Context: an optimization exercise on an open-source flow, tuned for small area and a short achievable clock period. The choices shown serve that exercise and are no tape-out recipe. Where RTL was checked, it was by simulation tests only, not by an equivalence proof against the original. The series may have gaps, and a smaller design here may also do less where the tests do not look. No functional check of the RTL was part of runs 1 to 9.

==> design/flow/design.v <==
module montgomery_kyber(clk, a, b, out);
input clk;
input [11:0] a, b;
output [11:0] out;
wire n0;
k_nand2 un0 (.a(a[0]), .b(b[0]), .y(n0));
wire n1;
k_nand2 un1 (.a(a[0]), .b(b[1]), .y(n1));
wire n2;
k_nand2 un2 (.a(a[0]), .b(b[2]), .y(n2));
wire n3;
k_nand2 un3 (.a(a[0]), .b(b[3]), .y(n3));
wire n4;
k_nand2 un4 (.a(a[0]), .b(b[4]), .y(n4));
wire n5;
k_nand2 un5 (.a(a[0]), .b(b[5]), .y(n5));
wire n6;
k_nand2 un6 (.a(a[0]), .b(b[6]), .y(n6));
wire n7;
k_nand2 un7 (.a(a[0]), .b(b[7]), .y(n7));
wire n8;
k_nand2 un8 (.a(a[0]), .b(b[8]), .y(n8));
wire n9;
k_nand2 un9 (.a(a[0]), .b(b[9]), .y(n9));
wire n10;
k_nand2 un10 (.a(a[0]), .b(b[10]), .y(n10));
wire n11;
k_nand2 un11 (.a(a[0]), .b(b[11]), .y(n11));
wire n12;
k_nand2 un12 (.a(a[1]), .b(b[0]), .y(n12));
wire n13;
k_nand2 un13 (.a(a[1]), .b(b[1]), .y(n13));
wire n14;
k_nand2 un14 (.a(a[1]), .b(b[2]), .y(n14));
wire n15;
k_nand2 un15 (.a(a[1]), .b(b[3]), .y(n15));
wire n16;
k_nand2 un16 (.a(a[1]), .b(b[4]), .y(n16));
wire n17;
k_nand2 un17 (.a(a[1]), .b(b[5]), .y(n17));
wire n18;
k_nand2 un18 (.a(a[1]), .b(b[6]), .y(n18));
wire n19;
k_nand2 un19 (.a(a[1]), .b(b[7]), .y(n19));
wire n20;
k_nand2 un20 (.a(a[1]), .b(b[8]), .y(n20));
wire n21;
k_nand2 un21 (.a(a[1]), .b(b[9]), .y(n21));
wire n22;
k_nand2 un22 (.a(a[1]), .b(b[10]), .y(n22));
wire n23;
k_nand2 un23 (.a(a[1]), .b(b[11]), .y(n23));
wire n24;
k_nand2 un24 (.a(a[2]), .b(b[0]), .y(n24));
wire n25;
k_nand2 un25 (.a(a[2]), .b(b[1]), .y(n25));
wire n26;
k_nand2 un26 (.a(a[2]), .b(b[2]), .y(n26));
wire n27;
k_nand2 un27 (.a(a[2]), .b(b[3]), .y(n27));
wire n28;
k_nand2 un28 (.a(a[2]), .b(b[4]), .y(n28));
wire n29;
k_nand2 un29 (.a(a[2]), .b(b[5]), .y(n29));
wire n30;
k_nand2 un30 (.a(a[2]), .b(b[6]), .y(n30));
wire n31;
k_nand2 un31 (.a(a[2]), .b(b[7]), .y(n31));
wire n32;
k_nand2 un32 (.a(a[2]), .b(b[8]), .y(n32));
wire n33;
k_nand2 un33 (.a(a[2]), .b(b[9]), .y(n33));
wire n34;
k_nand2 un34 (.a(a[2]), .b(b[10]), .y(n34));
wire n35;
k_nand2 un35 (.a(a[2]), .b(b[11]), .y(n35));
wire n36;
k_nand2 un36 (.a(a[3]), .b(b[0]), .y(n36));
wire n37;
k_nand2 un37 (.a(a[3]), .b(b[1]), .y(n37));
wire n38;
k_nand2 un38 (.a(a[3]), .b(b[2]), .y(n38));
wire n39;
k_nand2 un39 (.a(a[3]), .b(b[3]), .y(n39));
wire n40;
k_nand2 un40 (.a(a[3]), .b(b[4]), .y(n40));
wire n41;
k_nand2 un41 (.a(a[3]), .b(b[5]), .y(n41));
wire n42;
k_nand2 un42 (.a(a[3]), .b(b[6]), .y(n42));
wire n43;
k_nand2 un43 (.a(a[3]), .b(b[7]), .y(n43));
wire n44;
k_nand2 un44 (.a(a[3]), .b(b[8]), .y(n44));
wire n45;
k_nand2 un45 (.a(a[3]), .b(b[9]), .y(n45));
wire n46;
k_nand2 un46 (.a(a[3]), .b(b[10]), .y(n46));
wire n47;
k_nand2 un47 (.a(a[3]), .b(b[11]), .y(n47));
wire n48;
k_nand2 un48 (.a(a[4]), .b(b[0]), .y(n48));
wire n49;
k_nand2 un49 (.a(a[4]), .b(b[1]), .y(n49));
wire n50;
k_nand2 un50 (.a(a[4]), .b(b[2]), .y(n50));
wire n51;
k_nand2 un51 (.a(a[4]), .b(b[3]), .y(n51));
wire n52;
k_nand2 un52 (.a(a[4]), .b(b[4]), .y(n52));
wire n53;
k_nand2 un53 (.a(a[4]), .b(b[5]), .y(n53));
wire n54;
k_nand2 un54 (.a(a[4]), .b(b[6]), .y(n54));
wire n55;
k_nand2 un55 (.a(a[4]), .b(b[7]), .y(n55));
wire n56;
k_nand2 un56 (.a(a[4]), .b(b[8]), .y(n56));
wire n57;
k_nand2 un57 (.a(a[4]), .b(b[9]), .y(n57));
wire n58;
k_nand2 un58 (.a(a[4]), .b(b[10]), .y(n58));
wire n59;
k_nand2 un59 (.a(a[4]), .b(b[11]), .y(n59));
wire n60;
k_nand2 un60 (.a(a[5]), .b(b[0]), .y(n60));
wire n61;
k_nand2 un61 (.a(a[5]), .b(b[1]), .y(n61));
wire n62;
k_nand2 un62 (.a(a[5]), .b(b[2]), .y(n62));
wire n63;
k_nand2 un63 (.a(a[5]), .b(b[3]), .y(n63));
wire n64;
k_nand2 un64 (.a(a[5]), .b(b[4]), .y(n64));
wire n65;
k_nand2 un65 (.a(a[5]), .b(b[5]), .y(n65));
wire n66;
k_nand2 un66 (.a(a[5]), .b(b[6]), .y(n66));
wire n67;
k_nand2 un67 (.a(a[5]), .b(b[7]), .y(n67));
wire n68;
k_nand2 un68 (.a(a[5]), .b(b[8]), .y(n68));
wire n69;
k_nand2 un69 (.a(a[5]), .b(b[9]), .y(n69));
wire n70;
k_nand2 un70 (.a(a[5]), .b(b[10]), .y(n70));
wire n71;
k_nand2 un71 (.a(a[5]), .b(b[11]), .y(n71));
wire n72;
k_nand2 un72 (.a(a[6]), .b(b[0]), .y(n72));
wire n73;
k_nand2 un73 (.a(a[6]), .b(b[1]), .y(n73));
wire n74;
k_nand2 un74 (.a(a[6]), .b(b[2]), .y(n74));
wire n75;
k_nand2 un75 (.a(a[6]), .b(b[3]), .y(n75));
wire n76;
k_nand2 un76 (.a(a[6]), .b(b[4]), .y(n76));
wire n77;
k_nand2 un77 (.a(a[6]), .b(b[5]), .y(n77));
wire n78;
k_nand2 un78 (.a(a[6]), .b(b[6]), .y(n78));
wire n79;
k_nand2 un79 (.a(a[6]), .b(b[7]), .y(n79));
wire n80;
k_nand2 un80 (.a(a[6]), .b(b[8]), .y(n80));
wire n81;
k_nand2 un81 (.a(a[6]), .b(b[9]), .y(n81));
wire n82;
k_nand2 un82 (.a(a[6]), .b(b[10]), .y(n82));
wire n83;
k_nand2 un83 (.a(a[6]), .b(b[11]), .y(n83));
wire n84;
k_nand2 un84 (.a(a[7]), .b(b[0]), .y(n84));
wire n85;
k_nand2 un85 (.a(a[7]), .b(b[1]), .y(n85));
wire n86;
k_nand2 un86 (.a(a[7]), .b(b[2]), .y(n86));
wire n87;
k_nand2 un87 (.a(a[7]), .b(b[3]), .y(n87));
wire n88;
k_nand2 un88 (.a(a[7]), .b(b[4]), .y(n88));
wire n89;
k_nand2 un89 (.a(a[7]), .b(b[5]), .y(n89));
wire n90;
k_nand2 un90 (.a(a[7]), .b(b[6]), .y(n90));
wire n91;
k_nand2 un91 (.a(a[7]), .b(b[7]), .y(n91));
wire n92;
k_nand2 un92 (.a(a[7]), .b(b[8]), .y(n92));
wire n93;
k_nand2 un93 (.a(a[7]), .b(b[9]), .y(n93));
wire n94;
k_nand2 un94 (.a(a[7]), .b(b[10]), .y(n94));
wire n95;
k_nand2 un95 (.a(a[7]), .b(b[11]), .y(n95));
wire n96;
k_nand2 un96 (.a(a[8]), .b(b[0]), .y(n96));
wire n97;
k_nand2 un97 (.a(a[8]), .b(b[1]), .y(n97));
wire n98;
k_nand2 un98 (.a(a[8]), .b(b[2]), .y(n98));
wire n99;
k_nand2 un99 (.a(a[8]), .b(b[3]), .y(n99));
wire n100;
k_nand2 un100 (.a(a[8]), .b(b[4]), .y(n100));
wire n101;
k_nand2 un101 (.a(a[8]), .b(b[5]), .y(n101));
wire n102;
k_nand2 un102 (.a(a[8]), .b(b[6]), .y(n102));
wire n103;
k_nand2 un103 (.a(a[8]), .b(b[7]), .y(n103));
wire n104;
k_nand2 un104 (.a(a[8]), .b(b[8]), .y(n104));
wire n105;
k_nand2 un105 (.a(a[8]), .b(b[9]), .y(n105));
wire n106;
k_nand2 un106 (.a(a[8]), .b(b[10]), .y(n106));
wire n107;
k_nand2 un107 (.a(a[8]), .b(b[11]), .y(n107));
wire n108;
k_nand2 un108 (.a(a[9]), .b(b[0]), .y(n108));
wire n109;
k_nand2 un109 (.a(a[9]), .b(b[1]), .y(n109));
wire n110;
k_nand2 un110 (.a(a[9]), .b(b[2]), .y(n110));
wire n111;
k_nand2 un111 (.a(a[9]), .b(b[3]), .y(n111));
wire n112;
k_nand2 un112 (.a(a[9]), .b(b[4]), .y(n112));
wire n113;
k_nand2 un113 (.a(a[9]), .b(b[5]), .y(n113));
wire n114;
k_nand2 un114 (.a(a[9]), .b(b[6]), .y(n114));
wire n115;
k_nand2 un115 (.a(a[9]), .b(b[7]), .y(n115));
wire n116;
k_nand2 un116 (.a(a[9]), .b(b[8]), .y(n116));
wire n117;
k_nand2 un117 (.a(a[9]), .b(b[9]), .y(n117));
wire n118;
k_nand2 un118 (.a(a[9]), .b(b[10]), .y(n118));
wire n119;
k_nand2 un119 (.a(a[9]), .b(b[11]), .y(n119));
wire n120;
k_nand2 un120 (.a(a[10]), .b(b[0]), .y(n120));
wire n121;
k_nand2 un121 (.a(a[10]), .b(b[1]), .y(n121));
wire n122;
k_nand2 un122 (.a(a[10]), .b(b[2]), .y(n122));
wire n123;
k_nand2 un123 (.a(a[10]), .b(b[3]), .y(n123));
wire n124;
k_nand2 un124 (.a(a[10]), .b(b[4]), .y(n124));
wire n125;
k_nand2 un125 (.a(a[10]), .b(b[5]), .y(n125));
wire n126;
k_nand2 un126 (.a(a[10]), .b(b[6]), .y(n126));
wire n127;
k_nand2 un127 (.a(a[10]), .b(b[7]), .y(n127));
wire n128;
k_nand2 un128 (.a(a[10]), .b(b[8]), .y(n128));
wire n129;
k_nand2 un129 (.a(a[10]), .b(b[9]), .y(n129));
wire n130;
k_nand2 un130 (.a(a[10]), .b(b[10]), .y(n130));
wire n131;
k_nand2 un131 (.a(a[10]), .b(b[11]), .y(n131));
wire n132;
k_nand2 un132 (.a(a[11]), .b(b[0]), .y(n132));
wire n133;
k_nand2 un133 (.a(a[11]), .b(b[1]), .y(n133));
wire n134;
k_nand2 un134 (.a(a[11]), .b(b[2]), .y(n134));
wire n135;
k_nand2 un135 (.a(a[11]), .b(b[3]), .y(n135));
wire n136;
k_nand2 un136 (.a(a[11]), .b(b[4]), .y(n136));
wire n137;
k_nand2 un137 (.a(a[11]), .b(b[5]), .y(n137));
wire n138;
k_nand2 un138 (.a(a[11]), .b(b[6]), .y(n138));
wire n139;
k_nand2 un139 (.a(a[11]), .b(b[7]), .y(n139));
wire n140;
k_nand2 un140 (.a(a[11]), .b(b[8]), .y(n140));
wire n141;
k_nand2 un141 (.a(a[11]), .b(b[9]), .y(n141));
wire n142;
k_nand2 un142 (.a(a[11]), .b(b[10]), .y(n142));
wire n143;
k_nand2 un143 (.a(a[11]), .b(b[11]), .y(n143));
wire n144;
k_xnor2 un144 (.a(n9), .b(n20), .y(n144));
wire n145;
k_or2 un145 (.a(n9), .b(n20), .y(n145));
wire fs146, fc146;
kfa ufs146 (.a(n10), .b(n21), .c(n32), .s(fs146), .co(fc146));
wire n147;
k_xnor2 un147 (.a(n43), .b(n54), .y(n147));
wire n148;
k_or2 un148 (.a(n43), .b(n54), .y(n148));
wire fs149, fc149;
kfa ufs149 (.a(n11), .b(n22), .c(n33), .s(fs149), .co(fc149));
wire fs150, fc150;
kfa ufs150 (.a(n44), .b(n55), .c(n66), .s(fs150), .co(fc150));
wire n151;
k_xnor2 un151 (.a(n77), .b(n88), .y(n151));
wire n152;
k_or2 un152 (.a(n77), .b(n88), .y(n152));
wire fs153, fc153;
kfa ufs153 (.a(n23), .b(n34), .c(n45), .s(fs153), .co(fc153));
wire fs154, fc154;
kfa ufs154 (.a(n56), .b(n67), .c(n78), .s(fs154), .co(fc154));
wire n155;
k_xnor2 un155 (.a(n89), .b(n100), .y(n155));
wire n156;
k_or2 un156 (.a(n89), .b(n100), .y(n156));
wire fs157, fc157;
kfa ufs157 (.a(n35), .b(n46), .c(n57), .s(fs157), .co(fc157));
wire fs158, fc158;
kfa ufs158 (.a(n68), .b(n79), .c(n90), .s(fs158), .co(fc158));
wire fs159, fc159;
kfa ufs159 (.a(n47), .b(n58), .c(n69), .s(fs159), .co(fc159));
wire n160;
k_xnor2 un160 (.a(n6), .b(n17), .y(n160));
wire n161;
k_or2 un161 (.a(n6), .b(n17), .y(n161));
wire fs162, fc162;
kfa ufs162 (.a(n7), .b(n18), .c(n29), .s(fs162), .co(fc162));
wire n163;
k_xnor2 un163 (.a(n40), .b(n51), .y(n163));
wire n164;
k_or2 un164 (.a(n40), .b(n51), .y(n164));
wire fs165, fc165;
kfa ufs165 (.a(n8), .b(n19), .c(n30), .s(fs165), .co(fc165));
wire fs166, fc166;
kfa ufs166 (.a(n41), .b(n52), .c(n63), .s(fs166), .co(fc166));
wire n167;
k_xnor2 un167 (.a(n74), .b(n85), .y(n167));
wire n168;
k_or2 un168 (.a(n74), .b(n85), .y(n168));
wire fs169, fc169;
kfa ufs169 (.a(n31), .b(n42), .c(n53), .s(fs169), .co(fc169));
wire fs170, fc170;
kfa ufs170 (.a(n64), .b(n75), .c(n86), .s(fs170), .co(fc170));
wire fs171, fc171;
kfa ufs171 (.a(n97), .b(n108), .c(n144), .s(fs171), .co(fc171));
wire fs172, fc172;
kfa ufs172 (.a(n65), .b(n76), .c(n87), .s(fs172), .co(fc172));
wire fs173, fc173;
kfa ufs173 (.a(n98), .b(n109), .c(n120), .s(fs173), .co(fc173));
wire fs174, fc174;
kfa ufs174 (.a(n145), .b(n147), .c(fs146), .s(fs174), .co(fc174));
wire fs175, fc175;
kfa ufs175 (.a(n99), .b(n110), .c(n121), .s(fs175), .co(fc175));
wire fs176, fc176;
kfa ufs176 (.a(n132), .b(n148), .c(n151), .s(fs176), .co(fc176));
wire fs177, fc177;
kfa ufs177 (.a(fc146), .b(fs149), .c(fs150), .s(fs177), .co(fc177));
wire fs178, fc178;
kfa ufs178 (.a(n111), .b(n122), .c(n133), .s(fs178), .co(fc178));
wire fs179, fc179;
kfa ufs179 (.a(n152), .b(n155), .c(fc149), .s(fs179), .co(fc179));
wire fs180, fc180;
kfa ufs180 (.a(fc150), .b(fs153), .c(fs154), .s(fs180), .co(fc180));
wire fs181, fc181;
kfa ufs181 (.a(n101), .b(n112), .c(n123), .s(fs181), .co(fc181));
wire fs182, fc182;
kfa ufs182 (.a(n134), .b(n156), .c(fc153), .s(fs182), .co(fc182));
wire fs183, fc183;
kfa ufs183 (.a(fc154), .b(fs157), .c(fs158), .s(fs183), .co(fc183));
wire fs184, fc184;
kfa ufs184 (.a(n80), .b(n91), .c(n102), .s(fs184), .co(fc184));
wire fs185, fc185;
kfa ufs185 (.a(n113), .b(n124), .c(n135), .s(fs185), .co(fc185));
wire fs186, fc186;
kfa ufs186 (.a(fc157), .b(fc158), .c(fs159), .s(fs186), .co(fc186));
wire fs187, fc187;
kfa ufs187 (.a(n59), .b(n70), .c(n81), .s(fs187), .co(fc187));
wire fs188, fc188;
kfa ufs188 (.a(n92), .b(n103), .c(n114), .s(fs188), .co(fc188));
wire fs189, fc189;
kfa ufs189 (.a(n125), .b(n136), .c(fc159), .s(fs189), .co(fc189));
wire fs190, fc190;
kfa ufs190 (.a(n71), .b(n82), .c(n93), .s(fs190), .co(fc190));
wire fs191, fc191;
kfa ufs191 (.a(n104), .b(n115), .c(n126), .s(fs191), .co(fc191));
wire fs192, fc192;
kfa ufs192 (.a(n83), .b(n94), .c(n105), .s(fs192), .co(fc192));
wire n193;
k_xnor2 un193 (.a(n4), .b(n15), .y(n193));
wire n194;
k_or2 un194 (.a(n4), .b(n15), .y(n194));
wire fs195, fc195;
kfa ufs195 (.a(n5), .b(n16), .c(n27), .s(fs195), .co(fc195));
wire n196;
k_xnor2 un196 (.a(n38), .b(n49), .y(n196));
wire n197;
k_or2 un197 (.a(n38), .b(n49), .y(n197));
wire fs198, fc198;
kfa ufs198 (.a(n28), .b(n39), .c(n50), .s(fs198), .co(fc198));
wire fs199, fc199;
kfa ufs199 (.a(n61), .b(n72), .c(n160), .s(fs199), .co(fc199));
wire fs200, fc200;
kfa ufs200 (.a(n62), .b(n73), .c(n84), .s(fs200), .co(fc200));
wire fs201, fc201;
kfa ufs201 (.a(n161), .b(n163), .c(fs162), .s(fs201), .co(fc201));
wire fs202, fc202;
kfa ufs202 (.a(n96), .b(n164), .c(n167), .s(fs202), .co(fc202));
wire fs203, fc203;
kfa ufs203 (.a(fc162), .b(fs165), .c(fs166), .s(fs203), .co(fc203));
wire fs204, fc204;
kfa ufs204 (.a(n168), .b(fc165), .c(fc166), .s(fs204), .co(fc204));
wire fs205, fc205;
kfa ufs205 (.a(fs169), .b(fs170), .c(fs171), .s(fs205), .co(fc205));
wire fs206, fc206;
kfa ufs206 (.a(fc169), .b(fc170), .c(fs172), .s(fs206), .co(fc206));
wire fs207, fc207;
kfa ufs207 (.a(fs173), .b(fc171), .c(fs174), .s(fs207), .co(fc207));
wire fs208, fc208;
kfa ufs208 (.a(fc172), .b(fc173), .c(fs175), .s(fs208), .co(fc208));
wire fs209, fc209;
kfa ufs209 (.a(fs176), .b(fc174), .c(fs177), .s(fs209), .co(fc209));
wire fs210, fc210;
kfa ufs210 (.a(fc175), .b(fs178), .c(fc176), .s(fs210), .co(fc210));
wire fs211, fc211;
kfa ufs211 (.a(fs179), .b(fc177), .c(fs180), .s(fs211), .co(fc211));
wire fs212, fc212;
kfa ufs212 (.a(fc178), .b(fs181), .c(fc179), .s(fs212), .co(fc212));
wire fs213, fc213;
kfa ufs213 (.a(fs182), .b(fc180), .c(fs183), .s(fs213), .co(fc213));
wire fs214, fc214;
kfa ufs214 (.a(fc181), .b(fs184), .c(fs185), .s(fs214), .co(fc214));
wire fs215, fc215;
kfa ufs215 (.a(fc182), .b(fc183), .c(fs186), .s(fs215), .co(fc215));
wire fs216, fc216;
kfa ufs216 (.a(fc184), .b(fc185), .c(fs187), .s(fs216), .co(fc216));
wire fs217, fc217;
kfa ufs217 (.a(fs188), .b(fs189), .c(fc186), .s(fs217), .co(fc217));
wire fs218, fc218;
kfa ufs218 (.a(n137), .b(fc187), .c(fc188), .s(fs218), .co(fc218));
wire fs219, fc219;
kfa ufs219 (.a(fs190), .b(fs191), .c(fc189), .s(fs219), .co(fc219));
wire fs220, fc220;
kfa ufs220 (.a(n116), .b(n127), .c(n138), .s(fs220), .co(fc220));
wire fs221, fc221;
kfa ufs221 (.a(fc190), .b(fc191), .c(fs192), .s(fs221), .co(fc221));
wire fs222, fc222;
kfa ufs222 (.a(n95), .b(n106), .c(n117), .s(fs222), .co(fc222));
wire fs223, fc223;
kfa ufs223 (.a(n128), .b(n139), .c(fc192), .s(fs223), .co(fc223));
wire fs224, fc224;
kfa ufs224 (.a(n107), .b(n118), .c(n129), .s(fs224), .co(fc224));
wire n225;
k_xnor2 un225 (.a(n3), .b(n14), .y(n225));
wire n226;
k_or2 un226 (.a(n3), .b(n14), .y(n226));
wire fs227, fc227;
kfa ufs227 (.a(n26), .b(n37), .c(n48), .s(fs227), .co(fc227));
wire fs228, fc228;
kfa ufs228 (.a(n60), .b(n194), .c(n196), .s(fs228), .co(fc228));
wire fs229, fc229;
kfa ufs229 (.a(n197), .b(fc195), .c(fs198), .s(fs229), .co(fc229));
wire fs230, fc230;
kfa ufs230 (.a(fc198), .b(fs200), .c(fc199), .s(fs230), .co(fc230));
wire fs231, fc231;
kfa ufs231 (.a(fc200), .b(fs202), .c(fc201), .s(fs231), .co(fc231));
wire fs232, fc232;
kfa ufs232 (.a(fc202), .b(fs204), .c(fc203), .s(fs232), .co(fc232));
wire fs233, fc233;
kfa ufs233 (.a(fc204), .b(fs206), .c(fc205), .s(fs233), .co(fc233));
wire fs234, fc234;
kfa ufs234 (.a(fc206), .b(fs208), .c(fc207), .s(fs234), .co(fc234));
wire fs235, fc235;
kfa ufs235 (.a(fc208), .b(fs210), .c(fc209), .s(fs235), .co(fc235));
wire fs236, fc236;
kfa ufs236 (.a(fc210), .b(fs212), .c(fc211), .s(fs236), .co(fc236));
wire fs237, fc237;
kfa ufs237 (.a(fs214), .b(fc212), .c(fc213), .s(fs237), .co(fc237));
wire fs238, fc238;
kfa ufs238 (.a(fc214), .b(fs216), .c(fs217), .s(fs238), .co(fc238));
wire fs239, fc239;
kfa ufs239 (.a(fs218), .b(fc216), .c(fs219), .s(fs239), .co(fc239));
wire fs240, fc240;
kfa ufs240 (.a(fs220), .b(fc218), .c(fs221), .s(fs240), .co(fc240));
wire fs241, fc241;
kfa ufs241 (.a(fc220), .b(fs222), .c(fs223), .s(fs241), .co(fc241));
wire fs242, fc242;
kfa ufs242 (.a(n140), .b(fc222), .c(fs224), .s(fs242), .co(fc242));
wire fs243, fc243;
kfa ufs243 (.a(n119), .b(n130), .c(n141), .s(fs243), .co(fc243));
wire n244;
k_xnor2 un244 (.a(n2), .b(n13), .y(n244));
wire n245;
k_or2 un245 (.a(n2), .b(n13), .y(n245));
wire fs246, fc246;
kfa ufs246 (.a(n25), .b(n36), .c(n225), .s(fs246), .co(fc246));
wire fs247, fc247;
kfa ufs247 (.a(n226), .b(n193), .c(fs227), .s(fs247), .co(fc247));
wire fs248, fc248;
kfa ufs248 (.a(fc227), .b(fs195), .c(fs228), .s(fs248), .co(fc248));
wire fs249, fc249;
kfa ufs249 (.a(fc228), .b(fs199), .c(fs229), .s(fs249), .co(fc249));
wire fs250, fc250;
kfa ufs250 (.a(fc229), .b(fs201), .c(fs230), .s(fs250), .co(fc250));
wire fs251, fc251;
kfa ufs251 (.a(fs203), .b(fc230), .c(fs231), .s(fs251), .co(fc251));
wire fs252, fc252;
kfa ufs252 (.a(fs205), .b(fc231), .c(fs232), .s(fs252), .co(fc252));
wire fs253, fc253;
kfa ufs253 (.a(fc232), .b(fs207), .c(fs233), .s(fs253), .co(fc253));
wire fs254, fc254;
kfa ufs254 (.a(fs209), .b(fc233), .c(fs234), .s(fs254), .co(fc254));
wire fs255, fc255;
kfa ufs255 (.a(fs211), .b(fc234), .c(fs235), .s(fs255), .co(fc255));
wire fs256, fc256;
kfa ufs256 (.a(fs213), .b(fc235), .c(fs236), .s(fs256), .co(fc256));
wire fs257, fc257;
kfa ufs257 (.a(fs215), .b(fc236), .c(fs237), .s(fs257), .co(fc257));
wire fs258, fc258;
kfa ufs258 (.a(fc215), .b(fc237), .c(fs238), .s(fs258), .co(fc258));
wire fs259, fc259;
kfa ufs259 (.a(fc217), .b(fs239), .c(fc238), .s(fs259), .co(fc259));
wire fs260, fc260;
kfa ufs260 (.a(fc219), .b(fs240), .c(fc239), .s(fs260), .co(fc260));
wire fs261, fc261;
kfa ufs261 (.a(fc221), .b(fs241), .c(fc240), .s(fs261), .co(fc261));
wire fs262, fc262;
kfa ufs262 (.a(fc223), .b(fs242), .c(fc241), .s(fs262), .co(fc262));
wire fs263, fc263;
kfa ufs263 (.a(fc224), .b(fs243), .c(fc242), .s(fs263), .co(fc263));
wire fs264, fc264;
kfa ufs264 (.a(n131), .b(n142), .c(fc243), .s(fs264), .co(fc264));
wire n265;
k_xnor2 un265 (.a(n1), .b(n12), .y(n265));
wire n266;
k_or2 un266 (.a(n1), .b(n12), .y(n266));
wire fs267, fc267;
kfa ufs267 (.a(n24), .b(n244), .c(n266), .s(fs267), .co(fc267));
wire fs268, fc268;
kfa ufs268 (.a(fs246), .b(n245), .c(fc267), .s(fs268), .co(fc268));
wire fs269, fc269;
kfa ufs269 (.a(fs247), .b(fc246), .c(fc268), .s(fs269), .co(fc269));
wire fs270, fc270;
kfa ufs270 (.a(fs248), .b(fc247), .c(fc269), .s(fs270), .co(fc270));
wire n271;
k_nor2 un271 (.a(fs249), .b(fc248), .y(n271));
wire n272;
k_xor2 un272 (.a(fs249), .b(fc248), .y(n272));
wire n273;
k_nor2 un273 (.a(fs250), .b(fc249), .y(n273));
wire n274;
k_xor2 un274 (.a(fs250), .b(fc249), .y(n274));
wire n275;
k_nor2 un275 (.a(fs251), .b(fc250), .y(n275));
wire n276;
k_xor2 un276 (.a(fs251), .b(fc250), .y(n276));
wire n277;
k_nor2 un277 (.a(fs252), .b(fc251), .y(n277));
wire n278;
k_xor2 un278 (.a(fs252), .b(fc251), .y(n278));
wire n279;
k_nor2 un279 (.a(fs253), .b(fc252), .y(n279));
wire n280;
k_xor2 un280 (.a(fs253), .b(fc252), .y(n280));
wire n281;
k_nor2 un281 (.a(fs254), .b(fc253), .y(n281));
wire n282;
k_xor2 un282 (.a(fs254), .b(fc253), .y(n282));
wire n283;
k_nor2 un283 (.a(fs255), .b(fc254), .y(n283));
wire n284;
k_xor2 un284 (.a(fs255), .b(fc254), .y(n284));
wire n285;
k_nor2 un285 (.a(fs256), .b(fc255), .y(n285));
wire n286;
k_xor2 un286 (.a(fs256), .b(fc255), .y(n286));
wire n287;
k_nor2 un287 (.a(fs257), .b(fc256), .y(n287));
wire n288;
k_xor2 un288 (.a(fs257), .b(fc256), .y(n288));
wire n289;
k_nor2 un289 (.a(fs258), .b(fc257), .y(n289));
wire n290;
k_xor2 un290 (.a(fs258), .b(fc257), .y(n290));
wire n291;
k_nor2 un291 (.a(fs259), .b(fc258), .y(n291));
wire n292;
k_xor2 un292 (.a(fs259), .b(fc258), .y(n292));
wire n293;
k_nor2 un293 (.a(fs260), .b(fc259), .y(n293));
wire n294;
k_xor2 un294 (.a(fs260), .b(fc259), .y(n294));
wire n295;
k_nor2 un295 (.a(fs261), .b(fc260), .y(n295));
wire n296;
k_xor2 un296 (.a(fs261), .b(fc260), .y(n296));
wire n297;
k_nor2 un297 (.a(fs262), .b(fc261), .y(n297));
wire n298;
k_xor2 un298 (.a(fs262), .b(fc261), .y(n298));
wire n299;
k_nor2 un299 (.a(fs263), .b(fc262), .y(n299));
wire n300;
k_xor2 un300 (.a(fs263), .b(fc262), .y(n300));
wire n301;
k_nor2 un301 (.a(fs264), .b(fc263), .y(n301));
wire n302;
k_xor2 un302 (.a(fs264), .b(fc263), .y(n302));
wire n303;
k_nor2 un303 (.a(n143), .b(fc264), .y(n303));
wire n304;
k_xor2 un304 (.a(n143), .b(fc264), .y(n304));
wire n305;
k_inv un305 (.a(fc270), .y(n305));
wire n306;
k_a21oi un306 (.a(n272), .b(n305), .c(n271), .y(n306));
wire n307;
k_a21oi un307 (.a(n276), .b(n273), .c(n275), .y(n307));
wire n308;
k_nand2 un308 (.a(n276), .b(n274), .y(n308));
wire n309;
k_a21oi un309 (.a(n280), .b(n277), .c(n279), .y(n309));
wire n310;
k_nand2 un310 (.a(n280), .b(n278), .y(n310));
wire n311;
k_a21oi un311 (.a(n284), .b(n281), .c(n283), .y(n311));
wire n312;
k_nand2 un312 (.a(n284), .b(n282), .y(n312));
wire n313;
k_a21oi un313 (.a(n288), .b(n285), .c(n287), .y(n313));
wire n314;
k_nand2 un314 (.a(n288), .b(n286), .y(n314));
wire n315;
k_a21oi un315 (.a(n292), .b(n289), .c(n291), .y(n315));
wire n316;
k_nand2 un316 (.a(n292), .b(n290), .y(n316));
wire n317;
k_a21oi un317 (.a(n296), .b(n293), .c(n295), .y(n317));
wire n318;
k_nand2 un318 (.a(n296), .b(n294), .y(n318));
wire n319;
k_a21oi un319 (.a(n300), .b(n297), .c(n299), .y(n319));
wire n320;
k_nand2 un320 (.a(n300), .b(n298), .y(n320));
wire n321;
k_a21oi un321 (.a(n304), .b(n301), .c(n303), .y(n321));
wire n322;
k_nand2 un322 (.a(n304), .b(n302), .y(n322));
wire n323;
k_inv un323 (.a(n306), .y(n323));
wire n324;
k_a21oi un324 (.a(n274), .b(n323), .c(n273), .y(n324));
wire n325;
k_o21ai un325 (.a(n308), .b(n306), .c(n307), .y(n325));
wire n326;
k_inv un326 (.a(n309), .y(n326));
wire n327;
k_a21oi un327 (.a(n282), .b(n326), .c(n281), .y(n327));
wire n328;
k_inv un328 (.a(n310), .y(n328));
wire n329;
k_nand2 un329 (.a(n282), .b(n328), .y(n329));
wire n330;
k_o21ai un330 (.a(n312), .b(n309), .c(n311), .y(n330));
wire n331;
k_nor2 un331 (.a(n312), .b(n310), .y(n331));
wire n332;
k_inv un332 (.a(n313), .y(n332));
wire n333;
k_a21oi un333 (.a(n290), .b(n332), .c(n289), .y(n333));
wire n334;
k_inv un334 (.a(n290), .y(n334));
wire n335;
k_nor2 un335 (.a(n334), .b(n314), .y(n335));
wire n336;
k_o21ai un336 (.a(n316), .b(n313), .c(n315), .y(n336));
wire n337;
k_nor2 un337 (.a(n316), .b(n314), .y(n337));
wire n338;
k_inv un338 (.a(n317), .y(n338));
wire n339;
k_a21oi un339 (.a(n298), .b(n338), .c(n297), .y(n339));
wire n340;
k_inv un340 (.a(n298), .y(n340));
wire n341;
k_nor2 un341 (.a(n340), .b(n318), .y(n341));
wire n342;
k_o21ai un342 (.a(n320), .b(n317), .c(n319), .y(n342));
wire n343;
k_nor2 un343 (.a(n320), .b(n318), .y(n343));
wire n344;
k_a21oi un344 (.a(n278), .b(n325), .c(n277), .y(n344));
wire n345;
k_inv un345 (.a(n325), .y(n345));
wire n346;
k_o21ai un346 (.a(n310), .b(n345), .c(n309), .y(n346));
wire n347;
k_o21ai un347 (.a(n329), .b(n345), .c(n327), .y(n347));
wire n348;
k_a21oi un348 (.a(n331), .b(n325), .c(n330), .y(n348));
wire n349;
k_a21oi un349 (.a(n294), .b(n336), .c(n293), .y(n349));
wire n350;
k_nand2 un350 (.a(n294), .b(n337), .y(n350));
wire n351;
k_inv un351 (.a(n336), .y(n351));
wire n352;
k_o21ai un352 (.a(n318), .b(n351), .c(n317), .y(n352));
wire n353;
k_inv un353 (.a(n318), .y(n353));
wire n354;
k_nand2 un354 (.a(n353), .b(n337), .y(n354));
wire n355;
k_a21bo un355 (.a(n341), .b(n336), .c(n339), .y(n355));
wire n356;
k_nand2 un356 (.a(n341), .b(n337), .y(n356));
wire n357;
k_a21oi un357 (.a(n343), .b(n336), .c(n342), .y(n357));
wire n358;
k_nand2 un358 (.a(n343), .b(n337), .y(n358));
wire n359;
k_inv un359 (.a(n348), .y(n359));
wire n360;
k_a21oi un360 (.a(n286), .b(n359), .c(n285), .y(n360));
wire n361;
k_o21ai un361 (.a(n314), .b(n348), .c(n313), .y(n361));
wire n362;
k_inv un362 (.a(n335), .y(n362));
wire n363;
k_o21ai un363 (.a(n362), .b(n348), .c(n333), .y(n363));
wire n364;
k_a21oi un364 (.a(n337), .b(n359), .c(n336), .y(n364));
wire n365;
k_o21ai un365 (.a(n350), .b(n348), .c(n349), .y(n365));
wire n366;
k_o21bai un366 (.a(n354), .b(n348), .c(n352), .y(n366));
wire n367;
k_o21bai un367 (.a(n356), .b(n348), .c(n355), .y(n367));
wire n368;
k_o21ai un368 (.a(n358), .b(n348), .c(n357), .y(n368));
wire n369;
k_a21oi un369 (.a(n302), .b(n368), .c(n301), .y(n369));
wire n370;
k_inv un370 (.a(n368), .y(n370));
wire n371;
k_o21ai un371 (.a(n322), .b(n370), .c(n321), .y(n371));
wire n372;
k_xnor2 un372 (.a(n272), .b(fc270), .y(n372));
wire n373;
k_xnor2 un373 (.a(n274), .b(n306), .y(n373));
wire n374;
k_xnor2 un374 (.a(n276), .b(n324), .y(n374));
wire n375;
k_xor2 un375 (.a(n278), .b(n325), .y(n375));
wire n376;
k_xnor2 un376 (.a(n280), .b(n344), .y(n376));
wire n377;
k_xor2 un377 (.a(n282), .b(n346), .y(n377));
wire n378;
k_xnor2 un378 (.a(n284), .b(n347), .y(n378));
wire n379;
k_xor2 un379 (.a(n286), .b(n348), .y(n379));
wire n380;
k_xor2 un380 (.a(n288), .b(n360), .y(n380));
wire n381;
k_xnor2 un381 (.a(n290), .b(n361), .y(n381));
wire n382;
k_xnor2 un382 (.a(n292), .b(n363), .y(n382));
wire n383;
k_xor2 un383 (.a(n294), .b(n364), .y(n383));
wire n384;
k_xnor2 un384 (.a(n296), .b(n365), .y(n384));
wire n385;
k_xnor2 un385 (.a(n298), .b(n366), .y(n385));
wire n386;
k_xnor2 un386 (.a(n300), .b(n367), .y(n386));
wire n387;
k_xnor2 un387 (.a(n302), .b(n368), .y(n387));
wire n388;
k_xor2 un388 (.a(n304), .b(n369), .y(n388));
wire n389;
k_nor2 un389 (.a(n265), .b(n0), .y(n389));
wire n390;
k_xor2 un390 (.a(n265), .b(n0), .y(n390));
wire n391;
k_nor2 un391 (.a(fs267), .b(n265), .y(n391));
wire n392;
k_xor2 un392 (.a(fs267), .b(n265), .y(n392));
wire n393;
k_nor2 un393 (.a(fs268), .b(fs267), .y(n393));
wire n394;
k_xor2 un394 (.a(fs268), .b(fs267), .y(n394));
wire n395;
k_inv un395 (.a(n0), .y(n395));
wire n396;
k_nand2 un396 (.a(n390), .b(n395), .y(n396));
wire n397;
k_a21oi un397 (.a(n394), .b(n391), .c(n393), .y(n397));
wire n398;
k_nand2 un398 (.a(n394), .b(n392), .y(n398));
wire n399;
k_a21oi un399 (.a(n392), .b(n389), .c(n391), .y(n399));
wire n400;
k_inv un400 (.a(n396), .y(n400));
wire n401;
k_nand2 un401 (.a(n392), .b(n400), .y(n401));
wire n402;
k_inv un402 (.a(n389), .y(n402));
wire n403;
k_o21ai un403 (.a(n398), .b(n402), .c(n397), .y(n403));
wire n404;
k_nor2 un404 (.a(n398), .b(n396), .y(n404));
wire n405;
k_xor2 un405 (.a(n392), .b(n389), .y(n405));
wire n406;
k_xnor2 un406 (.a(n394), .b(n399), .y(n406));
wire fs407, fc407;
kfa ufs407 (.a(n0), .b(fc250), .c(fs251), .s(fs407), .co(fc407));
wire n408;
k_inv un408 (.a(n390), .y(n408));
wire fs409, fc409;
kfa ufs409 (.a(n408), .b(fc251), .c(fs252), .s(fs409), .co(fc409));
wire n410;
k_inv un410 (.a(n405), .y(n410));
wire fs411, fc411;
kfa ufs411 (.a(n410), .b(fc252), .c(fs253), .s(fs411), .co(fc411));
wire n412;
k_inv un412 (.a(n406), .y(n412));
wire fs413, fc413;
kfa ufs413 (.a(n412), .b(fc253), .c(fs254), .s(fs413), .co(fc413));
wire n414;
k_nor2 un414 (.a(fs409), .b(fc407), .y(n414));
wire n415;
k_xor2 un415 (.a(fs409), .b(fc407), .y(n415));
wire n416;
k_nor2 un416 (.a(fs411), .b(fc409), .y(n416));
wire n417;
k_xor2 un417 (.a(fs411), .b(fc409), .y(n417));
wire n418;
k_nor2 un418 (.a(fs413), .b(fc411), .y(n418));
wire n419;
k_xor2 un419 (.a(fs413), .b(fc411), .y(n419));
wire n420;
k_nor2 un420 (.a(fs407), .b(n324), .y(n420));
wire n421;
k_a21oi un421 (.a(n417), .b(n414), .c(n416), .y(n421));
wire n422;
k_nand2 un422 (.a(n417), .b(n415), .y(n422));
wire n423;
k_a21oi un423 (.a(n415), .b(n420), .c(n414), .y(n423));
wire n424;
k_inv un424 (.a(n420), .y(n424));
wire n425;
k_o21ai un425 (.a(n422), .b(n424), .c(n421), .y(n425));
wire n426;
k_a21oi un426 (.a(n419), .b(n425), .c(n418), .y(n426));
wire n427;
k_xor2 un427 (.a(fs407), .b(n324), .y(n427));
wire n428;
k_xor2 un428 (.a(n415), .b(n420), .y(n428));
wire n429;
k_xnor2 un429 (.a(n417), .b(n423), .y(n429));
wire n430;
k_xor2 un430 (.a(n419), .b(n425), .y(n430));
wire n431;
k_inv un431 (.a(n265), .y(n431));
wire n432;
k_inv un432 (.a(fs267), .y(n432));
wire n433;
k_inv un433 (.a(fs268), .y(n433));
wire n434;
k_inv un434 (.a(fs269), .y(n434));
wire n435;
k_inv un435 (.a(fs270), .y(n435));
reg [23:0] r;
always @(posedge clk) r <= {n371, n388, n387, n386, n385, n384, n383, n382, n381, n380, n379, n378, n430, n429, n428, n427, n373, n372, n435, n434, n433, n432, n431, n395};
wire n436;
k_xnor2 un436 (.a(r[11]), .b(r[3]), .y(n436));
wire n437;
k_or2 un437 (.a(r[11]), .b(r[3]), .y(n437));
wire n438;
k_xnor2 un438 (.a(r[12]), .b(r[4]), .y(n438));
wire n439;
k_or2 un439 (.a(r[12]), .b(r[4]), .y(n439));
wire n440;
k_xnor2 un440 (.a(r[13]), .b(r[5]), .y(n440));
wire n441;
k_or2 un441 (.a(r[13]), .b(r[5]), .y(n441));
wire n442;
k_xnor2 un442 (.a(r[14]), .b(r[6]), .y(n442));
wire n443;
k_or2 un443 (.a(r[14]), .b(r[6]), .y(n443));
wire n444;
k_xnor2 un444 (.a(r[15]), .b(r[7]), .y(n444));
wire n445;
k_or2 un445 (.a(r[15]), .b(r[7]), .y(n445));
wire n446;
k_xnor2 un446 (.a(r[16]), .b(r[8]), .y(n446));
wire n447;
k_or2 un447 (.a(r[16]), .b(r[8]), .y(n447));
wire n448;
k_xnor2 un448 (.a(r[17]), .b(r[9]), .y(n448));
wire n449;
k_or2 un449 (.a(r[17]), .b(r[9]), .y(n449));
wire n450;
k_xnor2 un450 (.a(r[18]), .b(r[10]), .y(n450));
wire n451;
k_or2 un451 (.a(r[18]), .b(r[10]), .y(n451));
wire n452;
k_xnor2 un452 (.a(r[19]), .b(r[11]), .y(n452));
wire n453;
k_or2 un453 (.a(r[19]), .b(r[11]), .y(n453));
wire n454;
k_xnor2 un454 (.a(r[20]), .b(r[10]), .y(n454));
wire n455;
k_or2 un455 (.a(r[20]), .b(r[10]), .y(n455));
wire n456;
k_xnor2 un456 (.a(r[21]), .b(r[11]), .y(n456));
wire n457;
k_or2 un457 (.a(r[21]), .b(r[11]), .y(n457));
wire n458;
k_xnor2 un458 (.a(r[10]), .b(r[2]), .y(n458));
wire n459;
k_or2 un459 (.a(r[10]), .b(r[2]), .y(n459));
wire fs460, fc460;
kfa ufs460 (.a(r[1]), .b(r[0]), .c(n436), .s(fs460), .co(fc460));
wire fs461, fc461;
kfa ufs461 (.a(r[2]), .b(r[1]), .c(n437), .s(fs461), .co(fc461));
wire fs462, fc462;
kfa ufs462 (.a(r[3]), .b(r[2]), .c(n439), .s(fs462), .co(fc462));
wire fs463, fc463;
kfa ufs463 (.a(r[4]), .b(r[3]), .c(n441), .s(fs463), .co(fc463));
wire fs464, fc464;
kfa ufs464 (.a(r[5]), .b(r[4]), .c(n443), .s(fs464), .co(fc464));
wire fs465, fc465;
kfa ufs465 (.a(r[6]), .b(r[5]), .c(n445), .s(fs465), .co(fc465));
wire fs466, fc466;
kfa ufs466 (.a(r[7]), .b(r[6]), .c(n447), .s(fs466), .co(fc466));
wire fs467, fc467;
kfa ufs467 (.a(r[8]), .b(r[7]), .c(n449), .s(fs467), .co(fc467));
wire fs468, fc468;
kfa ufs468 (.a(r[9]), .b(r[8]), .c(n451), .s(fs468), .co(fc468));
wire fs469, fc469;
kfa ufs469 (.a(r[9]), .b(n453), .c(n454), .s(fs469), .co(fc469));
wire fs470, fc470;
kfa ufs470 (.a(r[10]), .b(n455), .c(n456), .s(fs470), .co(fc470));
wire n471;
k_xnor2 un471 (.a(r[22]), .b(r[11]), .y(n471));
wire n472;
k_or2 un472 (.a(r[22]), .b(r[11]), .y(n472));
wire n473;
k_xnor2 un473 (.a(r[8]), .b(r[0]), .y(n473));
wire n474;
k_or2 un474 (.a(r[8]), .b(r[0]), .y(n474));
wire n475;
k_xnor2 un475 (.a(r[9]), .b(r[1]), .y(n475));
wire n476;
k_or2 un476 (.a(r[9]), .b(r[1]), .y(n476));
wire n477;
k_xor2 un477 (.a(r[0]), .b(n458), .y(n477));
wire n478;
k_and2 un478 (.a(r[0]), .b(n458), .y(n478));
wire n479;
k_xor2 un479 (.a(n459), .b(fs460), .y(n479));
wire n480;
k_and2 un480 (.a(n459), .b(fs460), .y(n480));
wire fs481, fc481;
kfa ufs481 (.a(n438), .b(fs461), .c(fc460), .s(fs481), .co(fc481));
wire fs482, fc482;
kfa ufs482 (.a(n440), .b(fc461), .c(fs462), .s(fs482), .co(fc482));
wire fs483, fc483;
kfa ufs483 (.a(n442), .b(fc462), .c(fs463), .s(fs483), .co(fc483));
wire fs484, fc484;
kfa ufs484 (.a(n444), .b(fc463), .c(fs464), .s(fs484), .co(fc484));
wire fs485, fc485;
kfa ufs485 (.a(n446), .b(fc464), .c(fs465), .s(fs485), .co(fc485));
wire fs486, fc486;
kfa ufs486 (.a(n448), .b(fc465), .c(fs466), .s(fs486), .co(fc486));
wire fs487, fc487;
kfa ufs487 (.a(n450), .b(fc466), .c(fs467), .s(fs487), .co(fc487));
wire fs488, fc488;
kfa ufs488 (.a(n452), .b(fc467), .c(fs468), .s(fs488), .co(fc488));
wire n489;
k_xor2 un489 (.a(fc468), .b(fs469), .y(n489));
wire n490;
k_and2 un490 (.a(fc468), .b(fs469), .y(n490));
wire n491;
k_xor2 un491 (.a(fc469), .b(fs470), .y(n491));
wire n492;
k_and2 un492 (.a(fc469), .b(fs470), .y(n492));
wire fs493, fc493;
kfa ufs493 (.a(n457), .b(n471), .c(fc470), .s(fs493), .co(fc493));
wire n494;
k_xor2 un494 (.a(r[23]), .b(n472), .y(n494));
wire n495;
k_inv un495 (.a(r[23]), .y(n495));
wire n496;
k_nor2 un496 (.a(n495), .b(n472), .y(n496));
wire n497;
k_nor2 un497 (.a(n474), .b(n475), .y(n497));
wire n498;
k_nand2 un498 (.a(n474), .b(n475), .y(n498));
wire n499;
k_nor2 un499 (.a(n476), .b(n477), .y(n499));
wire n500;
k_nand2 un500 (.a(n476), .b(n477), .y(n500));
wire n501;
k_nor2 un501 (.a(n478), .b(n479), .y(n501));
wire n502;
k_nand2 un502 (.a(n478), .b(n479), .y(n502));
wire n503;
k_nor2 un503 (.a(r[1]), .b(r[0]), .y(n503));
wire n504;
k_nor2 un504 (.a(r[3]), .b(r[2]), .y(n504));
wire n505;
k_nor2 un505 (.a(r[5]), .b(r[4]), .y(n505));
wire n506;
k_nor2 un506 (.a(r[7]), .b(r[6]), .y(n506));
wire n507;
k_inv un507 (.a(n473), .y(n507));
wire n508;
k_a21oi un508 (.a(n498), .b(n507), .c(n497), .y(n508));
wire n509;
k_a21oi un509 (.a(n502), .b(n499), .c(n501), .y(n509));
wire n510;
k_nand2 un510 (.a(n502), .b(n500), .y(n510));
wire n511;
k_inv un511 (.a(r[2]), .y(n511));
wire n512;
k_nand2 un512 (.a(n511), .b(n503), .y(n512));
wire n513;
k_nand2 un513 (.a(n504), .b(n503), .y(n513));
wire n514;
k_inv un514 (.a(r[6]), .y(n514));
wire n515;
k_nand2 un515 (.a(n514), .b(n505), .y(n515));
wire n516;
k_nand2 un516 (.a(n506), .b(n505), .y(n516));
wire n517;
k_inv un517 (.a(n508), .y(n517));
wire n518;
k_a21oi un518 (.a(n500), .b(n517), .c(n499), .y(n518));
wire n519;
k_nand2 un519 (.a(n500), .b(n498), .y(n519));
wire n520;
k_o21ai un520 (.a(n510), .b(n508), .c(n509), .y(n520));
wire n521;
k_inv un521 (.a(n498), .y(n521));
wire n522;
k_nor2 un522 (.a(n510), .b(n521), .y(n522));
wire n523;
k_nor2 un523 (.a(r[4]), .b(n513), .y(n523));
wire n524;
k_inv un524 (.a(n505), .y(n524));
wire n525;
k_nor2 un525 (.a(n524), .b(n513), .y(n525));
wire n526;
k_nor2 un526 (.a(n515), .b(n513), .y(n526));
wire n527;
k_nor2 un527 (.a(n516), .b(n513), .y(n527));
wire n528;
k_nand2 un528 (.a(n498), .b(n527), .y(n528));
wire n529;
k_inv un529 (.a(n527), .y(n529));
wire n530;
k_nor2 un530 (.a(n519), .b(n529), .y(n530));
wire n531;
k_nand2 un531 (.a(n522), .b(n527), .y(n531));
wire n532;
k_nor2 un532 (.a(n480), .b(fs481), .y(n532));
wire n533;
k_xor2 un533 (.a(n480), .b(fs481), .y(n533));
wire n534;
k_nor2 un534 (.a(fc481), .b(fs482), .y(n534));
wire n535;
k_xor2 un535 (.a(fc481), .b(fs482), .y(n535));
wire n536;
k_nor2 un536 (.a(fc482), .b(fs483), .y(n536));
wire n537;
k_xor2 un537 (.a(fc482), .b(fs483), .y(n537));
wire n538;
k_nor2 un538 (.a(fc483), .b(fs484), .y(n538));
wire n539;
k_xor2 un539 (.a(fc483), .b(fs484), .y(n539));
wire n540;
k_nor2 un540 (.a(fc484), .b(fs485), .y(n540));
wire n541;
k_xor2 un541 (.a(fc484), .b(fs485), .y(n541));
wire n542;
k_nor2 un542 (.a(fc485), .b(fs486), .y(n542));
wire n543;
k_xor2 un543 (.a(fc485), .b(fs486), .y(n543));
wire n544;
k_nor2 un544 (.a(fc486), .b(fs487), .y(n544));
wire n545;
k_xor2 un545 (.a(fc486), .b(fs487), .y(n545));
wire n546;
k_nor2 un546 (.a(fc487), .b(fs488), .y(n546));
wire n547;
k_xor2 un547 (.a(fc487), .b(fs488), .y(n547));
wire n548;
k_nor2 un548 (.a(n489), .b(fc488), .y(n548));
wire n549;
k_xor2 un549 (.a(n489), .b(fc488), .y(n549));
wire n550;
k_nor2 un550 (.a(n490), .b(n491), .y(n550));
wire n551;
k_xor2 un551 (.a(n490), .b(n491), .y(n551));
wire n552;
k_nor2 un552 (.a(n492), .b(fs493), .y(n552));
wire n553;
k_xor2 un553 (.a(n492), .b(fs493), .y(n553));
wire n554;
k_nor2 un554 (.a(n494), .b(fc493), .y(n554));
wire n555;
k_xor2 un555 (.a(n494), .b(fc493), .y(n555));
wire n556;
k_a21oi un556 (.a(n533), .b(n520), .c(n532), .y(n556));
wire n557;
k_a21oi un557 (.a(n537), .b(n534), .c(n536), .y(n557));
wire n558;
k_nand2 un558 (.a(n537), .b(n535), .y(n558));
wire n559;
k_a21oi un559 (.a(n541), .b(n538), .c(n540), .y(n559));
wire n560;
k_nand2 un560 (.a(n541), .b(n539), .y(n560));
wire n561;
k_a21oi un561 (.a(n545), .b(n542), .c(n544), .y(n561));
wire n562;
k_nand2 un562 (.a(n545), .b(n543), .y(n562));
wire n563;
k_a21oi un563 (.a(n549), .b(n546), .c(n548), .y(n563));
wire n564;
k_nand2 un564 (.a(n549), .b(n547), .y(n564));
wire n565;
k_a21oi un565 (.a(n553), .b(n550), .c(n552), .y(n565));
wire n566;
k_nand2 un566 (.a(n553), .b(n551), .y(n566));
wire n567;
k_inv un567 (.a(n496), .y(n567));
wire n568;
k_a21oi un568 (.a(n567), .b(n554), .c(n496), .y(n568));
wire n569;
k_nand2 un569 (.a(n567), .b(n555), .y(n569));
wire n570;
k_inv un570 (.a(n556), .y(n570));
wire n571;
k_a21oi un571 (.a(n535), .b(n570), .c(n534), .y(n571));
wire n572;
k_o21ai un572 (.a(n558), .b(n556), .c(n557), .y(n572));
wire n573;
k_inv un573 (.a(n559), .y(n573));
wire n574;
k_a21oi un574 (.a(n543), .b(n573), .c(n542), .y(n574));
wire n575;
k_inv un575 (.a(n543), .y(n575));
wire n576;
k_nor2 un576 (.a(n575), .b(n560), .y(n576));
wire n577;
k_o21ai un577 (.a(n562), .b(n559), .c(n561), .y(n577));
wire n578;
k_nor2 un578 (.a(n562), .b(n560), .y(n578));
wire n579;
k_inv un579 (.a(n563), .y(n579));
wire n580;
k_a21oi un580 (.a(n551), .b(n579), .c(n550), .y(n580));
wire n581;
k_inv un581 (.a(n551), .y(n581));
wire n582;
k_nor2 un582 (.a(n581), .b(n564), .y(n582));
wire n583;
k_o21ai un583 (.a(n566), .b(n563), .c(n565), .y(n583));
wire n584;
k_nor2 un584 (.a(n566), .b(n564), .y(n584));
wire n585;
k_a21oi un585 (.a(n539), .b(n572), .c(n538), .y(n585));
wire n586;
k_inv un586 (.a(n572), .y(n586));
wire n587;
k_o21ai un587 (.a(n560), .b(n586), .c(n559), .y(n587));
wire n588;
k_a21bo un588 (.a(n576), .b(n572), .c(n574), .y(n588));
wire n589;
k_a21oi un589 (.a(n578), .b(n572), .c(n577), .y(n589));
wire n590;
k_a21oi un590 (.a(n555), .b(n583), .c(n554), .y(n590));
wire n591;
k_nand2 un591 (.a(n555), .b(n584), .y(n591));
wire n592;
k_inv un592 (.a(n583), .y(n592));
wire n593;
k_o21ai un593 (.a(n569), .b(n592), .c(n568), .y(n593));
wire n594;
k_inv un594 (.a(n569), .y(n594));
wire n595;
k_nand2 un595 (.a(n594), .b(n584), .y(n595));
wire n596;
k_inv un596 (.a(n589), .y(n596));
wire n597;
k_a21oi un597 (.a(n547), .b(n596), .c(n546), .y(n597));
wire n598;
k_o21ai un598 (.a(n564), .b(n589), .c(n563), .y(n598));
wire n599;
k_inv un599 (.a(n582), .y(n599));
wire n600;
k_o21ai un600 (.a(n599), .b(n589), .c(n580), .y(n600));
wire n601;
k_a21oi un601 (.a(n584), .b(n596), .c(n583), .y(n601));
wire n602;
k_o21ai un602 (.a(n591), .b(n589), .c(n590), .y(n602));
wire n603;
k_o21bai un603 (.a(n595), .b(n589), .c(n593), .y(n603));
wire n604;
k_xor2 un604 (.a(n533), .b(n520), .y(n604));
wire n605;
k_xnor2 un605 (.a(n535), .b(n556), .y(n605));
wire n606;
k_xnor2 un606 (.a(n537), .b(n571), .y(n606));
wire n607;
k_xor2 un607 (.a(n539), .b(n572), .y(n607));
wire n608;
k_xnor2 un608 (.a(n541), .b(n585), .y(n608));
wire n609;
k_xor2 un609 (.a(n543), .b(n587), .y(n609));
wire n610;
k_xor2 un610 (.a(n545), .b(n588), .y(n610));
wire n611;
k_xnor2 un611 (.a(n547), .b(n589), .y(n611));
wire n612;
k_xnor2 un612 (.a(n549), .b(n597), .y(n612));
wire n613;
k_xor2 un613 (.a(n551), .b(n598), .y(n613));
wire n614;
k_xor2 un614 (.a(n553), .b(n600), .y(n614));
wire n615;
k_xnor2 un615 (.a(n555), .b(n601), .y(n615));
wire n616;
k_xnor2 un616 (.a(n496), .b(n602), .y(n616));
wire n617;
k_nand2 un617 (.a(n604), .b(n616), .y(n617));
wire n618;
k_xor2 un618 (.a(n604), .b(n616), .y(n618));
wire n619;
k_nand2 un619 (.a(n612), .b(n616), .y(n619));
wire n620;
k_xor2 un620 (.a(n612), .b(n616), .y(n620));
wire n621;
k_nand2 un621 (.a(n614), .b(n616), .y(n621));
wire n622;
k_xor2 un622 (.a(n614), .b(n616), .y(n622));
wire n623;
k_nand2 un623 (.a(n615), .b(n616), .y(n623));
wire n624;
k_xor2 un624 (.a(n615), .b(n616), .y(n624));
wire n625;
k_inv un625 (.a(n605), .y(n625));
wire n626;
k_nor2 un626 (.a(n625), .b(n617), .y(n626));
wire n627;
k_nand2 un627 (.a(n605), .b(n618), .y(n627));
wire n628;
k_nand2 un628 (.a(n607), .b(n606), .y(n628));
wire n629;
k_nand2 un629 (.a(n609), .b(n608), .y(n629));
wire n630;
k_nand2 un630 (.a(n611), .b(n610), .y(n630));
wire n631;
k_inv un631 (.a(n613), .y(n631));
wire n632;
k_nor2 un632 (.a(n631), .b(n619), .y(n632));
wire n633;
k_nand2 un633 (.a(n613), .b(n620), .y(n633));
wire n634;
k_inv un634 (.a(n624), .y(n634));
wire n635;
k_o21ai un635 (.a(n634), .b(n621), .c(n623), .y(n635));
wire n636;
k_nand2 un636 (.a(n624), .b(n622), .y(n636));
wire n637;
k_nand2 un637 (.a(n606), .b(n626), .y(n637));
wire n638;
k_inv un638 (.a(n606), .y(n638));
wire n639;
k_nor2 un639 (.a(n638), .b(n627), .y(n639));
wire n640;
k_inv un640 (.a(n628), .y(n640));
wire n641;
k_nand2 un641 (.a(n640), .b(n626), .y(n641));
wire n642;
k_nor2 un642 (.a(n628), .b(n627), .y(n642));
wire n643;
k_inv un643 (.a(n610), .y(n643));
wire n644;
k_nor2 un644 (.a(n643), .b(n629), .y(n644));
wire n645;
k_nor2 un645 (.a(n630), .b(n629), .y(n645));
wire n646;
k_a21bo un646 (.a(n622), .b(n632), .c(n621), .y(n646));
wire n647;
k_inv un647 (.a(n622), .y(n647));
wire n648;
k_nor2 un648 (.a(n647), .b(n633), .y(n648));
wire n649;
k_inv un649 (.a(n636), .y(n649));
wire n650;
k_a21oi un650 (.a(n649), .b(n632), .c(n635), .y(n650));
wire n651;
k_nor2 un651 (.a(n636), .b(n633), .y(n651));
wire n652;
k_inv un652 (.a(n608), .y(n652));
wire n653;
k_nor2 un653 (.a(n652), .b(n641), .y(n653));
wire n654;
k_nand2 un654 (.a(n608), .b(n642), .y(n654));
wire n655;
k_nor2 un655 (.a(n629), .b(n641), .y(n655));
wire n656;
k_inv un656 (.a(n629), .y(n656));
wire n657;
k_nand2 un657 (.a(n656), .b(n642), .y(n657));
wire n658;
k_inv un658 (.a(n644), .y(n658));
wire n659;
k_nor2 un659 (.a(n658), .b(n641), .y(n659));
wire n660;
k_nand2 un660 (.a(n644), .b(n642), .y(n660));
wire n661;
k_inv un661 (.a(n645), .y(n661));
wire n662;
k_nor2 un662 (.a(n661), .b(n641), .y(n662));
wire n663;
k_nand2 un663 (.a(n645), .b(n642), .y(n663));
wire n664;
k_a21bo un664 (.a(n620), .b(n662), .c(n619), .y(n664));
wire n665;
k_inv un665 (.a(n620), .y(n665));
wire n666;
k_nor2 un666 (.a(n665), .b(n663), .y(n666));
wire n667;
k_inv un667 (.a(n633), .y(n667));
wire n668;
k_a21oi un668 (.a(n667), .b(n662), .c(n632), .y(n668));
wire n669;
k_nor2 un669 (.a(n633), .b(n663), .y(n669));
wire n670;
k_a21oi un670 (.a(n648), .b(n662), .c(n646), .y(n670));
wire n671;
k_inv un671 (.a(n648), .y(n671));
wire n672;
k_nor2 un672 (.a(n671), .b(n663), .y(n672));
wire n673;
k_a21bo un673 (.a(n651), .b(n662), .c(n650), .y(n673));
wire n674;
k_inv un674 (.a(n651), .y(n674));
wire n675;
k_nor2 un675 (.a(n674), .b(n663), .y(n675));
wire n676;
k_xnor2 un676 (.a(n605), .b(n617), .y(n676));
wire n677;
k_xor2 un677 (.a(n606), .b(n626), .y(n677));
wire n678;
k_xnor2 un678 (.a(n607), .b(n637), .y(n678));
wire n679;
k_xnor2 un679 (.a(n608), .b(n641), .y(n679));
wire n680;
k_xor2 un680 (.a(n609), .b(n653), .y(n680));
wire n681;
k_xor2 un681 (.a(n610), .b(n655), .y(n681));
wire n682;
k_xor2 un682 (.a(n611), .b(n659), .y(n682));
wire n683;
k_xor2 un683 (.a(n620), .b(n662), .y(n683));
wire n684;
k_xor2 un684 (.a(n613), .b(n664), .y(n684));
wire n685;
k_xnor2 un685 (.a(n622), .b(n668), .y(n685));
wire n686;
k_xnor2 un686 (.a(n624), .b(n670), .y(n686));
assign out[0] = n618;
assign out[1] = n676;
assign out[2] = n677;
assign out[3] = n678;
assign out[4] = n679;
assign out[5] = n680;
assign out[6] = n681;
assign out[7] = n682;
assign out[8] = n683;
assign out[9] = n684;
assign out[10] = n685;
assign out[11] = n686;
endmodule
module kfa(a, b, c, s, co);
input a, b, c;
output s, co;
assign s = a ^ b ^ c;
assign co = (a & b) | (a & c) | (b & c);
endmodule
module k_a21bo(a, b, c, y);
input a, b, c;
output y;
assign y = (a & b) | ~c;
endmodule
module k_a21oi(a, b, c, y);
input a, b, c;
output y;
assign y = ~((a & b) | c);
endmodule
module k_and2(a, b, y);
input a, b;
output y;
assign y = a & b;
endmodule
module k_inv(a, y);
input a;
output y;
assign y = ~a;
endmodule
module k_nand2(a, b, y);
input a, b;
output y;
assign y = ~(a & b);
endmodule
module k_nor2(a, b, y);
input a, b;
output y;
assign y = ~(a | b);
endmodule
module k_o21ai(a, b, c, y);
input a, b, c;
output y;
assign y = ~((a | b) & c);
endmodule
module k_o21bai(a, b, c, y);
input a, b, c;
output y;
assign y = ~((a | b) & ~c);
endmodule
module k_or2(a, b, y);
input a, b;
output y;
assign y = a | b;
endmodule
module k_xnor2(a, b, y);
input a, b;
output y;
assign y = ~(a ^ b);
endmodule
module k_xor2(a, b, y);
input a, b;
output y;
assign y = a ^ b;
endmodule
==> design/flow/flow/run.sh <==
#!/bin/bash
set -euo pipefail
MARGIN=${MARGIN:-5.5}
BUF=${BUF:-sky130_fd_sc_hd__buf_1}
RECOVER=${RECOVER:-0}
bash standard.sh "SETUP_SLACK_MARGIN=$MARGIN" \
  "BUFFER_PORTS_ARGS=-buffer_cell $BUF" "RECOVER_POWER=$RECOVER" finish > flow_make.log 2>&1
==> design/flow/standard.sh <==
#!/bin/bash
# synth_recipe.tcl (not shown) runs the flow's synth.tcl, then flattens the netlist and writes it again
# the make line also repeats each setting of config.mk as NAME=value (left out here)
make -C /OpenROAD-flow-scripts/flow DESIGN_CONFIG=/design/flow/config.mk WORK_HOME=/design/flow/orfs CLKGATE_MAP_FILE= SYNTH_SCRIPT=/design/flow/synth_recipe.tcl "${@:-finish}"
==> design/flow/config.mk <==
export PLATFORM = sky130hd
export DESIGN_NAME = montgomery_kyber
export DESIGN_NICKNAME = montgomery_kyber
export VERILOG_FILES = /design/flow/design.v
export SDC_FILE = /design/flow/constraint.sdc
export NUM_CORES = 4
export LEC_CHECK = 0
export CAP_MARGIN = 20
export CORE_MARGIN = 2
export CORE_UTILIZATION = 40
export CTS_BUF_LIST = sky130_fd_sc_hd__clkbuf_4 sky130_fd_sc_hd__clkbuf_8
export SETUP_SLACK_MARGIN = 5
export SLEW_MARGIN = 20
export SYNTH_HIERARCHICAL = 1
export SYNTH_MINIMUM_KEEP_SIZE = 0
==> design/flow/constraint.sdc <==
create_clock -name core_clock -period 12.0 [get_ports {clk}]
set_input_delay 2.4000 -clock core_clock [delete_from_list [all_inputs] [get_ports {clk}]]
set_output_delay 2.4000 -clock core_clock [all_outputs]
set_load 0.01 [all_outputs]
**Run 1: supply network**

Bar = 20 um. Pins as bars on the die edge. Tap cells in grey.
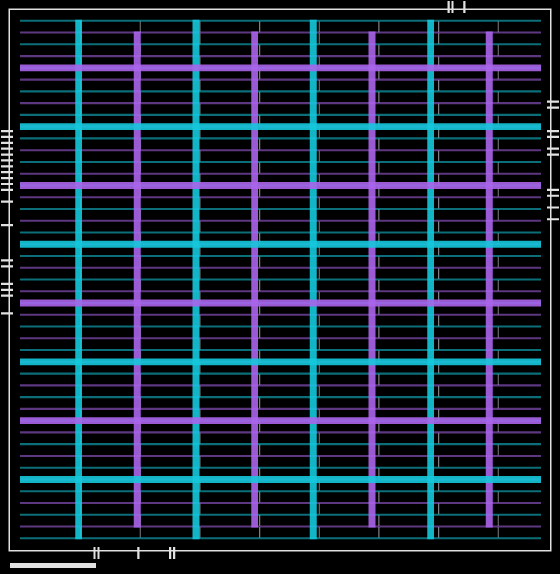
| colour | net |
|---|---|
| cyan | VSS |
| purple | VDD |
signal pins: 37
rows: 44
tap cells: 184
met4 straps: 8
met5 straps: 8
Die Width: 125 um
Die Ht: 125 um

**Run 1: placement by cell class**

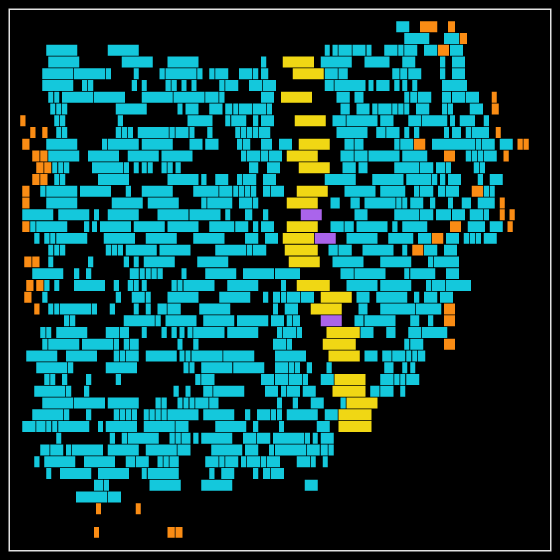
| colour | class | cells |
|---|---|---|
| cyan | combinational and other logic | 614 |
| yellow | sequential cells | 24 |
| purple | clock drivers | 3 |
| orange | remaining buffers and delay cells | 47 |
final core occ: 0.452
core box area: 14400 um^2

**Run 1: routed clock nets over the placement**

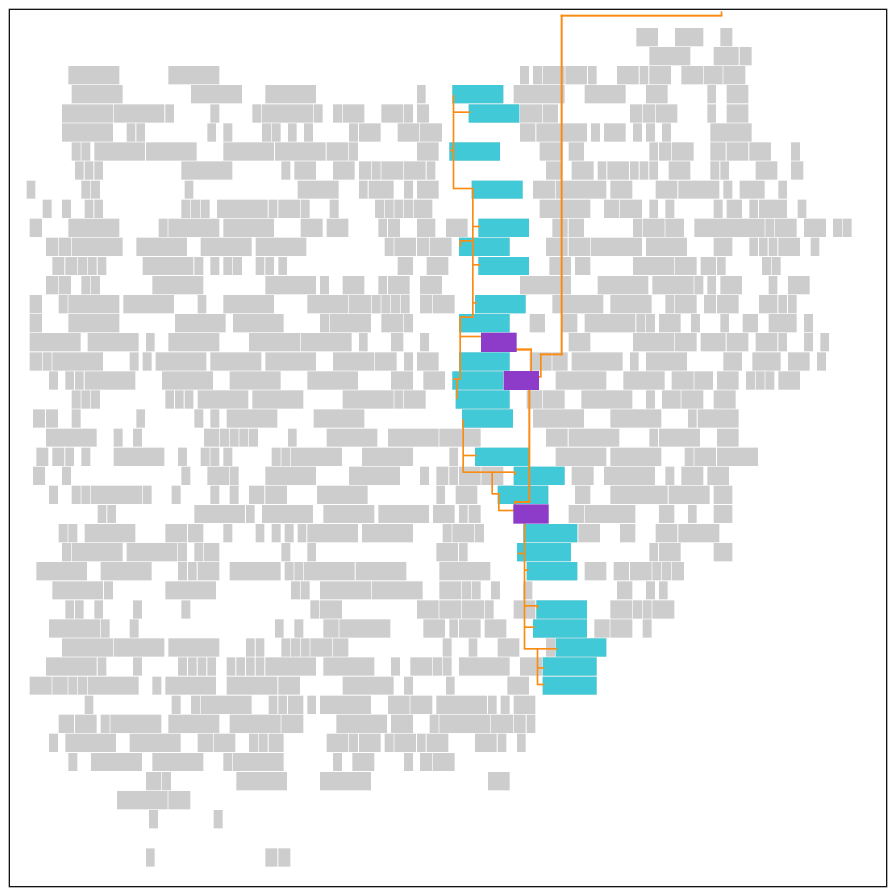
[orange] clock wires | length: 246 um
[purple] clock drivers | count: 3
[cyan] flip-flops | count: 24
routed clock nets: 4

**Run 1: signal wires by layer**

Bar = 20 um. Only two layers are drawn.
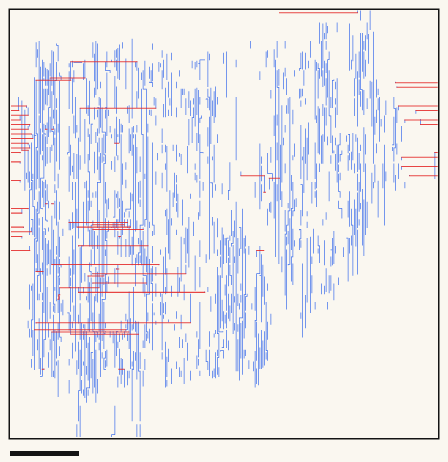
| colour | layer | wire length |
|---|---|---|
| red | metal 3 | 589 um |
| blue | metal 2 | 6480 um |

==> summary.md, run 1 <==
| Metric | Value |
|---|---|
| Fraction of area in multi-input gates | `0.821` |
| Largest net degree at the start of global routing | `13` |
| Count of pins over their slew limit | `0` |
| Dpl cells | `858` |
| Dominant kind of cell | `multi-input gates` |
| Yosys top cell area share | `0.435` |
| Routability cong. | `0.835` |
| Crit path DAT | `3880 ps` |
| FF+latch area | `489 um^2` |
| Via-to-Cell Ratio | `4.86` |
| Critical path's most frequent cell | `a21oi_2` |
| Post-Syn Nets | `802` |
| WL per Instance | `14.4 um` |
| Total grt overflow | `0` |
| Synth top cells by count | `nand2_1 (177), fa_1 (127), xor2_1 (64)` |
| Multi-input combinational cell area | `5350 um^2` |
| CTS H-tree depth | `1` |
| Largest Register | `r` |
| Total of max-cap violations | `0` |
| Biggest regs | `r (24)` |
| Top-count cell post-synth | `nand2_1` |
| Gr usage total | `0.168` |
| Initial antenna violation count | `0` |
| Tapcells | `184` |
| Hold_ws | `2670 ps` |
| Endpoints failing setup | `0` |
| Worst Setup Slack, final | `5720 ps` |
| Worst stage delay on the critical path | `500 ps` |
| Ports | `37` |
| # clk buffers | `3` |
| WS Path Type | `register to output pin` |
| Antenna Violating Nets Remaining | `0` |
| ANT cells | `0` |
| DPL Wire Length | `10.6 mm` |
| Min Tclk post-route | `6280 ps` |
| Clock network share of area | `0.00634` |
| Slowest CP cell | `fa_1` |
| Worst EP required | `9600 ps` |
| Ys flop type | `dfxtp_1` |
| Row cnt | `44` |
| Vias in the first global route | `4684` |
| Crit Path Max Fanout | `8` |
| Post-synth EDFFs | `0` |
| Status | `complete, no violations` |
| Seq_cells | `24` |
| Drt pass-1 iters | `4` |
| IO Port Bufs | `36` |
| Clock sink count | `24` |
| CTS clk-pin slew, worst paths | `70 ps` |
| Vias post-DR | `4237` |
| CTS Buf Count | `3` |
| Seq/total area | `0.0751` |
| Initial Util | `0.405` |
| Layout Cells excl Fill | `872` |
| Cells after Synth | `650` |
| Max_slew headroom | `0.556` |
| Signal buf overhead | `0.0378` |
| First-pass GRT wire length | `21.6 mm` |
| Nets | `842` |
| Worst Tran Pin Value | `666 ps` |
| CP Launch Type | `register` |
| Final hold vios | `0` |
| TNS Setup | `0 ps` |
| Top post-synthesis cells by area | `fa_1 (43%), nand2_1 (11%), xor2_1 (9.6%), dfxtp_1 (8.2%), xnor2_1 (7.5%)` |
| Max reg flops | `24` |
| CTS root buffer | `clkbuf_8` |
| Plain + repair buffers | `47` |
| Drt total wl | `12.6 mm` |
## run 1: metal layers
layer / vias up / global-route usage / wire [um]
met5: - / 0 / 0
met4: 0 / 0.0490 / 193
met3: 14 / 0.0159 / 589
met2: 94 / 0.303 / 6480
met1: 2095 / 0.214 / 5320
li1: 2034 / - / -
## run 1: placed cells by master (no fill, tap or decap), types with 4 or more instances in the layout
master	Yosys	routed
nand2_1	177	175
a21oi_2	40	39
nor2_1	56	50
and2_1	4	4
fa_1	127	126
o21ai_1	20	15
a21bo_1	4	4
buf_2	0	17
dfxtp_1	24	17
xor2_2	0	16
dfxtp_2	0	7
xnor2_1	50	47
inv_1	43	43
or2_1	27	27
buf_1	0	16
xor2_1	64	47
nor2_2	0	4
o21ai_2	0	4
buf_4	12	10
## run 1: through the flow
stage	cell area (um^2)	utilization
after global placement	6130	0.425
final	6520	0.452
after CTS	6310	0.438
after global routing	6520	0.452
after floorplan	5850	-
after detailed placement	6130	0.425
## run 1: path summary, 6_finish.rpt
kind,start,to,slack (ps),depth (start not counted)
hold / removal,a[0],r[0]$_DFF_P_,2670,3
setup / recovery,r[11]$_DFF_P_,out[11],5720,16
## run 1: timing repair
action / 4_1_cts / 5_1_grt
pin swaps: 3 / 11
gates resized for setup: 33 / 34
setup endpoints to repair: 15 / 12
hold buffers: 0 / 0
setup buffers: 3 / 8
## run 1: cell families after synthesis
| logic type | synth area share |
|---|---|
| adders and majority gates | 0.435 |
| and+or+nand+nor | 0.183 |
| DFF | 0.0822 |
| xor gates and xnor gates | 0.171 |
| buffers and inverters | 0.0430 |
| AOI/OAI and AO/OA | 0.0865 |
## run 1: critical path: cells and delay by family, from the launching register on
family | cells | cell delay, ps
adders and majority gates | 2 | 970
xor gates and xnor gates | 4 | 770
AOI/OAI and AO/OA | 5 | 700
and+or+nand+nor | 3 | 460
DFF | 1 | 380
buffers and inverters | 2 | 340
==> inputs of run 2 (changes only) <==
--- a/design/flow/config.mk
+++ b/design/flow/config.mk
@@ -9,5 +9,5 @@
 export CORE_MARGIN = 2
 export CORE_UTILIZATION = 40
-export CTS_BUF_LIST = sky130_fd_sc_hd__clkbuf_4 sky130_fd_sc_hd__clkbuf_8
+export CTS_BUF_LIST = sky130_fd_sc_hd__clkbuf_2 sky130_fd_sc_hd__clkbuf_4
 export SETUP_SLACK_MARGIN = 5
 export SLEW_MARGIN = 20
**Run 2: signal wires by layer**

Bar = 20 um. Only two layers are drawn.
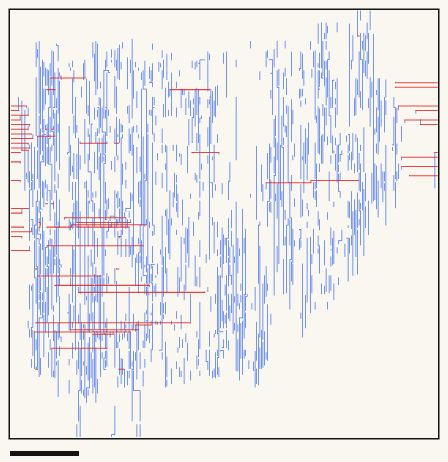
| colour | layer | wire length |
|---|---|---|
| red | metal 3 | 555 um |
| blue | metal 2 | 6610 um |

==> run 2 against run 1 <==
Effect of this change:
- still clean on timing, DRC and antenna
- global-route usage about the same
- sequential cell count unchanged
- die area unchanged
- design area increased by 1.3%
- critical path type unchanged
==> summary.md, run 2 <==
| Metric | Value |
|---|---|
| Worst EP required | `9600 ps` |
| Initial antenna violation count | `0` |
| Status | `complete, no violations` |
| CTS Buf Count | `3` |
| Yosys top cell area share | `0.435` |
| Hold_ws | `2630 ps` |
| Synth top cells by count | `nand2_1 (177), fa_1 (127), xor2_1 (64)` |
| TNS Setup | `0 ps` |
| Crit path DAT | `3910 ps` |
| Antenna Violating Nets Remaining | `0` |
| WL per Instance | `14.4 um` |
| Count of pins over their slew limit | `0` |
| CP Launch Type | `register` |
| Critical path's most frequent cell | `a21oi_2` |
| Nets | `852` |
| Crit Path Max Fanout | `6` |
| Core box area | `14400 um^2` |
| Clock sink count | `24` |
| Drt total wl | `12.7 mm` |
| Yosys reg bits | `24` |
| Final hold vios | `0` |
| Die Width | `125 um` |
| IO Port Bufs | `36` |
| CTS H-tree depth | `1` |
| Largest Register | `r` |
| Cells after Synth | `650` |
| Slowest CP cell | `fa_1` |
| First-pass GRT wire length | `21.6 mm` |
| Max reg flops | `24` |
| Post-synth EDFFs | `0` |
| Final core occ | `0.458` |
| WS Path Type | `register to output pin` |
| Max_slew headroom | `0.560` |
| Vias in the first global route | `4681` |
| Total of max-cap violations | `0` |
| Routability cong. | `0.835` |
| Largest net degree at the start of global routing | `13` |
| Post-Syn Nets | `802` |
| CP top delay family | `adder cells` |
| Drt pass-1 iters | `4` |
| Ports | `37` |
| Endpoints failing setup | `0` |
| DPL Wire Length | `10.6 mm` |
| Biggest regs | `r (24)` |
| Worst stage delay on the critical path | `560 ps` |
| Most frequent cells in the layout | `nand2_1 (174), fa_1 (125), nor2_1 (49), xor2_1 (48), xnor2_1 (47)` |
| Total grt overflow | `0` |
| CTS clk-pin slew, worst paths | `110 ps` |
| Min Tclk post-route | `6310 ps` |
| Top post-synthesis cells by area | `fa_1 (43%), nand2_1 (11%), xor2_1 (9.6%), dfxtp_1 (8.2%), xnor2_1 (7.5%)` |
| ANT cells | `0` |
| Ys flop type | `dfxtp_1` |
| CTS root buffer | `clkbuf_4` |
| Initial Util | `0.405` |
| Dpl ws | `5030 ps` |
| Vias post-DR | `4284` |
| Via-to-Cell Ratio | `4.86` |
| Gr usage total | `0.167` |
| Post-Syn Area | `5850 um^2` |
| Top-count cell post-synth | `nand2_1` |
| Die Ht | `125 um` |
| Commonest non-fill, non-tap cell in the layout | `nand2_1` |
| Worst Path Buf+Inv | `3` |
| Worst Tran Pin Value | `660 ps` |
**Run 2: cell placement**

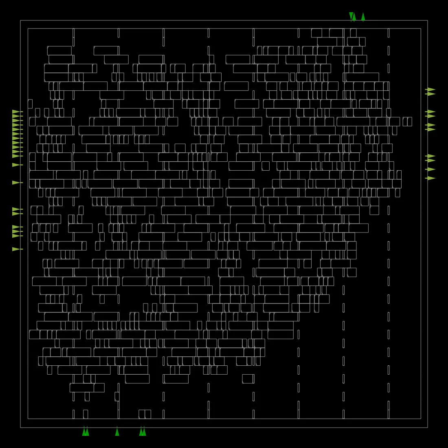
Fill cells: 1413
row cnt: 44
seq_cells: 24
Seq/total area: 0.0756

-- run 2: per-stage QoR --
| step | instance area (um^2) | instances |
|---|---|---|
| 3_5_place_dp | 6130 | 858 |
| 6_report | 6600 | 882 |
| 4_1_cts | 6300 | 864 |
| 2_1_floorplan | 5850 | 650 |
| 5_1_grt | 6600 | 882 |
| 3_3_place_gp | 6130 | 858 |
-- run 2: path summary, 6_finish.rpt --
kind                          from      endpoint  slack, ps  depth (start not counted)
worst max-delay path  r[3]$_DFF_P_       out[11]       5690                         16
worst min-delay path          a[0]  r[0]$_DFF_P_       2630                          3
-- run 2: layout make-up --
cell class / count / area [um^2] / area share
multi-input combinational: 571 / 5360 / 0.812
tap: 184 / 230 / 0.0349
timing repair buffer: 57 / 325 / 0.0493
clock buffer: 3 / 22.5 / 0.00341
inverter: 43 / 161 / 0.0244
sequential: 24 / 499 / 0.0756
-- run 2: logic make-up after synthesis --
kind of cell	share of synthesized area
compound gates	0.0865
flops	0.0822
fa+ha+maj	0.435
buf+inv	0.0430
simple gates	0.183
xor+xnor	0.171
-- run 2: Yosys stat by module, one instance, submodules excluded, a selection --
| module | cells | flip-flops and latches | cell area (um^2) | copies in the design |
|---|---|---|---|---|
| k_nor2 | 1 | 0 | 3.75 | 56 |
| k_nand2 | 1 | 0 | 3.75 | 177 |
| k_o21bai | 1 | 0 | 7.51 | 2 |
| montgomery_kyber | 36 | 24 | 571 | 1 |
| k_xnor2 | 1 | 0 | 8.76 | 50 |
| k_a21oi | 1 | 0 | 8.76 | 40 |
| k_xor2 | 1 | 0 | 8.76 | 64 |
| k_and2 | 1 | 0 | 6.26 | 4 |
| k_a21bo | 1 | 0 | 10.0 | 4 |
| k_inv | 1 | 0 | 3.75 | 43 |
| k_or2 | 1 | 0 | 6.26 | 27 |
-- run 2: what timing repair did --
action,in CTS,in global routing
setup buffers,3,18
gates resized for setup,36,44
hold buffers,0,0
pin swaps,5,23
setup endpoints to repair,13,13
-- run 2: worst min-delay path, cell delays in order --
cell     delay (ps)
buf_2           190
nand2_1         230
inv_1            60
-- run 2: per-layer routing --
metal  track usage  share of wire  up-vias
li1              -              -     2059
met2         0.303           0.52       95
met3        0.0159          0.044       12
met1         0.215           0.42     2118
met5             0              0        -
met4        0.0471          0.013        0
**Run 2: routed clock nets over the placement**

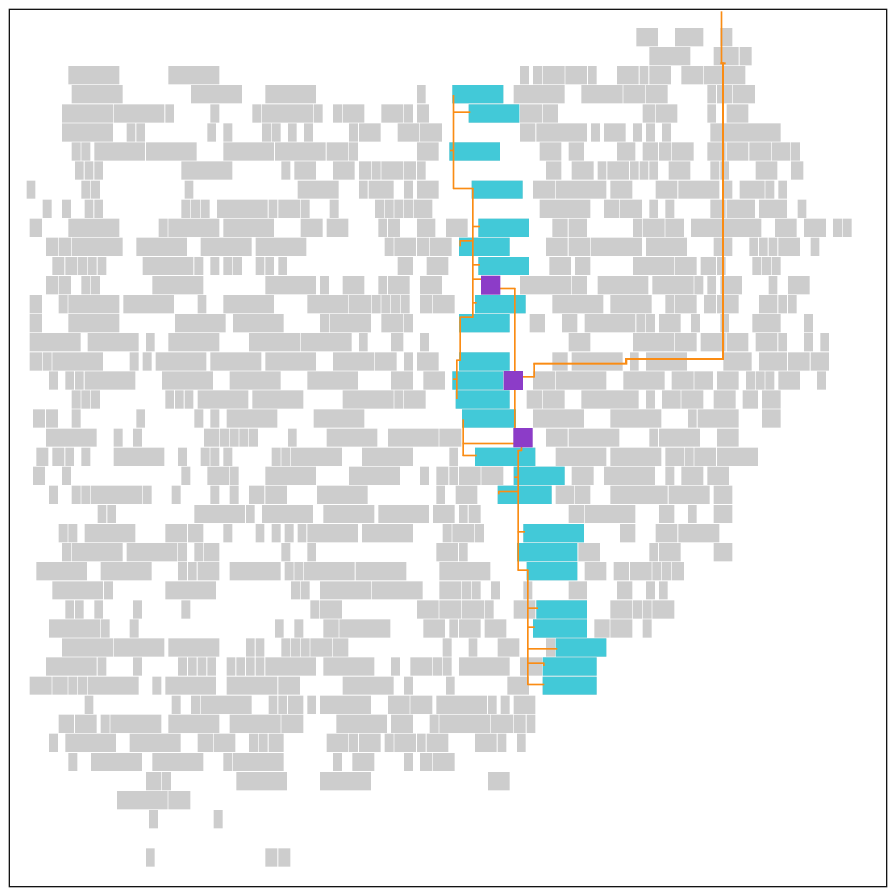

==> inputs of run 3 (changes only) <==
--- a/design/flow/design.v
+++ b/design/flow/design.v
@@ -1146,249 +1146,283 @@
 k_nand2 un569 (.a(n567), .b(n555), .y(n569));
 wire n570;
-k_inv un570 (.a(n556), .y(n570));
+k_o21ai un570 (.a(n558), .b(n556), .c(n557), .y(n570));
 wire n571;
-k_a21oi un571 (.a(n535), .b(n570), .c(n534), .y(n571));
+k_o21ai un571 (.a(n562), .b(n559), .c(n561), .y(n571));
 wire n572;
-k_o21ai un572 (.a(n558), .b(n556), .c(n557), .y(n572));
+k_nor2 un572 (.a(n562), .b(n560), .y(n572));
 wire n573;
-k_inv un573 (.a(n559), .y(n573));
+k_o21ai un573 (.a(n566), .b(n563), .c(n565), .y(n573));
 wire n574;
-k_a21oi un574 (.a(n543), .b(n573), .c(n542), .y(n574));
+k_nor2 un574 (.a(n566), .b(n564), .y(n574));
 wire n575;
-k_inv un575 (.a(n543), .y(n575));
+k_a21oi un575 (.a(n572), .b(n570), .c(n571), .y(n575));
 wire n576;
-k_nor2 un576 (.a(n575), .b(n560), .y(n576));
+k_inv un576 (.a(n575), .y(n576));
 wire n577;
-k_o21ai un577 (.a(n562), .b(n559), .c(n561), .y(n577));
+k_a21oi un577 (.a(n574), .b(n576), .c(n573), .y(n577));
 wire n578;
-k_nor2 un578 (.a(n562), .b(n560), .y(n578));
+k_inv un578 (.a(n570), .y(n578));
 wire n579;
-k_inv un579 (.a(n563), .y(n579));
+k_o21ai un579 (.a(n560), .b(n578), .c(n559), .y(n579));
 wire n580;
-k_a21oi un580 (.a(n551), .b(n579), .c(n550), .y(n580));
+k_o21ai un580 (.a(n564), .b(n575), .c(n563), .y(n580));
 wire n581;
-k_inv un581 (.a(n551), .y(n581));
+k_o21ai un581 (.a(n569), .b(n577), .c(n568), .y(n581));
 wire n582;
-k_nor2 un582 (.a(n581), .b(n564), .y(n582));
+k_inv un582 (.a(n556), .y(n582));
 wire n583;
-k_o21ai un583 (.a(n566), .b(n563), .c(n565), .y(n583));
+k_a21oi un583 (.a(n535), .b(n582), .c(n534), .y(n583));
 wire n584;
-k_nor2 un584 (.a(n566), .b(n564), .y(n584));
+k_a21oi un584 (.a(n539), .b(n570), .c(n538), .y(n584));
 wire n585;
-k_a21oi un585 (.a(n539), .b(n572), .c(n538), .y(n585));
+k_a21oi un585 (.a(n543), .b(n579), .c(n542), .y(n585));
 wire n586;
-k_inv un586 (.a(n572), .y(n586));
+k_a21oi un586 (.a(n547), .b(n576), .c(n546), .y(n586));
 wire n587;
-k_o21ai un587 (.a(n560), .b(n586), .c(n559), .y(n587));
+k_a21oi un587 (.a(n551), .b(n580), .c(n550), .y(n587));
 wire n588;
-k_a21bo un588 (.a(n576), .b(n572), .c(n574), .y(n588));
+k_inv un588 (.a(n577), .y(n588));
 wire n589;
-k_a21oi un589 (.a(n578), .b(n572), .c(n577), .y(n589));
+k_a21oi un589 (.a(n555), .b(n588), .c(n554), .y(n589));
 wire n590;
-k_a21oi un590 (.a(n555), .b(n583), .c(n554), .y(n590));
+k_xnor2 un590 (.a(n533), .b(n520), .y(n590));
 wire n591;
-k_nand2 un591 (.a(n555), .b(n584), .y(n591));
+k_xor2 un591 (.a(n535), .b(n556), .y(n591));
 wire n592;
-k_inv un592 (.a(n583), .y(n592));
+k_xor2 un592 (.a(n537), .b(n583), .y(n592));
 wire n593;
-k_o21ai un593 (.a(n569), .b(n592), .c(n568), .y(n593));
+k_xnor2 un593 (.a(n539), .b(n570), .y(n593));
 wire n594;
-k_inv un594 (.a(n569), .y(n594));
+k_xor2 un594 (.a(n541), .b(n584), .y(n594));
 wire n595;
-k_nand2 un595 (.a(n594), .b(n584), .y(n595));
+k_xnor2 un595 (.a(n543), .b(n579), .y(n595));
 wire n596;
-k_inv un596 (.a(n589), .y(n596));
+k_xor2 un596 (.a(n545), .b(n585), .y(n596));
 wire n597;
-k_a21oi un597 (.a(n547), .b(n596), .c(n546), .y(n597));
+k_xor2 un597 (.a(n547), .b(n575), .y(n597));
 wire n598;
-k_o21ai un598 (.a(n564), .b(n589), .c(n563), .y(n598));
+k_xor2 un598 (.a(n549), .b(n586), .y(n598));
 wire n599;
-k_inv un599 (.a(n582), .y(n599));
+k_xnor2 un599 (.a(n551), .b(n580), .y(n599));
 wire n600;
-k_o21ai un600 (.a(n599), .b(n589), .c(n580), .y(n600));
+k_xor2 un600 (.a(n553), .b(n587), .y(n600));
 wire n601;
-k_a21oi un601 (.a(n584), .b(n596), .c(n583), .y(n601));
+k_xor2 un601 (.a(n555), .b(n577), .y(n601));
 wire n602;
-k_o21ai un602 (.a(n591), .b(n589), .c(n590), .y(n602));
+k_xor2 un602 (.a(n496), .b(n589), .y(n602));
 wire n603;
-k_o21bai un603 (.a(n595), .b(n589), .c(n593), .y(n603));
+k_xor2 un603 (.a(n480), .b(fs481), .y(n603));
 wire n604;
-k_xor2 un604 (.a(n533), .b(n520), .y(n604));
+k_and2 un604 (.a(n480), .b(fs481), .y(n604));
 wire n605;
-k_xnor2 un605 (.a(n535), .b(n556), .y(n605));
+k_xnor2 un605 (.a(fc481), .b(fs482), .y(n605));
 wire n606;
-k_xnor2 un606 (.a(n537), .b(n571), .y(n606));
+k_or2 un606 (.a(fc481), .b(fs482), .y(n606));
 wire n607;
-k_xor2 un607 (.a(n539), .b(n572), .y(n607));
+k_xnor2 un607 (.a(fc482), .b(fs483), .y(n607));
 wire n608;
-k_xnor2 un608 (.a(n541), .b(n585), .y(n608));
+k_or2 un608 (.a(fc482), .b(fs483), .y(n608));
 wire n609;
-k_xor2 un609 (.a(n543), .b(n587), .y(n609));
+k_xnor2 un609 (.a(fc483), .b(fs484), .y(n609));
 wire n610;
-k_xor2 un610 (.a(n545), .b(n588), .y(n610));
+k_or2 un610 (.a(fc483), .b(fs484), .y(n610));
 wire n611;
-k_xnor2 un611 (.a(n547), .b(n589), .y(n611));
+k_xnor2 un611 (.a(fc484), .b(fs485), .y(n611));
 wire n612;
-k_xnor2 un612 (.a(n549), .b(n597), .y(n612));
+k_or2 un612 (.a(fc484), .b(fs485), .y(n612));
 wire n613;
-k_xor2 un613 (.a(n551), .b(n598), .y(n613));
+k_xnor2 un613 (.a(fc485), .b(fs486), .y(n613));
 wire n614;
-k_xor2 un614 (.a(n553), .b(n600), .y(n614));
+k_or2 un614 (.a(fc485), .b(fs486), .y(n614));
 wire n615;
-k_xnor2 un615 (.a(n555), .b(n601), .y(n615));
+k_xnor2 un615 (.a(fc486), .b(fs487), .y(n615));
 wire n616;
-k_xnor2 un616 (.a(n496), .b(n602), .y(n616));
+k_or2 un616 (.a(fc486), .b(fs487), .y(n616));
 wire n617;
-k_nand2 un617 (.a(n604), .b(n616), .y(n617));
+k_xnor2 un617 (.a(fc487), .b(fs488), .y(n617));
 wire n618;
-k_xor2 un618 (.a(n604), .b(n616), .y(n618));
+k_or2 un618 (.a(fc487), .b(fs488), .y(n618));
 wire n619;
-k_nand2 un619 (.a(n612), .b(n616), .y(n619));
+k_xor2 un619 (.a(n489), .b(fc488), .y(n619));
 wire n620;
-k_xor2 un620 (.a(n612), .b(n616), .y(n620));
+k_and2 un620 (.a(n489), .b(fc488), .y(n620));
 wire n621;
-k_nand2 un621 (.a(n614), .b(n616), .y(n621));
+k_xnor2 un621 (.a(n490), .b(n491), .y(n621));
 wire n622;
-k_xor2 un622 (.a(n614), .b(n616), .y(n622));
+k_or2 un622 (.a(n490), .b(n491), .y(n622));
 wire n623;
-k_nand2 un623 (.a(n615), .b(n616), .y(n623));
+k_xor2 un623 (.a(n492), .b(fs493), .y(n623));
 wire n624;
-k_xor2 un624 (.a(n615), .b(n616), .y(n624));
+k_and2 un624 (.a(n492), .b(fs493), .y(n624));
 wire n625;
-k_inv un625 (.a(n605), .y(n625));
+k_xor2 un625 (.a(n494), .b(fc493), .y(n625));
 wire n626;
-k_nor2 un626 (.a(n625), .b(n617), .y(n626));
+k_and2 un626 (.a(n494), .b(fc493), .y(n626));
 wire n627;
-k_nand2 un627 (.a(n605), .b(n618), .y(n627));
+k_nor2 un627 (.a(n605), .b(n604), .y(n627));
 wire n628;
-k_nand2 un628 (.a(n607), .b(n606), .y(n628));
+k_xor2 un628 (.a(n605), .b(n604), .y(n628));
 wire n629;
-k_nand2 un629 (.a(n609), .b(n608), .y(n629));
+k_nor2 un629 (.a(n607), .b(n606), .y(n629));
 wire n630;
-k_nand2 un630 (.a(n611), .b(n610), .y(n630));
+k_xor2 un630 (.a(n607), .b(n606), .y(n630));
 wire n631;
-k_inv un631 (.a(n613), .y(n631));
+k_nor2 un631 (.a(n609), .b(n608), .y(n631));
 wire n632;
-k_nor2 un632 (.a(n631), .b(n619), .y(n632));
+k_xor2 un632 (.a(n609), .b(n608), .y(n632));
 wire n633;
-k_nand2 un633 (.a(n613), .b(n620), .y(n633));
+k_nor2 un633 (.a(n611), .b(n610), .y(n633));
 wire n634;
-k_inv un634 (.a(n624), .y(n634));
+k_xor2 un634 (.a(n611), .b(n610), .y(n634));
 wire n635;
-k_o21ai un635 (.a(n634), .b(n621), .c(n623), .y(n635));
+k_nor2 un635 (.a(n613), .b(n612), .y(n635));
 wire n636;
-k_nand2 un636 (.a(n624), .b(n622), .y(n636));
+k_xor2 un636 (.a(n613), .b(n612), .y(n636));
 wire n637;
-k_nand2 un637 (.a(n606), .b(n626), .y(n637));
+k_nor2 un637 (.a(n615), .b(n614), .y(n637));
 wire n638;
-k_inv un638 (.a(n606), .y(n638));
+k_xor2 un638 (.a(n615), .b(n614), .y(n638));
 wire n639;
-k_nor2 un639 (.a(n638), .b(n627), .y(n639));
+k_nor2 un639 (.a(n617), .b(n616), .y(n639));
 wire n640;
-k_inv un640 (.a(n628), .y(n640));
+k_xor2 un640 (.a(n617), .b(n616), .y(n640));
 wire n641;
-k_nand2 un641 (.a(n640), .b(n626), .y(n641));
+k_nor2 un641 (.a(n619), .b(n618), .y(n641));
 wire n642;
-k_nor2 un642 (.a(n628), .b(n627), .y(n642));
+k_xor2 un642 (.a(n619), .b(n618), .y(n642));
 wire n643;
-k_inv un643 (.a(n610), .y(n643));
+k_nor2 un643 (.a(n621), .b(n620), .y(n643));
 wire n644;
-k_nor2 un644 (.a(n643), .b(n629), .y(n644));
+k_xor2 un644 (.a(n621), .b(n620), .y(n644));
 wire n645;
-k_nor2 un645 (.a(n630), .b(n629), .y(n645));
+k_nor2 un645 (.a(n623), .b(n622), .y(n645));
 wire n646;
-k_a21bo un646 (.a(n622), .b(n632), .c(n621), .y(n646));
+k_xor2 un646 (.a(n623), .b(n622), .y(n646));
 wire n647;
-k_inv un647 (.a(n622), .y(n647));
+k_nor2 un647 (.a(n625), .b(n624), .y(n647));
 wire n648;
-k_nor2 un648 (.a(n647), .b(n633), .y(n648));
+k_xor2 un648 (.a(n625), .b(n624), .y(n648));
 wire n649;
-k_inv un649 (.a(n636), .y(n649));
+k_nor2 un649 (.a(n496), .b(n626), .y(n649));
 wire n650;
-k_a21oi un650 (.a(n649), .b(n632), .c(n635), .y(n650));
+k_xor2 un650 (.a(n496), .b(n626), .y(n650));
 wire n651;
-k_nor2 un651 (.a(n636), .b(n633), .y(n651));
+k_inv un651 (.a(n520), .y(n651));
 wire n652;
-k_inv un652 (.a(n608), .y(n652));
+k_nor2 un652 (.a(n603), .b(n651), .y(n652));
 wire n653;
-k_nor2 un653 (.a(n652), .b(n641), .y(n653));
+k_a21oi un653 (.a(n630), .b(n627), .c(n629), .y(n653));
 wire n654;
-k_nand2 un654 (.a(n608), .b(n642), .y(n654));
+k_nand2 un654 (.a(n630), .b(n628), .y(n654));
 wire n655;
-k_nor2 un655 (.a(n629), .b(n641), .y(n655));
+k_a21oi un655 (.a(n634), .b(n631), .c(n633), .y(n655));
 wire n656;
-k_inv un656 (.a(n629), .y(n656));
+k_nand2 un656 (.a(n634), .b(n632), .y(n656));
 wire n657;
-k_nand2 un657 (.a(n656), .b(n642), .y(n657));
+k_a21oi un657 (.a(n638), .b(n635), .c(n637), .y(n657));
 wire n658;
-k_inv un658 (.a(n644), .y(n658));
+k_nand2 un658 (.a(n638), .b(n636), .y(n658));
 wire n659;
-k_nor2 un659 (.a(n658), .b(n641), .y(n659));
+k_a21oi un659 (.a(n642), .b(n639), .c(n641), .y(n659));
 wire n660;
-k_nand2 un660 (.a(n644), .b(n642), .y(n660));
+k_nand2 un660 (.a(n642), .b(n640), .y(n660));
 wire n661;
-k_inv un661 (.a(n645), .y(n661));
+k_a21oi un661 (.a(n646), .b(n643), .c(n645), .y(n661));
 wire n662;
-k_nor2 un662 (.a(n661), .b(n641), .y(n662));
+k_nand2 un662 (.a(n646), .b(n644), .y(n662));
 wire n663;
-k_nand2 un663 (.a(n645), .b(n642), .y(n663));
+k_a21oi un663 (.a(n650), .b(n647), .c(n649), .y(n663));
 wire n664;
-k_a21bo un664 (.a(n620), .b(n662), .c(n619), .y(n664));
+k_nand2 un664 (.a(n650), .b(n648), .y(n664));
 wire n665;
-k_inv un665 (.a(n620), .y(n665));
+k_inv un665 (.a(n652), .y(n665));
 wire n666;
-k_nor2 un666 (.a(n665), .b(n663), .y(n666));
+k_o21ai un666 (.a(n654), .b(n665), .c(n653), .y(n666));
 wire n667;
-k_inv un667 (.a(n633), .y(n667));
+k_o21ai un667 (.a(n658), .b(n655), .c(n657), .y(n667));
 wire n668;
-k_a21oi un668 (.a(n667), .b(n662), .c(n632), .y(n668));
+k_nor2 un668 (.a(n658), .b(n656), .y(n668));
 wire n669;
-k_nor2 un669 (.a(n633), .b(n663), .y(n669));
+k_o21ai un669 (.a(n662), .b(n659), .c(n661), .y(n669));
 wire n670;
-k_a21oi un670 (.a(n648), .b(n662), .c(n646), .y(n670));
+k_nor2 un670 (.a(n662), .b(n660), .y(n670));
 wire n671;
-k_inv un671 (.a(n648), .y(n671));
+k_a21oi un671 (.a(n668), .b(n666), .c(n667), .y(n671));
 wire n672;
-k_nor2 un672 (.a(n671), .b(n663), .y(n672));
+k_inv un672 (.a(n671), .y(n672));
 wire n673;
-k_a21bo un673 (.a(n651), .b(n662), .c(n650), .y(n673));
+k_a21oi un673 (.a(n670), .b(n672), .c(n669), .y(n673));
 wire n674;
-k_inv un674 (.a(n651), .y(n674));
+k_inv un674 (.a(n666), .y(n674));
 wire n675;
-k_nor2 un675 (.a(n674), .b(n663), .y(n675));
+k_o21ai un675 (.a(n656), .b(n674), .c(n655), .y(n675));
 wire n676;
-k_xnor2 un676 (.a(n605), .b(n617), .y(n676));
+k_o21ai un676 (.a(n660), .b(n671), .c(n659), .y(n676));
 wire n677;
-k_xor2 un677 (.a(n606), .b(n626), .y(n677));
+k_o21ai un677 (.a(n664), .b(n673), .c(n663), .y(n677));
 wire n678;
-k_xnor2 un678 (.a(n607), .b(n637), .y(n678));
+k_a21oi un678 (.a(n628), .b(n652), .c(n627), .y(n678));
 wire n679;
-k_xnor2 un679 (.a(n608), .b(n641), .y(n679));
+k_a21oi un679 (.a(n632), .b(n666), .c(n631), .y(n679));
 wire n680;
-k_xor2 un680 (.a(n609), .b(n653), .y(n680));
+k_a21oi un680 (.a(n636), .b(n675), .c(n635), .y(n680));
 wire n681;
-k_xor2 un681 (.a(n610), .b(n655), .y(n681));
+k_a21oi un681 (.a(n640), .b(n672), .c(n639), .y(n681));
 wire n682;
-k_xor2 un682 (.a(n611), .b(n659), .y(n682));
+k_a21oi un682 (.a(n644), .b(n676), .c(n643), .y(n682));
 wire n683;
-k_xor2 un683 (.a(n620), .b(n662), .y(n683));
+k_inv un683 (.a(n673), .y(n683));
 wire n684;
-k_xor2 un684 (.a(n613), .b(n664), .y(n684));
+k_a21oi un684 (.a(n648), .b(n683), .c(n647), .y(n684));
 wire n685;
-k_xnor2 un685 (.a(n622), .b(n668), .y(n685));
+k_xor2 un685 (.a(n603), .b(n520), .y(n685));
 wire n686;
-k_xnor2 un686 (.a(n624), .b(n670), .y(n686));
-assign out[0] = n618;
-assign out[1] = n676;
-assign out[2] = n677;
-assign out[3] = n678;
-assign out[4] = n679;
-assign out[5] = n680;
-assign out[6] = n681;
-assign out[7] = n682;
-assign out[8] = n683;
-assign out[9] = n684;
-assign out[10] = n685;
-assign out[11] = n686;
+k_xnor2 un686 (.a(n628), .b(n652), .y(n686));
+wire n687;
+k_xor2 un687 (.a(n630), .b(n678), .y(n687));
+wire n688;
+k_xnor2 un688 (.a(n632), .b(n666), .y(n688));
+wire n689;
+k_xor2 un689 (.a(n634), .b(n679), .y(n689));
+wire n690;
+k_xnor2 un690 (.a(n636), .b(n675), .y(n690));
+wire n691;
+k_xor2 un691 (.a(n638), .b(n680), .y(n691));
+wire n692;
+k_xor2 un692 (.a(n640), .b(n671), .y(n692));
+wire n693;
+k_xor2 un693 (.a(n642), .b(n681), .y(n693));
+wire n694;
+k_xnor2 un694 (.a(n644), .b(n676), .y(n694));
+wire n695;
+k_xor2 un695 (.a(n646), .b(n682), .y(n695));
+wire n696;
+k_xor2 un696 (.a(n648), .b(n673), .y(n696));
+wire n697;
+k_xor2 un697 (.a(n650), .b(n684), .y(n697));
+wire o0;
+k_mux2i uo0 (.s(n602), .a(n590), .b(n685), .y(out[0]));
+wire o1;
+k_mux2i uo1 (.s(n602), .a(n591), .b(n686), .y(out[1]));
+wire o2;
+k_mux2i uo2 (.s(n602), .a(n592), .b(n687), .y(out[2]));
+wire o3;
+k_mux2i uo3 (.s(n602), .a(n593), .b(n688), .y(out[3]));
+wire o4;
+k_mux2i uo4 (.s(n602), .a(n594), .b(n689), .y(out[4]));
+wire o5;
+k_mux2i uo5 (.s(n602), .a(n595), .b(n690), .y(out[5]));
+wire o6;
+k_mux2i uo6 (.s(n602), .a(n596), .b(n691), .y(out[6]));
+wire o7;
+k_mux2i uo7 (.s(n602), .a(n597), .b(n692), .y(out[7]));
+wire o8;
+k_mux2i uo8 (.s(n602), .a(n598), .b(n693), .y(out[8]));
+wire o9;
+k_mux2i uo9 (.s(n602), .a(n599), .b(n694), .y(out[9]));
+wire o10;
+k_mux2i uo10 (.s(n602), .a(n600), .b(n695), .y(out[10]));
+wire o11;
+k_mux2i uo11 (.s(n602), .a(n601), .b(n696), .y(out[11]));
 endmodule
 module kfa(a, b, c, s, co);
@@ -1418,4 +1452,9 @@
 assign y = ~a;
 endmodule
+module k_mux2i(s, a, b, y);
+input s, a, b;
+output y;
+assign y = ~(s ? b : a);
+endmodule
 module k_nand2(a, b, y);
 input a, b;
==> design/flow/flow/run.sh (replaced) <==
#!/bin/bash
set -euo pipefail
MARGIN=${MARGIN:-5.5}
BUF=${BUF:-sky130_fd_sc_hd__buf_1}
bash standard.sh "SETUP_SLACK_MARGIN=$MARGIN" \
  "BUFFER_PORTS_ARGS=-buffer_cell $BUF" finish > flow_make.log 2>&1
--- a/design/flow/config.mk
+++ b/design/flow/config.mk
@@ -9,5 +9,4 @@
 export CORE_MARGIN = 2
 export CORE_UTILIZATION = 40
-export CTS_BUF_LIST = sky130_fd_sc_hd__clkbuf_2 sky130_fd_sc_hd__clkbuf_4
 export SETUP_SLACK_MARGIN = 5
 export SLEW_MARGIN = 20
**Run 3: routed clock nets over the placement**

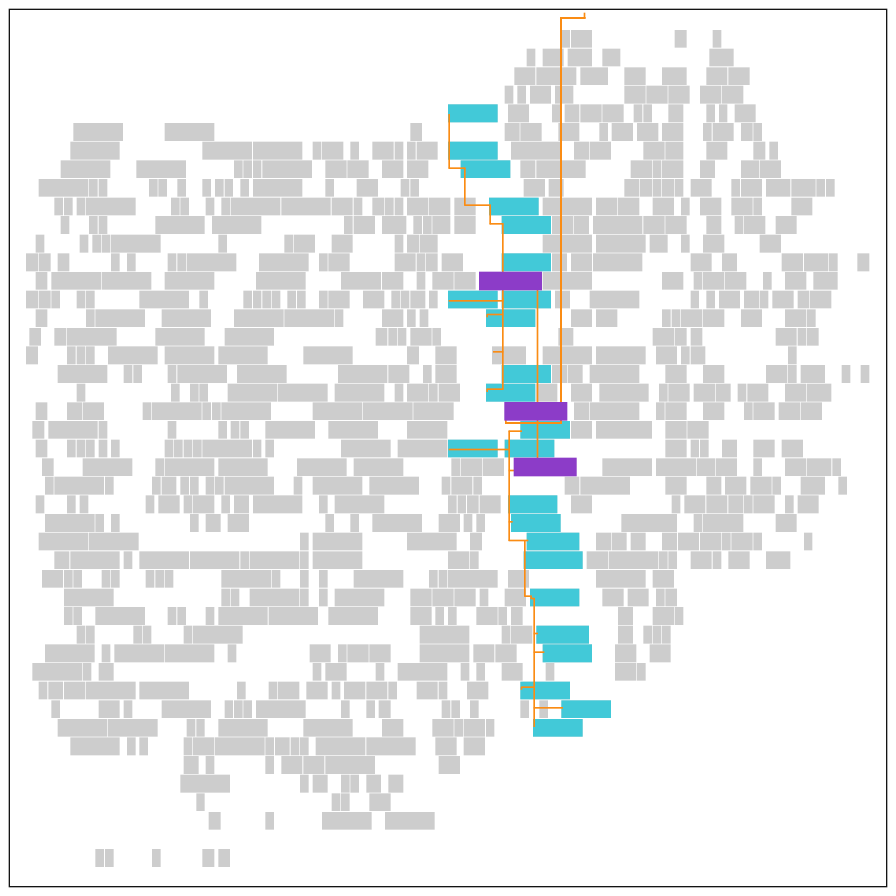
[purple] clock drivers | count: 3
[orange] clock wires | length: 253 um
[cyan] flip-flops | count: 24
routed clock nets: 4

**Run 3: cell placement**

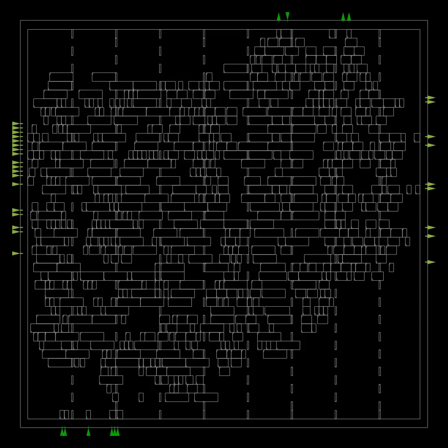
core box area: 15100 um^2
Seq/total area: 0.0720
Tapcells: 188
Layout Cells excl Fill: 914
final core occ: 0.448

==> run 3 against run 2 <==
Effect of this change:
- critical path type is now input pin to register
- sequential share of layout area shrank 0.36 points
- clock-buffer cell count is 1 higher
- still clean
- design area is 2.4% higher
==> summary.md, run 3 <==
| Metric | Value |
|---|---|
| Die Ht | `128 um` |
| Synth top cells by count | `nand2_1 (172), fa_1 (127), xor2_1 (80)` |
| DPL Wire Length | `11.2 mm` |
| Largest family of logic cells by synthesized area | `adder cells` |
| Post-Syn Area | `6150 um^2` |
| Status | `complete, no violations` |
| Total grt overflow | `0` |
| Count of pins over their slew limit | `0` |
| Final hold vios | `0` |
| Gr usage total | `0.172` |
| Clock sink count | `24` |
| Post-Synth Adder-Cell Area | `0.414` |
| Drt total wl | `13.2 mm` |
| CP top delay family | `adder cells` |
| IO Port Bufs | `36` |
| Synth Area in Simple Gates | `0.183` |
| Synth Area in Compound Gates | `0.0940` |
| Fill cells | `1479` |
| WL per Instance | `14.4 um` |
| Largest Register | `r` |
| WS Path Type | `input pin to register` |
| Largest net degree at the start of global routing | `14` |
| Routed length on met2 | `6.39 mm` |
| Min Tclk post-route | `6320 ps` |
| Top-count cell post-synth | `nand2_1` |
| Max reg flops | `24` |
| Antenna Violating Nets Remaining | `0` |
| Met1 usage | `0.228` |
| Top post-synthesis cells by area | `fa_1 (41%), xor2_1 (11%), nand2_1 (11%), dfxtp_1 (7.8%), xnor2_1 (7.7%)` |
| Max_slew headroom | `0.544` |
| Xor/xnor share of the synthesized area | `0.191` |
| Slowest CP cell | `fa_1` |
| Worst EP required | `12120 ps` |
| Cells after Synth | `679` |
| Commonest non-fill, non-tap cell in the layout | `nand2_1` |
| Post-Syn Nets | `831` |
| Row cnt | `45` |
| ANT cells | `0` |
| Routability cong. | `0.865` |
| CTS Buf Count | `3` |
| Ys flop type | `dfxtp_1` |
| Most frequent cells in the layout | `nand2_1 (172), fa_1 (125), xor2_1 (74), nor2_1 (57), xnor2_1 (54)` |
| First-pass GRT wire length | `22.9 mm` |
| Worst stage delay on the critical path | `580 ps` |
| Total of max-cap violations | `0` |
| Post-synth EDFFs | `0` |
| Critical path's most frequent cell | `fa_1` |
| CTS H-tree depth | `1` |
| Highest Signal Layer | `met4` |
| Met3 WL | `599 um` |
| Yosys top cell area share | `0.414` |
| CTS clk-pin slew, worst paths | `50 ps` |
| Nets | `879` |
| CTS root buffer | `clkbuf_16` |
| Initial Util | `0.407` |
| Met3 usage | `0.0117` |
[run 3: cell count changes after synthesis]
cell / delta
a21bo_1: -3
a21oi_2: +10
and2_1: +3
buf_4: -12
inv_1: -9
mux2i_1: +12
nand2_1: -5
nor2_1: +2
o21ai_1: +3
or2_1: +8
xnor2_1: +4
xor2_1: +16
[run 3: final timing paths]
path,end,from,slack [ps],depth (start not counted)
worst max-delay path,r[22]$_DFF_P_,a[0],5680,14
worst min-delay path,r[0]$_DFF_P_,a[0],2680,3
[run 3: stage by stage]
stage	instances	hold WS, ps	setup slack, ps	instance area [um^2]
6_report	914	2680	5680	6760
5_1_grt	914	2710	5480	6760
4_1_cts	909	2670	5520	6660
3_5_place_dp	904	3100	4960	6530
3_3_place_gp	904	3080	5080	6530
2_1_floorplan	679	2590	5590	6150
[run 3: cell families after synthesis]
logic type,after synthesis
compound gates,76
xor+xnor,134
fa+ha+maj,127
buf+inv,34
flops,24
mux,12
simple gates,272
[run 3: what timing repair did]
item	4_1_cts	5_1_grt
endpoints found under the setup margin	18	15
resized for setup	20	18
pin swaps	1	6
setup buffers	1	4
hold buffers	0	0
cloned	0	1
[run 3: cell type report]
type                       instances  area share
clock buffer                       4      0.0131
inverter                          34      0.0189
multi-input combinational        621       0.829
timing repair buffer              43      0.0318
sequential                        24      0.0720
tap                              188      0.0348
[run 3: modules after synthesis, one instance, submodules excluded]
module | times used | flip-flops and latches | cell area, um^2
montgomery_kyber | 1 | 24 | 480
kfa | 127 | 0 | 20.0
k_a21bo | 1 | 0 | 10.0
k_mux2i | 12 | 0 | 10.0
k_a21oi | 50 | 0 | 8.76
k_xnor2 | 54 | 0 | 8.76
k_xor2 | 80 | 0 | 8.76
k_o21bai | 2 | 0 | 7.51
k_and2 | 7 | 0 | 6.26
k_or2 | 35 | 0 | 6.26
k_o21ai | 23 | 0 | 5.00
k_inv | 34 | 0 | 3.75
k_nand2 | 172 | 0 | 3.75
k_nor2 | 58 | 0 | 3.75
==> inputs of run 4 (changes only) <==
==> design/flow/flow/run.sh (replaced) <==
#!/bin/bash
set -euo pipefail
MARGIN=${MARGIN:-5.5}
BUF=${BUF:-sky130_fd_sc_hd__buf_1}
RECOVER=${RECOVER:-0}
bash standard.sh "SETUP_SLACK_MARGIN=$MARGIN" \
  "BUFFER_PORTS_ARGS=-buffer_cell $BUF" "RECOVER_POWER=$RECOVER" finish > flow_make.log 2>&1
**Run 4: placement by cell class**

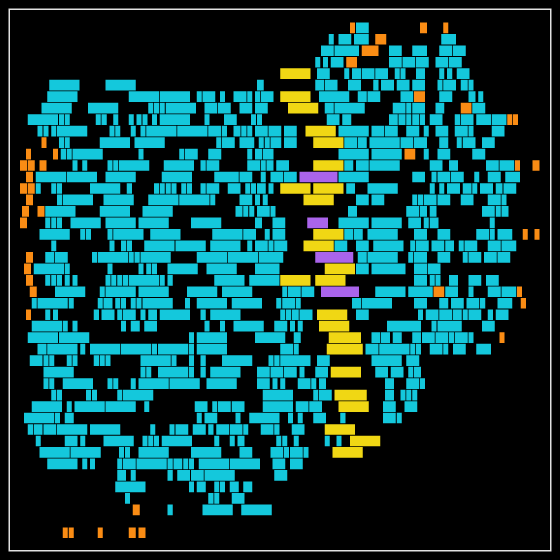
| colour | class | cells |
|---|---|---|
| orange | remaining buffers and delay cells | 43 |
| yellow | sequential cells | 24 |
| cyan | combinational and other logic | 655 |
| purple | clock drivers and dummy loads | 4 |
fin area: 6760 um^2
row cnt: 45

**Run 4: supply network**

Bar = 50 um. Pins as bars on the die edge. Tap cells in grey.
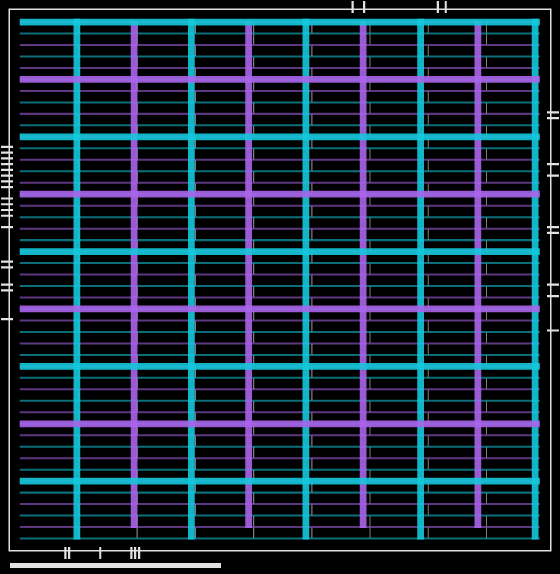
| colour | net |
|---|---|
| cyan | VSS |
| purple | VDD |
met5 straps: 9
signal pins: 37
Die Width: 128 um
Die Ht: 128 um

==> run 4 against run 3 <==
Effect of this change:
- wire length is the same
- sequential cell count is the same
- non-clock buffer count is the same
- die area is the same
- setup slack is the same
- core utilization is the same
- final cell count is the same
- sequential share of layout area is the same
- largest cell class unchanged
==> summary.md, run 4 <==
| Metric | Value |
|---|---|
| Status | `complete, no violations` |
| Crit path DAT | `6450 ps` |
| Biggest regs | `r (24)` |
| IO Port Bufs | `36` |
| Cells after Synth | `679` |
| Clock sink count | `24` |
| Routability cong. | `0.865` |
| Worst min-delay path class | `input pin to register` |
| Worst Path Buf+Inv | `1` |
| Worst Setup SP | `a[0]` |
| Xor/xnor share of the synthesized area | `0.191` |
| Post-Syn Nets | `831` |
| Yosys top cell area share | `0.414` |
| Most frequent cells in the layout | `nand2_1 (172), fa_1 (125), xor2_1 (74), nor2_1 (57), xnor2_1 (54)` |
| Count of pins over their slew limit | `0` |
| TNS Setup | `0 ps` |
| Worst Tran Pin Value | `684 ps` |
| Core box area | `15100 um^2` |
| FF+latch area | `487 um^2` |
| Max reg flops | `24` |
| Worst hold path depth | `3` |
| First-pass GRT wire length | `22.9 mm` |
| Largest Register | `r` |
| Synth top cells by count | `nand2_1 (172), fa_1 (127), xor2_1 (80)` |
| Ports | `37` |
| Total grt overflow | `0` |
| CP Launch Type | `input pin` |
| Critical path endpoint | `r[22]$_DFF_P_` |
| Largest net degree at the start of global routing | `14` |
| WL per Instance | `14.4 um` |
| Ys flop type | `dfxtp_1` |
| CTS H-tree depth | `1` |
| Antenna Violating Nets Remaining | `0` |
| Yosys reg bits | `24` |
| Largest family of logic cells by synthesized area | `adder cells` |
| Synth Area in Simple Gates | `0.183` |
| WS Path Type | `input pin to register` |
| Total of max-cap violations | `0` |
| Max_slew headroom | `0.544` |
| ANT cells | `0` |
| Multi-input combinational cell area | `5610 um^2` |
| DPL Wire Length | `11.2 mm` |
| Post-synth EDFFs | `0` |
| Drt pass-1 iters | `6` |
| CTS Hold Bufs | `0` |
| Via-to-Cell Ratio | `4.99` |
| Synth Area in Compound Gates | `0.0940` |
| CTS clk-pin slew, worst paths | `50 ps` |
| WP depth | `14` |
| Worst EP required | `12120 ps` |
| Nets | `879` |
| Mux cell area share after synthesis | `0.0195` |
| CP top delay family | `adder cells` |
| Gr usage total | `0.172` |
| Post-Syn Area | `6150 um^2` |
| Worst stage delay on the critical path | `580 ps` |
| CTS root buffer | `clkbuf_16` |
| Initial antenna violation count | `0` |
| Commonest non-fill, non-tap cell in the layout | `nand2_1` |
| Endpoints failing setup | `0` |
| Min Tclk post-route | `6320 ps` |
| Drt total wl | `13.2 mm` |
| Die ar. | `16400 um^2` |
| Post-Synth Adder-Cell Area | `0.414` |
| Initial Util | `0.407` |
| Vias post-DR | `4560` |
| Critical path's most frequent cell | `fa_1` |
| Fill cells | `1479` |
| Crit Path Max Fanout | `12` |
[run 4: cell counts after synthesis]
No cell type changed its count.
[run 4: metal layers]
| layer | track usage | wire (um) | vias up |
|---|---|---|---|
| met5 | 0 | 0 | - |
| met4 | 0.0407 | 155 | 0 |
| met3 | 0.0117 | 599 | 12 |
| met2 | 0.307 | 6390 | 129 |
| met1 | 0.228 | 6010 | 2225 |
| li1 | - | - | 2194 |
[run 4: layout make-up]
class                           count  share of cell area
Multi-Input combinational cell    621               0.829
Sequential cell                    24              0.0720
Tap cell                          188              0.0348
Timing Repair Buffer               43              0.0318
Inverter                           34              0.0189
Clock buffer                        4              0.0131
[run 4: logic make-up (layout without fill, tap and decap cells)]
family          count (synthesis)  after routing
mux                            12             12
xor+xnor                      134            134
fa+ha+maj                     127            127
compound gates                 76             76
buf+inv                        34             81
simple gates                  272            272
flops                          24             24
[run 4: how the worst min path moves through the flow]
| stage | from | endpoint | slack, ps |
|---|---|---|---|
| after floorplan | b[0] | r[0]$_DFF_P_ | 2590 |
| after global placement | b[0] | r[0]$_DFF_P_ | 3080 |
| after detailed placement | b[0] | r[0]$_DFF_P_ | 3100 |
| after CTS | a[0] | r[0]$_DFF_P_ | 2670 |
| after global routing | a[0] | r[0]$_DFF_P_ | 2710 |
| final | a[0] | r[0]$_DFF_P_ | 2680 |
[run 4: what timing repair did]
action,in CTS,in global routing
gates cloned,0,1
setup endpoints to repair,18,15
buffers inserted,1,4
resized for setup,20,18
pin swaps,1,6
[run 4: per-stage QoR]
step	instances	hold WS, ps	setup slack, ps	instance area, um^2	util
floorplan	679	2590	5590	6150	-
global placement	904	3080	5080	6530	0.433
detailed placement	904	3100	4960	6530	0.433
CTS	909	2670	5520	6660	0.441
global route	914	2710	5480	6760	0.448
finish	914	2680	5680	6760	0.448
==> inputs of run 5 (changes only) <==
--- a/design/flow/design.v
+++ b/design/flow/design.v
@@ -1186,243 +1186,171 @@
 k_a21oi un589 (.a(n555), .b(n588), .c(n554), .y(n589));
 wire n590;
-k_xnor2 un590 (.a(n533), .b(n520), .y(n590));
+k_xor2 un590 (.a(n533), .b(n520), .y(n590));
 wire n591;
-k_xor2 un591 (.a(n535), .b(n556), .y(n591));
+k_xnor2 un591 (.a(n535), .b(n556), .y(n591));
 wire n592;
-k_xor2 un592 (.a(n537), .b(n583), .y(n592));
+k_xnor2 un592 (.a(n537), .b(n583), .y(n592));
 wire n593;
-k_xnor2 un593 (.a(n539), .b(n570), .y(n593));
+k_xor2 un593 (.a(n539), .b(n570), .y(n593));
 wire n594;
-k_xor2 un594 (.a(n541), .b(n584), .y(n594));
+k_xnor2 un594 (.a(n541), .b(n584), .y(n594));
 wire n595;
-k_xnor2 un595 (.a(n543), .b(n579), .y(n595));
+k_xor2 un595 (.a(n543), .b(n579), .y(n595));
 wire n596;
-k_xor2 un596 (.a(n545), .b(n585), .y(n596));
+k_xnor2 un596 (.a(n545), .b(n585), .y(n596));
 wire n597;
-k_xor2 un597 (.a(n547), .b(n575), .y(n597));
+k_xnor2 un597 (.a(n547), .b(n575), .y(n597));
 wire n598;
-k_xor2 un598 (.a(n549), .b(n586), .y(n598));
+k_xnor2 un598 (.a(n549), .b(n586), .y(n598));
 wire n599;
-k_xnor2 un599 (.a(n551), .b(n580), .y(n599));
+k_xor2 un599 (.a(n551), .b(n580), .y(n599));
 wire n600;
-k_xor2 un600 (.a(n553), .b(n587), .y(n600));
+k_xnor2 un600 (.a(n553), .b(n587), .y(n600));
 wire n601;
-k_xor2 un601 (.a(n555), .b(n577), .y(n601));
+k_xnor2 un601 (.a(n555), .b(n577), .y(n601));
 wire n602;
 k_xor2 un602 (.a(n496), .b(n589), .y(n602));
 wire n603;
-k_xor2 un603 (.a(n480), .b(fs481), .y(n603));
+k_nand2 un603 (.a(n590), .b(n602), .y(n603));
 wire n604;
-k_and2 un604 (.a(n480), .b(fs481), .y(n604));
+k_xor2 un604 (.a(n590), .b(n602), .y(n604));
 wire n605;
-k_xnor2 un605 (.a(fc481), .b(fs482), .y(n605));
+k_nand2 un605 (.a(n598), .b(n602), .y(n605));
 wire n606;
-k_or2 un606 (.a(fc481), .b(fs482), .y(n606));
+k_xor2 un606 (.a(n598), .b(n602), .y(n606));
 wire n607;
-k_xnor2 un607 (.a(fc482), .b(fs483), .y(n607));
+k_nand2 un607 (.a(n600), .b(n602), .y(n607));
 wire n608;
-k_or2 un608 (.a(fc482), .b(fs483), .y(n608));
+k_xor2 un608 (.a(n600), .b(n602), .y(n608));
 wire n609;
-k_xnor2 un609 (.a(fc483), .b(fs484), .y(n609));
+k_nand2 un609 (.a(n601), .b(n602), .y(n609));
 wire n610;
-k_or2 un610 (.a(fc483), .b(fs484), .y(n610));
+k_xor2 un610 (.a(n601), .b(n602), .y(n610));
 wire n611;
-k_xnor2 un611 (.a(fc484), .b(fs485), .y(n611));
+k_inv un611 (.a(n591), .y(n611));
 wire n612;
-k_or2 un612 (.a(fc484), .b(fs485), .y(n612));
+k_nor2 un612 (.a(n611), .b(n603), .y(n612));
 wire n613;
-k_xnor2 un613 (.a(fc485), .b(fs486), .y(n613));
+k_nand2 un613 (.a(n591), .b(n604), .y(n613));
 wire n614;
-k_or2 un614 (.a(fc485), .b(fs486), .y(n614));
+k_nand2 un614 (.a(n593), .b(n592), .y(n614));
 wire n615;
-k_xnor2 un615 (.a(fc486), .b(fs487), .y(n615));
+k_nand2 un615 (.a(n595), .b(n594), .y(n615));
 wire n616;
-k_or2 un616 (.a(fc486), .b(fs487), .y(n616));
+k_nand2 un616 (.a(n597), .b(n596), .y(n616));
 wire n617;
-k_xnor2 un617 (.a(fc487), .b(fs488), .y(n617));
+k_inv un617 (.a(n599), .y(n617));
 wire n618;
-k_or2 un618 (.a(fc487), .b(fs488), .y(n618));
+k_nor2 un618 (.a(n617), .b(n605), .y(n618));
 wire n619;
-k_xor2 un619 (.a(n489), .b(fc488), .y(n619));
+k_nand2 un619 (.a(n599), .b(n606), .y(n619));
 wire n620;
-k_and2 un620 (.a(n489), .b(fc488), .y(n620));
+k_inv un620 (.a(n610), .y(n620));
 wire n621;
-k_xnor2 un621 (.a(n490), .b(n491), .y(n621));
+k_o21ai un621 (.a(n620), .b(n607), .c(n609), .y(n621));
 wire n622;
-k_or2 un622 (.a(n490), .b(n491), .y(n622));
+k_nand2 un622 (.a(n610), .b(n608), .y(n622));
 wire n623;
-k_xor2 un623 (.a(n492), .b(fs493), .y(n623));
+k_inv un623 (.a(n614), .y(n623));
 wire n624;
-k_and2 un624 (.a(n492), .b(fs493), .y(n624));
+k_nand2 un624 (.a(n623), .b(n612), .y(n624));
 wire n625;
-k_xor2 un625 (.a(n494), .b(fc493), .y(n625));
+k_nor2 un625 (.a(n614), .b(n613), .y(n625));
 wire n626;
-k_and2 un626 (.a(n494), .b(fc493), .y(n626));
+k_nor2 un626 (.a(n616), .b(n615), .y(n626));
 wire n627;
-k_nor2 un627 (.a(n605), .b(n604), .y(n627));
+k_inv un627 (.a(n622), .y(n627));
 wire n628;
-k_xor2 un628 (.a(n605), .b(n604), .y(n628));
+k_a21oi un628 (.a(n627), .b(n618), .c(n621), .y(n628));
 wire n629;
-k_nor2 un629 (.a(n607), .b(n606), .y(n629));
+k_nor2 un629 (.a(n622), .b(n619), .y(n629));
 wire n630;
-k_xor2 un630 (.a(n607), .b(n606), .y(n630));
+k_inv un630 (.a(n626), .y(n630));
 wire n631;
-k_nor2 un631 (.a(n609), .b(n608), .y(n631));
+k_nor2 un631 (.a(n630), .b(n624), .y(n631));
 wire n632;
-k_xor2 un632 (.a(n609), .b(n608), .y(n632));
+k_nand2 un632 (.a(n626), .b(n625), .y(n632));
 wire n633;
-k_nor2 un633 (.a(n611), .b(n610), .y(n633));
+k_a21bo un633 (.a(n629), .b(n631), .c(n628), .y(n633));
 wire n634;
-k_xor2 un634 (.a(n611), .b(n610), .y(n634));
+k_inv un634 (.a(n629), .y(n634));
 wire n635;
-k_nor2 un635 (.a(n613), .b(n612), .y(n635));
+k_nor2 un635 (.a(n634), .b(n632), .y(n635));
 wire n636;
-k_xor2 un636 (.a(n613), .b(n612), .y(n636));
+k_nor2 un636 (.a(n615), .b(n624), .y(n636));
 wire n637;
-k_nor2 un637 (.a(n615), .b(n614), .y(n637));
+k_inv un637 (.a(n615), .y(n637));
 wire n638;
-k_xor2 un638 (.a(n615), .b(n614), .y(n638));
+k_nand2 un638 (.a(n637), .b(n625), .y(n638));
 wire n639;
-k_nor2 un639 (.a(n617), .b(n616), .y(n639));
+k_inv un639 (.a(n619), .y(n639));
 wire n640;
-k_xor2 un640 (.a(n617), .b(n616), .y(n640));
+k_a21oi un640 (.a(n639), .b(n631), .c(n618), .y(n640));
 wire n641;
-k_nor2 un641 (.a(n619), .b(n618), .y(n641));
+k_nor2 un641 (.a(n619), .b(n632), .y(n641));
 wire n642;
-k_xor2 un642 (.a(n619), .b(n618), .y(n642));
+k_nand2 un642 (.a(n592), .b(n612), .y(n642));
 wire n643;
-k_nor2 un643 (.a(n621), .b(n620), .y(n643));
+k_inv un643 (.a(n592), .y(n643));
 wire n644;
-k_xor2 un644 (.a(n621), .b(n620), .y(n644));
+k_nor2 un644 (.a(n643), .b(n613), .y(n644));
 wire n645;
-k_nor2 un645 (.a(n623), .b(n622), .y(n645));
+k_inv un645 (.a(n594), .y(n645));
 wire n646;
-k_xor2 un646 (.a(n623), .b(n622), .y(n646));
+k_nor2 un646 (.a(n645), .b(n624), .y(n646));
 wire n647;
-k_nor2 un647 (.a(n625), .b(n624), .y(n647));
+k_nand2 un647 (.a(n594), .b(n625), .y(n647));
 wire n648;
-k_xor2 un648 (.a(n625), .b(n624), .y(n648));
+k_nand2 un648 (.a(n596), .b(n636), .y(n648));
 wire n649;
-k_nor2 un649 (.a(n496), .b(n626), .y(n649));
+k_inv un649 (.a(n596), .y(n649));
 wire n650;
-k_xor2 un650 (.a(n496), .b(n626), .y(n650));
+k_nor2 un650 (.a(n649), .b(n638), .y(n650));
 wire n651;
-k_inv un651 (.a(n520), .y(n651));
+k_a21bo un651 (.a(n606), .b(n631), .c(n605), .y(n651));
 wire n652;
-k_nor2 un652 (.a(n603), .b(n651), .y(n652));
+k_inv un652 (.a(n606), .y(n652));
 wire n653;
-k_a21oi un653 (.a(n630), .b(n627), .c(n629), .y(n653));
+k_nor2 un653 (.a(n652), .b(n632), .y(n653));
 wire n654;
-k_nand2 un654 (.a(n630), .b(n628), .y(n654));
+k_inv un654 (.a(n608), .y(n654));
 wire n655;
-k_a21oi un655 (.a(n634), .b(n631), .c(n633), .y(n655));
+k_o21ai un655 (.a(n654), .b(n640), .c(n607), .y(n655));
 wire n656;
-k_nand2 un656 (.a(n634), .b(n632), .y(n656));
+k_nand2 un656 (.a(n608), .b(n641), .y(n656));
 wire n657;
-k_a21oi un657 (.a(n638), .b(n635), .c(n637), .y(n657));
+k_xnor2 un657 (.a(n591), .b(n603), .y(n657));
 wire n658;
-k_nand2 un658 (.a(n638), .b(n636), .y(n658));
+k_xor2 un658 (.a(n592), .b(n612), .y(n658));
 wire n659;
-k_a21oi un659 (.a(n642), .b(n639), .c(n641), .y(n659));
+k_xnor2 un659 (.a(n593), .b(n642), .y(n659));
 wire n660;
-k_nand2 un660 (.a(n642), .b(n640), .y(n660));
+k_xnor2 un660 (.a(n594), .b(n624), .y(n660));
 wire n661;
-k_a21oi un661 (.a(n646), .b(n643), .c(n645), .y(n661));
+k_xor2 un661 (.a(n595), .b(n646), .y(n661));
 wire n662;
-k_nand2 un662 (.a(n646), .b(n644), .y(n662));
+k_xor2 un662 (.a(n596), .b(n636), .y(n662));
 wire n663;
-k_a21oi un663 (.a(n650), .b(n647), .c(n649), .y(n663));
+k_xnor2 un663 (.a(n597), .b(n648), .y(n663));
 wire n664;
-k_nand2 un664 (.a(n650), .b(n648), .y(n664));
+k_xor2 un664 (.a(n606), .b(n631), .y(n664));
 wire n665;
-k_inv un665 (.a(n652), .y(n665));
+k_xor2 un665 (.a(n599), .b(n651), .y(n665));
 wire n666;
-k_o21ai un666 (.a(n654), .b(n665), .c(n653), .y(n666));
+k_xnor2 un666 (.a(n608), .b(n640), .y(n666));
 wire n667;
-k_o21ai un667 (.a(n658), .b(n655), .c(n657), .y(n667));
-wire n668;
-k_nor2 un668 (.a(n658), .b(n656), .y(n668));
-wire n669;
-k_o21ai un669 (.a(n662), .b(n659), .c(n661), .y(n669));
-wire n670;
-k_nor2 un670 (.a(n662), .b(n660), .y(n670));
-wire n671;
-k_a21oi un671 (.a(n668), .b(n666), .c(n667), .y(n671));
-wire n672;
-k_inv un672 (.a(n671), .y(n672));
-wire n673;
-k_a21oi un673 (.a(n670), .b(n672), .c(n669), .y(n673));
-wire n674;
-k_inv un674 (.a(n666), .y(n674));
-wire n675;
-k_o21ai un675 (.a(n656), .b(n674), .c(n655), .y(n675));
-wire n676;
-k_o21ai un676 (.a(n660), .b(n671), .c(n659), .y(n676));
-wire n677;
-k_o21ai un677 (.a(n664), .b(n673), .c(n663), .y(n677));
-wire n678;
-k_a21oi un678 (.a(n628), .b(n652), .c(n627), .y(n678));
-wire n679;
-k_a21oi un679 (.a(n632), .b(n666), .c(n631), .y(n679));
-wire n680;
-k_a21oi un680 (.a(n636), .b(n675), .c(n635), .y(n680));
-wire n681;
-k_a21oi un681 (.a(n640), .b(n672), .c(n639), .y(n681));
-wire n682;
-k_a21oi un682 (.a(n644), .b(n676), .c(n643), .y(n682));
-wire n683;
-k_inv un683 (.a(n673), .y(n683));
-wire n684;
-k_a21oi un684 (.a(n648), .b(n683), .c(n647), .y(n684));
-wire n685;
-k_xor2 un685 (.a(n603), .b(n520), .y(n685));
-wire n686;
-k_xnor2 un686 (.a(n628), .b(n652), .y(n686));
-wire n687;
-k_xor2 un687 (.a(n630), .b(n678), .y(n687));
-wire n688;
-k_xnor2 un688 (.a(n632), .b(n666), .y(n688));
-wire n689;
-k_xor2 un689 (.a(n634), .b(n679), .y(n689));
-wire n690;
-k_xnor2 un690 (.a(n636), .b(n675), .y(n690));
-wire n691;
-k_xor2 un691 (.a(n638), .b(n680), .y(n691));
-wire n692;
-k_xor2 un692 (.a(n640), .b(n671), .y(n692));
-wire n693;
-k_xor2 un693 (.a(n642), .b(n681), .y(n693));
-wire n694;
-k_xnor2 un694 (.a(n644), .b(n676), .y(n694));
-wire n695;
-k_xor2 un695 (.a(n646), .b(n682), .y(n695));
-wire n696;
-k_xor2 un696 (.a(n648), .b(n673), .y(n696));
-wire n697;
-k_xor2 un697 (.a(n650), .b(n684), .y(n697));
-wire o0;
-k_mux2i uo0 (.s(n602), .a(n590), .b(n685), .y(out[0]));
-wire o1;
-k_mux2i uo1 (.s(n602), .a(n591), .b(n686), .y(out[1]));
-wire o2;
-k_mux2i uo2 (.s(n602), .a(n592), .b(n687), .y(out[2]));
-wire o3;
-k_mux2i uo3 (.s(n602), .a(n593), .b(n688), .y(out[3]));
-wire o4;
-k_mux2i uo4 (.s(n602), .a(n594), .b(n689), .y(out[4]));
-wire o5;
-k_mux2i uo5 (.s(n602), .a(n595), .b(n690), .y(out[5]));
-wire o6;
-k_mux2i uo6 (.s(n602), .a(n596), .b(n691), .y(out[6]));
-wire o7;
-k_mux2i uo7 (.s(n602), .a(n597), .b(n692), .y(out[7]));
-wire o8;
-k_mux2i uo8 (.s(n602), .a(n598), .b(n693), .y(out[8]));
-wire o9;
-k_mux2i uo9 (.s(n602), .a(n599), .b(n694), .y(out[9]));
-wire o10;
-k_mux2i uo10 (.s(n602), .a(n600), .b(n695), .y(out[10]));
-wire o11;
-k_mux2i uo11 (.s(n602), .a(n601), .b(n696), .y(out[11]));
+k_xor2 un667 (.a(n610), .b(n655), .y(n667));
+assign out[0] = n604;
+assign out[1] = n657;
+assign out[2] = n658;
+assign out[3] = n659;
+assign out[4] = n660;
+assign out[5] = n661;
+assign out[6] = n662;
+assign out[7] = n663;
+assign out[8] = n664;
+assign out[9] = n665;
+assign out[10] = n666;
+assign out[11] = n667;
 endmodule
 module kfa(a, b, c, s, co);
@@ -1452,9 +1380,4 @@
 assign y = ~a;
 endmodule
-module k_mux2i(s, a, b, y);
-input s, a, b;
-output y;
-assign y = ~(s ? b : a);
-endmodule
 module k_nand2(a, b, y);
 input a, b;
**Run 5: placement by cell class**

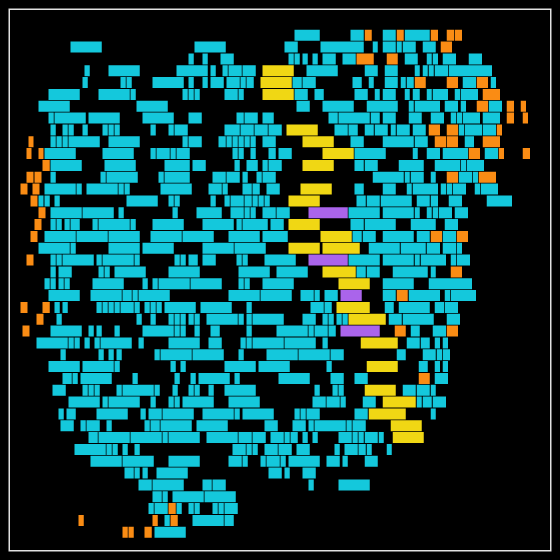
| colour | class | cells |
|---|---|---|
| purple | clock drivers and dummy loads | 4 |
| yellow | sequential cells | 24 |
| cyan | combinational and other logic | 599 |
| orange | remaining buffers and delay cells | 59 |

==> run 5 against run 4 <==
Effect of this change:
- still clean
- sequential share of layout area grew 0.34 points
- largest cell class unchanged
- core utilization increased by 2.5 points
- sequential cell count is the same
- global-route usage rose by 0.92 points
- non-clock buffer count is 16 higher
==> summary.md, run 5 <==
| Metric | Value |
|---|---|
| Post-Syn Nets | `787` |
| Core box area | `14000 um^2` |
| Placed Area | `6060 um^2` |
| Top post-synthesis cells by area | `fa_1 (44%), nand2_1 (12%), xor2_1 (9.6%), dfxtp_1 (8.3%), xnor2_1 (7.7%)` |
| Top-count cell post-synth | `nand2_1` |
| Largest net degree at the start of global routing | `14` |
| Min-delay src | `a[0]` |
| Worst Setup SP | `r[3]$_DFF_P_` |
| Post-synth EDFFs | `0` |
| Fin area | `6620 um^2` |
| Max reg flops | `24` |
| Fill cells | `1314` |
| Antenna Violating Nets Remaining | `0` |
| Clock sink count | `24` |
| CTS root buffer | `clkbuf_16` |
| Worst Path Buf+Inv | `3` |
| Max_slew headroom | `0.523` |
| Drt pass-1 iters | `4` |
| Status | `complete, no violations` |
| Nets | `839` |
| Vias in the first global route | `4722` |
| Row cnt | `43` |
| CTS Hold Bufs | `0` |
| Critical path endpoint | `out[11]` |
| FF+latch area | `499 um^2` |
| Critical path's most frequent cell | `a21oi_2` |
| First-pass GRT wire length | `21.9 mm` |
| Total of max-cap violations | `0` |
| Largest Register | `r` |
| Hold endpoint | `r[0]$_DFF_P_` |
| Synth top cells by count | `nand2_1 (177), fa_1 (127), xor2_1 (63)` |
| Final hold vios | `0` |
| DPL Wire Length | `10.7 mm` |
| ANT cells | `0` |
| Worst EP required | `9600 ps` |
| Via-to-Cell Ratio | `4.95` |
| Yosys reg bits | `24` |
| Cells after Synth | `635` |
| Endpoints failing setup | `0` |
| Worst Tran Pin Value | `716 ps` |
| Multi-input combinational cell area | `5320 um^2` |
| CTS H-tree depth | `1` |
**Run 5: signal wires by layer**

Bar = 20 um. Only two layers are drawn.
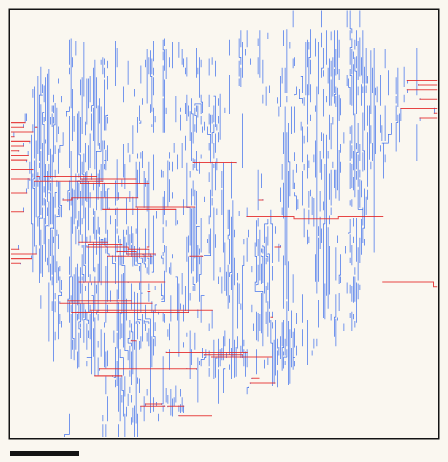
| colour | layer | wire length |
|---|---|---|
| blue | metal 2 | 6600 um |
| red | metal 3 | 650 um |

run 5: cell count changes in the layout (fill, tap and decap cells not counted), moves of 4 or more:
cell,before,now
a21oi_2,50,37
buf_1,17,11
buf_2,17,25
buf_4,5,19
dfxtp_1,21,17
mux2i_1,12,0
nor2_1,57,46
nor2_4,0,4
o21ai_1,19,14
or2_1,35,27
xnor2_1,54,48
xor2_1,74,48
xor2_2,6,12
run 5: kinds of logic (layout without fill, tap and decap cells):
family                   after synthesis  count (layout)  synth area share
flip-flops                            24              24            0.0832
AO/OA/AOI/OAI                         62              62            0.0817
buffers and inverters                 49             100            0.0397
adder cells (fa/ha/maj)              127             127             0.440
AND/OR/NAND/NOR                      259             259             0.182
XOR/XNOR                             114             114             0.173
run 5: Yosys stat by module (local to each module, per instance), excerpt:
module | cells | area [um^2]
kfa | 1 | 20.0
k_xor2 | 1 | 8.76
montgomery_kyber | 36 | 571
k_xnor2 | 1 | 8.76
k_and2 | 1 | 6.26
k_or2 | 1 | 6.26
k_a21oi | 1 | 8.76
k_a21bo | 1 | 10.0
k_nor2 | 1 | 3.75
run 5: stage by stage:
step	setup WS [ps]	hold WS, ps	utilization
floorplan	5510	2590	-
global placement	5040	3070	0.433
detailed placement	4960	3080	0.433
CTS	5460	2670	0.458
global route	5240	2710	0.474
finish	5460	2670	0.474
run 5: routing by layer:
| metal | global-route usage | vias up | part of all wire |
|---|---|---|---|
| met3 | 0.0179 | 16 | 0.050 |
| met4 | 0.0463 | 0 | 0.015 |
| li1 | - | 2021 | - |
| met2 | 0.324 | 104 | 0.51 |
| met1 | 0.234 | 2144 | 0.42 |
| met5 | 0 | - | 0 |
run 5: repair_timing:
action | in CTS | in global routing
gates resized for setup | 45 | 42
pin swaps | 17 | 15
cloned | 0 | 0
setup buffers | 16 | 7
endpoints found under the setup margin | 17 | 13
endpoints found under the hold margin | 0 | 0
run 5: layout make-up:
class,count,share of cell area
Multi-Input combinational cell,562,0.803
Sequential cell,24,0.0754
Timing Repair Buffer,59,0.0535
Tap cell,180,0.0340
Inverter,37,0.0210
Clock buffer,4,0.0134
==> inputs of run 6 (changes only) <==
--- a/design/flow/design.v
+++ b/design/flow/design.v
@@ -1028,329 +1028,363 @@
 k_nand2 un510 (.a(n502), .b(n500), .y(n510));
 wire n511;
-k_inv un511 (.a(r[2]), .y(n511));
+k_nand2 un511 (.a(n504), .b(n503), .y(n511));
 wire n512;
-k_nand2 un512 (.a(n511), .b(n503), .y(n512));
+k_nand2 un512 (.a(n506), .b(n505), .y(n512));
 wire n513;
-k_nand2 un513 (.a(n504), .b(n503), .y(n513));
+k_o21ai un513 (.a(n510), .b(n508), .c(n509), .y(n513));
 wire n514;
-k_inv un514 (.a(r[6]), .y(n514));
+k_inv un514 (.a(n498), .y(n514));
 wire n515;
-k_nand2 un515 (.a(n514), .b(n505), .y(n515));
+k_nor2 un515 (.a(n510), .b(n514), .y(n515));
 wire n516;
-k_nand2 un516 (.a(n506), .b(n505), .y(n516));
+k_nor2 un516 (.a(n512), .b(n511), .y(n516));
 wire n517;
-k_inv un517 (.a(n508), .y(n517));
+k_nand2 un517 (.a(n515), .b(n516), .y(n517));
 wire n518;
-k_a21oi un518 (.a(n500), .b(n517), .c(n499), .y(n518));
+k_inv un518 (.a(n505), .y(n518));
 wire n519;
-k_nand2 un519 (.a(n500), .b(n498), .y(n519));
+k_nor2 un519 (.a(n518), .b(n511), .y(n519));
 wire n520;
-k_o21ai un520 (.a(n510), .b(n508), .c(n509), .y(n520));
+k_nand2 un520 (.a(n498), .b(n516), .y(n520));
 wire n521;
-k_inv un521 (.a(n498), .y(n521));
+k_inv un521 (.a(r[2]), .y(n521));
 wire n522;
-k_nor2 un522 (.a(n510), .b(n521), .y(n522));
+k_nand2 un522 (.a(n521), .b(n503), .y(n522));
 wire n523;
-k_nor2 un523 (.a(r[4]), .b(n513), .y(n523));
+k_nor2 un523 (.a(r[4]), .b(n511), .y(n523));
 wire n524;
-k_inv un524 (.a(n505), .y(n524));
+k_inv un524 (.a(r[6]), .y(n524));
 wire n525;
-k_nor2 un525 (.a(n524), .b(n513), .y(n525));
+k_nand2 un525 (.a(n524), .b(n519), .y(n525));
 wire n526;
-k_nor2 un526 (.a(n515), .b(n513), .y(n526));
+k_inv un526 (.a(n508), .y(n526));
 wire n527;
-k_nor2 un527 (.a(n516), .b(n513), .y(n527));
+k_a21oi un527 (.a(n500), .b(n526), .c(n499), .y(n527));
 wire n528;
-k_nand2 un528 (.a(n498), .b(n527), .y(n528));
+k_inv un528 (.a(n500), .y(n528));
 wire n529;
-k_inv un529 (.a(n527), .y(n529));
+k_nor2 un529 (.a(n528), .b(n520), .y(n529));
 wire n530;
-k_nor2 un530 (.a(n519), .b(n529), .y(n530));
+k_nor2 un530 (.a(n480), .b(fs481), .y(n530));
 wire n531;
-k_nand2 un531 (.a(n522), .b(n527), .y(n531));
+k_xor2 un531 (.a(n480), .b(fs481), .y(n531));
 wire n532;
-k_nor2 un532 (.a(n480), .b(fs481), .y(n532));
+k_nor2 un532 (.a(fc481), .b(fs482), .y(n532));
 wire n533;
-k_xor2 un533 (.a(n480), .b(fs481), .y(n533));
+k_xor2 un533 (.a(fc481), .b(fs482), .y(n533));
 wire n534;
-k_nor2 un534 (.a(fc481), .b(fs482), .y(n534));
+k_nor2 un534 (.a(fc482), .b(fs483), .y(n534));
 wire n535;
-k_xor2 un535 (.a(fc481), .b(fs482), .y(n535));
+k_xor2 un535 (.a(fc482), .b(fs483), .y(n535));
 wire n536;
-k_nor2 un536 (.a(fc482), .b(fs483), .y(n536));
+k_nor2 un536 (.a(fc483), .b(fs484), .y(n536));
 wire n537;
-k_xor2 un537 (.a(fc482), .b(fs483), .y(n537));
+k_xor2 un537 (.a(fc483), .b(fs484), .y(n537));
 wire n538;
-k_nor2 un538 (.a(fc483), .b(fs484), .y(n538));
+k_nor2 un538 (.a(fc484), .b(fs485), .y(n538));
 wire n539;
-k_xor2 un539 (.a(fc483), .b(fs484), .y(n539));
+k_xor2 un539 (.a(fc484), .b(fs485), .y(n539));
 wire n540;
-k_nor2 un540 (.a(fc484), .b(fs485), .y(n540));
+k_nor2 un540 (.a(fc485), .b(fs486), .y(n540));
 wire n541;
-k_xor2 un541 (.a(fc484), .b(fs485), .y(n541));
+k_xor2 un541 (.a(fc485), .b(fs486), .y(n541));
 wire n542;
-k_nor2 un542 (.a(fc485), .b(fs486), .y(n542));
+k_nor2 un542 (.a(fc486), .b(fs487), .y(n542));
 wire n543;
-k_xor2 un543 (.a(fc485), .b(fs486), .y(n543));
+k_xor2 un543 (.a(fc486), .b(fs487), .y(n543));
 wire n544;
-k_nor2 un544 (.a(fc486), .b(fs487), .y(n544));
+k_nor2 un544 (.a(fc487), .b(fs488), .y(n544));
 wire n545;
-k_xor2 un545 (.a(fc486), .b(fs487), .y(n545));
+k_xor2 un545 (.a(fc487), .b(fs488), .y(n545));
 wire n546;
-k_nor2 un546 (.a(fc487), .b(fs488), .y(n546));
+k_nor2 un546 (.a(n489), .b(fc488), .y(n546));
 wire n547;
-k_xor2 un547 (.a(fc487), .b(fs488), .y(n547));
+k_xor2 un547 (.a(n489), .b(fc488), .y(n547));
 wire n548;
-k_nor2 un548 (.a(n489), .b(fc488), .y(n548));
+k_nor2 un548 (.a(n490), .b(n491), .y(n548));
 wire n549;
-k_xor2 un549 (.a(n489), .b(fc488), .y(n549));
+k_xor2 un549 (.a(n490), .b(n491), .y(n549));
 wire n550;
-k_nor2 un550 (.a(n490), .b(n491), .y(n550));
+k_nor2 un550 (.a(n492), .b(fs493), .y(n550));
 wire n551;
-k_xor2 un551 (.a(n490), .b(n491), .y(n551));
+k_xor2 un551 (.a(n492), .b(fs493), .y(n551));
 wire n552;
-k_nor2 un552 (.a(n492), .b(fs493), .y(n552));
+k_nor2 un552 (.a(n494), .b(fc493), .y(n552));
 wire n553;
-k_xor2 un553 (.a(n492), .b(fs493), .y(n553));
+k_xor2 un553 (.a(n494), .b(fc493), .y(n553));
 wire n554;
-k_nor2 un554 (.a(n494), .b(fc493), .y(n554));
+k_a21oi un554 (.a(n531), .b(n513), .c(n530), .y(n554));
 wire n555;
-k_xor2 un555 (.a(n494), .b(fc493), .y(n555));
+k_a21oi un555 (.a(n535), .b(n532), .c(n534), .y(n555));
 wire n556;
-k_a21oi un556 (.a(n533), .b(n520), .c(n532), .y(n556));
+k_nand2 un556 (.a(n535), .b(n533), .y(n556));
 wire n557;
-k_a21oi un557 (.a(n537), .b(n534), .c(n536), .y(n557));
+k_a21oi un557 (.a(n539), .b(n536), .c(n538), .y(n557));
 wire n558;
-k_nand2 un558 (.a(n537), .b(n535), .y(n558));
+k_nand2 un558 (.a(n539), .b(n537), .y(n558));
 wire n559;
-k_a21oi un559 (.a(n541), .b(n538), .c(n540), .y(n559));
+k_a21oi un559 (.a(n543), .b(n540), .c(n542), .y(n559));
 wire n560;
-k_nand2 un560 (.a(n541), .b(n539), .y(n560));
+k_nand2 un560 (.a(n543), .b(n541), .y(n560));
 wire n561;
-k_a21oi un561 (.a(n545), .b(n542), .c(n544), .y(n561));
+k_a21oi un561 (.a(n547), .b(n544), .c(n546), .y(n561));
 wire n562;
-k_nand2 un562 (.a(n545), .b(n543), .y(n562));
+k_nand2 un562 (.a(n547), .b(n545), .y(n562));
 wire n563;
-k_a21oi un563 (.a(n549), .b(n546), .c(n548), .y(n563));
+k_a21oi un563 (.a(n551), .b(n548), .c(n550), .y(n563));
 wire n564;
-k_nand2 un564 (.a(n549), .b(n547), .y(n564));
+k_nand2 un564 (.a(n551), .b(n549), .y(n564));
 wire n565;
-k_a21oi un565 (.a(n553), .b(n550), .c(n552), .y(n565));
+k_inv un565 (.a(n496), .y(n565));
 wire n566;
-k_nand2 un566 (.a(n553), .b(n551), .y(n566));
+k_a21oi un566 (.a(n565), .b(n552), .c(n496), .y(n566));
 wire n567;
-k_inv un567 (.a(n496), .y(n567));
+k_nand2 un567 (.a(n565), .b(n553), .y(n567));
 wire n568;
-k_a21oi un568 (.a(n567), .b(n554), .c(n496), .y(n568));
+k_inv un568 (.a(n554), .y(n568));
 wire n569;
-k_nand2 un569 (.a(n567), .b(n555), .y(n569));
+k_a21oi un569 (.a(n533), .b(n568), .c(n532), .y(n569));
 wire n570;
-k_o21ai un570 (.a(n558), .b(n556), .c(n557), .y(n570));
+k_o21ai un570 (.a(n556), .b(n554), .c(n555), .y(n570));
 wire n571;
-k_o21ai un571 (.a(n562), .b(n559), .c(n561), .y(n571));
+k_inv un571 (.a(n557), .y(n571));
 wire n572;
-k_nor2 un572 (.a(n562), .b(n560), .y(n572));
+k_a21oi un572 (.a(n541), .b(n571), .c(n540), .y(n572));
 wire n573;
-k_o21ai un573 (.a(n566), .b(n563), .c(n565), .y(n573));
+k_inv un573 (.a(n541), .y(n573));
 wire n574;
-k_nor2 un574 (.a(n566), .b(n564), .y(n574));
+k_nor2 un574 (.a(n573), .b(n558), .y(n574));
 wire n575;
-k_a21oi un575 (.a(n572), .b(n570), .c(n571), .y(n575));
+k_o21ai un575 (.a(n560), .b(n557), .c(n559), .y(n575));
 wire n576;
-k_inv un576 (.a(n575), .y(n576));
+k_nor2 un576 (.a(n560), .b(n558), .y(n576));
 wire n577;
-k_a21oi un577 (.a(n574), .b(n576), .c(n573), .y(n577));
+k_inv un577 (.a(n561), .y(n577));
 wire n578;
-k_inv un578 (.a(n570), .y(n578));
+k_a21oi un578 (.a(n549), .b(n577), .c(n548), .y(n578));
 wire n579;
-k_o21ai un579 (.a(n560), .b(n578), .c(n559), .y(n579));
+k_inv un579 (.a(n549), .y(n579));
 wire n580;
-k_o21ai un580 (.a(n564), .b(n575), .c(n563), .y(n580));
+k_nor2 un580 (.a(n579), .b(n562), .y(n580));
 wire n581;
-k_o21ai un581 (.a(n569), .b(n577), .c(n568), .y(n581));
+k_o21ai un581 (.a(n564), .b(n561), .c(n563), .y(n581));
 wire n582;
-k_inv un582 (.a(n556), .y(n582));
+k_nor2 un582 (.a(n564), .b(n562), .y(n582));
 wire n583;
-k_a21oi un583 (.a(n535), .b(n582), .c(n534), .y(n583));
+k_a21oi un583 (.a(n537), .b(n570), .c(n536), .y(n583));
 wire n584;
-k_a21oi un584 (.a(n539), .b(n570), .c(n538), .y(n584));
+k_inv un584 (.a(n570), .y(n584));
 wire n585;
-k_a21oi un585 (.a(n543), .b(n579), .c(n542), .y(n585));
+k_o21ai un585 (.a(n558), .b(n584), .c(n557), .y(n585));
 wire n586;
-k_a21oi un586 (.a(n547), .b(n576), .c(n546), .y(n586));
+k_a21bo un586 (.a(n574), .b(n570), .c(n572), .y(n586));
 wire n587;
-k_a21oi un587 (.a(n551), .b(n580), .c(n550), .y(n587));
+k_a21oi un587 (.a(n576), .b(n570), .c(n575), .y(n587));
 wire n588;
-k_inv un588 (.a(n577), .y(n588));
+k_a21oi un588 (.a(n553), .b(n581), .c(n552), .y(n588));
 wire n589;
-k_a21oi un589 (.a(n555), .b(n588), .c(n554), .y(n589));
+k_nand2 un589 (.a(n553), .b(n582), .y(n589));
 wire n590;
-k_xor2 un590 (.a(n533), .b(n520), .y(n590));
+k_inv un590 (.a(n581), .y(n590));
 wire n591;
-k_xnor2 un591 (.a(n535), .b(n556), .y(n591));
+k_o21ai un591 (.a(n567), .b(n590), .c(n566), .y(n591));
 wire n592;
-k_xnor2 un592 (.a(n537), .b(n583), .y(n592));
+k_inv un592 (.a(n567), .y(n592));
 wire n593;
-k_xor2 un593 (.a(n539), .b(n570), .y(n593));
+k_nand2 un593 (.a(n592), .b(n582), .y(n593));
 wire n594;
-k_xnor2 un594 (.a(n541), .b(n584), .y(n594));
+k_inv un594 (.a(n587), .y(n594));
 wire n595;
-k_xor2 un595 (.a(n543), .b(n579), .y(n595));
+k_a21oi un595 (.a(n545), .b(n594), .c(n544), .y(n595));
 wire n596;
-k_xnor2 un596 (.a(n545), .b(n585), .y(n596));
+k_o21ai un596 (.a(n562), .b(n587), .c(n561), .y(n596));
 wire n597;
-k_xnor2 un597 (.a(n547), .b(n575), .y(n597));
+k_inv un597 (.a(n580), .y(n597));
 wire n598;
-k_xnor2 un598 (.a(n549), .b(n586), .y(n598));
+k_o21ai un598 (.a(n597), .b(n587), .c(n578), .y(n598));
 wire n599;
-k_xor2 un599 (.a(n551), .b(n580), .y(n599));
+k_a21oi un599 (.a(n582), .b(n594), .c(n581), .y(n599));
 wire n600;
-k_xnor2 un600 (.a(n553), .b(n587), .y(n600));
+k_o21ai un600 (.a(n589), .b(n587), .c(n588), .y(n600));
 wire n601;
-k_xnor2 un601 (.a(n555), .b(n577), .y(n601));
+k_o21bai un601 (.a(n593), .b(n587), .c(n591), .y(n601));
 wire n602;
-k_xor2 un602 (.a(n496), .b(n589), .y(n602));
+k_xor2 un602 (.a(n531), .b(n513), .y(n602));
 wire n603;
-k_nand2 un603 (.a(n590), .b(n602), .y(n603));
+k_xnor2 un603 (.a(n533), .b(n554), .y(n603));
 wire n604;
-k_xor2 un604 (.a(n590), .b(n602), .y(n604));
+k_xnor2 un604 (.a(n535), .b(n569), .y(n604));
 wire n605;
-k_nand2 un605 (.a(n598), .b(n602), .y(n605));
+k_xor2 un605 (.a(n537), .b(n570), .y(n605));
 wire n606;
-k_xor2 un606 (.a(n598), .b(n602), .y(n606));
+k_xnor2 un606 (.a(n539), .b(n583), .y(n606));
 wire n607;
-k_nand2 un607 (.a(n600), .b(n602), .y(n607));
+k_xor2 un607 (.a(n541), .b(n585), .y(n607));
 wire n608;
-k_xor2 un608 (.a(n600), .b(n602), .y(n608));
+k_xor2 un608 (.a(n543), .b(n586), .y(n608));
 wire n609;
-k_nand2 un609 (.a(n601), .b(n602), .y(n609));
+k_xnor2 un609 (.a(n545), .b(n587), .y(n609));
 wire n610;
-k_xor2 un610 (.a(n601), .b(n602), .y(n610));
+k_xnor2 un610 (.a(n547), .b(n595), .y(n610));
 wire n611;
-k_inv un611 (.a(n591), .y(n611));
+k_xor2 un611 (.a(n549), .b(n596), .y(n611));
 wire n612;
-k_nor2 un612 (.a(n611), .b(n603), .y(n612));
+k_xor2 un612 (.a(n551), .b(n598), .y(n612));
 wire n613;
-k_nand2 un613 (.a(n591), .b(n604), .y(n613));
+k_xnor2 un613 (.a(n553), .b(n599), .y(n613));
 wire n614;
-k_nand2 un614 (.a(n593), .b(n592), .y(n614));
+k_xnor2 un614 (.a(n496), .b(n600), .y(n614));
 wire n615;
-k_nand2 un615 (.a(n595), .b(n594), .y(n615));
+k_nand2 un615 (.a(n602), .b(n614), .y(n615));
 wire n616;
-k_nand2 un616 (.a(n597), .b(n596), .y(n616));
+k_xor2 un616 (.a(n602), .b(n614), .y(n616));
 wire n617;
-k_inv un617 (.a(n599), .y(n617));
+k_nand2 un617 (.a(n610), .b(n614), .y(n617));
 wire n618;
-k_nor2 un618 (.a(n617), .b(n605), .y(n618));
+k_xor2 un618 (.a(n610), .b(n614), .y(n618));
 wire n619;
-k_nand2 un619 (.a(n599), .b(n606), .y(n619));
+k_nand2 un619 (.a(n612), .b(n614), .y(n619));
 wire n620;
-k_inv un620 (.a(n610), .y(n620));
+k_xor2 un620 (.a(n612), .b(n614), .y(n620));
 wire n621;
-k_o21ai un621 (.a(n620), .b(n607), .c(n609), .y(n621));
+k_nand2 un621 (.a(n613), .b(n614), .y(n621));
 wire n622;
-k_nand2 un622 (.a(n610), .b(n608), .y(n622));
+k_xor2 un622 (.a(n613), .b(n614), .y(n622));
 wire n623;
-k_inv un623 (.a(n614), .y(n623));
+k_inv un623 (.a(n603), .y(n623));
 wire n624;
-k_nand2 un624 (.a(n623), .b(n612), .y(n624));
+k_nor2 un624 (.a(n623), .b(n615), .y(n624));
 wire n625;
-k_nor2 un625 (.a(n614), .b(n613), .y(n625));
+k_nand2 un625 (.a(n603), .b(n616), .y(n625));
 wire n626;
-k_nor2 un626 (.a(n616), .b(n615), .y(n626));
+k_nand2 un626 (.a(n605), .b(n604), .y(n626));
 wire n627;
-k_inv un627 (.a(n622), .y(n627));
+k_nand2 un627 (.a(n607), .b(n606), .y(n627));
 wire n628;
-k_a21oi un628 (.a(n627), .b(n618), .c(n621), .y(n628));
+k_nand2 un628 (.a(n609), .b(n608), .y(n628));
 wire n629;
-k_nor2 un629 (.a(n622), .b(n619), .y(n629));
+k_inv un629 (.a(n611), .y(n629));
 wire n630;
-k_inv un630 (.a(n626), .y(n630));
+k_nor2 un630 (.a(n629), .b(n617), .y(n630));
 wire n631;
-k_nor2 un631 (.a(n630), .b(n624), .y(n631));
+k_nand2 un631 (.a(n611), .b(n618), .y(n631));
 wire n632;
-k_nand2 un632 (.a(n626), .b(n625), .y(n632));
+k_inv un632 (.a(n622), .y(n632));
 wire n633;
-k_a21bo un633 (.a(n629), .b(n631), .c(n628), .y(n633));
+k_o21ai un633 (.a(n632), .b(n619), .c(n621), .y(n633));
 wire n634;
-k_inv un634 (.a(n629), .y(n634));
+k_nand2 un634 (.a(n622), .b(n620), .y(n634));
 wire n635;
-k_nor2 un635 (.a(n634), .b(n632), .y(n635));
+k_nand2 un635 (.a(n604), .b(n624), .y(n635));
 wire n636;
-k_nor2 un636 (.a(n615), .b(n624), .y(n636));
+k_inv un636 (.a(n604), .y(n636));
 wire n637;
-k_inv un637 (.a(n615), .y(n637));
+k_nor2 un637 (.a(n636), .b(n625), .y(n637));
 wire n638;
-k_nand2 un638 (.a(n637), .b(n625), .y(n638));
+k_inv un638 (.a(n626), .y(n638));
 wire n639;
-k_inv un639 (.a(n619), .y(n639));
+k_nand2 un639 (.a(n638), .b(n624), .y(n639));
 wire n640;
-k_a21oi un640 (.a(n639), .b(n631), .c(n618), .y(n640));
+k_nor2 un640 (.a(n626), .b(n625), .y(n640));
 wire n641;
-k_nor2 un641 (.a(n619), .b(n632), .y(n641));
+k_inv un641 (.a(n608), .y(n641));
 wire n642;
-k_nand2 un642 (.a(n592), .b(n612), .y(n642));
+k_nor2 un642 (.a(n641), .b(n627), .y(n642));
 wire n643;
-k_inv un643 (.a(n592), .y(n643));
+k_nor2 un643 (.a(n628), .b(n627), .y(n643));
 wire n644;
-k_nor2 un644 (.a(n643), .b(n613), .y(n644));
+k_a21bo un644 (.a(n620), .b(n630), .c(n619), .y(n644));
 wire n645;
-k_inv un645 (.a(n594), .y(n645));
+k_inv un645 (.a(n620), .y(n645));
 wire n646;
-k_nor2 un646 (.a(n645), .b(n624), .y(n646));
+k_nor2 un646 (.a(n645), .b(n631), .y(n646));
 wire n647;
-k_nand2 un647 (.a(n594), .b(n625), .y(n647));
+k_inv un647 (.a(n634), .y(n647));
 wire n648;
-k_nand2 un648 (.a(n596), .b(n636), .y(n648));
+k_a21oi un648 (.a(n647), .b(n630), .c(n633), .y(n648));
 wire n649;
-k_inv un649 (.a(n596), .y(n649));
+k_nor2 un649 (.a(n634), .b(n631), .y(n649));
 wire n650;
-k_nor2 un650 (.a(n649), .b(n638), .y(n650));
+k_inv un650 (.a(n606), .y(n650));
 wire n651;
-k_a21bo un651 (.a(n606), .b(n631), .c(n605), .y(n651));
+k_nor2 un651 (.a(n650), .b(n639), .y(n651));
 wire n652;
-k_inv un652 (.a(n606), .y(n652));
+k_nand2 un652 (.a(n606), .b(n640), .y(n652));
 wire n653;
-k_nor2 un653 (.a(n652), .b(n632), .y(n653));
+k_nor2 un653 (.a(n627), .b(n639), .y(n653));
 wire n654;
-k_inv un654 (.a(n608), .y(n654));
+k_inv un654 (.a(n627), .y(n654));
 wire n655;
-k_o21ai un655 (.a(n654), .b(n640), .c(n607), .y(n655));
+k_nand2 un655 (.a(n654), .b(n640), .y(n655));
 wire n656;
-k_nand2 un656 (.a(n608), .b(n641), .y(n656));
+k_inv un656 (.a(n642), .y(n656));
 wire n657;
-k_xnor2 un657 (.a(n591), .b(n603), .y(n657));
+k_nor2 un657 (.a(n656), .b(n639), .y(n657));
 wire n658;
-k_xor2 un658 (.a(n592), .b(n612), .y(n658));
+k_nand2 un658 (.a(n642), .b(n640), .y(n658));
 wire n659;
-k_xnor2 un659 (.a(n593), .b(n642), .y(n659));
+k_inv un659 (.a(n643), .y(n659));
 wire n660;
-k_xnor2 un660 (.a(n594), .b(n624), .y(n660));
+k_nor2 un660 (.a(n659), .b(n639), .y(n660));
 wire n661;
-k_xor2 un661 (.a(n595), .b(n646), .y(n661));
+k_nand2 un661 (.a(n643), .b(n640), .y(n661));
 wire n662;
-k_xor2 un662 (.a(n596), .b(n636), .y(n662));
+k_a21bo un662 (.a(n618), .b(n660), .c(n617), .y(n662));
 wire n663;
-k_xnor2 un663 (.a(n597), .b(n648), .y(n663));
+k_inv un663 (.a(n618), .y(n663));
 wire n664;
-k_xor2 un664 (.a(n606), .b(n631), .y(n664));
+k_nor2 un664 (.a(n663), .b(n661), .y(n664));
 wire n665;
-k_xor2 un665 (.a(n599), .b(n651), .y(n665));
+k_inv un665 (.a(n631), .y(n665));
 wire n666;
-k_xnor2 un666 (.a(n608), .b(n640), .y(n666));
+k_a21oi un666 (.a(n665), .b(n660), .c(n630), .y(n666));
 wire n667;
-k_xor2 un667 (.a(n610), .b(n655), .y(n667));
-assign out[0] = n604;
-assign out[1] = n657;
-assign out[2] = n658;
-assign out[3] = n659;
-assign out[4] = n660;
-assign out[5] = n661;
-assign out[6] = n662;
-assign out[7] = n663;
-assign out[8] = n664;
-assign out[9] = n665;
-assign out[10] = n666;
-assign out[11] = n667;
+k_nor2 un667 (.a(n631), .b(n661), .y(n667));
+wire n668;
+k_a21oi un668 (.a(n646), .b(n660), .c(n644), .y(n668));
+wire n669;
+k_inv un669 (.a(n646), .y(n669));
+wire n670;
+k_nor2 un670 (.a(n669), .b(n661), .y(n670));
+wire n671;
+k_a21bo un671 (.a(n649), .b(n660), .c(n648), .y(n671));
+wire n672;
+k_inv un672 (.a(n649), .y(n672));
+wire n673;
+k_nor2 un673 (.a(n672), .b(n661), .y(n673));
+wire n674;
+k_xnor2 un674 (.a(n603), .b(n615), .y(n674));
+wire n675;
+k_xor2 un675 (.a(n604), .b(n624), .y(n675));
+wire n676;
+k_xnor2 un676 (.a(n605), .b(n635), .y(n676));
+wire n677;
+k_xnor2 un677 (.a(n606), .b(n639), .y(n677));
+wire n678;
+k_xor2 un678 (.a(n607), .b(n651), .y(n678));
+wire n679;
+k_xor2 un679 (.a(n608), .b(n653), .y(n679));
+wire n680;
+k_xor2 un680 (.a(n609), .b(n657), .y(n680));
+wire n681;
+k_xor2 un681 (.a(n618), .b(n660), .y(n681));
+wire n682;
+k_xor2 un682 (.a(n611), .b(n662), .y(n682));
+wire n683;
+k_xnor2 un683 (.a(n620), .b(n666), .y(n683));
+wire n684;
+k_xnor2 un684 (.a(n622), .b(n668), .y(n684));
+assign out[0] = n616;
+assign out[1] = n674;
+assign out[2] = n675;
+assign out[3] = n676;
+assign out[4] = n677;
+assign out[5] = n678;
+assign out[6] = n679;
+assign out[7] = n680;
+assign out[8] = n681;
+assign out[9] = n682;
+assign out[10] = n683;
+assign out[11] = n684;
 endmodule
 module kfa(a, b, c, s, co);
**Run 6: routed clock nets over the placement**

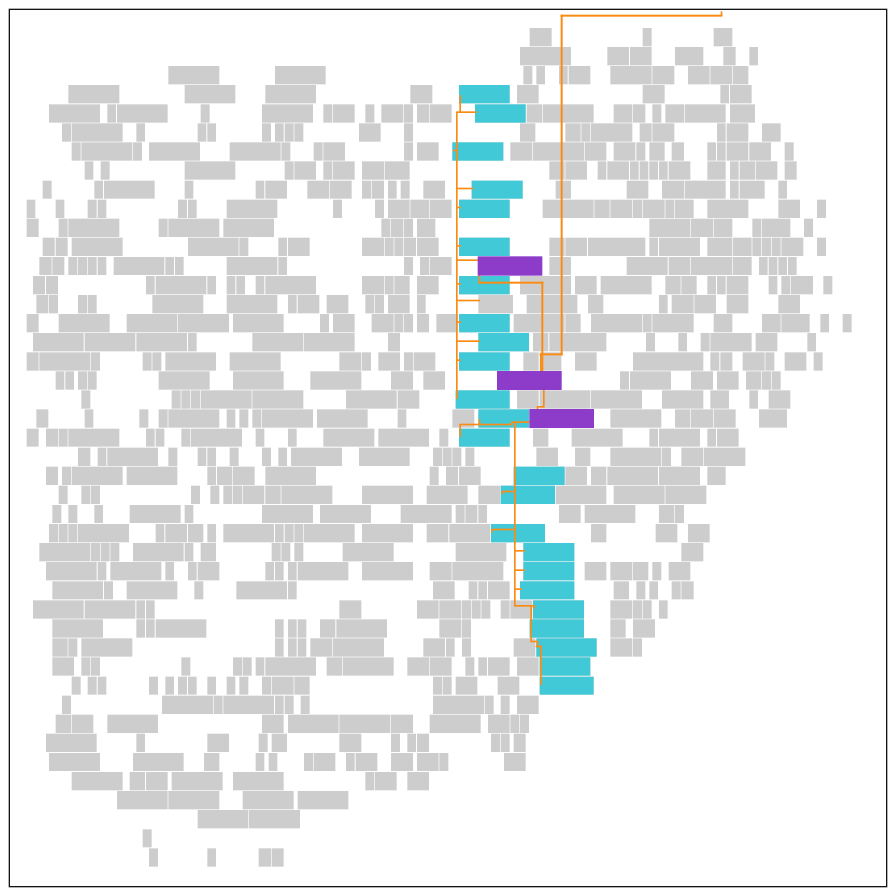
[purple] clock drivers | count: 3
[orange] clock wires | length: 254 um
[cyan] flip-flops | count: 24
routed clock nets: 4

**Run 6: supply network**

Bar = 20 um. Pins as bars on the die edge. Tap cells in grey.
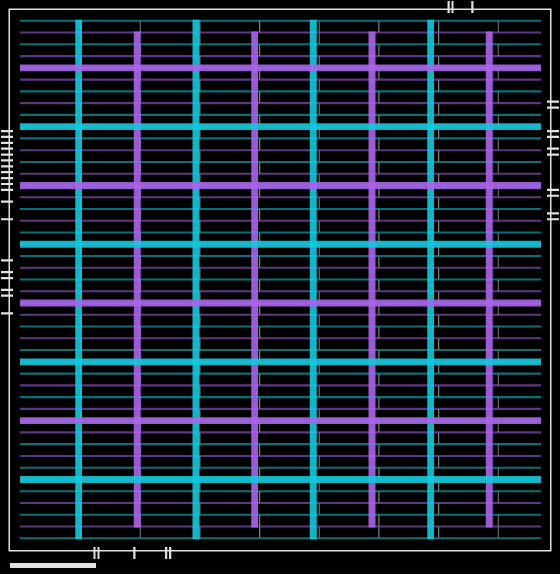
| colour | net |
|---|---|
| cyan | VSS |
| purple | VDD |
met4 straps: 8
rows: 44
tap cells: 184
met1 rails: 45
core box area: 14400 um^2

==> run 6 against run 5 <==
Effect of this change:
- design area shrank 0.62%
- highest routed layer unchanged
- still clean on timing, DRC and antenna
- core utilization shrank 1.7 points
==> summary.md, run 6 <==
| Metric | Value |
|---|---|
| Xor/xnor share of the synthesized area | `0.171` |
| Die ar. | `15600 um^2` |
| Largest Register | `r` |
| WL per Instance | `14.2 um` |
| Top-count cell post-synth | `nand2_1` |
| Total of max-cap violations | `0` |
| Worst Setup SP | `b[11]` |
| Worst Tran Pin Value | `650 ps` |
| Dominant kind of cell | `multi-input gates` |
| Ys flop type | `dfxtp_1` |
| Largest net degree at the start of global routing | `14` |
| Synth warn | `7` |
| Post-Synth Adder-Cell Area | `0.435` |
| Fraction of area in multi-input gates | `0.812` |
| Post-Syn Area | `5850 um^2` |
| CP Launch Type | `input pin` |
| Largest family of logic cells by synthesized area | `adder cells` |
| Signal buf overhead | `0.0407` |
| CTS tree | `yes` |
| Vias in the first global route | `4501` |
| Gr usage total | `0.166` |
| Vias post-DR | `4274` |
| WS Path Type | `input pin to register` |
| Crit path DAT | `6420 ps` |
| Min-delay src | `a[0]` |
| Total grt overflow | `0` |
| Max reg flops | `24` |
| Die Ht | `125 um` |
| RSZ-0062 raised after global routing | `true` |
| Drt drc | `0` |
| FFs w/ async S/R, synth | `0` |
| Status | `complete, no violations` |
| Most frequent cells in the layout | `nand2_1 (172), fa_1 (125), nor2_1 (50), xor2_1 (50), xnor2_1 (47)` |
| TNS Setup | `0 ps` |
| Period utilisation layout | `0.525` |
| CTS H-tree depth | `1` |
| Initial detailed-routing violation count | `157` |
| Register area share after synthesis | `0.0822` |
| Seq/total area | `0.0747` |
| Max_slew headroom | `0.566` |
| Clock network share of area | `0.0135` |
| Fill cells | `1396` |
| Tapcells | `184` |
| Inverters | `43` |
| Min Tclk post-route | `6290 ps` |
| Layout cells sized above 1 | `0.172` |
| Post-Syn Nets | `802` |
| Ports | `37` |
| Cells after Synth | `650` |
| Mux cell area share after synthesis | `0` |
| Post-synth EDFFs | `0` |
| Routability cong. | `0.842` |
| CTS Buf Count | `3` |
| Antenna Violating Nets Remaining | `0` |
| First-pass GRT wire length | `21.2 mm` |
| ANT cells | `0` |
| Achievable Freq | `159 MHz` |
| CP Capture Type | `register` |
| FF+latch area | `492 um^2` |
| Placed Area | `6130 um^2` |
| Via-to-Cell Ratio | `4.88` |
| Clock sink count | `24` |
| Hold endpoint | `r[0]$_DFF_P_` |
| Seq_cells | `24` |
| Worst min-delay path class | `input pin to register` |
| Biggest regs | `r (24)` |
| CTS root buffer | `clkbuf_16` |
| Plain + repair buffers | `50` |
| Top post-synthesis cells by area | `fa_1 (43%), nand2_1 (11%), xor2_1 (9.6%), dfxtp_1 (8.2%), xnor2_1 (7.5%)` |
| DPL Wire Length | `10.6 mm` |
| Commonest non-fill, non-tap cell in the layout | `nand2_1` |
| Synth Area in Compound Gates | `0.0865` |
| Worst EP required | `12120 ps` |
| # clk buffers | `4` |
| Drt total wl | `12.4 mm` |
| Yosys cell types | `14` |
| Initial Util | `0.405` |
| Drt pass-1 iters | `4` |
| Synth top cells by count | `nand2_1 (177), fa_1 (127), xor2_1 (64)` |
| Multi-In Gates | `571` |
| Multi-input combinational cell area | `5340 um^2` |
| Row cnt | `44` |
| CTS clk-pin slew, worst paths | `60 ps` |
| Fin area | `6580 um^2` |
| CTS Hold Bufs | `0` |
| Syn avg cell area | `9.00 um^2` |
| Yosys top cell area share | `0.435` |
| Worst hold path depth | `3` |
| IO Port Bufs | `36` |
| Area Overhead vs Synth | `12.6%` |
| Synth Area in Simple Gates | `0.183` |
| Initial antenna violation count | `0` |
| Final hold vios | `0` |
| Synth area leader | `fa_1` |
| Count of pins over their slew limit | `0` |
| Clk buf depth | `2` |
| Crit Path Max Fanout | `12` |
| Die Width | `125 um` |
| Nets | `845` |
| Critical path endpoint | `r[22]$_DFF_P_` |
| Endpoints failing setup | `0` |
| Yosys reg bits | `24` |
-- run 6: cell types whose count changed after synthesis, sizes merged --
cell,before,now
xor2,63,64
o21ai,19,20
xnor2,51,50
nor2,51,56
inv,37,43
a21oi,39,40
a21bo,2,4
-- run 6: per-module statistics from Yosys (local to each module, per instance), excerpt --
module / cells / flip-flops and latches / times used
k_o21ai: 1 / 0 / 20
k_a21bo: 1 / 0 / 4
k_inv: 1 / 0 / 43
k_nand2: 1 / 0 / 177
k_a21oi: 1 / 0 / 40
k_o21bai: 1 / 0 / 2
k_xor2: 1 / 0 / 64
montgomery_kyber: 36 / 24 / 1
k_and2: 1 / 0 / 4
k_or2: 1 / 0 / 27
kfa: 1 / 0 / 127
-- run 6: routing by layer --
| layer | vias to the layer above | track usage | part of all wire |
|---|---|---|---|
| li1 | 2043 | - | - |
| met1 | 2098 | 0.210 | 0.42 |
| met2 | 115 | 0.305 | 0.51 |
| met3 | 18 | 0.0129 | 0.050 |
| met4 | 0 | 0.0464 | 0.022 |
| met5 | - | 0 | 0 |
-- run 6: logic make-up after synthesis --
kind of cell,Yosys count
AND/OR/NAND/NOR,264
adder cells (fa/ha/maj),127
XOR/XNOR,114
AO/OA/AOI/OAI,66
buffers and inverters,55
flip-flops,24
-- run 6: through the flow --
stage / std cells / worst slack, ps / utilization / hold slack [ps]
finish: 876 / 5710 / 0.456 / 2670
global route: 876 / 5460 / 0.456 / 2710
global placement: 858 / 5100 / 0.425 / 3080
detailed placement: 858 / 4990 / 0.425 / 3070
floorplan: 650 / 5560 / - / 2590
CTS: 865 / 5500 / 0.442 / 2680
-- run 6: what timing repair did --
action,CTS,global route
resized for setup,37,34
endpoints found under the setup margin,15,11
gates cloned,0,0
setup buffers,3,11
pin swaps,3,19
-- run 6: critical path, stage by stage --
cell and delay [ps]:
buf_2 240, nand2_1 120, fa_1 450, fa_1 470, fa_1 540, fa_1 430, fa_1 530, xor2_1 320
nand2_1 160, nor2_2 210, nand2_1 90, o21ai_2 210, a21oi_2 80, xor2_1 160
==> run 7: too many edits to list; what changed since run 6 <==
design/flow/design.v: 1450 -> 1518 lines; modules unchanged: 12
  montgomery_kyber: edited, 1389 -> 1457 lines
--- a/design/flow/flow/run.sh
+++ b/design/flow/flow/run.sh
@@ -1,5 +1,5 @@
 #!/bin/bash
 set -euo pipefail
-MARGIN=${MARGIN:-5.5}
+MARGIN=${MARGIN:-5.75}
 BUF=${BUF:-sky130_fd_sc_hd__buf_1}
 RECOVER=${RECOVER:-0}
--- a/design/flow/config.mk
+++ b/design/flow/config.mk
@@ -9,4 +9,5 @@
 export CORE_MARGIN = 2
 export CORE_UTILIZATION = 40
+export CTS_BUF_LIST = sky130_fd_sc_hd__clkbuf_4 sky130_fd_sc_hd__clkbuf_8
 export SETUP_SLACK_MARGIN = 5
 export SLEW_MARGIN = 20
**Run 7: supply network**

Bar = 50 um. Pins as bars on the die edge. Tap cells in grey.
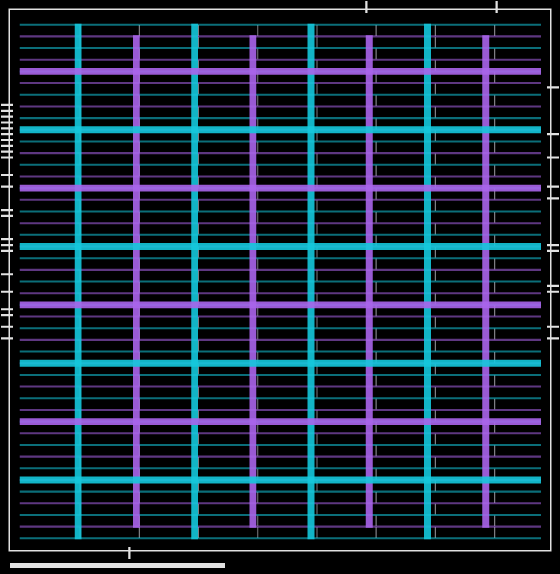
| colour | net |
|---|---|
| purple | VDD |
| cyan | VSS |
met4 straps: 8
tap cells: 184
met1 rails: 45
met5 straps: 8
signal pins: 37
Die Ht: 126 um
Die Width: 126 um

==> run 7 against run 6 <==
Effect of this change:
- synthesized cell count grew 4.9%
- setup slack gained 63 ps
- sequential share of layout area shrank 0.090 points
- synthesized area grew 1.5%
- critical path depth grew 5
- wire length grew 4.7%
- maximum frequency grew 1.0%
- critical path type is now register to output pin
- highest routed layer unchanged
==> summary.md, run 7 <==
| Metric | Value |
|---|---|
| WP depth | `19` |
| Yosys top cell area share | `0.428` |
| Met3 usage | `0.00807` |
| Count of pins over their slew limit | `0` |
| CP top delay family | `adder cells` |
| Endpoints failing setup | `0` |
| Met1 usage | `0.229` |
| Most frequent cells in the layout | `nand2_1 (205), fa_1 (127), xor2_1 (58), xnor2_1 (46), inv_1 (45)` |
| Yosys reg bits | `24` |
| Total of max-cap violations | `0` |
| Register area share after synthesis | `0.0809` |
| Status | `complete, no violations` |
| Worst min-delay path class | `input pin to register` |
| Syn avg cell area | `8.71 um^2` |
| Worst hold path depth | `3` |
| Vias post-DR | `4469` |
| Worst stage delay on the critical path | `590 ps` |
| Slowest CP cell | `fa_1` |
| CTS tree | `yes` |
| Top-count cell post-synth | `nand2_1` |
| Area Overhead vs Synth | `12.5%` |
| Clk buf depth | `2` |
| Initial antenna violation count | `0` |
| CTS Buf Count | `3` |
| Clock sink count | `24` |
| Min-delay src | `a[0]` |
| WS Path Type | `register to output pin` |
| Gr usage total | `0.171` |
| ANT cells | `0` |
| CTS Hold Bufs | `0` |
| Commonest non-fill, non-tap cell in the layout | `nand2_1` |
| Row cnt | `44` |
| RSZ-0062 raised after global routing | `true` |
| Cell Chain, Critical Path | `or2_1, fa_1, fa_1, nand2_2, a21oi_4, o21ai_4, a21oi_4, buf_4, o21ai_4, xnor2_4, buf_6, buf_4, nor2_4, inv_1, nand2_1, inv_1, a21oi_2, xnor2_1, buf_2` |
| Top post-synthesis cells by area | `fa_1 (43%), nand2_1 (13%), xor2_1 (8.9%), dfxtp_1 (8.1%), xnor2_1 (7.4%)` |
| First-pass GRT wire length | `22.3 mm` |
| Post-Syn Nets | `834` |
| Worst Tran Pin Value | `634 ps` |
| Synth top cells by count | `nand2_1 (209), fa_1 (127), xor2_1 (60)` |
| Max_slew headroom | `0.577` |
| Vias in the first global route | `4734` |
| Cells after Synth | `682` |
| Total grt overflow | `0` |
| CP Launch Type | `register` |
| Synth area leader | `fa_1` |
| Drt pass-1 iters | `5` |
| CP Capture Type | `output pin` |
| Ys flop type | `dfxtp_1` |
| Max reg flops | `24` |
| Via-to-Cell Ratio | `4.89` |
| Drt total wl | `13.0 mm` |
| Antenna Violating Nets Remaining | `0` |
| Worst Path Buf+Inv | `6` |
| Achievable Freq | `160 MHz` |
| Routability cong. | `0.918` |
| IO Port Bufs | `36` |
| Layout cells sized above 1 | `0.173` |
| Worst EP required | `9600 ps` |
| DPL Wire Length | `10.9 mm` |
| Met2 Track Usage GR | `0.306` |
| Period utilisation layout | `0.519` |
| Drt drc | `0` |
| Ports | `37` |
| CTS root buffer | `clkbuf_8` |
| GR peak layer | `met2` |
**Run 7: placement by cell class**

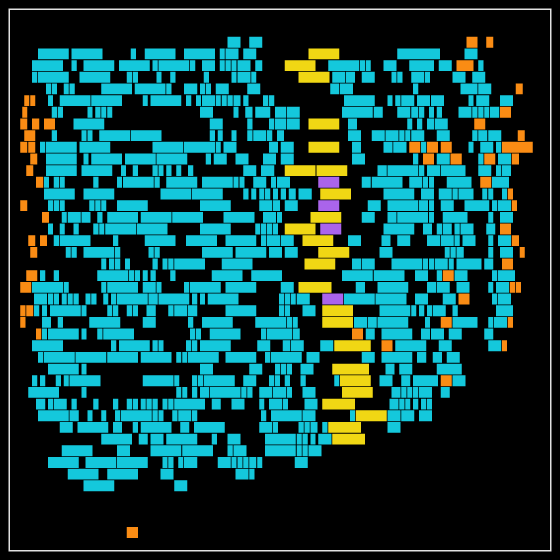
| colour | class | cells |
|---|---|---|
| orange | remaining buffers and delay cells | 56 |
| yellow | sequential cells | 24 |
| cyan | combinational and other logic | 646 |
| purple | clock drivers and dummy loads | 4 |
final core occ: 0.460
core box area: 14500 um^2

[run 7: how the worst max path moves through the flow]
stage | endpoint | slack, ps
6_report | out[11] | 5770
5_1_grt | out[11] | 5530
4_1_cts | out[9] | 5750
3_5_place_dp | r[22]$_DFF_P_ | 5190
3_3_place_gp | r[22]$_DFF_P_ | 5290
2_1_floorplan | out[9] | 5770
[run 7: routing by layer]
metal | up-vias | wire length (um)
met5 | - | 0
met4 | 0 | 158
met1 | 2179 | 5710
met3 | 12 | 594
met2 | 117 | 6540
li1 | 2161 | -
[run 7: logic make-up after synthesis]
logic type | count (synthesis) | synth area share
buf+inv | 57 | 0.0436
fa+ha+maj | 127 | 0.428
compound gates | 66 | 0.0835
simple gates | 298 | 0.201
flops | 24 | 0.0809
xor+xnor | 110 | 0.162
[run 7: cell type report]
cell class | count | area, um^2
flip-flops and latches | 24 | 493
repair buffers | 56 | 343
multi-input cells | 601 | 5390
clock buffers | 4 | 55.1
inverters | 45 | 169
fillers | 1420 | 7850
well taps | 184 | 230
[run 7: per-stage QoR]
stage | instance area [um^2] | instances | setup slack (ps) | util
after detailed placement | 6240 | 890 | 5190 | 0.429
after global placement | 6240 | 890 | 5290 | 0.429
after floorplan | 5960 | 682 | 5770 | -
final | 6680 | 914 | 5770 | 0.460
after global routing | 6680 | 914 | 5530 | 0.460
after CTS | 6520 | 907 | 5750 | 0.449
[run 7: Yosys stat by module (local to each module, per instance), excerpt]
module | cell area, um^2 | cells inside | flops+latches | times used
kfa | 20.0 | 1 | 0 | 127
k_nand2 | 3.75 | 1 | 0 | 209
k_xnor2 | 8.76 | 1 | 0 | 50
montgomery_kyber | 571 | 36 | 24 | 1
k_xor2 | 8.76 | 1 | 0 | 60
k_and2 | 6.26 | 1 | 0 | 4
k_inv | 3.75 | 1 | 0 | 45
[run 7: repair_timing]
| item | in CTS | in global routing |
|---|---|---|
| pin swaps | 10 | 17 |
| buffers inserted | 13 | 7 |
| endpoints found under the setup margin | 21 | 13 |
| gates resized for setup | 41 | 36 |
**Run 7: routed clock nets over the placement**

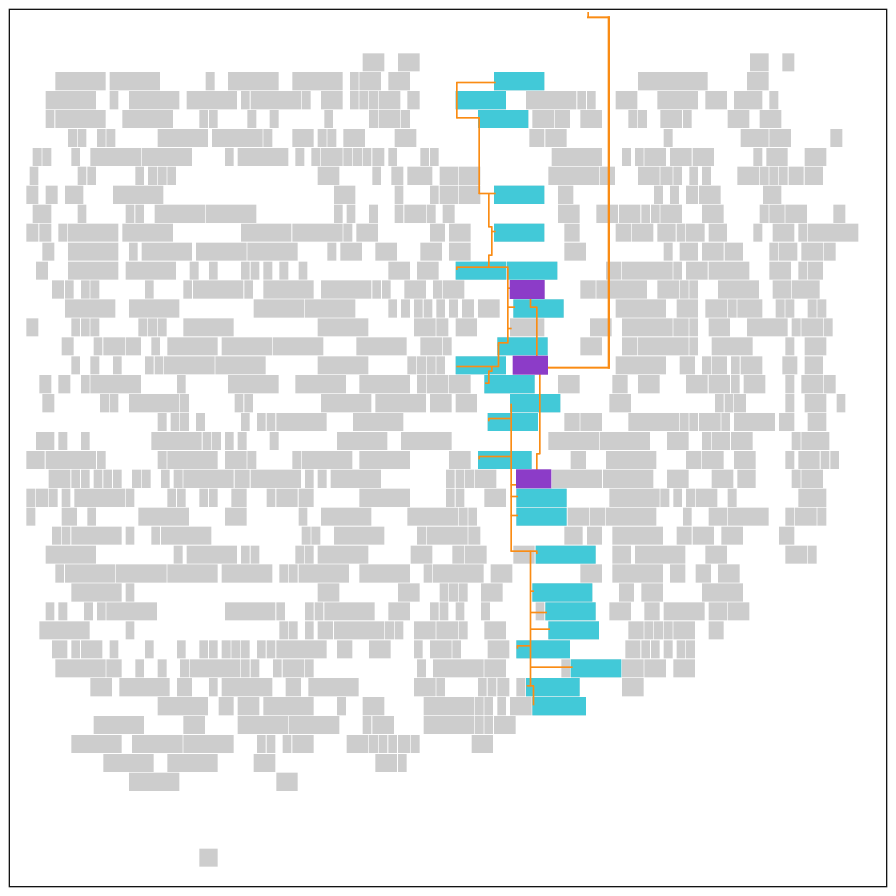

==> inputs of run 8 (changes only) <==
--- a/design/flow/flow/run.sh
+++ b/design/flow/flow/run.sh
@@ -1,5 +1,5 @@
 #!/bin/bash
 set -euo pipefail
-MARGIN=${MARGIN:-5.75}
+MARGIN=${MARGIN:-5.5}
 BUF=${BUF:-sky130_fd_sc_hd__buf_1}
 RECOVER=${RECOVER:-0}
**Run 8: routed clock nets over the placement**

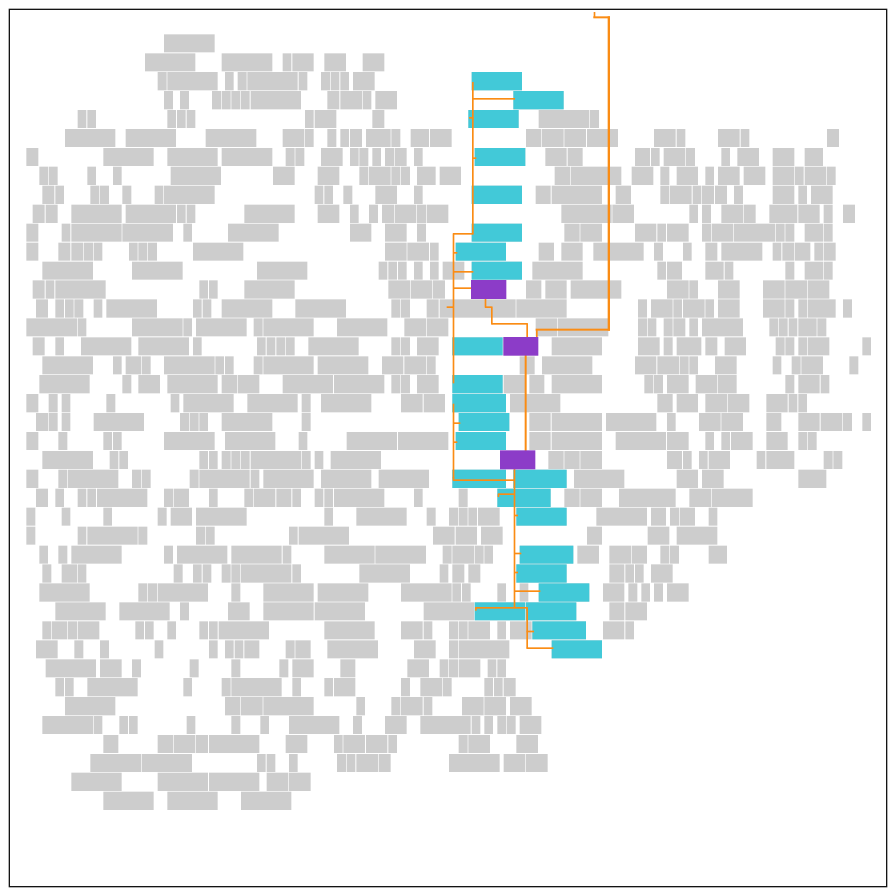
[purple] clock drivers | count: 3
[orange] clock wires | length: 234 um
[cyan] flip-flops | count: 24
routed clock nets: 4

==> run 8 against run 7 <==
Effect of this change:
- via count decreased by 2.0%
- critical path depth is 2 lower
- critical path type unchanged
- largest cell class unchanged
- wire length decreased by 2.9%
- core utilization decreased by 1.5 points
- final cell count down 1.3%
- clock-buffer cell count is 1 lower
==> summary.md, run 8 <==
| Metric | Value |
|---|---|
| Yosys top cell area share | `0.428` |
| Post-Syn Nets | `834` |
| Cells after Synth | `682` |
| Period utilisation layout | `0.525` |
| Gr usage total | `0.163` |
| CTS H-tree depth | `1` |
| Initial Util | `0.408` |
| Largest net degree at the start of global routing | `15` |
| IO Port Bufs | `36` |
| Count of pins over their slew limit | `0` |
| Total of max-cap violations | `0` |
| Worst Path Buf+Inv | `2` |
| Vias in the first global route | `4607` |
| Synth top cells by count | `nand2_1 (209), fa_1 (127), xor2_1 (60)` |
| Nets | `871` |
| Largest Register | `r` |
| Synth warn | `7` |
| Min Tclk post-route | `6300 ps` |
| Status | `complete, no violations` |
| Worst stage delay on the critical path | `580 ps` |
| Achievable Freq | `159 MHz` |
| Met3 usage | `0.00765` |
| Area Overhead vs Synth | `8.94%` |
| Clk buf depth | `2` |
| CP Capture Type | `output pin` |
| Crit Path Max Fanout | `5` |
| Die Ht | `126 um` |
| Worst Tran Pin Value | `667 ps` |
| Met1 usage | `0.222` |
| Endpoints failing setup | `0` |
| Met2 Track Usage GR | `0.291` |
| Post-synth EDFFs | `0` |
| Vias post-DR | `4380` |
| GR peak layer | `met2` |
| Max_slew headroom | `0.555` |
| Yosys reg bits | `24` |
| Initial detailed-routing violation count | `179` |
| Clock sink count | `24` |
| CTS Hold Bufs | `0` |
| Total grt overflow | `0` |
| RSZ-0062 raised after global routing | `true` |
| ANT cells | `0` |
| CTS Buf Count | `3` |
| Die Width | `126 um` |
| First-pass GRT wire length | `21.5 mm` |
| CP top delay family | `adder cells` |
| Synth area leader | `fa_1` |
| Post-Syn Area | `5940 um^2` |
| CTS root buffer | `clkbuf_8` |
| Critical path's most frequent cell | `o21ai_1` |
| CTS clk-pin slew, worst paths | `70 ps` |
| WS Path Type | `register to output pin` |
| Ys flop type | `dfxtp_1` |
| Drt total wl | `12.6 mm` |
| Routability cong. | `0.882` |
| FF+latch area | `488 um^2` |
| Dpl ws | `4970 ps` |
| Via-to-Cell Ratio | `4.86` |
| Cell Chain, Critical Path | `or2_1, fa_1, fa_1, nand2_1, a21oi_2, o21ai_1, a21oi_4, o21ai_1, xnor2_2, nand2_2, nor2_4, nand2_4, nor2_4, inv_1, o21ai_1, xor2_1, clkbuf_2` |
| Drt pass-1 iters | `4` |
**Run 8: cell placement**

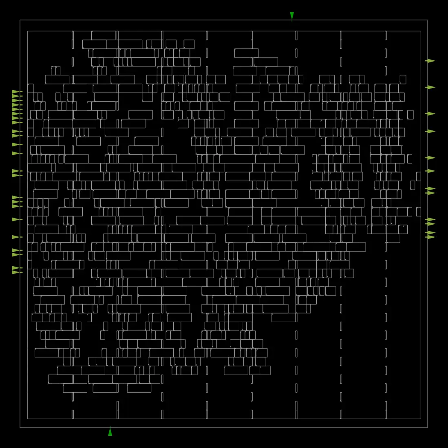
Layout Cells excl Fill: 902
final core occ: 0.445
Fill cells: 1437

run 8: cell type report:
class / count / share of cell area
Sequential cell: 24 / 0.0754
Tap cell: 184 / 0.0356
Inverter: 45 / 0.0261
Clock inverter: 1 / 0.00464
Clock buffer: 3 / 0.00638
Timing Repair Buffer: 44 / 0.0344
Multi-Input combinational cell: 601 / 0.817
run 8: timing repair:
action / 4_1_cts / 5_1_grt
pin swaps: 2 / 6
setup buffers: 2 / 6
gates resized for setup: 11 / 35
cloned: 0 / 0
setup endpoints to repair: 12 / 13
run 8: final timing paths:
kind | from | endpoint | slack [ps] | depth (start not counted)
worst min-delay path | a[0] | r[0]$_DFF_P_ | 2720 | 3
worst max-delay path | r[7]$_DFF_P_ | out[9] | 5700 | 17
run 8: stage by stage:
stage | area (um^2) | util | hold slack, ps
3_5_place_dp | 6220 | 0.428 | 3090
2_1_floorplan | 5940 | - | 2590
4_1_cts | 6350 | 0.437 | 2760
5_1_grt | 6470 | 0.445 | 2750
3_3_place_gp | 6220 | 0.428 | 3060
6_report | 6470 | 0.445 | 2720
run 8: modules after synthesis, one instance, submodules excluded:
module | flops+latches | times used
k_a21oi | 0 | 40
k_o21bai | 0 | 2
k_xnor2 | 0 | 50
k_o21ai | 0 | 22
k_xor2 | 0 | 60
k_and2 | 0 | 4
kfa | 0 | 127
k_a21bo | 0 | 2
k_or2 | 0 | 27
k_inv | 0 | 45
k_nand2 | 0 | 209
montgomery_kyber | 24 | 1
k_nor2 | 0 | 58
run 8: cells by family after synthesis:
group / count (synthesis) / share of synthesized area
adders and majority gates: 127 / 0.428
AOI/OAI and AO/OA: 66 / 0.0835
buffers and inverters: 57 / 0.0436
and+or+nand+nor: 298 / 0.201
xor gates and xnor gates: 110 / 0.162
DFF: 24 / 0.0809
run 8: routing by layer:
| layer | vias to the layer above | wire [um] |
|---|---|---|
| li1 | 2138 | - |
| met1 | 2129 | 5820 |
| met2 | 99 | 6190 |
| met3 | 14 | 463 |
| met4 | 0 | 148 |
| met5 | - | 0 |
**Run 8: placement by cell class**

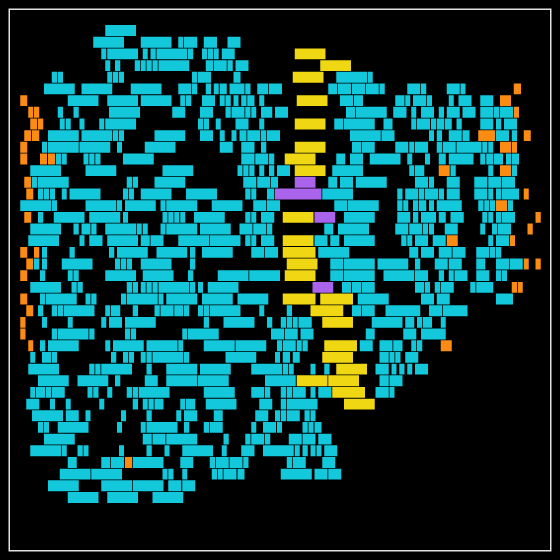

--- run 9: outline of the changes from run 8 ---
design/flow/design.v: 1518 -> 1592 lines; modules unchanged: 11
  montgomery_kyber: edited, 1457 -> 1531 lines
  k_orn2: new, 5 lines
  removed: k_o21bai
==> module k_orn2 as of run 9 <==
module k_orn2(a, b, y);
input a, b;
output y;
assign y = a | ~b;
endmodule
**Run 9: placement by cell class**

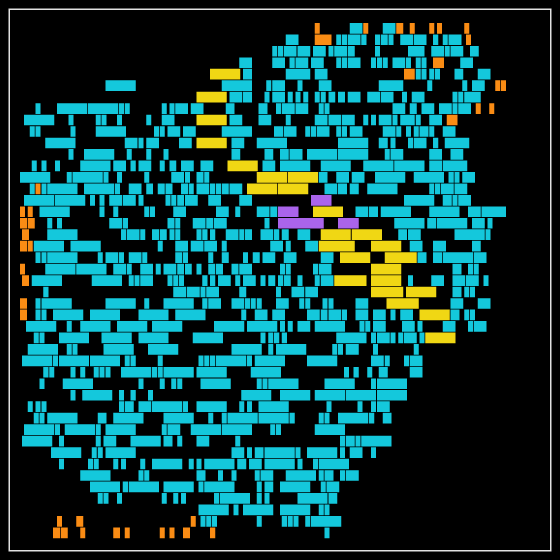
| colour | class | cells |
|---|---|---|
| orange | remaining buffers and delay cells | 40 |
| cyan | combinational and other logic | 685 |
| yellow | sequential cells | 24 |
| purple | clock drivers and dummy loads | 4 |
Seq/total area: 0.0735
final core occ: 0.439
fin area: 6660 um^2

**Run 9: cell placement**

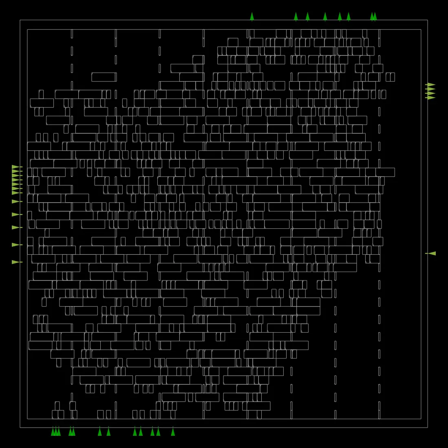
Fill cells: 1524
core box area: 15100 um^2
Layout Cells excl Fill: 941

==> run 9 against run 8 <==
Effect of this change:
- clock-buffer cell count did not move
- maximum frequency rose by 0.53%
- global-route usage rose by 1.8 points
- non-clock buffer count fell by 4
- synthesized area rose by 3.8%
- core utilization fell by 0.56 points
- wire length rose by 7.9%
==> summary.md, run 9 <==
| Metric | Value |
|---|---|
| Top-count cell post-synth | `nand2_1` |
| CTS Buf Count | `3` |
| Register area share after synthesis | `0.0780` |
| Dpl ws | `4990 ps` |
| Worst hold path depth | `3` |
| Top post-synthesis cells by area | `fa_1 (41%), nand2_1 (14%), xor2_1 (8.2%), dfxtp_1 (7.8%), a21oi_2 (7.7%)` |
| Cells after Synth | `721` |
| Row cnt | `45` |
| Hold_ws | `2710 ps` |
| Multi-input combinational cell area | `5550 um^2` |
| Drt pass-1 iters | `4` |
| Commonest non-fill, non-tap cell in the layout | `nand2_1` |
| DPL Wire Length | `11.5 mm` |
| Vias in the first global route | `5113` |
| Max reg flops | `24` |
| FFs w/ async S/R, synth | `0` |
| IO Port Bufs | `36` |
| Min-delay src | `a[0]` |
| Yosys cell types | `13` |
| Die Width | `128 um` |
| CTS root buffer | `clkbuf_8` |
| Total grt overflow | `0` |
| Slowest CP cell | `fa_1` |
| Total of max-cap violations | `0` |
| Initial Util | `0.407` |
| Count of pins over their slew limit | `0` |
| WL per Instance | `14.5 um` |
| Routability cong. | `0.868` |
| Endpoints failing setup | `0` |
| Syn avg cell area | `8.54 um^2` |
| Nets | `906` |
| Post-Syn Area | `6160 um^2` |
| Via-to-Cell Ratio | `4.98` |
| Gr usage total | `0.181` |
| Post-Syn Nets | `873` |
| Cell Chain, Critical Path | `or2_1, fa_1, fa_1, nor2_2, a21oi_2, o21ai_2, a21oi_4, o21ai_2, xor2_2, nand2_2, nor2_4, nand2_2, nor2_4, buf_4, a21oi_2, xnor2_1, buf_1` |
| Yosys reg bits | `24` |
| TNS Setup | `0 ps` |
| Worst Setup SP | `r[6]$_DFF_P_` |
| Most frequent cells in the layout | `nand2_1 (220), fa_1 (127), nor2_1 (63), xor2_1 (57), a21oi_2 (52)` |
| Placed Area | `6450 um^2` |
| Final hold vios | `0` |
| Initial antenna violation count | `0` |
| CP Capture Type | `output pin` |
| Die ar. | `16400 um^2` |
| Post-synth EDFFs | `0` |
| Achievable Freq | `160 MHz` |
| Min Tclk post-route | `6270 ps` |
| WS Path Type | `register to output pin` |
| Worst EP required | `9600 ps` |
| FF+latch area | `489 um^2` |
| Yosys top cell area share | `0.413` |
| Biggest regs | `r (24)` |
| Die Ht | `128 um` |
| Synth area leader | `fa_1` |
| Largest net degree at the start of global routing | `15` |
| Worst min-delay path class | `input pin to register` |
| RSZ-0062 raised after global routing | `true` |
| Synth top cells by count | `nand2_1 (222), fa_1 (127), nor2_1 (68)` |
| Largest Register | `r` |
| Initial detailed-routing violation count | `212` |
| Crit path DAT | `3870 ps` |
| Layout cells sized above 1 | `0.125` |
| CTS tree | `yes` |
| Vias post-DR | `4690` |
| ANT cells | `0` |
| Ports | `37` |
| Clock sink count | `24` |
| First-pass GRT wire length | `24.1 mm` |
| Clk buf depth | `2` |
| CTS H-tree depth | `1` |
| Status | `complete, no violations` |
| Synth warn | `7` |
| Max_slew headroom | `0.523` |
| Drt total wl | `13.6 mm` |
| CTS clk-pin slew, worst paths | `80 ps` |
| Worst stage delay on the critical path | `570 ps` |
| CP Launch Type | `register` |
| CTS Hold Bufs | `0` |
| Area Overhead vs Synth | `8.02%` |
| Worst Tran Pin Value | `716 ps` |
| Drt drc | `0` |
| Worst Setup Slack, final | `5730 ps` |
| Crit Path Max Fanout | `5` |
| Period utilisation layout | `0.522` |
| Ys flop type | `dfxtp_1` |
| Antenna Violating Nets Remaining | `0` |
[run 9: cell types whose count changed after synthesis, moves of 2 or more]
cell and change:
inv_1 -11, o21bai_1 -2, xnor2_1 +2, a21oi_2 +14
nand2_1 +13, xor2_1 -2, nor2_1 +10, o21ai_1 +15
[run 9: cell families (layout without fill, tap and decap cells)]
group,after synthesis,in the layout,synth area share
simple gates,322,322,0.209
fa+ha+maj,127,127,0.413
xor+xnor,110,110,0.156
compound gates,92,92,0.108
buf+inv,46,78,0.0353
flops,24,24,0.0780
[run 9: path summary, 6_finish.rpt]
check,end,slack [ps]
max,out[11],5730
min,r[0]$_DFF_P_,2710
[run 9: metal layers]
layer	part of all wire	wire length, um	GRT usage	vias up
met5	0	0	0	-
met4	0.015	208	0.0297	0
met3	0.031	427	0.0138	19
met2	0.52	7070	0.340	75
met1	0.43	5930	0.233	2300
li1	-	-	-	2296
[run 9: what timing repair did]
action                     4_1_cts  5_1_grt
buffers inserted                 2        2
gates resized for setup         11       27
pin swaps                        2        4
setup endpoints to repair       10        8
[run 9: final cells by class]
type	count	share of cell area
repair buffers	40	0.0278
clock inverters	1	0.00451
clock buffers	3	0.00620
multi-input cells	651	0.833
inverters	34	0.0192
flip-flops and latches	24	0.0735
well taps	188	0.0353
[run 9: metrics by stage]
stage	utilization	cells
floorplan	-	721
global placement	0.426	933
detailed placement	0.426	933
CTS	0.435	939
global route	0.439	941
finish	0.439	941
[run 9: Yosys stat by module, one instance, submodules excluded, excerpt]
module	cells	area [um^2]
k_xor2	1	8.76
k_o21ai	1	5.00
k_a21oi	1	8.76
k_nor2	1	3.75
montgomery_kyber	36	571
k_xnor2	1	8.76
kfa	1	20.0
k_a21bo	1	10.0
k_or2	1	6.26
[run 9: worst max-delay path: cells and delay by family, from the launching register on]
family	cells	cell delay [ps]
AO/OA/AOI/OAI	5	650
XOR/XNOR	2	410
adder cells (fa/ha/maj)	2	1030
buffers and inverters	2	300
flip-flops	1	380
AND/OR/NAND/NOR	6	850
## Run 10: large edit since run 9, in outline
design/flow/design.v: 1592 -> 1514 lines; modules unchanged: 11
  montgomery_kyber: edited, 1531 -> 1453 lines
  k_o21bai: new, 5 lines
  removed: k_orn2
==> module k_o21bai as of run 10 <==
module k_o21bai(a, b, c, y);
input a, b, c;
output y;
assign y = ~((a | b) & ~c);
endmodule
==> run 10 against run 9 <==
Effect of this change:
- critical path depth is 1 lower
- highest routed layer unchanged
- first-iteration DRC count shrank 12%
- clock-buffer cell count unchanged
- final cell count decreased by 5.3%
- global-route usage down 1.3 points
==> summary.md, run 10 <==
| Metric | Value |
|---|---|
| Status | `complete, no violations` |
| Largest Register | `r` |
| CTS H-tree depth | `1` |
| Met3 usage | `0.00813` |
| Placed Area | `6140 um^2` |
| Initial antenna violation count | `0` |
| DPL Wire Length | `11.1 mm` |
| Dpl ws | `5030 ps` |
| Worst stage delay on the critical path | `510 ps` |
| Post-Syn Nets | `829` |
| ANT cells | `0` |
| Yosys cell types | `14` |
| Most frequent cells in the layout | `nand2_1 (209), fa_1 (126), xor2_1 (60), inv_1 (57), nor2_1 (53)` |
| Synth warn | `7` |
| Worst min-delay path class | `input pin to register` |
| Via-to-Cell Ratio | `4.84` |
| Clock sink count | `25` |
| Initial Util | `0.407` |
| IO Port Bufs | `36` |
| Cell Chain, Critical Path | `fa_1, fa_1, nor2_2, a21oi_2, o21ai_1, a21oi_4, o21ai_1, xor2_2, nand2_1, nor2_2, nand2_2, nor2_4, inv_1, o21ai_1, xor2_1, buf_1` |
| CTS clk-pin slew, worst paths | `80 ps` |
| Synth top cells by count | `nand2_1 (210), fa_1 (126), xor2_1 (61)` |
| Met1 usage | `0.225` |
| WL per Instance | `14.5 um` |
| Yosys top cell area share | `0.430` |
| First-pass GRT wire length | `21.9 mm` |
| Ys flop type | `dfxtp_1` |
| Worst EP required | `9600 ps` |
| Die ar. | `15600 um^2` |
| Cells after Synth | `678` |
| FF+latch area | `508 um^2` |
| Total grt overflow | `0` |
| Die Ht | `125 um` |
| Synth area leader | `fa_1` |
| RSZ-0062 raised after global routing | `false` |
| Core box area | `14400 um^2` |
| Register area share after synthesis | `0.0853` |
| Initial detailed-routing violation count | `187` |
| Yosys reg bits | `25` |
| Ports | `37` |
| Area Overhead vs Synth | `7.02%` |
| Antenna Violating Nets Remaining | `0` |
| Crit Path Max Fanout | `5` |
| Commonest non-fill, non-tap cell in the layout | `nand2_1` |
| Vias post-DR | `4311` |
| Max reg flops | `25` |
| Worst Setup Slack, final | `5750 ps` |
| Post-synth EDFFs | `0` |
| Crit path DAT | `3850 ps` |
| Top post-synthesis cells by area | `fa_1 (43%), nand2_1 (13%), xor2_1 (9.1%), dfxtp_1 (8.5%), a21oi_2 (6.1%)` |
| Hold endpoint | `r[0]$_DFF_P_` |
| WS Path Type | `register to output pin` |
| Achievable Freq | `160 MHz` |
| Max_slew headroom | `0.554` |
| Total of max-cap violations | `0` |
| Min Tclk post-route | `6250 ps` |
| Syn avg cell area | `8.65 um^2` |
| CP Capture Type | `output pin` |
| Worst Tran Pin Value | `669 ps` |
| Multi-input combinational cell area | `5110 um^2` |
| Nets | `859` |
| CTS tree | `yes` |
| Post-Syn Area | `5860 um^2` |
| Layout cells sized above 1 | `0.113` |
| Met2 Track Usage GR | `0.299` |
| Largest net degree at the start of global routing | `15` |
| Drt total wl | `12.9 mm` |
| Biggest regs | `r (25)` |
| Drt pass-1 iters | `4` |
| Final hold vios | `0` |
| Drt drc | `0` |
| Row cnt | `44` |
| CTS Buf Count | `3` |
| Worst Path Buf+Inv | `2` |
| Clk buf depth | `2` |
| Min-delay src | `a[0]` |
| Endpoints failing setup | `0` |
| Period utilisation layout | `0.521` |
| Routability cong. | `0.908` |
| Die Width | `125 um` |
| CP Launch Type | `register` |
| Slowest CP cell | `fa_1` |
| Critical path's most frequent cell | `o21ai_1` |
| Top-count cell post-synth | `nand2_1` |
[run 10: worst max path at each step]
stage               depth (start not counted)     startpoint       endpoint
finish                                     16   r[3]$_DFF_P_         out[9]
floorplan                                  16  r[14]$_DFF_P_         out[9]
global placement                           16   r[2]$_DFF_P_         out[9]
global route                               15          b[11]  r[23]$_DFF_P_
detailed placement                         16   r[6]$_DFF_P_         out[9]
CTS                                        15           b[4]  r[23]$_DFF_P_
[run 10: cell families after synthesis]
| kind of cell | synth area share |
|---|---|
| flops | 0.0853 |
| simple gates | 0.194 |
| buf+inv | 0.0518 |
| fa+ha+maj | 0.430 |
| xor+xnor | 0.152 |
| compound gates | 0.0860 |
[run 10: repair_timing]
action,in CTS,in global routing
pin swaps,1,0
gates resized for setup,23,14
hold buffers,0,0
hold endpoints to repair,0,0
setup buffers,1,0
endpoints found under the setup margin,12,10
[run 10: modules after synthesis (local to each module, per instance), excerpt]
module | flops+latches | copies in the design | cells | cell area (um^2)
k_and2 | 0 | 4 | 1 | 6.26
k_inv | 0 | 57 | 1 | 3.75
k_o21bai | 0 | 2 | 1 | 7.51
k_xor2 | 0 | 61 | 1 | 8.76
montgomery_kyber | 25 | 1 | 37 | 591
k_o21ai | 0 | 22 | 1 | 5.00
k_nor2 | 0 | 57 | 1 | 3.75
k_a21bo | 0 | 2 | 1 | 10.0
k_nand2 | 0 | 210 | 1 | 3.75
k_xnor2 | 0 | 41 | 1 | 8.76
k_or2 | 0 | 18 | 1 | 6.26
[run 10: layer usage]
metal,share of wire,vias to the layer above
li1,-,2093
met1,0.44,2106
met2,0.50,99
met3,0.039,13
met4,0.020,0
met5,0,-
[run 10: per-stage QoR]
stage          instances  hold slack, ps
2_1_floorplan        678            2590
3_3_place_gp         886            3070
3_5_place_dp         886            3050
4_1_cts              891            2640
5_1_grt              891            2700
6_report             891            2650
[run 10: final cells by class]
cell class	count	area share
timing repair buffer	37	0.0265
clock buffer	3	0.00658
sequential	25	0.0809
multi-input combinational	584	0.814
clock inverter	1	0.000797
tap	184	0.0367
inverter	57	0.0341
**Run 10: cell placement**

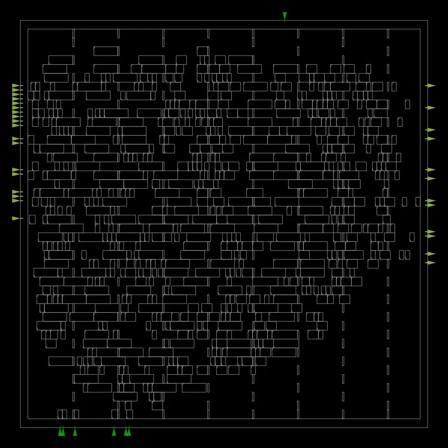
Fill cells: 1443
final core occ: 0.435
seq_cells: 25

**Run 10: routed clock nets over the placement**

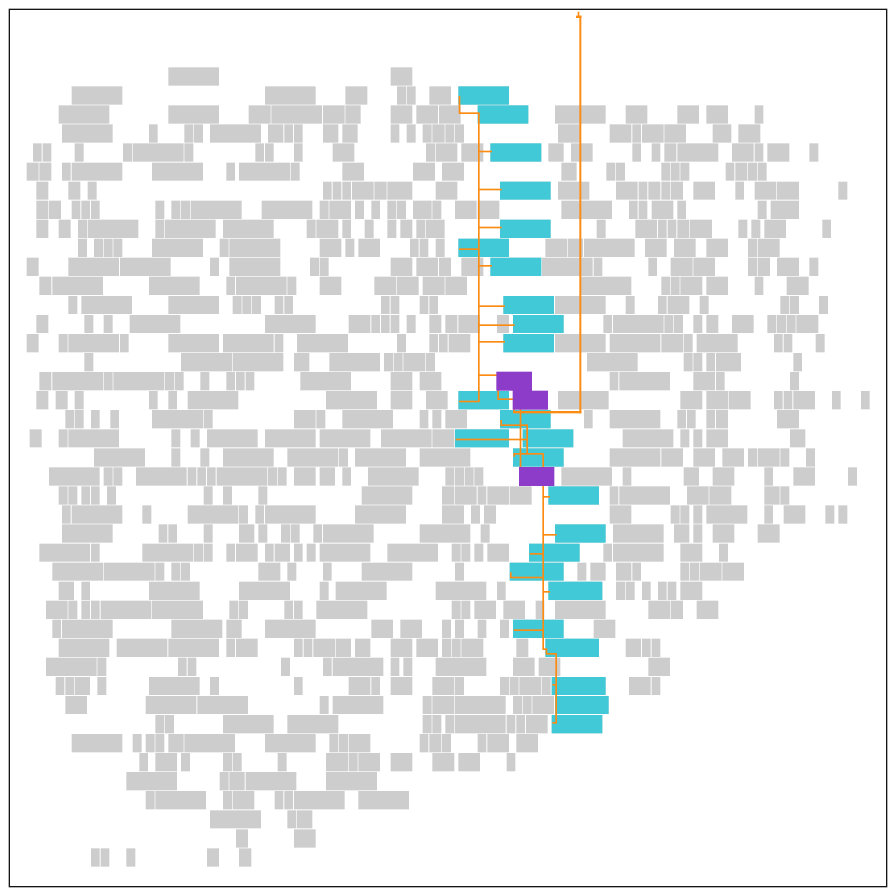
[purple] clock drivers | count: 3
[orange] clock wires | length: 249 um
[cyan] flip-flops | count: 25
routed clock nets: 4

**Run 10: signal wires by layer**

Bar = 50 um. Only two layers are drawn.
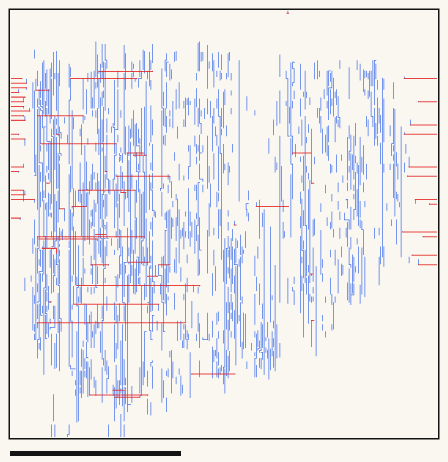

==> inputs of run 11 (changes only) <==
--- a/design/flow/flow/run.sh
+++ b/design/flow/flow/run.sh
@@ -1,5 +1,5 @@
 #!/bin/bash
 set -euo pipefail
-MARGIN=${MARGIN:-5.5}
+MARGIN=${MARGIN:-6.0}
 BUF=${BUF:-sky130_fd_sc_hd__buf_1}
 RECOVER=${RECOVER:-0}
**Run 11: signal wires by layer**

Bar = 50 um. Only two layers are drawn.
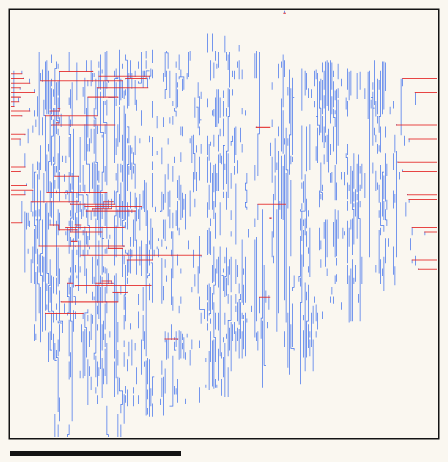
| colour | layer | wire length |
|---|---|---|
| red | metal 3 | 559 um |
| blue | metal 2 | 6660 um |

==> run 11 against run 10 <==
Effect of this change:
- still clean on timing, DRC and antenna
- sequential cell count did not move
- sequential share of layout area fell by 0.41 points
- first-iteration DRC count rose by 4.3%
- hold slack got worse by 53 ps
- maximum frequency rose by 4.5%
- non-clock buffer count rose by 27
- die area did not move
- via count rose by 3.1%
- synthesized area did not move
- core utilization rose by 3.8 points
- critical path type unchanged
- critical endpoint is now out[11]
- largest cell class unchanged
==> summary.md, run 11 <==
| Metric | Value |
|---|---|
| First-pass GRT wire length | `22.6 mm` |
| Synth Area in Simple Gates | `0.194` |
| ANT cells | `0` |
| Hold_ws | `2600 ps` |
| Antenna Violating Nets Remaining | `0` |
| Die ar. | `15600 um^2` |
| Status | `complete, no violations` |
| Ports | `37` |
| Yosys cell types | `14` |
| Top post-synthesis cells by area | `fa_1 (43%), nand2_1 (13%), xor2_1 (9.1%), dfxtp_1 (8.5%), a21oi_2 (6.1%)` |
| Clk buf depth | `2` |
| Period utilisation layout | `0.499` |
| Clock sink count | `25` |
| CTS H-tree depth | `1` |
| Final hold vios | `0` |
| Largest Register | `r` |
| CTS clk-pin slew, worst paths | `70 ps` |
| Gr usage total | `0.173` |
| Routability cong. | `0.870` |
| Worst Tran Pin Value | `548 ps` |
| Cells after Synth | `678` |
| Vias post-DR | `4444` |
| Met1 WL | `5.76 mm` |
| Synth area leader | `fa_1` |
| DPL Wire Length | `10.9 mm` |
| Drt pass-1 iters | `4` |
| Met3 WL | `558 um` |
| Post-Synth Adder-Cell Area | `0.430` |
| Largest family of logic cells by synthesized area | `adder cells` |
| Met1 usage | `0.233` |
| Die Width | `125 um` |
| Endpoints failing setup | `0` |
| CTS root buffer | `clkbuf_8` |
| Area Overhead vs Synth | `16.3%` |
| Register area share after synthesis | `0.0853` |
| CTS Buf Count | `3` |
| Hold endpoint | `r[0]$_DFF_P_` |
| Syn avg cell area | `8.65 um^2` |
**Run 11: routed clock nets over the placement**

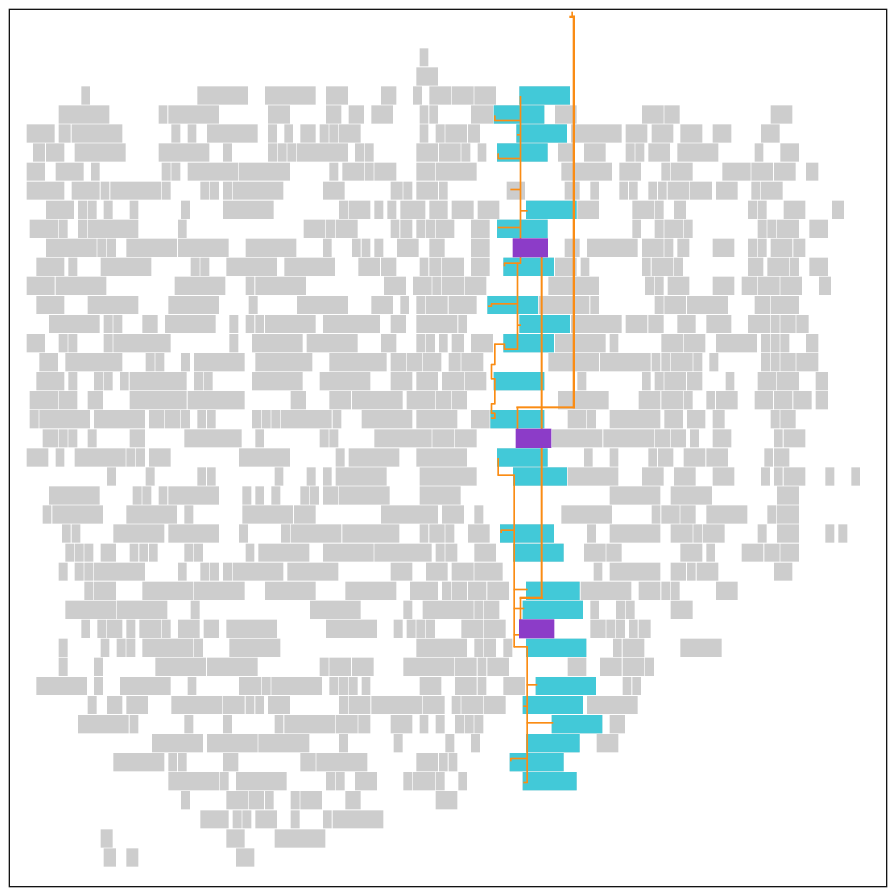
[purple] clock drivers | count: 3
[orange] clock wires | length: 278 um
[cyan] flip-flops | count: 25
routed clock nets: 4

-- run 11: cell counts after synthesis --
Identical to the previous run, type by type.
-- run 11: modules after synthesis, one instance, submodules excluded --
module / times used / flops+latches / cells inside
k_or2: 18 / 0 / 1
kfa: 126 / 0 / 1
montgomery_kyber: 1 / 25 / 37
k_xor2: 61 / 0 / 1
k_o21bai: 2 / 0 / 1
k_a21oi: 41 / 0 / 1
k_a21bo: 2 / 0 / 1
k_nand2: 210 / 0 / 1
k_and2: 4 / 0 / 1
k_inv: 57 / 0 / 1
k_o21ai: 22 / 0 / 1
k_xnor2: 41 / 0 / 1
k_nor2: 57 / 0 / 1
-- run 11: layout make-up --
class	count	area [um^2]
fillers	1425	7600
clock buffers	4	48.8
repair buffers	64	485
inverters	57	214
well taps	184	230
multi-input cells	584	5320
flip-flops and latches	25	524
-- run 11: cells by family after synthesis --
family / count (synthesis)
simple gates: 289
flops: 25
fa+ha+maj: 126
compound gates: 67
xor+xnor: 102
buf+inv: 69
-- run 11: critical path, cell delays in order (launching register included) --
cell and delay (ps):
dfxtp_4 360, fa_1 500, fa_1 630, nand2_2 100
a21oi_4 190, o21ai_2 80, a21oi_4 160, o21ai_2 80
xor2_2 190, buf_4 150, buf_6 130, nand2_2 70
nor2_2 130, inv_1 70, o21ai_2 150, a21oi_2 50
xnor2_1 130, buf_2 140
-- run 11: worst max path at each step --
stage	from	end	slack, ps	cells past startpoint
after global routing	r[8]$_DFF_P_	out[10]	5810	16
after global placement	a[3]	r[23]$_DFF_P_	5300	15
after CTS	r[6]$_DFF_P_	out[9]	6000	16
after floorplan	r[11]$_DFF_P_	out[9]	6000	16
after detailed placement	a[3]	r[23]$_DFF_P_	5220	15
final	r[8]$_DFF_P_	out[11]	6010	17
-- run 11: through the flow --
step | utilization | setup slack, ps
CTS | 0.448 | 6000
finish | 0.473 | 6010
detailed placement | 0.427 | 5220
global placement | 0.427 | 5300
global route | 0.473 | 5810
floorplan | - | 6000
-- run 11: repair_timing --
item,in CTS,in global routing
endpoints found under the hold margin,0,0
hold buffers,0,0
endpoints found under the setup margin,23,19
resized for setup,72,85
setup buffers,10,18
pin swaps,10,33
==> inputs of run 12 (changes only) <==
--- a/design/flow/flow/run.sh
+++ b/design/flow/flow/run.sh
@@ -1,5 +1,5 @@
 #!/bin/bash
 set -euo pipefail
-MARGIN=${MARGIN:-6.0}
+MARGIN=${MARGIN:-5.65}
 BUF=${BUF:-sky130_fd_sc_hd__buf_1}
 RECOVER=${RECOVER:-0}
**Run 12: routed clock nets over the placement**

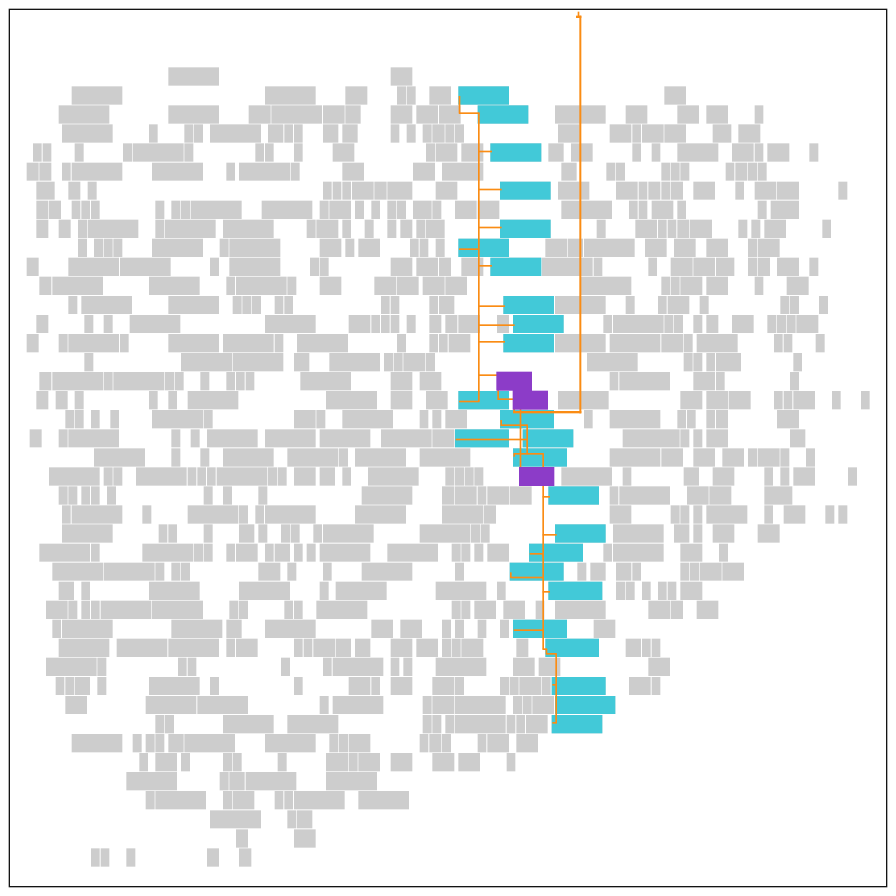
[orange] clock wires | length: 249 um
[purple] clock drivers | count: 3
[cyan] flip-flops | count: 25
routed clock nets: 4

**Run 12: cell placement**

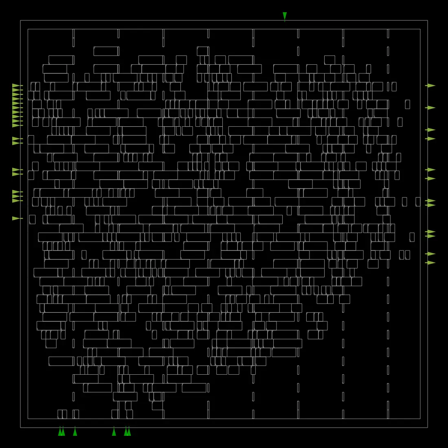
Layout Cells excl Fill: 892
Seq/total area: 0.0815
core box area: 14400 um^2
Fill cells: 1433
row cnt: 44

==> run 12 against run 11 <==
Effect of this change:
- design area is 7.3% lower
- critical path depth decreased by 1
- non-clock buffer count fell by 26
- first-iteration DRC count rose by 11%
- synthesized cell count stayed put
- maximum frequency decreased by 2.4%
- critical path type unchanged
- critical endpoint is now out[9]
- wire length down 1.2%
- sequential cell count stayed put
==> summary.md, run 12 <==
| Metric | Value |
|---|---|
| IO Port Bufs | `36` |
| Met1 WL | `5.61 mm` |
| Met1 usage | `0.225` |
| Status | `complete, no violations` |
| WL per Instance | `14.5 um` |
| Post-synth EDFFs | `0` |
| Ys flop type | `dfxtp_1` |
| CTS H-tree depth | `1` |
| Die ar. | `15600 um^2` |
| Antenna Violating Nets Remaining | `0` |
| Count of pins over their slew limit | `0` |
| Clk buf depth | `2` |
| Top post-synthesis cells by area | `fa_1 (43%), nand2_1 (13%), xor2_1 (9.1%), dfxtp_1 (8.5%), a21oi_2 (6.1%)` |
| Drt total wl | `13.0 mm` |
| Met3 usage | `0.00856` |
| Worst EP required | `9600 ps` |
| Crit Path Max Fanout | `5` |
| Vias in the first global route | `4650` |
| Clock sink count | `25` |
| Crit path DAT | `3740 ps` |
| CTS tree | `yes` |
| Layout cells sized above 1 | `0.124` |
| CTS clk-pin slew, worst paths | `80 ps` |
| Worst Tran Pin Value | `664 ps` |
| Syn avg cell area | `8.65 um^2` |
| ANT cells | `0` |
| Nets | `860` |
| Yosys top cell area share | `0.430` |
| Synth warn | `7` |
| Initial antenna violation count | `0` |
| Worst Path Buf+Inv | `2` |
| CP Launch Type | `register` |
| Worst min-delay path class | `input pin to register` |
| Yosys reg bits | `25` |
| CTS root buffer | `clkbuf_8` |
| Post-Syn Nets | `829` |
| CTS Hold Bufs | `0` |
| Worst Setup SP | `r[4]$_DFF_P_` |
| Synth area leader | `fa_1` |
| Vias post-DR | `4350` |
| Hold endpoint | `r[0]$_DFF_P_` |
| First-pass GRT wire length | `21.8 mm` |
| Routed length on met2 | `6.53 mm` |
| CP Capture Type | `output pin` |
[run 12: cell count changes in the layout (fill, tap and decap cells not counted), moves of 13 or more]
cell	change
nand2_2	-15
nand2_1	+16
buf_1	+13
fa_2	-13
buf_4	-27
nor2_1	+14
fa_1	+13
[run 12: through the flow]
stage                     utilization  hold slack [ps]  worst slack [ps]
final                           0.438             2650              5860
after global routing            0.438             2700              5630
after CTS                       0.434             2640              5610
after detailed placement        0.426             3050              5030
after global placement          0.426             3070              5150
after floorplan                     -             2590              5700
[run 12: kinds of logic after synthesis]
group	Yosys count	synth area share
AND/OR/NAND/NOR	289	0.194
flip-flops	25	0.0853
XOR/XNOR	102	0.152
buffers and inverters	69	0.0518
adder cells (fa/ha/maj)	126	0.430
AO/OA/AOI/OAI	67	0.0860
[run 12: area by class of cell]
| type | count | area, um^2 | share of cell area |
|---|---|---|---|
| clock inverter | 1 | 5.00 | 0.000792 |
| clock buffer | 3 | 41.3 | 0.00653 |
| inverter | 57 | 214 | 0.0338 |
| timing repair buffer | 38 | 176 | 0.0279 |
| tap | 184 | 230 | 0.0364 |
| multi-input combinational | 584 | 5140 | 0.813 |
| sequential | 25 | 515 | 0.0815 |
[run 12: Yosys stat by module (local to each module, per instance)]
module            times used  flops+latches  cells
k_nand2                  210              0      1
k_nor2                    57              0      1
k_a21oi                   41              0      1
k_a21bo                    2              0      1
kfa                      126              0      1
k_o21ai                   22              0      1
k_inv                     57              0      1
k_and2                     4              0      1
k_xnor2                   41              0      1
k_or2                     18              0      1
k_o21bai                   2              0      1
k_xor2                    61              0      1
montgomery_kyber           1             25     37
[run 12: what timing repair did]
action                     4_1_cts  5_1_grt
setup endpoints to repair       18       13
pin swaps                        1        3
cloned                           0        0
gates resized for setup         31       18
buffers inserted                 1        1
[run 12: worst max path at each step]
stage	to	cells past startpoint
3_5_place_dp	out[9]	16
6_report	out[9]	16
3_3_place_gp	out[9]	16
5_1_grt	r[23]$_DFF_P_	15
4_1_cts	out[9]	16
2_1_floorplan	out[9]	16
==> inputs of run 13 (changes only) <==
--- a/design/flow/flow/run.sh
+++ b/design/flow/flow/run.sh
@@ -1,5 +1,5 @@
 #!/bin/bash
 set -euo pipefail
-MARGIN=${MARGIN:-5.65}
+MARGIN=${MARGIN:-5.75}
 BUF=${BUF:-sky130_fd_sc_hd__buf_1}
 RECOVER=${RECOVER:-0}
==> run 13 against run 12 <==
Effect of this change:
- wire length shrank 1.4%
- core utilization rose by 0.49 points
- synthesized area did not move
- critical path depth fell by 2
- die area is the same
- maximum frequency grew 1.2%
- non-clock buffer count up 2
==> summary.md, run 13 <==
| Metric | Value |
|---|---|
| Status | `complete, no violations` |
| IO Port Bufs | `36` |
| Biggest regs | `r (25)` |
| Post-Syn Nets | `829` |
| Vias in the first global route | `4678` |
| Cells after Synth | `678` |
| Yosys reg bits | `25` |
| Fill cells | `1445` |
| ANT cells | `0` |
| Largest Register | `r` |
| CTS Hold Bufs | `0` |
| Endpoints failing setup | `0` |
| WL per Instance | `14.3 um` |
| Worst Tran Pin Value | `690 ps` |
| Post-synth EDFFs | `0` |
| Syn avg cell area | `8.65 um^2` |
| Met3 WL | `766 um` |
| Die Width | `125 um` |
| Ys flop type | `dfxtp_1` |
| WS Path Type | `input pin to register` |
| Met3 usage | `0.0116` |
| Initial antenna violation count | `0` |
| Hold_ws | `2660 ps` |
| Placed Area | `6150 um^2` |
| Final hold vios | `0` |
| Yosys cell types | `14` |
| Top post-synthesis cells by area | `fa_1 (43%), nand2_1 (13%), xor2_1 (9.1%), dfxtp_1 (8.5%), a21oi_2 (6.1%)` |
| Dpl cells | `886` |
| Fraction of area in multi-input gates | `0.811` |
| Plain + repair buffers | `40` |
| Clk buf depth | `2` |
| FFs w/ async S/R, synth | `0` |
| TNS Setup | `0 ps` |
| Layout cells sized above 1 | `0.145` |
| Post-Syn Area | `5860 um^2` |
| Tapcells | `184` |
| Worst min-delay path class | `input pin to register` |
| Row cnt | `44` |
| Multi-input combinational cell area | `5180 um^2` |
| Synth top cells by count | `nand2_1 (210), fa_1 (126), xor2_1 (61)` |
| Synth warn | `7` |
| Met2 Track Usage GR | `0.307` |
| FF+latch area | `517 um^2` |
| Drt drc | `0` |
| Critical path endpoint | `r[14]$_DFF_P_` |
| Antenna Violating Nets Remaining | `0` |
| Resized cells post-CTS | `30` |
| Initial detailed-routing violation count | `184` |
| Signal buf overhead | `0.0319` |
| Most frequent cells in the layout | `nand2_1 (208), fa_1 (126), xor2_1 (60), inv_1 (57), nor2_1 (48)` |
-- run 13: cell types whose count changed in the layout (fill, tap and decap cells not counted), moves of 3 or more --
cell and delta:
clkbuf_2 +4, nor2_2 +3, buf_2 -3, o21ai_1 -3, clkbuf_4 +3, nor2_1 -4
buf_1 -4
-- run 13: worst min path at each step --
stage	startpoint	endpoint	slack, ps	depth (start not counted)
after floorplan	b[0]	r[0]$_DFF_P_	2590	2
after global placement	a[0]	r[0]$_DFF_P_	3080	3
after detailed placement	a[0]	r[0]$_DFF_P_	3080	3
after CTS	a[0]	r[0]$_DFF_P_	2650	3
after global routing	a[0]	r[0]$_DFF_P_	2670	3
final	a[0]	r[0]$_DFF_P_	2660	3
-- run 13: Yosys stat by module, one instance, submodules excluded --
module | copies in the design | flops+latches | cells inside | area (um^2)
k_nand2 | 210 | 0 | 1 | 3.75
k_inv | 57 | 0 | 1 | 3.75
k_nor2 | 57 | 0 | 1 | 3.75
k_a21oi | 41 | 0 | 1 | 8.76
k_o21bai | 2 | 0 | 1 | 7.51
k_a21bo | 2 | 0 | 1 | 10.0
k_xnor2 | 41 | 0 | 1 | 8.76
k_or2 | 18 | 0 | 1 | 6.26
kfa | 126 | 0 | 1 | 20.0
montgomery_kyber | 1 | 25 | 37 | 591
k_xor2 | 61 | 0 | 1 | 8.76
k_and2 | 4 | 0 | 1 | 6.26
k_o21ai | 22 | 0 | 1 | 5.00
-- run 13: cells by family (layout without fill, tap and decap cells) --
group | count (synthesis) | after routing | share of synthesized area
buf+inv | 69 | 101 | 0.0518
fa+ha+maj | 126 | 126 | 0.430
flops | 25 | 25 | 0.0853
simple gates | 289 | 289 | 0.194
compound gates | 67 | 67 | 0.0860
xor+xnor | 102 | 102 | 0.152
-- run 13: critical path, cell delays in order --
cell     delay, ps
buf_2          240
nand2_1        120
fa_1           580
fa_1           440
fa_1           410
fa_1           460
fa_1           550
nand2_1        100
a21oi_2        160
o21ai_2         90
a21oi_4        260
inv_1          130
a21oi_2        140
xor2_1         150
-- run 13: metrics by stage --
stage | utilization | setup slack (ps)
after floorplan | - | 5840
after global placement | 0.426 | 5170
after detailed placement | 0.426 | 5090
after CTS | 0.434 | 5700
after global routing | 0.443 | 5740
final | 0.443 | 5940
**Run 13: routed clock nets over the placement**

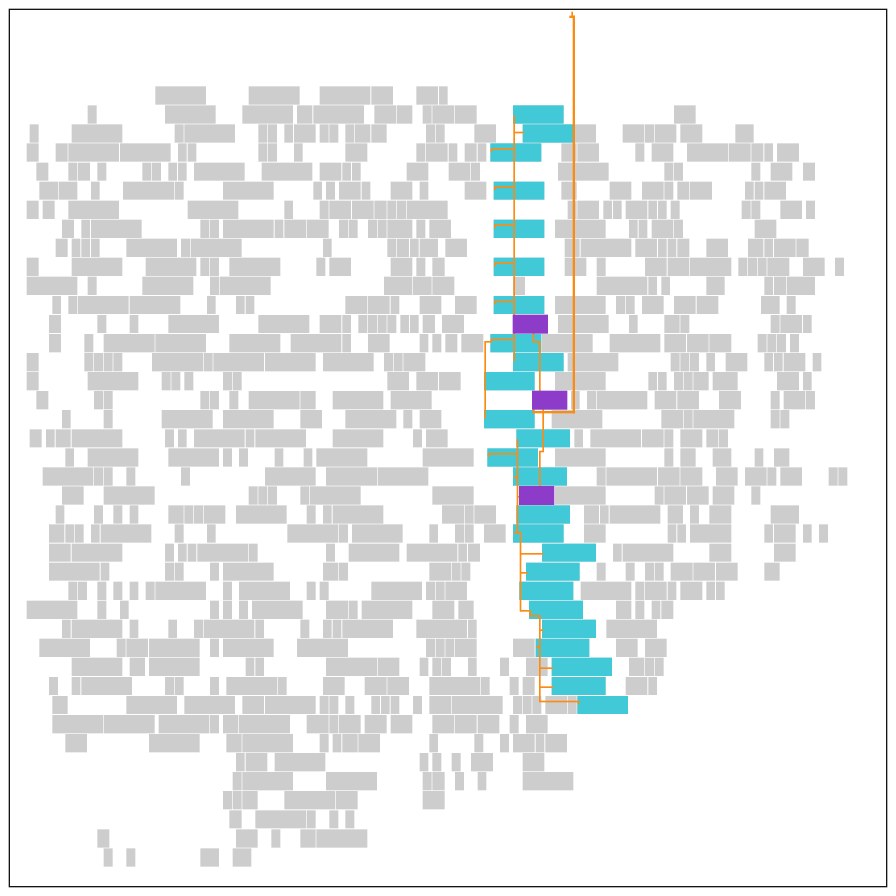
[purple] clock drivers | count: 3
[cyan] flip-flops | count: 25
[orange] clock wires | length: 234 um
routed clock nets: 4

**Run 13: placement by cell class**

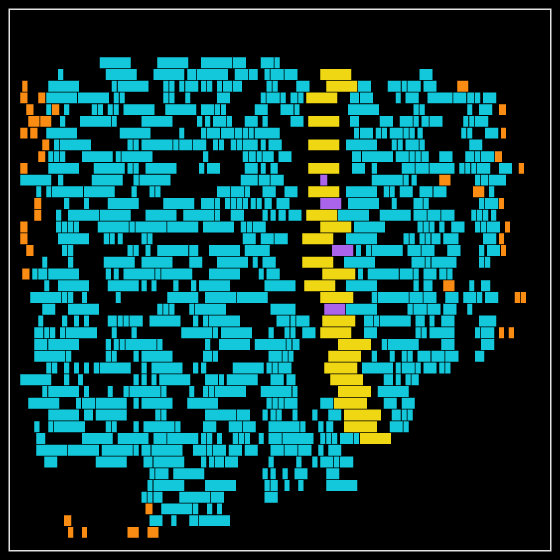
| colour | class | cells |
|---|---|---|
| orange | remaining buffers and delay cells | 40 |
| purple | clock drivers and dummy loads | 4 |
| cyan | combinational and other logic | 641 |
| yellow | sequential cells | 25 |

==> inputs of run 14 (changes only) <==
--- a/design/flow/config.mk
+++ b/design/flow/config.mk
@@ -8,5 +8,5 @@
 export CAP_MARGIN = 20
 export CORE_MARGIN = 2
-export CORE_UTILIZATION = 40
+export CORE_UTILIZATION = 55
 export CTS_BUF_LIST = sky130_fd_sc_hd__clkbuf_4 sky130_fd_sc_hd__clkbuf_8
 export SETUP_SLACK_MARGIN = 5
==> run 14 against run 13 <==
Effect of this change:
- still clean
- core utilization grew 17 points
- via count grew 1.1%
- final cell count shrank 5.3%
- critical path depth grew 2
- first-iteration DRC count shrank 18%
- setup slack lost 49 ps
- critical path type is now register to output pin
- critical endpoint is now out[9]
==> summary.md, run 14 <==
| Metric | Value |
|---|---|
| Period utilisation layout | `0.509` |
| Vias post-DR | `4449` |
| Largest net degree at the start of global routing | `15` |
| Most frequent cells in the layout | `nand2_1 (209), fa_1 (126), xor2_1 (60), inv_1 (57), nor2_1 (49)` |
| Gr usage total | `0.240` |
| Crit path DAT | `3710 ps` |
| Ports | `37` |
| TNS Setup | `0 ps` |
| IO Port Bufs | `36` |
| CTS Buf Count | `3` |
| Largest family of logic cells by synthesized area | `adder cells` |
| First-pass GRT wire length | `21.9 mm` |
| Synth area leader | `fa_1` |
| Initial Util | `0.568` |
| Worst EP required | `9600 ps` |
| CTS tree | `yes` |
| Endpoints failing setup | `0` |
| Die Ht | `107 um` |
| Yosys cell types | `14` |
| CP Launch Type | `register` |
| Via-to-Cell Ratio | `5.25` |
| Slowest CP cell | `fa_1` |
| Max reg flops | `25` |
| Synth Area in Compound Gates | `0.0860` |
| Initial detailed-routing violation count | `150` |
| CP top delay family | `adder cells` |
| Yosys top cell area share | `0.430` |
| WL per Instance | `14.9 um` |
| CTS H-tree depth | `1` |
| Area Overhead vs Synth | `8.62%` |
| Layout cells sized above 1 | `0.139` |
| RSZ-0062 raised after global routing | `true` |
| Cell Chain, Critical Path | `fa_1, fa_1, nand2_1, nand2_1, o21ai_4, a21oi_4, o21ai_4, xor2_4, nand2_1, nor2_4, nand2_2, nor2_4, inv_1, o21ai_1, xor2_1, buf_1` |
| Top-count cell post-synth | `nand2_1` |
| Ys flop type | `dfxtp_1` |
| Fin area | `6370 um^2` |
| Vias in the first global route | `4717` |
| Cells after Synth | `678` |
| Commonest non-fill, non-tap cell in the layout | `nand2_1` |
| Clk buf depth | `2` |
| Min Tclk post-route | `6110 ps` |
| Drt pass-1 iters | `7` |
| WS Path Type | `register to output pin` |
| Total grt overflow | `0` |
| Initial antenna violation count | `0` |
| Status | `complete, no violations` |
| Die Width | `107 um` |
| Routability cong. | `0.881` |
| Top post-synthesis cells by area | `fa_1 (43%), nand2_1 (13%), xor2_1 (9.1%), dfxtp_1 (8.5%), a21oi_2 (6.1%)` |
| Biggest regs | `r (25)` |
| ANT cells | `0` |
| Critical path's most frequent cell | `nand2_1` |
| Xor/xnor share of the synthesized area | `0.152` |
| Dpl ws | `5030 ps` |
| CP Capture Type | `output pin` |
| Largest Register | `r` |
| Register area share after synthesis | `0.0853` |
| Synth Area in Simple Gates | `0.194` |
| Total of max-cap violations | `0` |
-- run 14: final timing paths --
check,slack (ps),cells past startpoint,from,to
setup / recovery,5890,16,r[13]$_DFF_P_,out[9]
hold / removal,2650,3,a[0],r[0]$_DFF_P_
-- run 14: per-module statistics from Yosys, one instance, submodules excluded, a selection --
module            copies in the design  area, um^2
k_a21oi                             41        8.76
montgomery_kyber                     1         591
k_nand2                            210        3.75
k_inv                               57        3.75
k_o21bai                             2        7.51
kfa                                126        20.0
k_nor2                              57        3.75
k_and2                               4        6.26
k_xnor2                             41        8.76
k_a21bo                              2        10.0
-- run 14: per-layer routing --
layer / track usage / vias to the layer above / share of wire / wire [um]
li1: - / 2114 / - / -
met1: 0.309 / 2190 / 0.43 / 5390
met2: 0.438 / 133 / 0.51 / 6440
met3: 0.0206 / 12 / 0.051 / 641
met4: 0.0575 / 0 / 0.014 / 183
met5: 0 / - / 0 / 0
-- run 14: kinds of logic (layout without fill, tap and decap cells) --
family	after synthesis	in the layout
AND/OR/NAND/NOR	289	289
adder cells (fa/ha/maj)	126	126
flip-flops	25	25
AO/OA/AOI/OAI	67	67
XOR/XNOR	102	102
buffers and inverters	69	102
-- run 14: worst min-delay path, stage by stage --
cell	delay, ps
clkbuf_4	210
nand2_1	180
inv_1	80
-- run 14: cell type report --
type                    instances  area share
multi-input cells             584       0.816
flip-flops and latches         25      0.0819
repair buffers                 41      0.0344
inverters                      57      0.0336
well taps                     136      0.0267
clock buffers                   3     0.00648
clock inverters                 1    0.000786
-- run 14: per-stage QoR --
step           hold slack (ps)  cells  utilization
5_1_grt                   2680    847        0.617
4_1_cts                   2650    843        0.603
3_5_place_dp              3110    838        0.590
6_report                  2650    847        0.617
2_1_floorplan             2590    678            -
3_3_place_gp              3110    838        0.590
-- run 14: repair_timing --
action	in CTS	in global routing
pin swaps	1	4
endpoints found under the setup margin	21	13
gates resized for setup	36	34
buffers inserted	1	4
**Run 14: placement by cell class**

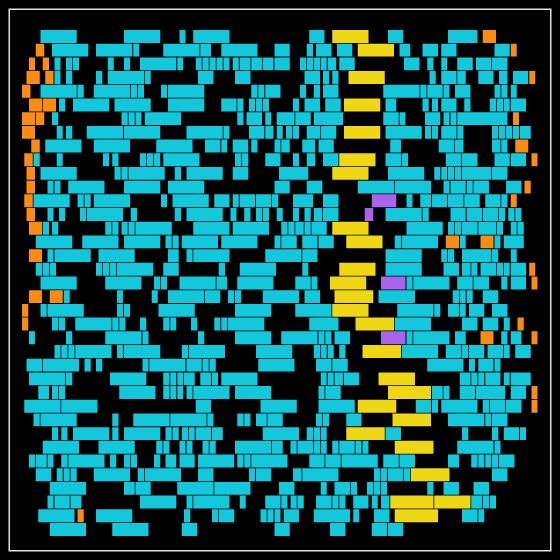
| colour | class | cells |
|---|---|---|
| orange | remaining buffers and delay cells | 41 |
| purple | clock drivers and dummy loads | 4 |
| cyan | combinational and other logic | 641 |
| yellow | sequential cells | 25 |
row cnt: 37
core box area: 10300 um^2

**Run 14: cell placement**

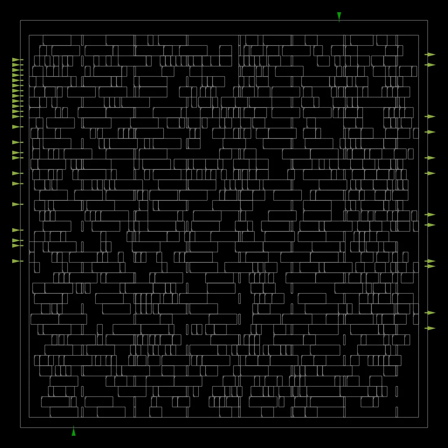
Fill cells: 939
Seq/total area: 0.0819

**Run 14: signal wires by layer**

Bar = 20 um. Only two layers are drawn.
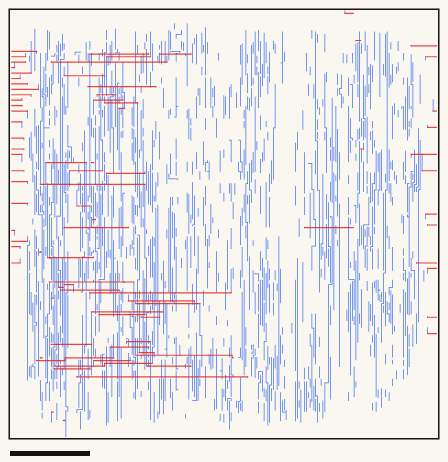

==> inputs of run 15 (changes only) <==
==> design/flow/flow/run.sh (replaced) <==
#!/bin/bash
set -euo pipefail
MARGIN=${MARGIN:-5.75}
BUF=${BUF:-sky130_fd_sc_hd__buf_1}
HERE=$(cd "$(dirname "$0")" && pwd)
bash standard.sh "SETUP_SLACK_MARGIN=$MARGIN" \
  "BUFFER_PORTS_ARGS=-buffer_cell $BUF" \
  "PRE_FLOORPLAN_TCL=$HERE/downsize.tcl" finish > flow_make.log 2>&1
==> design/flow/flow/downsize.tcl (new file) <==
# Before floorplanning: set every combinational cell to its smallest drive
# strength (x1) so that repair_timing sizes up only the cells that need it.
# Flip-flops are left as synthesis made them.
set db [ord::get_db]
set n 0
foreach inst [[ord::get_db_block] getInsts] {
  set m [[$inst getMaster] getName]
  if {[regexp {^(sky130_fd_sc_hd__[a-z0-9]+)_([0-9]+)$} $m -> base sz] && $sz > 1 && ![string match "*__df*" $base] && ![string match "*__dl*" $base]} {
    set new [$db findMaster ${base}_1]
    if {$new ne "NULL"} {
      $inst swapMaster $new
      incr n
    }
  }
}
puts "downsize: $n cells set to x1"
--- a/design/flow/config.mk
+++ b/design/flow/config.mk
@@ -8,5 +8,5 @@
 export CAP_MARGIN = 20
 export CORE_MARGIN = 2
-export CORE_UTILIZATION = 55
+export CORE_UTILIZATION = 40
 export CTS_BUF_LIST = sky130_fd_sc_hd__clkbuf_4 sky130_fd_sc_hd__clkbuf_8
 export SETUP_SLACK_MARGIN = 5
**Run 15: signal wires by layer**

Bar = 20 um. Only two layers are drawn.
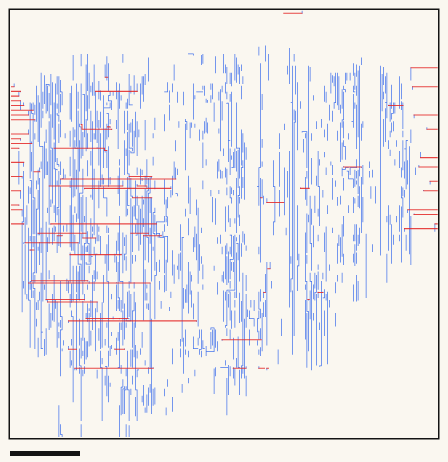
| colour | layer | wire length |
|---|---|---|
| blue | metal 2 | 5980 um |
| red | metal 3 | 547 um |

**Run 15: routed clock nets over the placement**

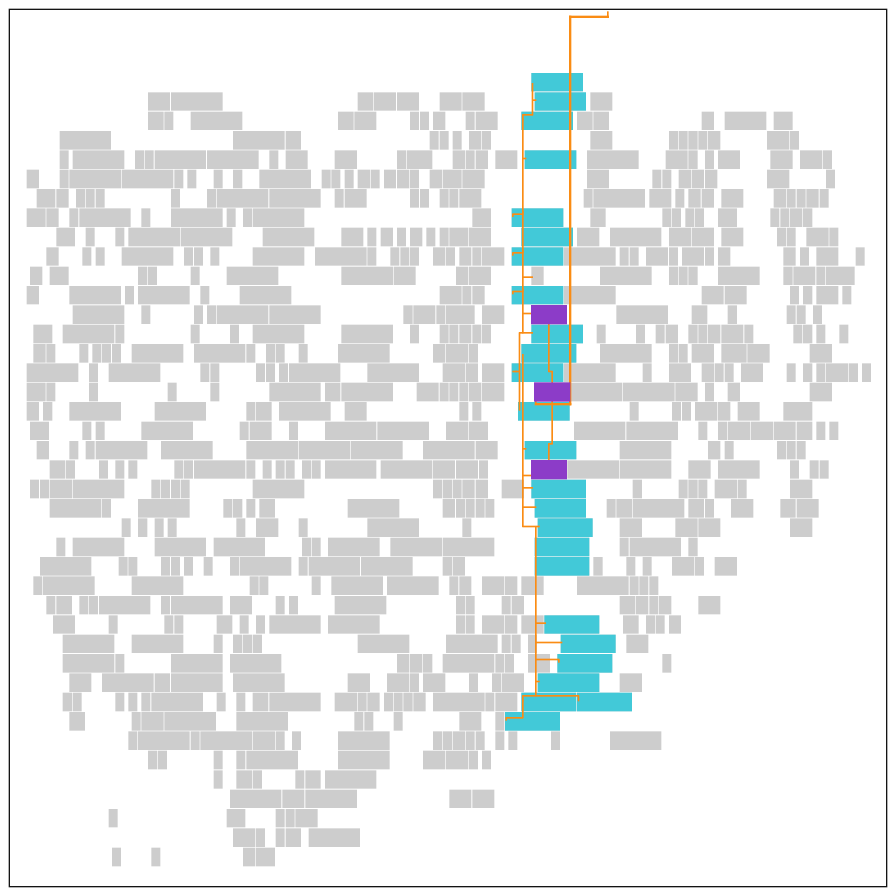
[cyan] flip-flops | count: 25
[orange] clock wires | length: 241 um
[purple] clock drivers | count: 3
routed clock nets: 4

==> run 15 against run 14 <==
Effect of this change:
- clock-buffer cell count is the same
- final cell count grew 5.1%
- hold slack lost 1.3 ps
- design area shrank 2.4%
==> summary.md, run 15 <==
| Metric | Value |
|---|---|
| CTS clk-pin slew, worst paths | `80 ps` |
| Slowest CP cell | `fa_1` |
| Worst stage delay on the critical path | `600 ps` |
| CTS Buf Count | `3` |
| Initial Util | `0.408` |
| Routability cong. | `0.863` |
| TNS Setup | `0 ps` |
| Status | `complete, no violations` |
| Core box area | `13900 um^2` |
| Nets | `862` |
| Final hold vios | `0` |
| CP Capture Type | `register` |
| Clock sink count | `25` |
| Count of pins over their slew limit | `0` |
| Via-to-Cell Ratio | `4.81` |
| Worst Tran Pin Value | `658 ps` |
| Worst Path Buf+Inv | `1` |
| Achievable Freq | `166 MHz` |
| Placed Area | `5990 um^2` |
| Largest net degree at the start of global routing | `15` |
| CTS Hold Bufs | `0` |
| Cells after Synth | `678` |
| Synth warn | `7` |
| Max reg flops | `25` |
| IO Port Bufs | `36` |
| Max_slew headroom | `0.562` |
| CTS root buffer | `clkbuf_8` |
| RSZ-0062 raised after global routing | `true` |
| Antenna Violating Nets Remaining | `0` |
| Period utilisation layout | `0.503` |
| Most frequent cells in the layout | `nand2_1 (208), fa_1 (126), xor2_1 (60), inv_1 (57), nor2_1 (52)` |
| Worst min-delay path class | `input pin to register` |
| Commonest non-fill, non-tap cell in the layout | `nand2_1` |
| Endpoints failing setup | `0` |
| Drt pass-1 iters | `4` |
| Vias in the first global route | `4469` |
| Drt total wl | `12.4 mm` |
| Dpl ws | `4950 ps` |
| Layout cells sized above 1 | `0.0831` |
| Clk buf depth | `2` |
| Ports | `37` |
| Crit path DAT | `6230 ps` |
| WL per Instance | `13.9 um` |
| Gr usage total | `0.175` |
| Largest Register | `r` |
| CTS H-tree depth | `1` |
| Vias post-DR | `4277` |
| Initial detailed-routing violation count | `199` |
| Final core occ | `0.448` |
| DPL Wire Length | `10.5 mm` |
| Die ar. | `15100 um^2` |
| Drt drc | `0` |
| Initial antenna violation count | `0` |
| Worst EP required | `12190 ps` |
| Total grt overflow | `0` |
| Cell Chain, Critical Path | `clkbuf_4, nand2_1, fa_1, fa_1, fa_1, fa_1, fa_1, nand2_1, a21oi_2, o21ai_2, a21oi_1, o21ai_2, a21oi_1, xor2_1` |
| Post-Syn Nets | `829` |
| CP top delay family | `adder cells` |
| Min Tclk post-route | `6040 ps` |
| WS Path Type | `input pin to register` |
| Total of max-cap violations | `0` |
| Die Width | `123 um` |
| Critical path's most frequent cell | `fa_1` |
| CTS tree | `yes` |
| CP Launch Type | `input pin` |
| First-pass GRT wire length | `20.9 mm` |
| Worst Setup Slack, final | `5960 ps` |
| ANT cells | `0` |
| Fin area | `6220 um^2` |
| Biggest regs | `r (25)` |
| Die Ht | `123 um` |
| Row cnt | `43` |
| Crit Path Max Fanout | `12` |
[run 15: per-stage QoR]
stage | std cells | hold WS, ps
finish | 890 | 2650
global route | 890 | 2710
CTS | 890 | 2660
detailed placement | 882 | 3060
global placement | 882 | 3030
floorplan | 678 | 2590
[run 15: worst min-delay path, cell delays in order]
cell     delay (ps)
buf_2           170
nand2_1         210
inv_1            70
[run 15: layer usage]
metal	global-route usage	share of wire	up-vias
met1	0.242	0.46	2041
li1	-	-	2110
met4	0.0376	0.017	0
met3	0.00784	0.044	14
met5	0	0	-
met2	0.307	0.48	112
[run 15: final timing paths]
| path | to | slack, ps | depth (start not counted) | startpoint |
|---|---|---|---|---|
| setup / recovery | r[22]$_DFF_P_ | 5960 | 14 | a[2] |
| hold / removal | r[0]$_DFF_P_ | 2650 | 3 | a[0] |
[run 15: what timing repair did]
item                                    4_1_cts  5_1_grt
pin swaps                                     1        1
gates resized for setup                      32       32
endpoints found under the setup margin       22        9
endpoints found under the hold margin         0        0
setup buffers                                 4        0
[run 15: area by class of cell]
cell class / instances / area [um^2]
fill: 1388 / 7660
multi-input combinational: 584 / 5000
sequential: 25 / 518
tap: 180 / 225
inverter: 57 / 214
timing repair buffer: 40 / 211
clock buffer: 3 / 41.3
clock inverter: 1 / 5.00
==> inputs of run 16 (changes only) <==
--- a/design/flow/flow/run.sh
+++ b/design/flow/flow/run.sh
@@ -1,5 +1,5 @@
 #!/bin/bash
 set -euo pipefail
-MARGIN=${MARGIN:-5.75}
+MARGIN=${MARGIN:-5.9}
 BUF=${BUF:-sky130_fd_sc_hd__buf_1}
 HERE=$(cd "$(dirname "$0")" && pwd)
**Run 16: supply network**

Bar = 20 um. Pins as bars on the die edge. Tap cells in grey.
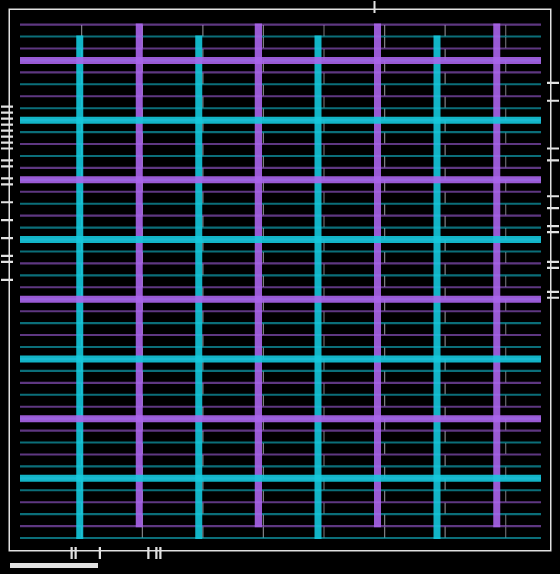
| colour | net |
|---|---|
| cyan | VSS |
| purple | VDD |
signal pins: 37
met5 straps: 8
tap cells: 180
met1 rails: 44
met4 straps: 8

**Run 16: routed clock nets over the placement**

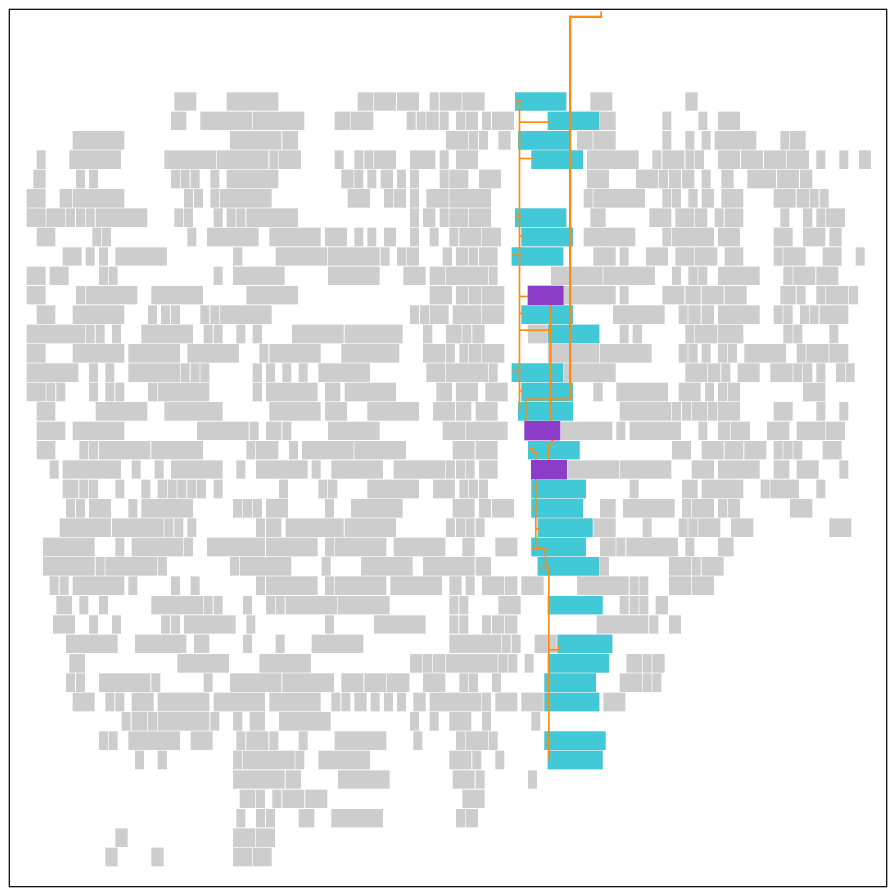
[cyan] flip-flops | count: 25
[purple] clock drivers | count: 3
[orange] clock wires | length: 220 um
routed clock nets: 4

==> run 16 against run 15 <==
Effect of this change:
- sequential share of layout area is 0.33 points lower
- setup slack improved by 48 ps
- core utilization is 2.2 points higher
- global-route usage increased by 0.065 points
- sequential cell count unchanged
- via count up 2.2%
- critical path depth unchanged
- non-clock buffer count increased by 16
- highest routed layer unchanged
==> summary.md, run 16 <==
| Metric | Value |
|---|---|
| Initial antenna violation count | `0` |
| Count of pins over their slew limit | `0` |
| Worst min-delay path class | `input pin to register` |
| FF+latch area | `522 um^2` |
| CTS Buf Count | `3` |
| Multi-input combinational cell area | `5140 um^2` |
| Vias post-DR | `4373` |
| Total grt overflow | `0` |
| Cells after Synth | `678` |
| Drt pass-1 iters | `4` |
| CTS clk-pin slew, worst paths | `70 ps` |
| Clk buf depth | `2` |
| WS Path Type | `input pin to register` |
| CTS root buffer | `clkbuf_8` |
| Initial detailed-routing violation count | `160` |
| ANT cells | `0` |
| Commonest non-fill, non-tap cell in the layout | `nand2_1` |
| Drt drc | `0` |
| Total of max-cap violations | `0` |
| RSZ-0062 raised after global routing | `true` |
| Die ar. | `15100 um^2` |
| Most frequent cells in the layout | `nand2_1 (203), fa_1 (119), xor2_1 (58), inv_1 (57), nor2_1 (48)` |
| Nets | `878` |
| Max_slew headroom | `0.587` |
| Gr usage total | `0.176` |
| CP Launch Type | `input pin` |
| Clock sink count | `25` |
| Crit path DAT | `6170 ps` |
| Largest Register | `r` |
| Min Tclk post-route | `5990 ps` |
| Synth warn | `7` |
| Core box area | `13900 um^2` |
| Initial Util | `0.408` |
| CTS H-tree depth | `1` |
| Largest net degree at the start of global routing | `14` |
| Layout cells sized above 1 | `0.147` |
| Antenna Violating Nets Remaining | `0` |
| Row cnt | `43` |
| Drt total wl | `12.5 mm` |
| Die Width | `123 um` |
| WL per Instance | `13.8 um` |
| Post-Syn Nets | `829` |
| CTS tree | `yes` |
| Via-to-Cell Ratio | `4.83` |
| CP Capture Type | `register` |
| Biggest regs | `r (25)` |
| Crit Path Max Fanout | `12` |
| Routability cong. | `0.866` |
| DPL Wire Length | `10.4 mm` |
| Achievable Freq | `167 MHz` |
| First-pass GRT wire length | `21.2 mm` |
| Vias in the first global route | `4511` |
| CTS Hold Bufs | `0` |
| TNS Setup | `0 ps` |
| Status | `complete, no violations` |
-- run 16: per-layer routing --
layer	track usage	wire, um	vias to the layer above
li1	-	-	2139
met2	0.306	6210	123
met5	0	0	-
met4	0.0384	158	0
met1	0.239	5590	2099
met3	0.0180	582	12
-- run 16: path summary, 6_finish.rpt --
path | start | end | slack (ps) | cells after the start
worst max-delay path | b[8] | r[17]$_DFF_P_ | 6010 | 14
worst min-delay path | a[0] | r[0]$_DFF_P_ | 2630 | 3
-- run 16: critical path, cell delays in order --
cell,delay (ps)
buf_4,170
nand2_1,100
fa_1,580
fa_1,470
fa_2,370
fa_1,460
fa_1,570
nand2_1,100
a21oi_2,170
o21ai_2,90
a21oi_4,240
inv_1,110
a21oi_1,170
xor2_1,160
-- run 16: area by class of cell --
cell class,instances,share of cell area
Timing Repair Buffer,56,0.0560
Tap cell,180,0.0345
Sequential cell,25,0.0800
Multi-Input combinational cell,584,0.789
Clock buffer,4,0.00748
Inverter,57,0.0328
-- run 16: per-stage QoR --
| stage | area, um^2 | std cells | util | setup slack [ps] |
|---|---|---|---|---|
| finish | 6520 | 906 | 0.470 | 6010 |
| global route | 6520 | 906 | 0.470 | 5830 |
| CTS | 6150 | 887 | 0.443 | 5830 |
| detailed placement | 5990 | 882 | 0.432 | 5010 |
| global placement | 5990 | 882 | 0.432 | 5200 |
| floorplan | 5680 | 678 | - | 5940 |
-- run 16: repair_timing --
item	4_1_cts	5_1_grt
pin swaps	0	22
resized for setup	43	77
buffers inserted	1	19
cloned	0	0
setup endpoints to repair	22	18

==> layout pictures side by side <==
Signal wires by layer.
(a)
Bar = 20 um. Only two layers are drawn.
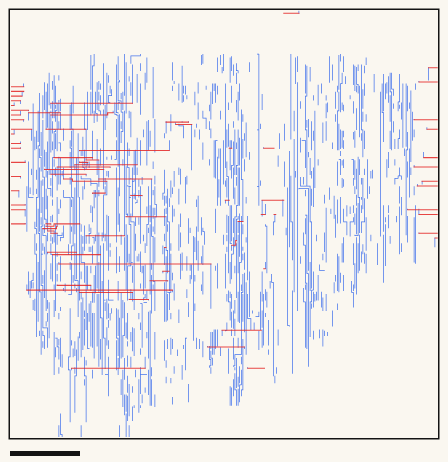
(b)
Bar = 50 um. Only two layers are drawn.
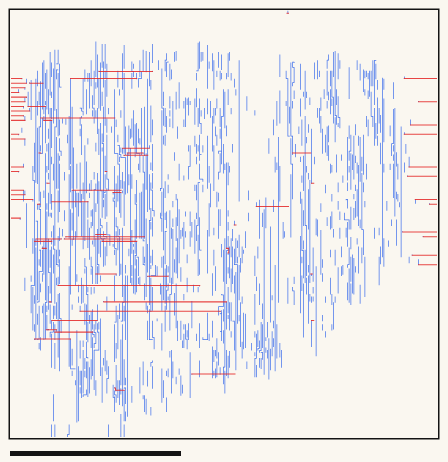
(c)
Bar = 50 um. Only two layers are drawn.
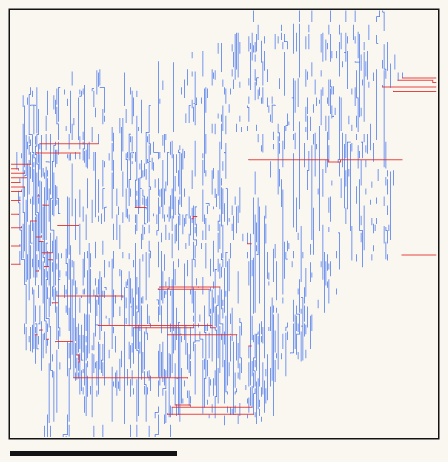
| picture | from |
|---|---|
| (a) | run 16 |
| (c) | run 9 |
| (b) | run 12 |

Key to (a):
| colour | layer | wire length |
|---|---|---|
| red | metal 3 | 582 um |
| blue | metal 2 | 6210 um |

afterwards: timing with drivers on the ports:
Ports are ideal in the flow. The routed layouts listed here were re-timed in OpenROAD.
Step 1, drivers: a clkbuf_16 drives clk and a buf_2 each remaining input, both assumed.
Step 2 also shifts input and output timing later by t, the mid clock arrival at the registers, as if the neighbouring blocks saw the same clock.
a / b / c = ideal / step 1 / step 2; a / b = the first two.
run | shift t [ns] | slack for setup (ns) | worst register clock-pin slew, ns
run 1 | 0.282 | 5.722 / 5.692 / 5.459 | 0.07 / 0.07
run 2 | 0.317 | 5.685 / 5.655 / 5.390 | 0.11 / 0.11
run 3 | 0.281 | 5.677 / 5.683 / 5.409 | 0.05 / 0.05
run 4 | 0.281 | 5.677 / 5.683 / 5.409 | 0.05 / 0.05
run 5 | 0.281 | 5.461 / 5.428 / 5.465 | 0.06 / 0.06
run 6 | 0.284 | 5.706 / 5.688 / 5.432 | 0.06 / 0.06
run 7 | 0.283 | 5.768 / 5.739 / 5.669 | 0.07 / 0.07
run 8 | 0.283 | 5.699 / 5.673 / 5.495 | 0.07 / 0.07
run 9 | 0.283 | 5.733 / 5.702 / 5.468 | 0.08 / 0.08
run 10 | 0.281 | 5.745 / 5.717 / 5.490 | 0.08 / 0.08
run 11 | 0.293 | 6.012 / 5.984 / 5.821 | 0.07 / 0.07
run 12 | 0.281 | 5.865 / 5.837 / 5.602 | 0.08 / 0.08
run 13 | 0.281 | 5.936 / 5.939 / 5.658 | 0.07 / 0.07
run 14 | 0.288 | 5.888 / 5.858 / 5.623 | 0.08 / 0.08
run 15 | 0.281 | 5.960 / 5.956 / 5.680 | 0.08 / 0.08
run 16 | 0.277 | 6.008 / 6.011 / 5.734 | 0.07 / 0.07
After both steps setup and hold are still met in every run listed. The setup slack of run 2, which loses most, moves by -0.030 ns with the drivers and by -0.295 ns with both steps.
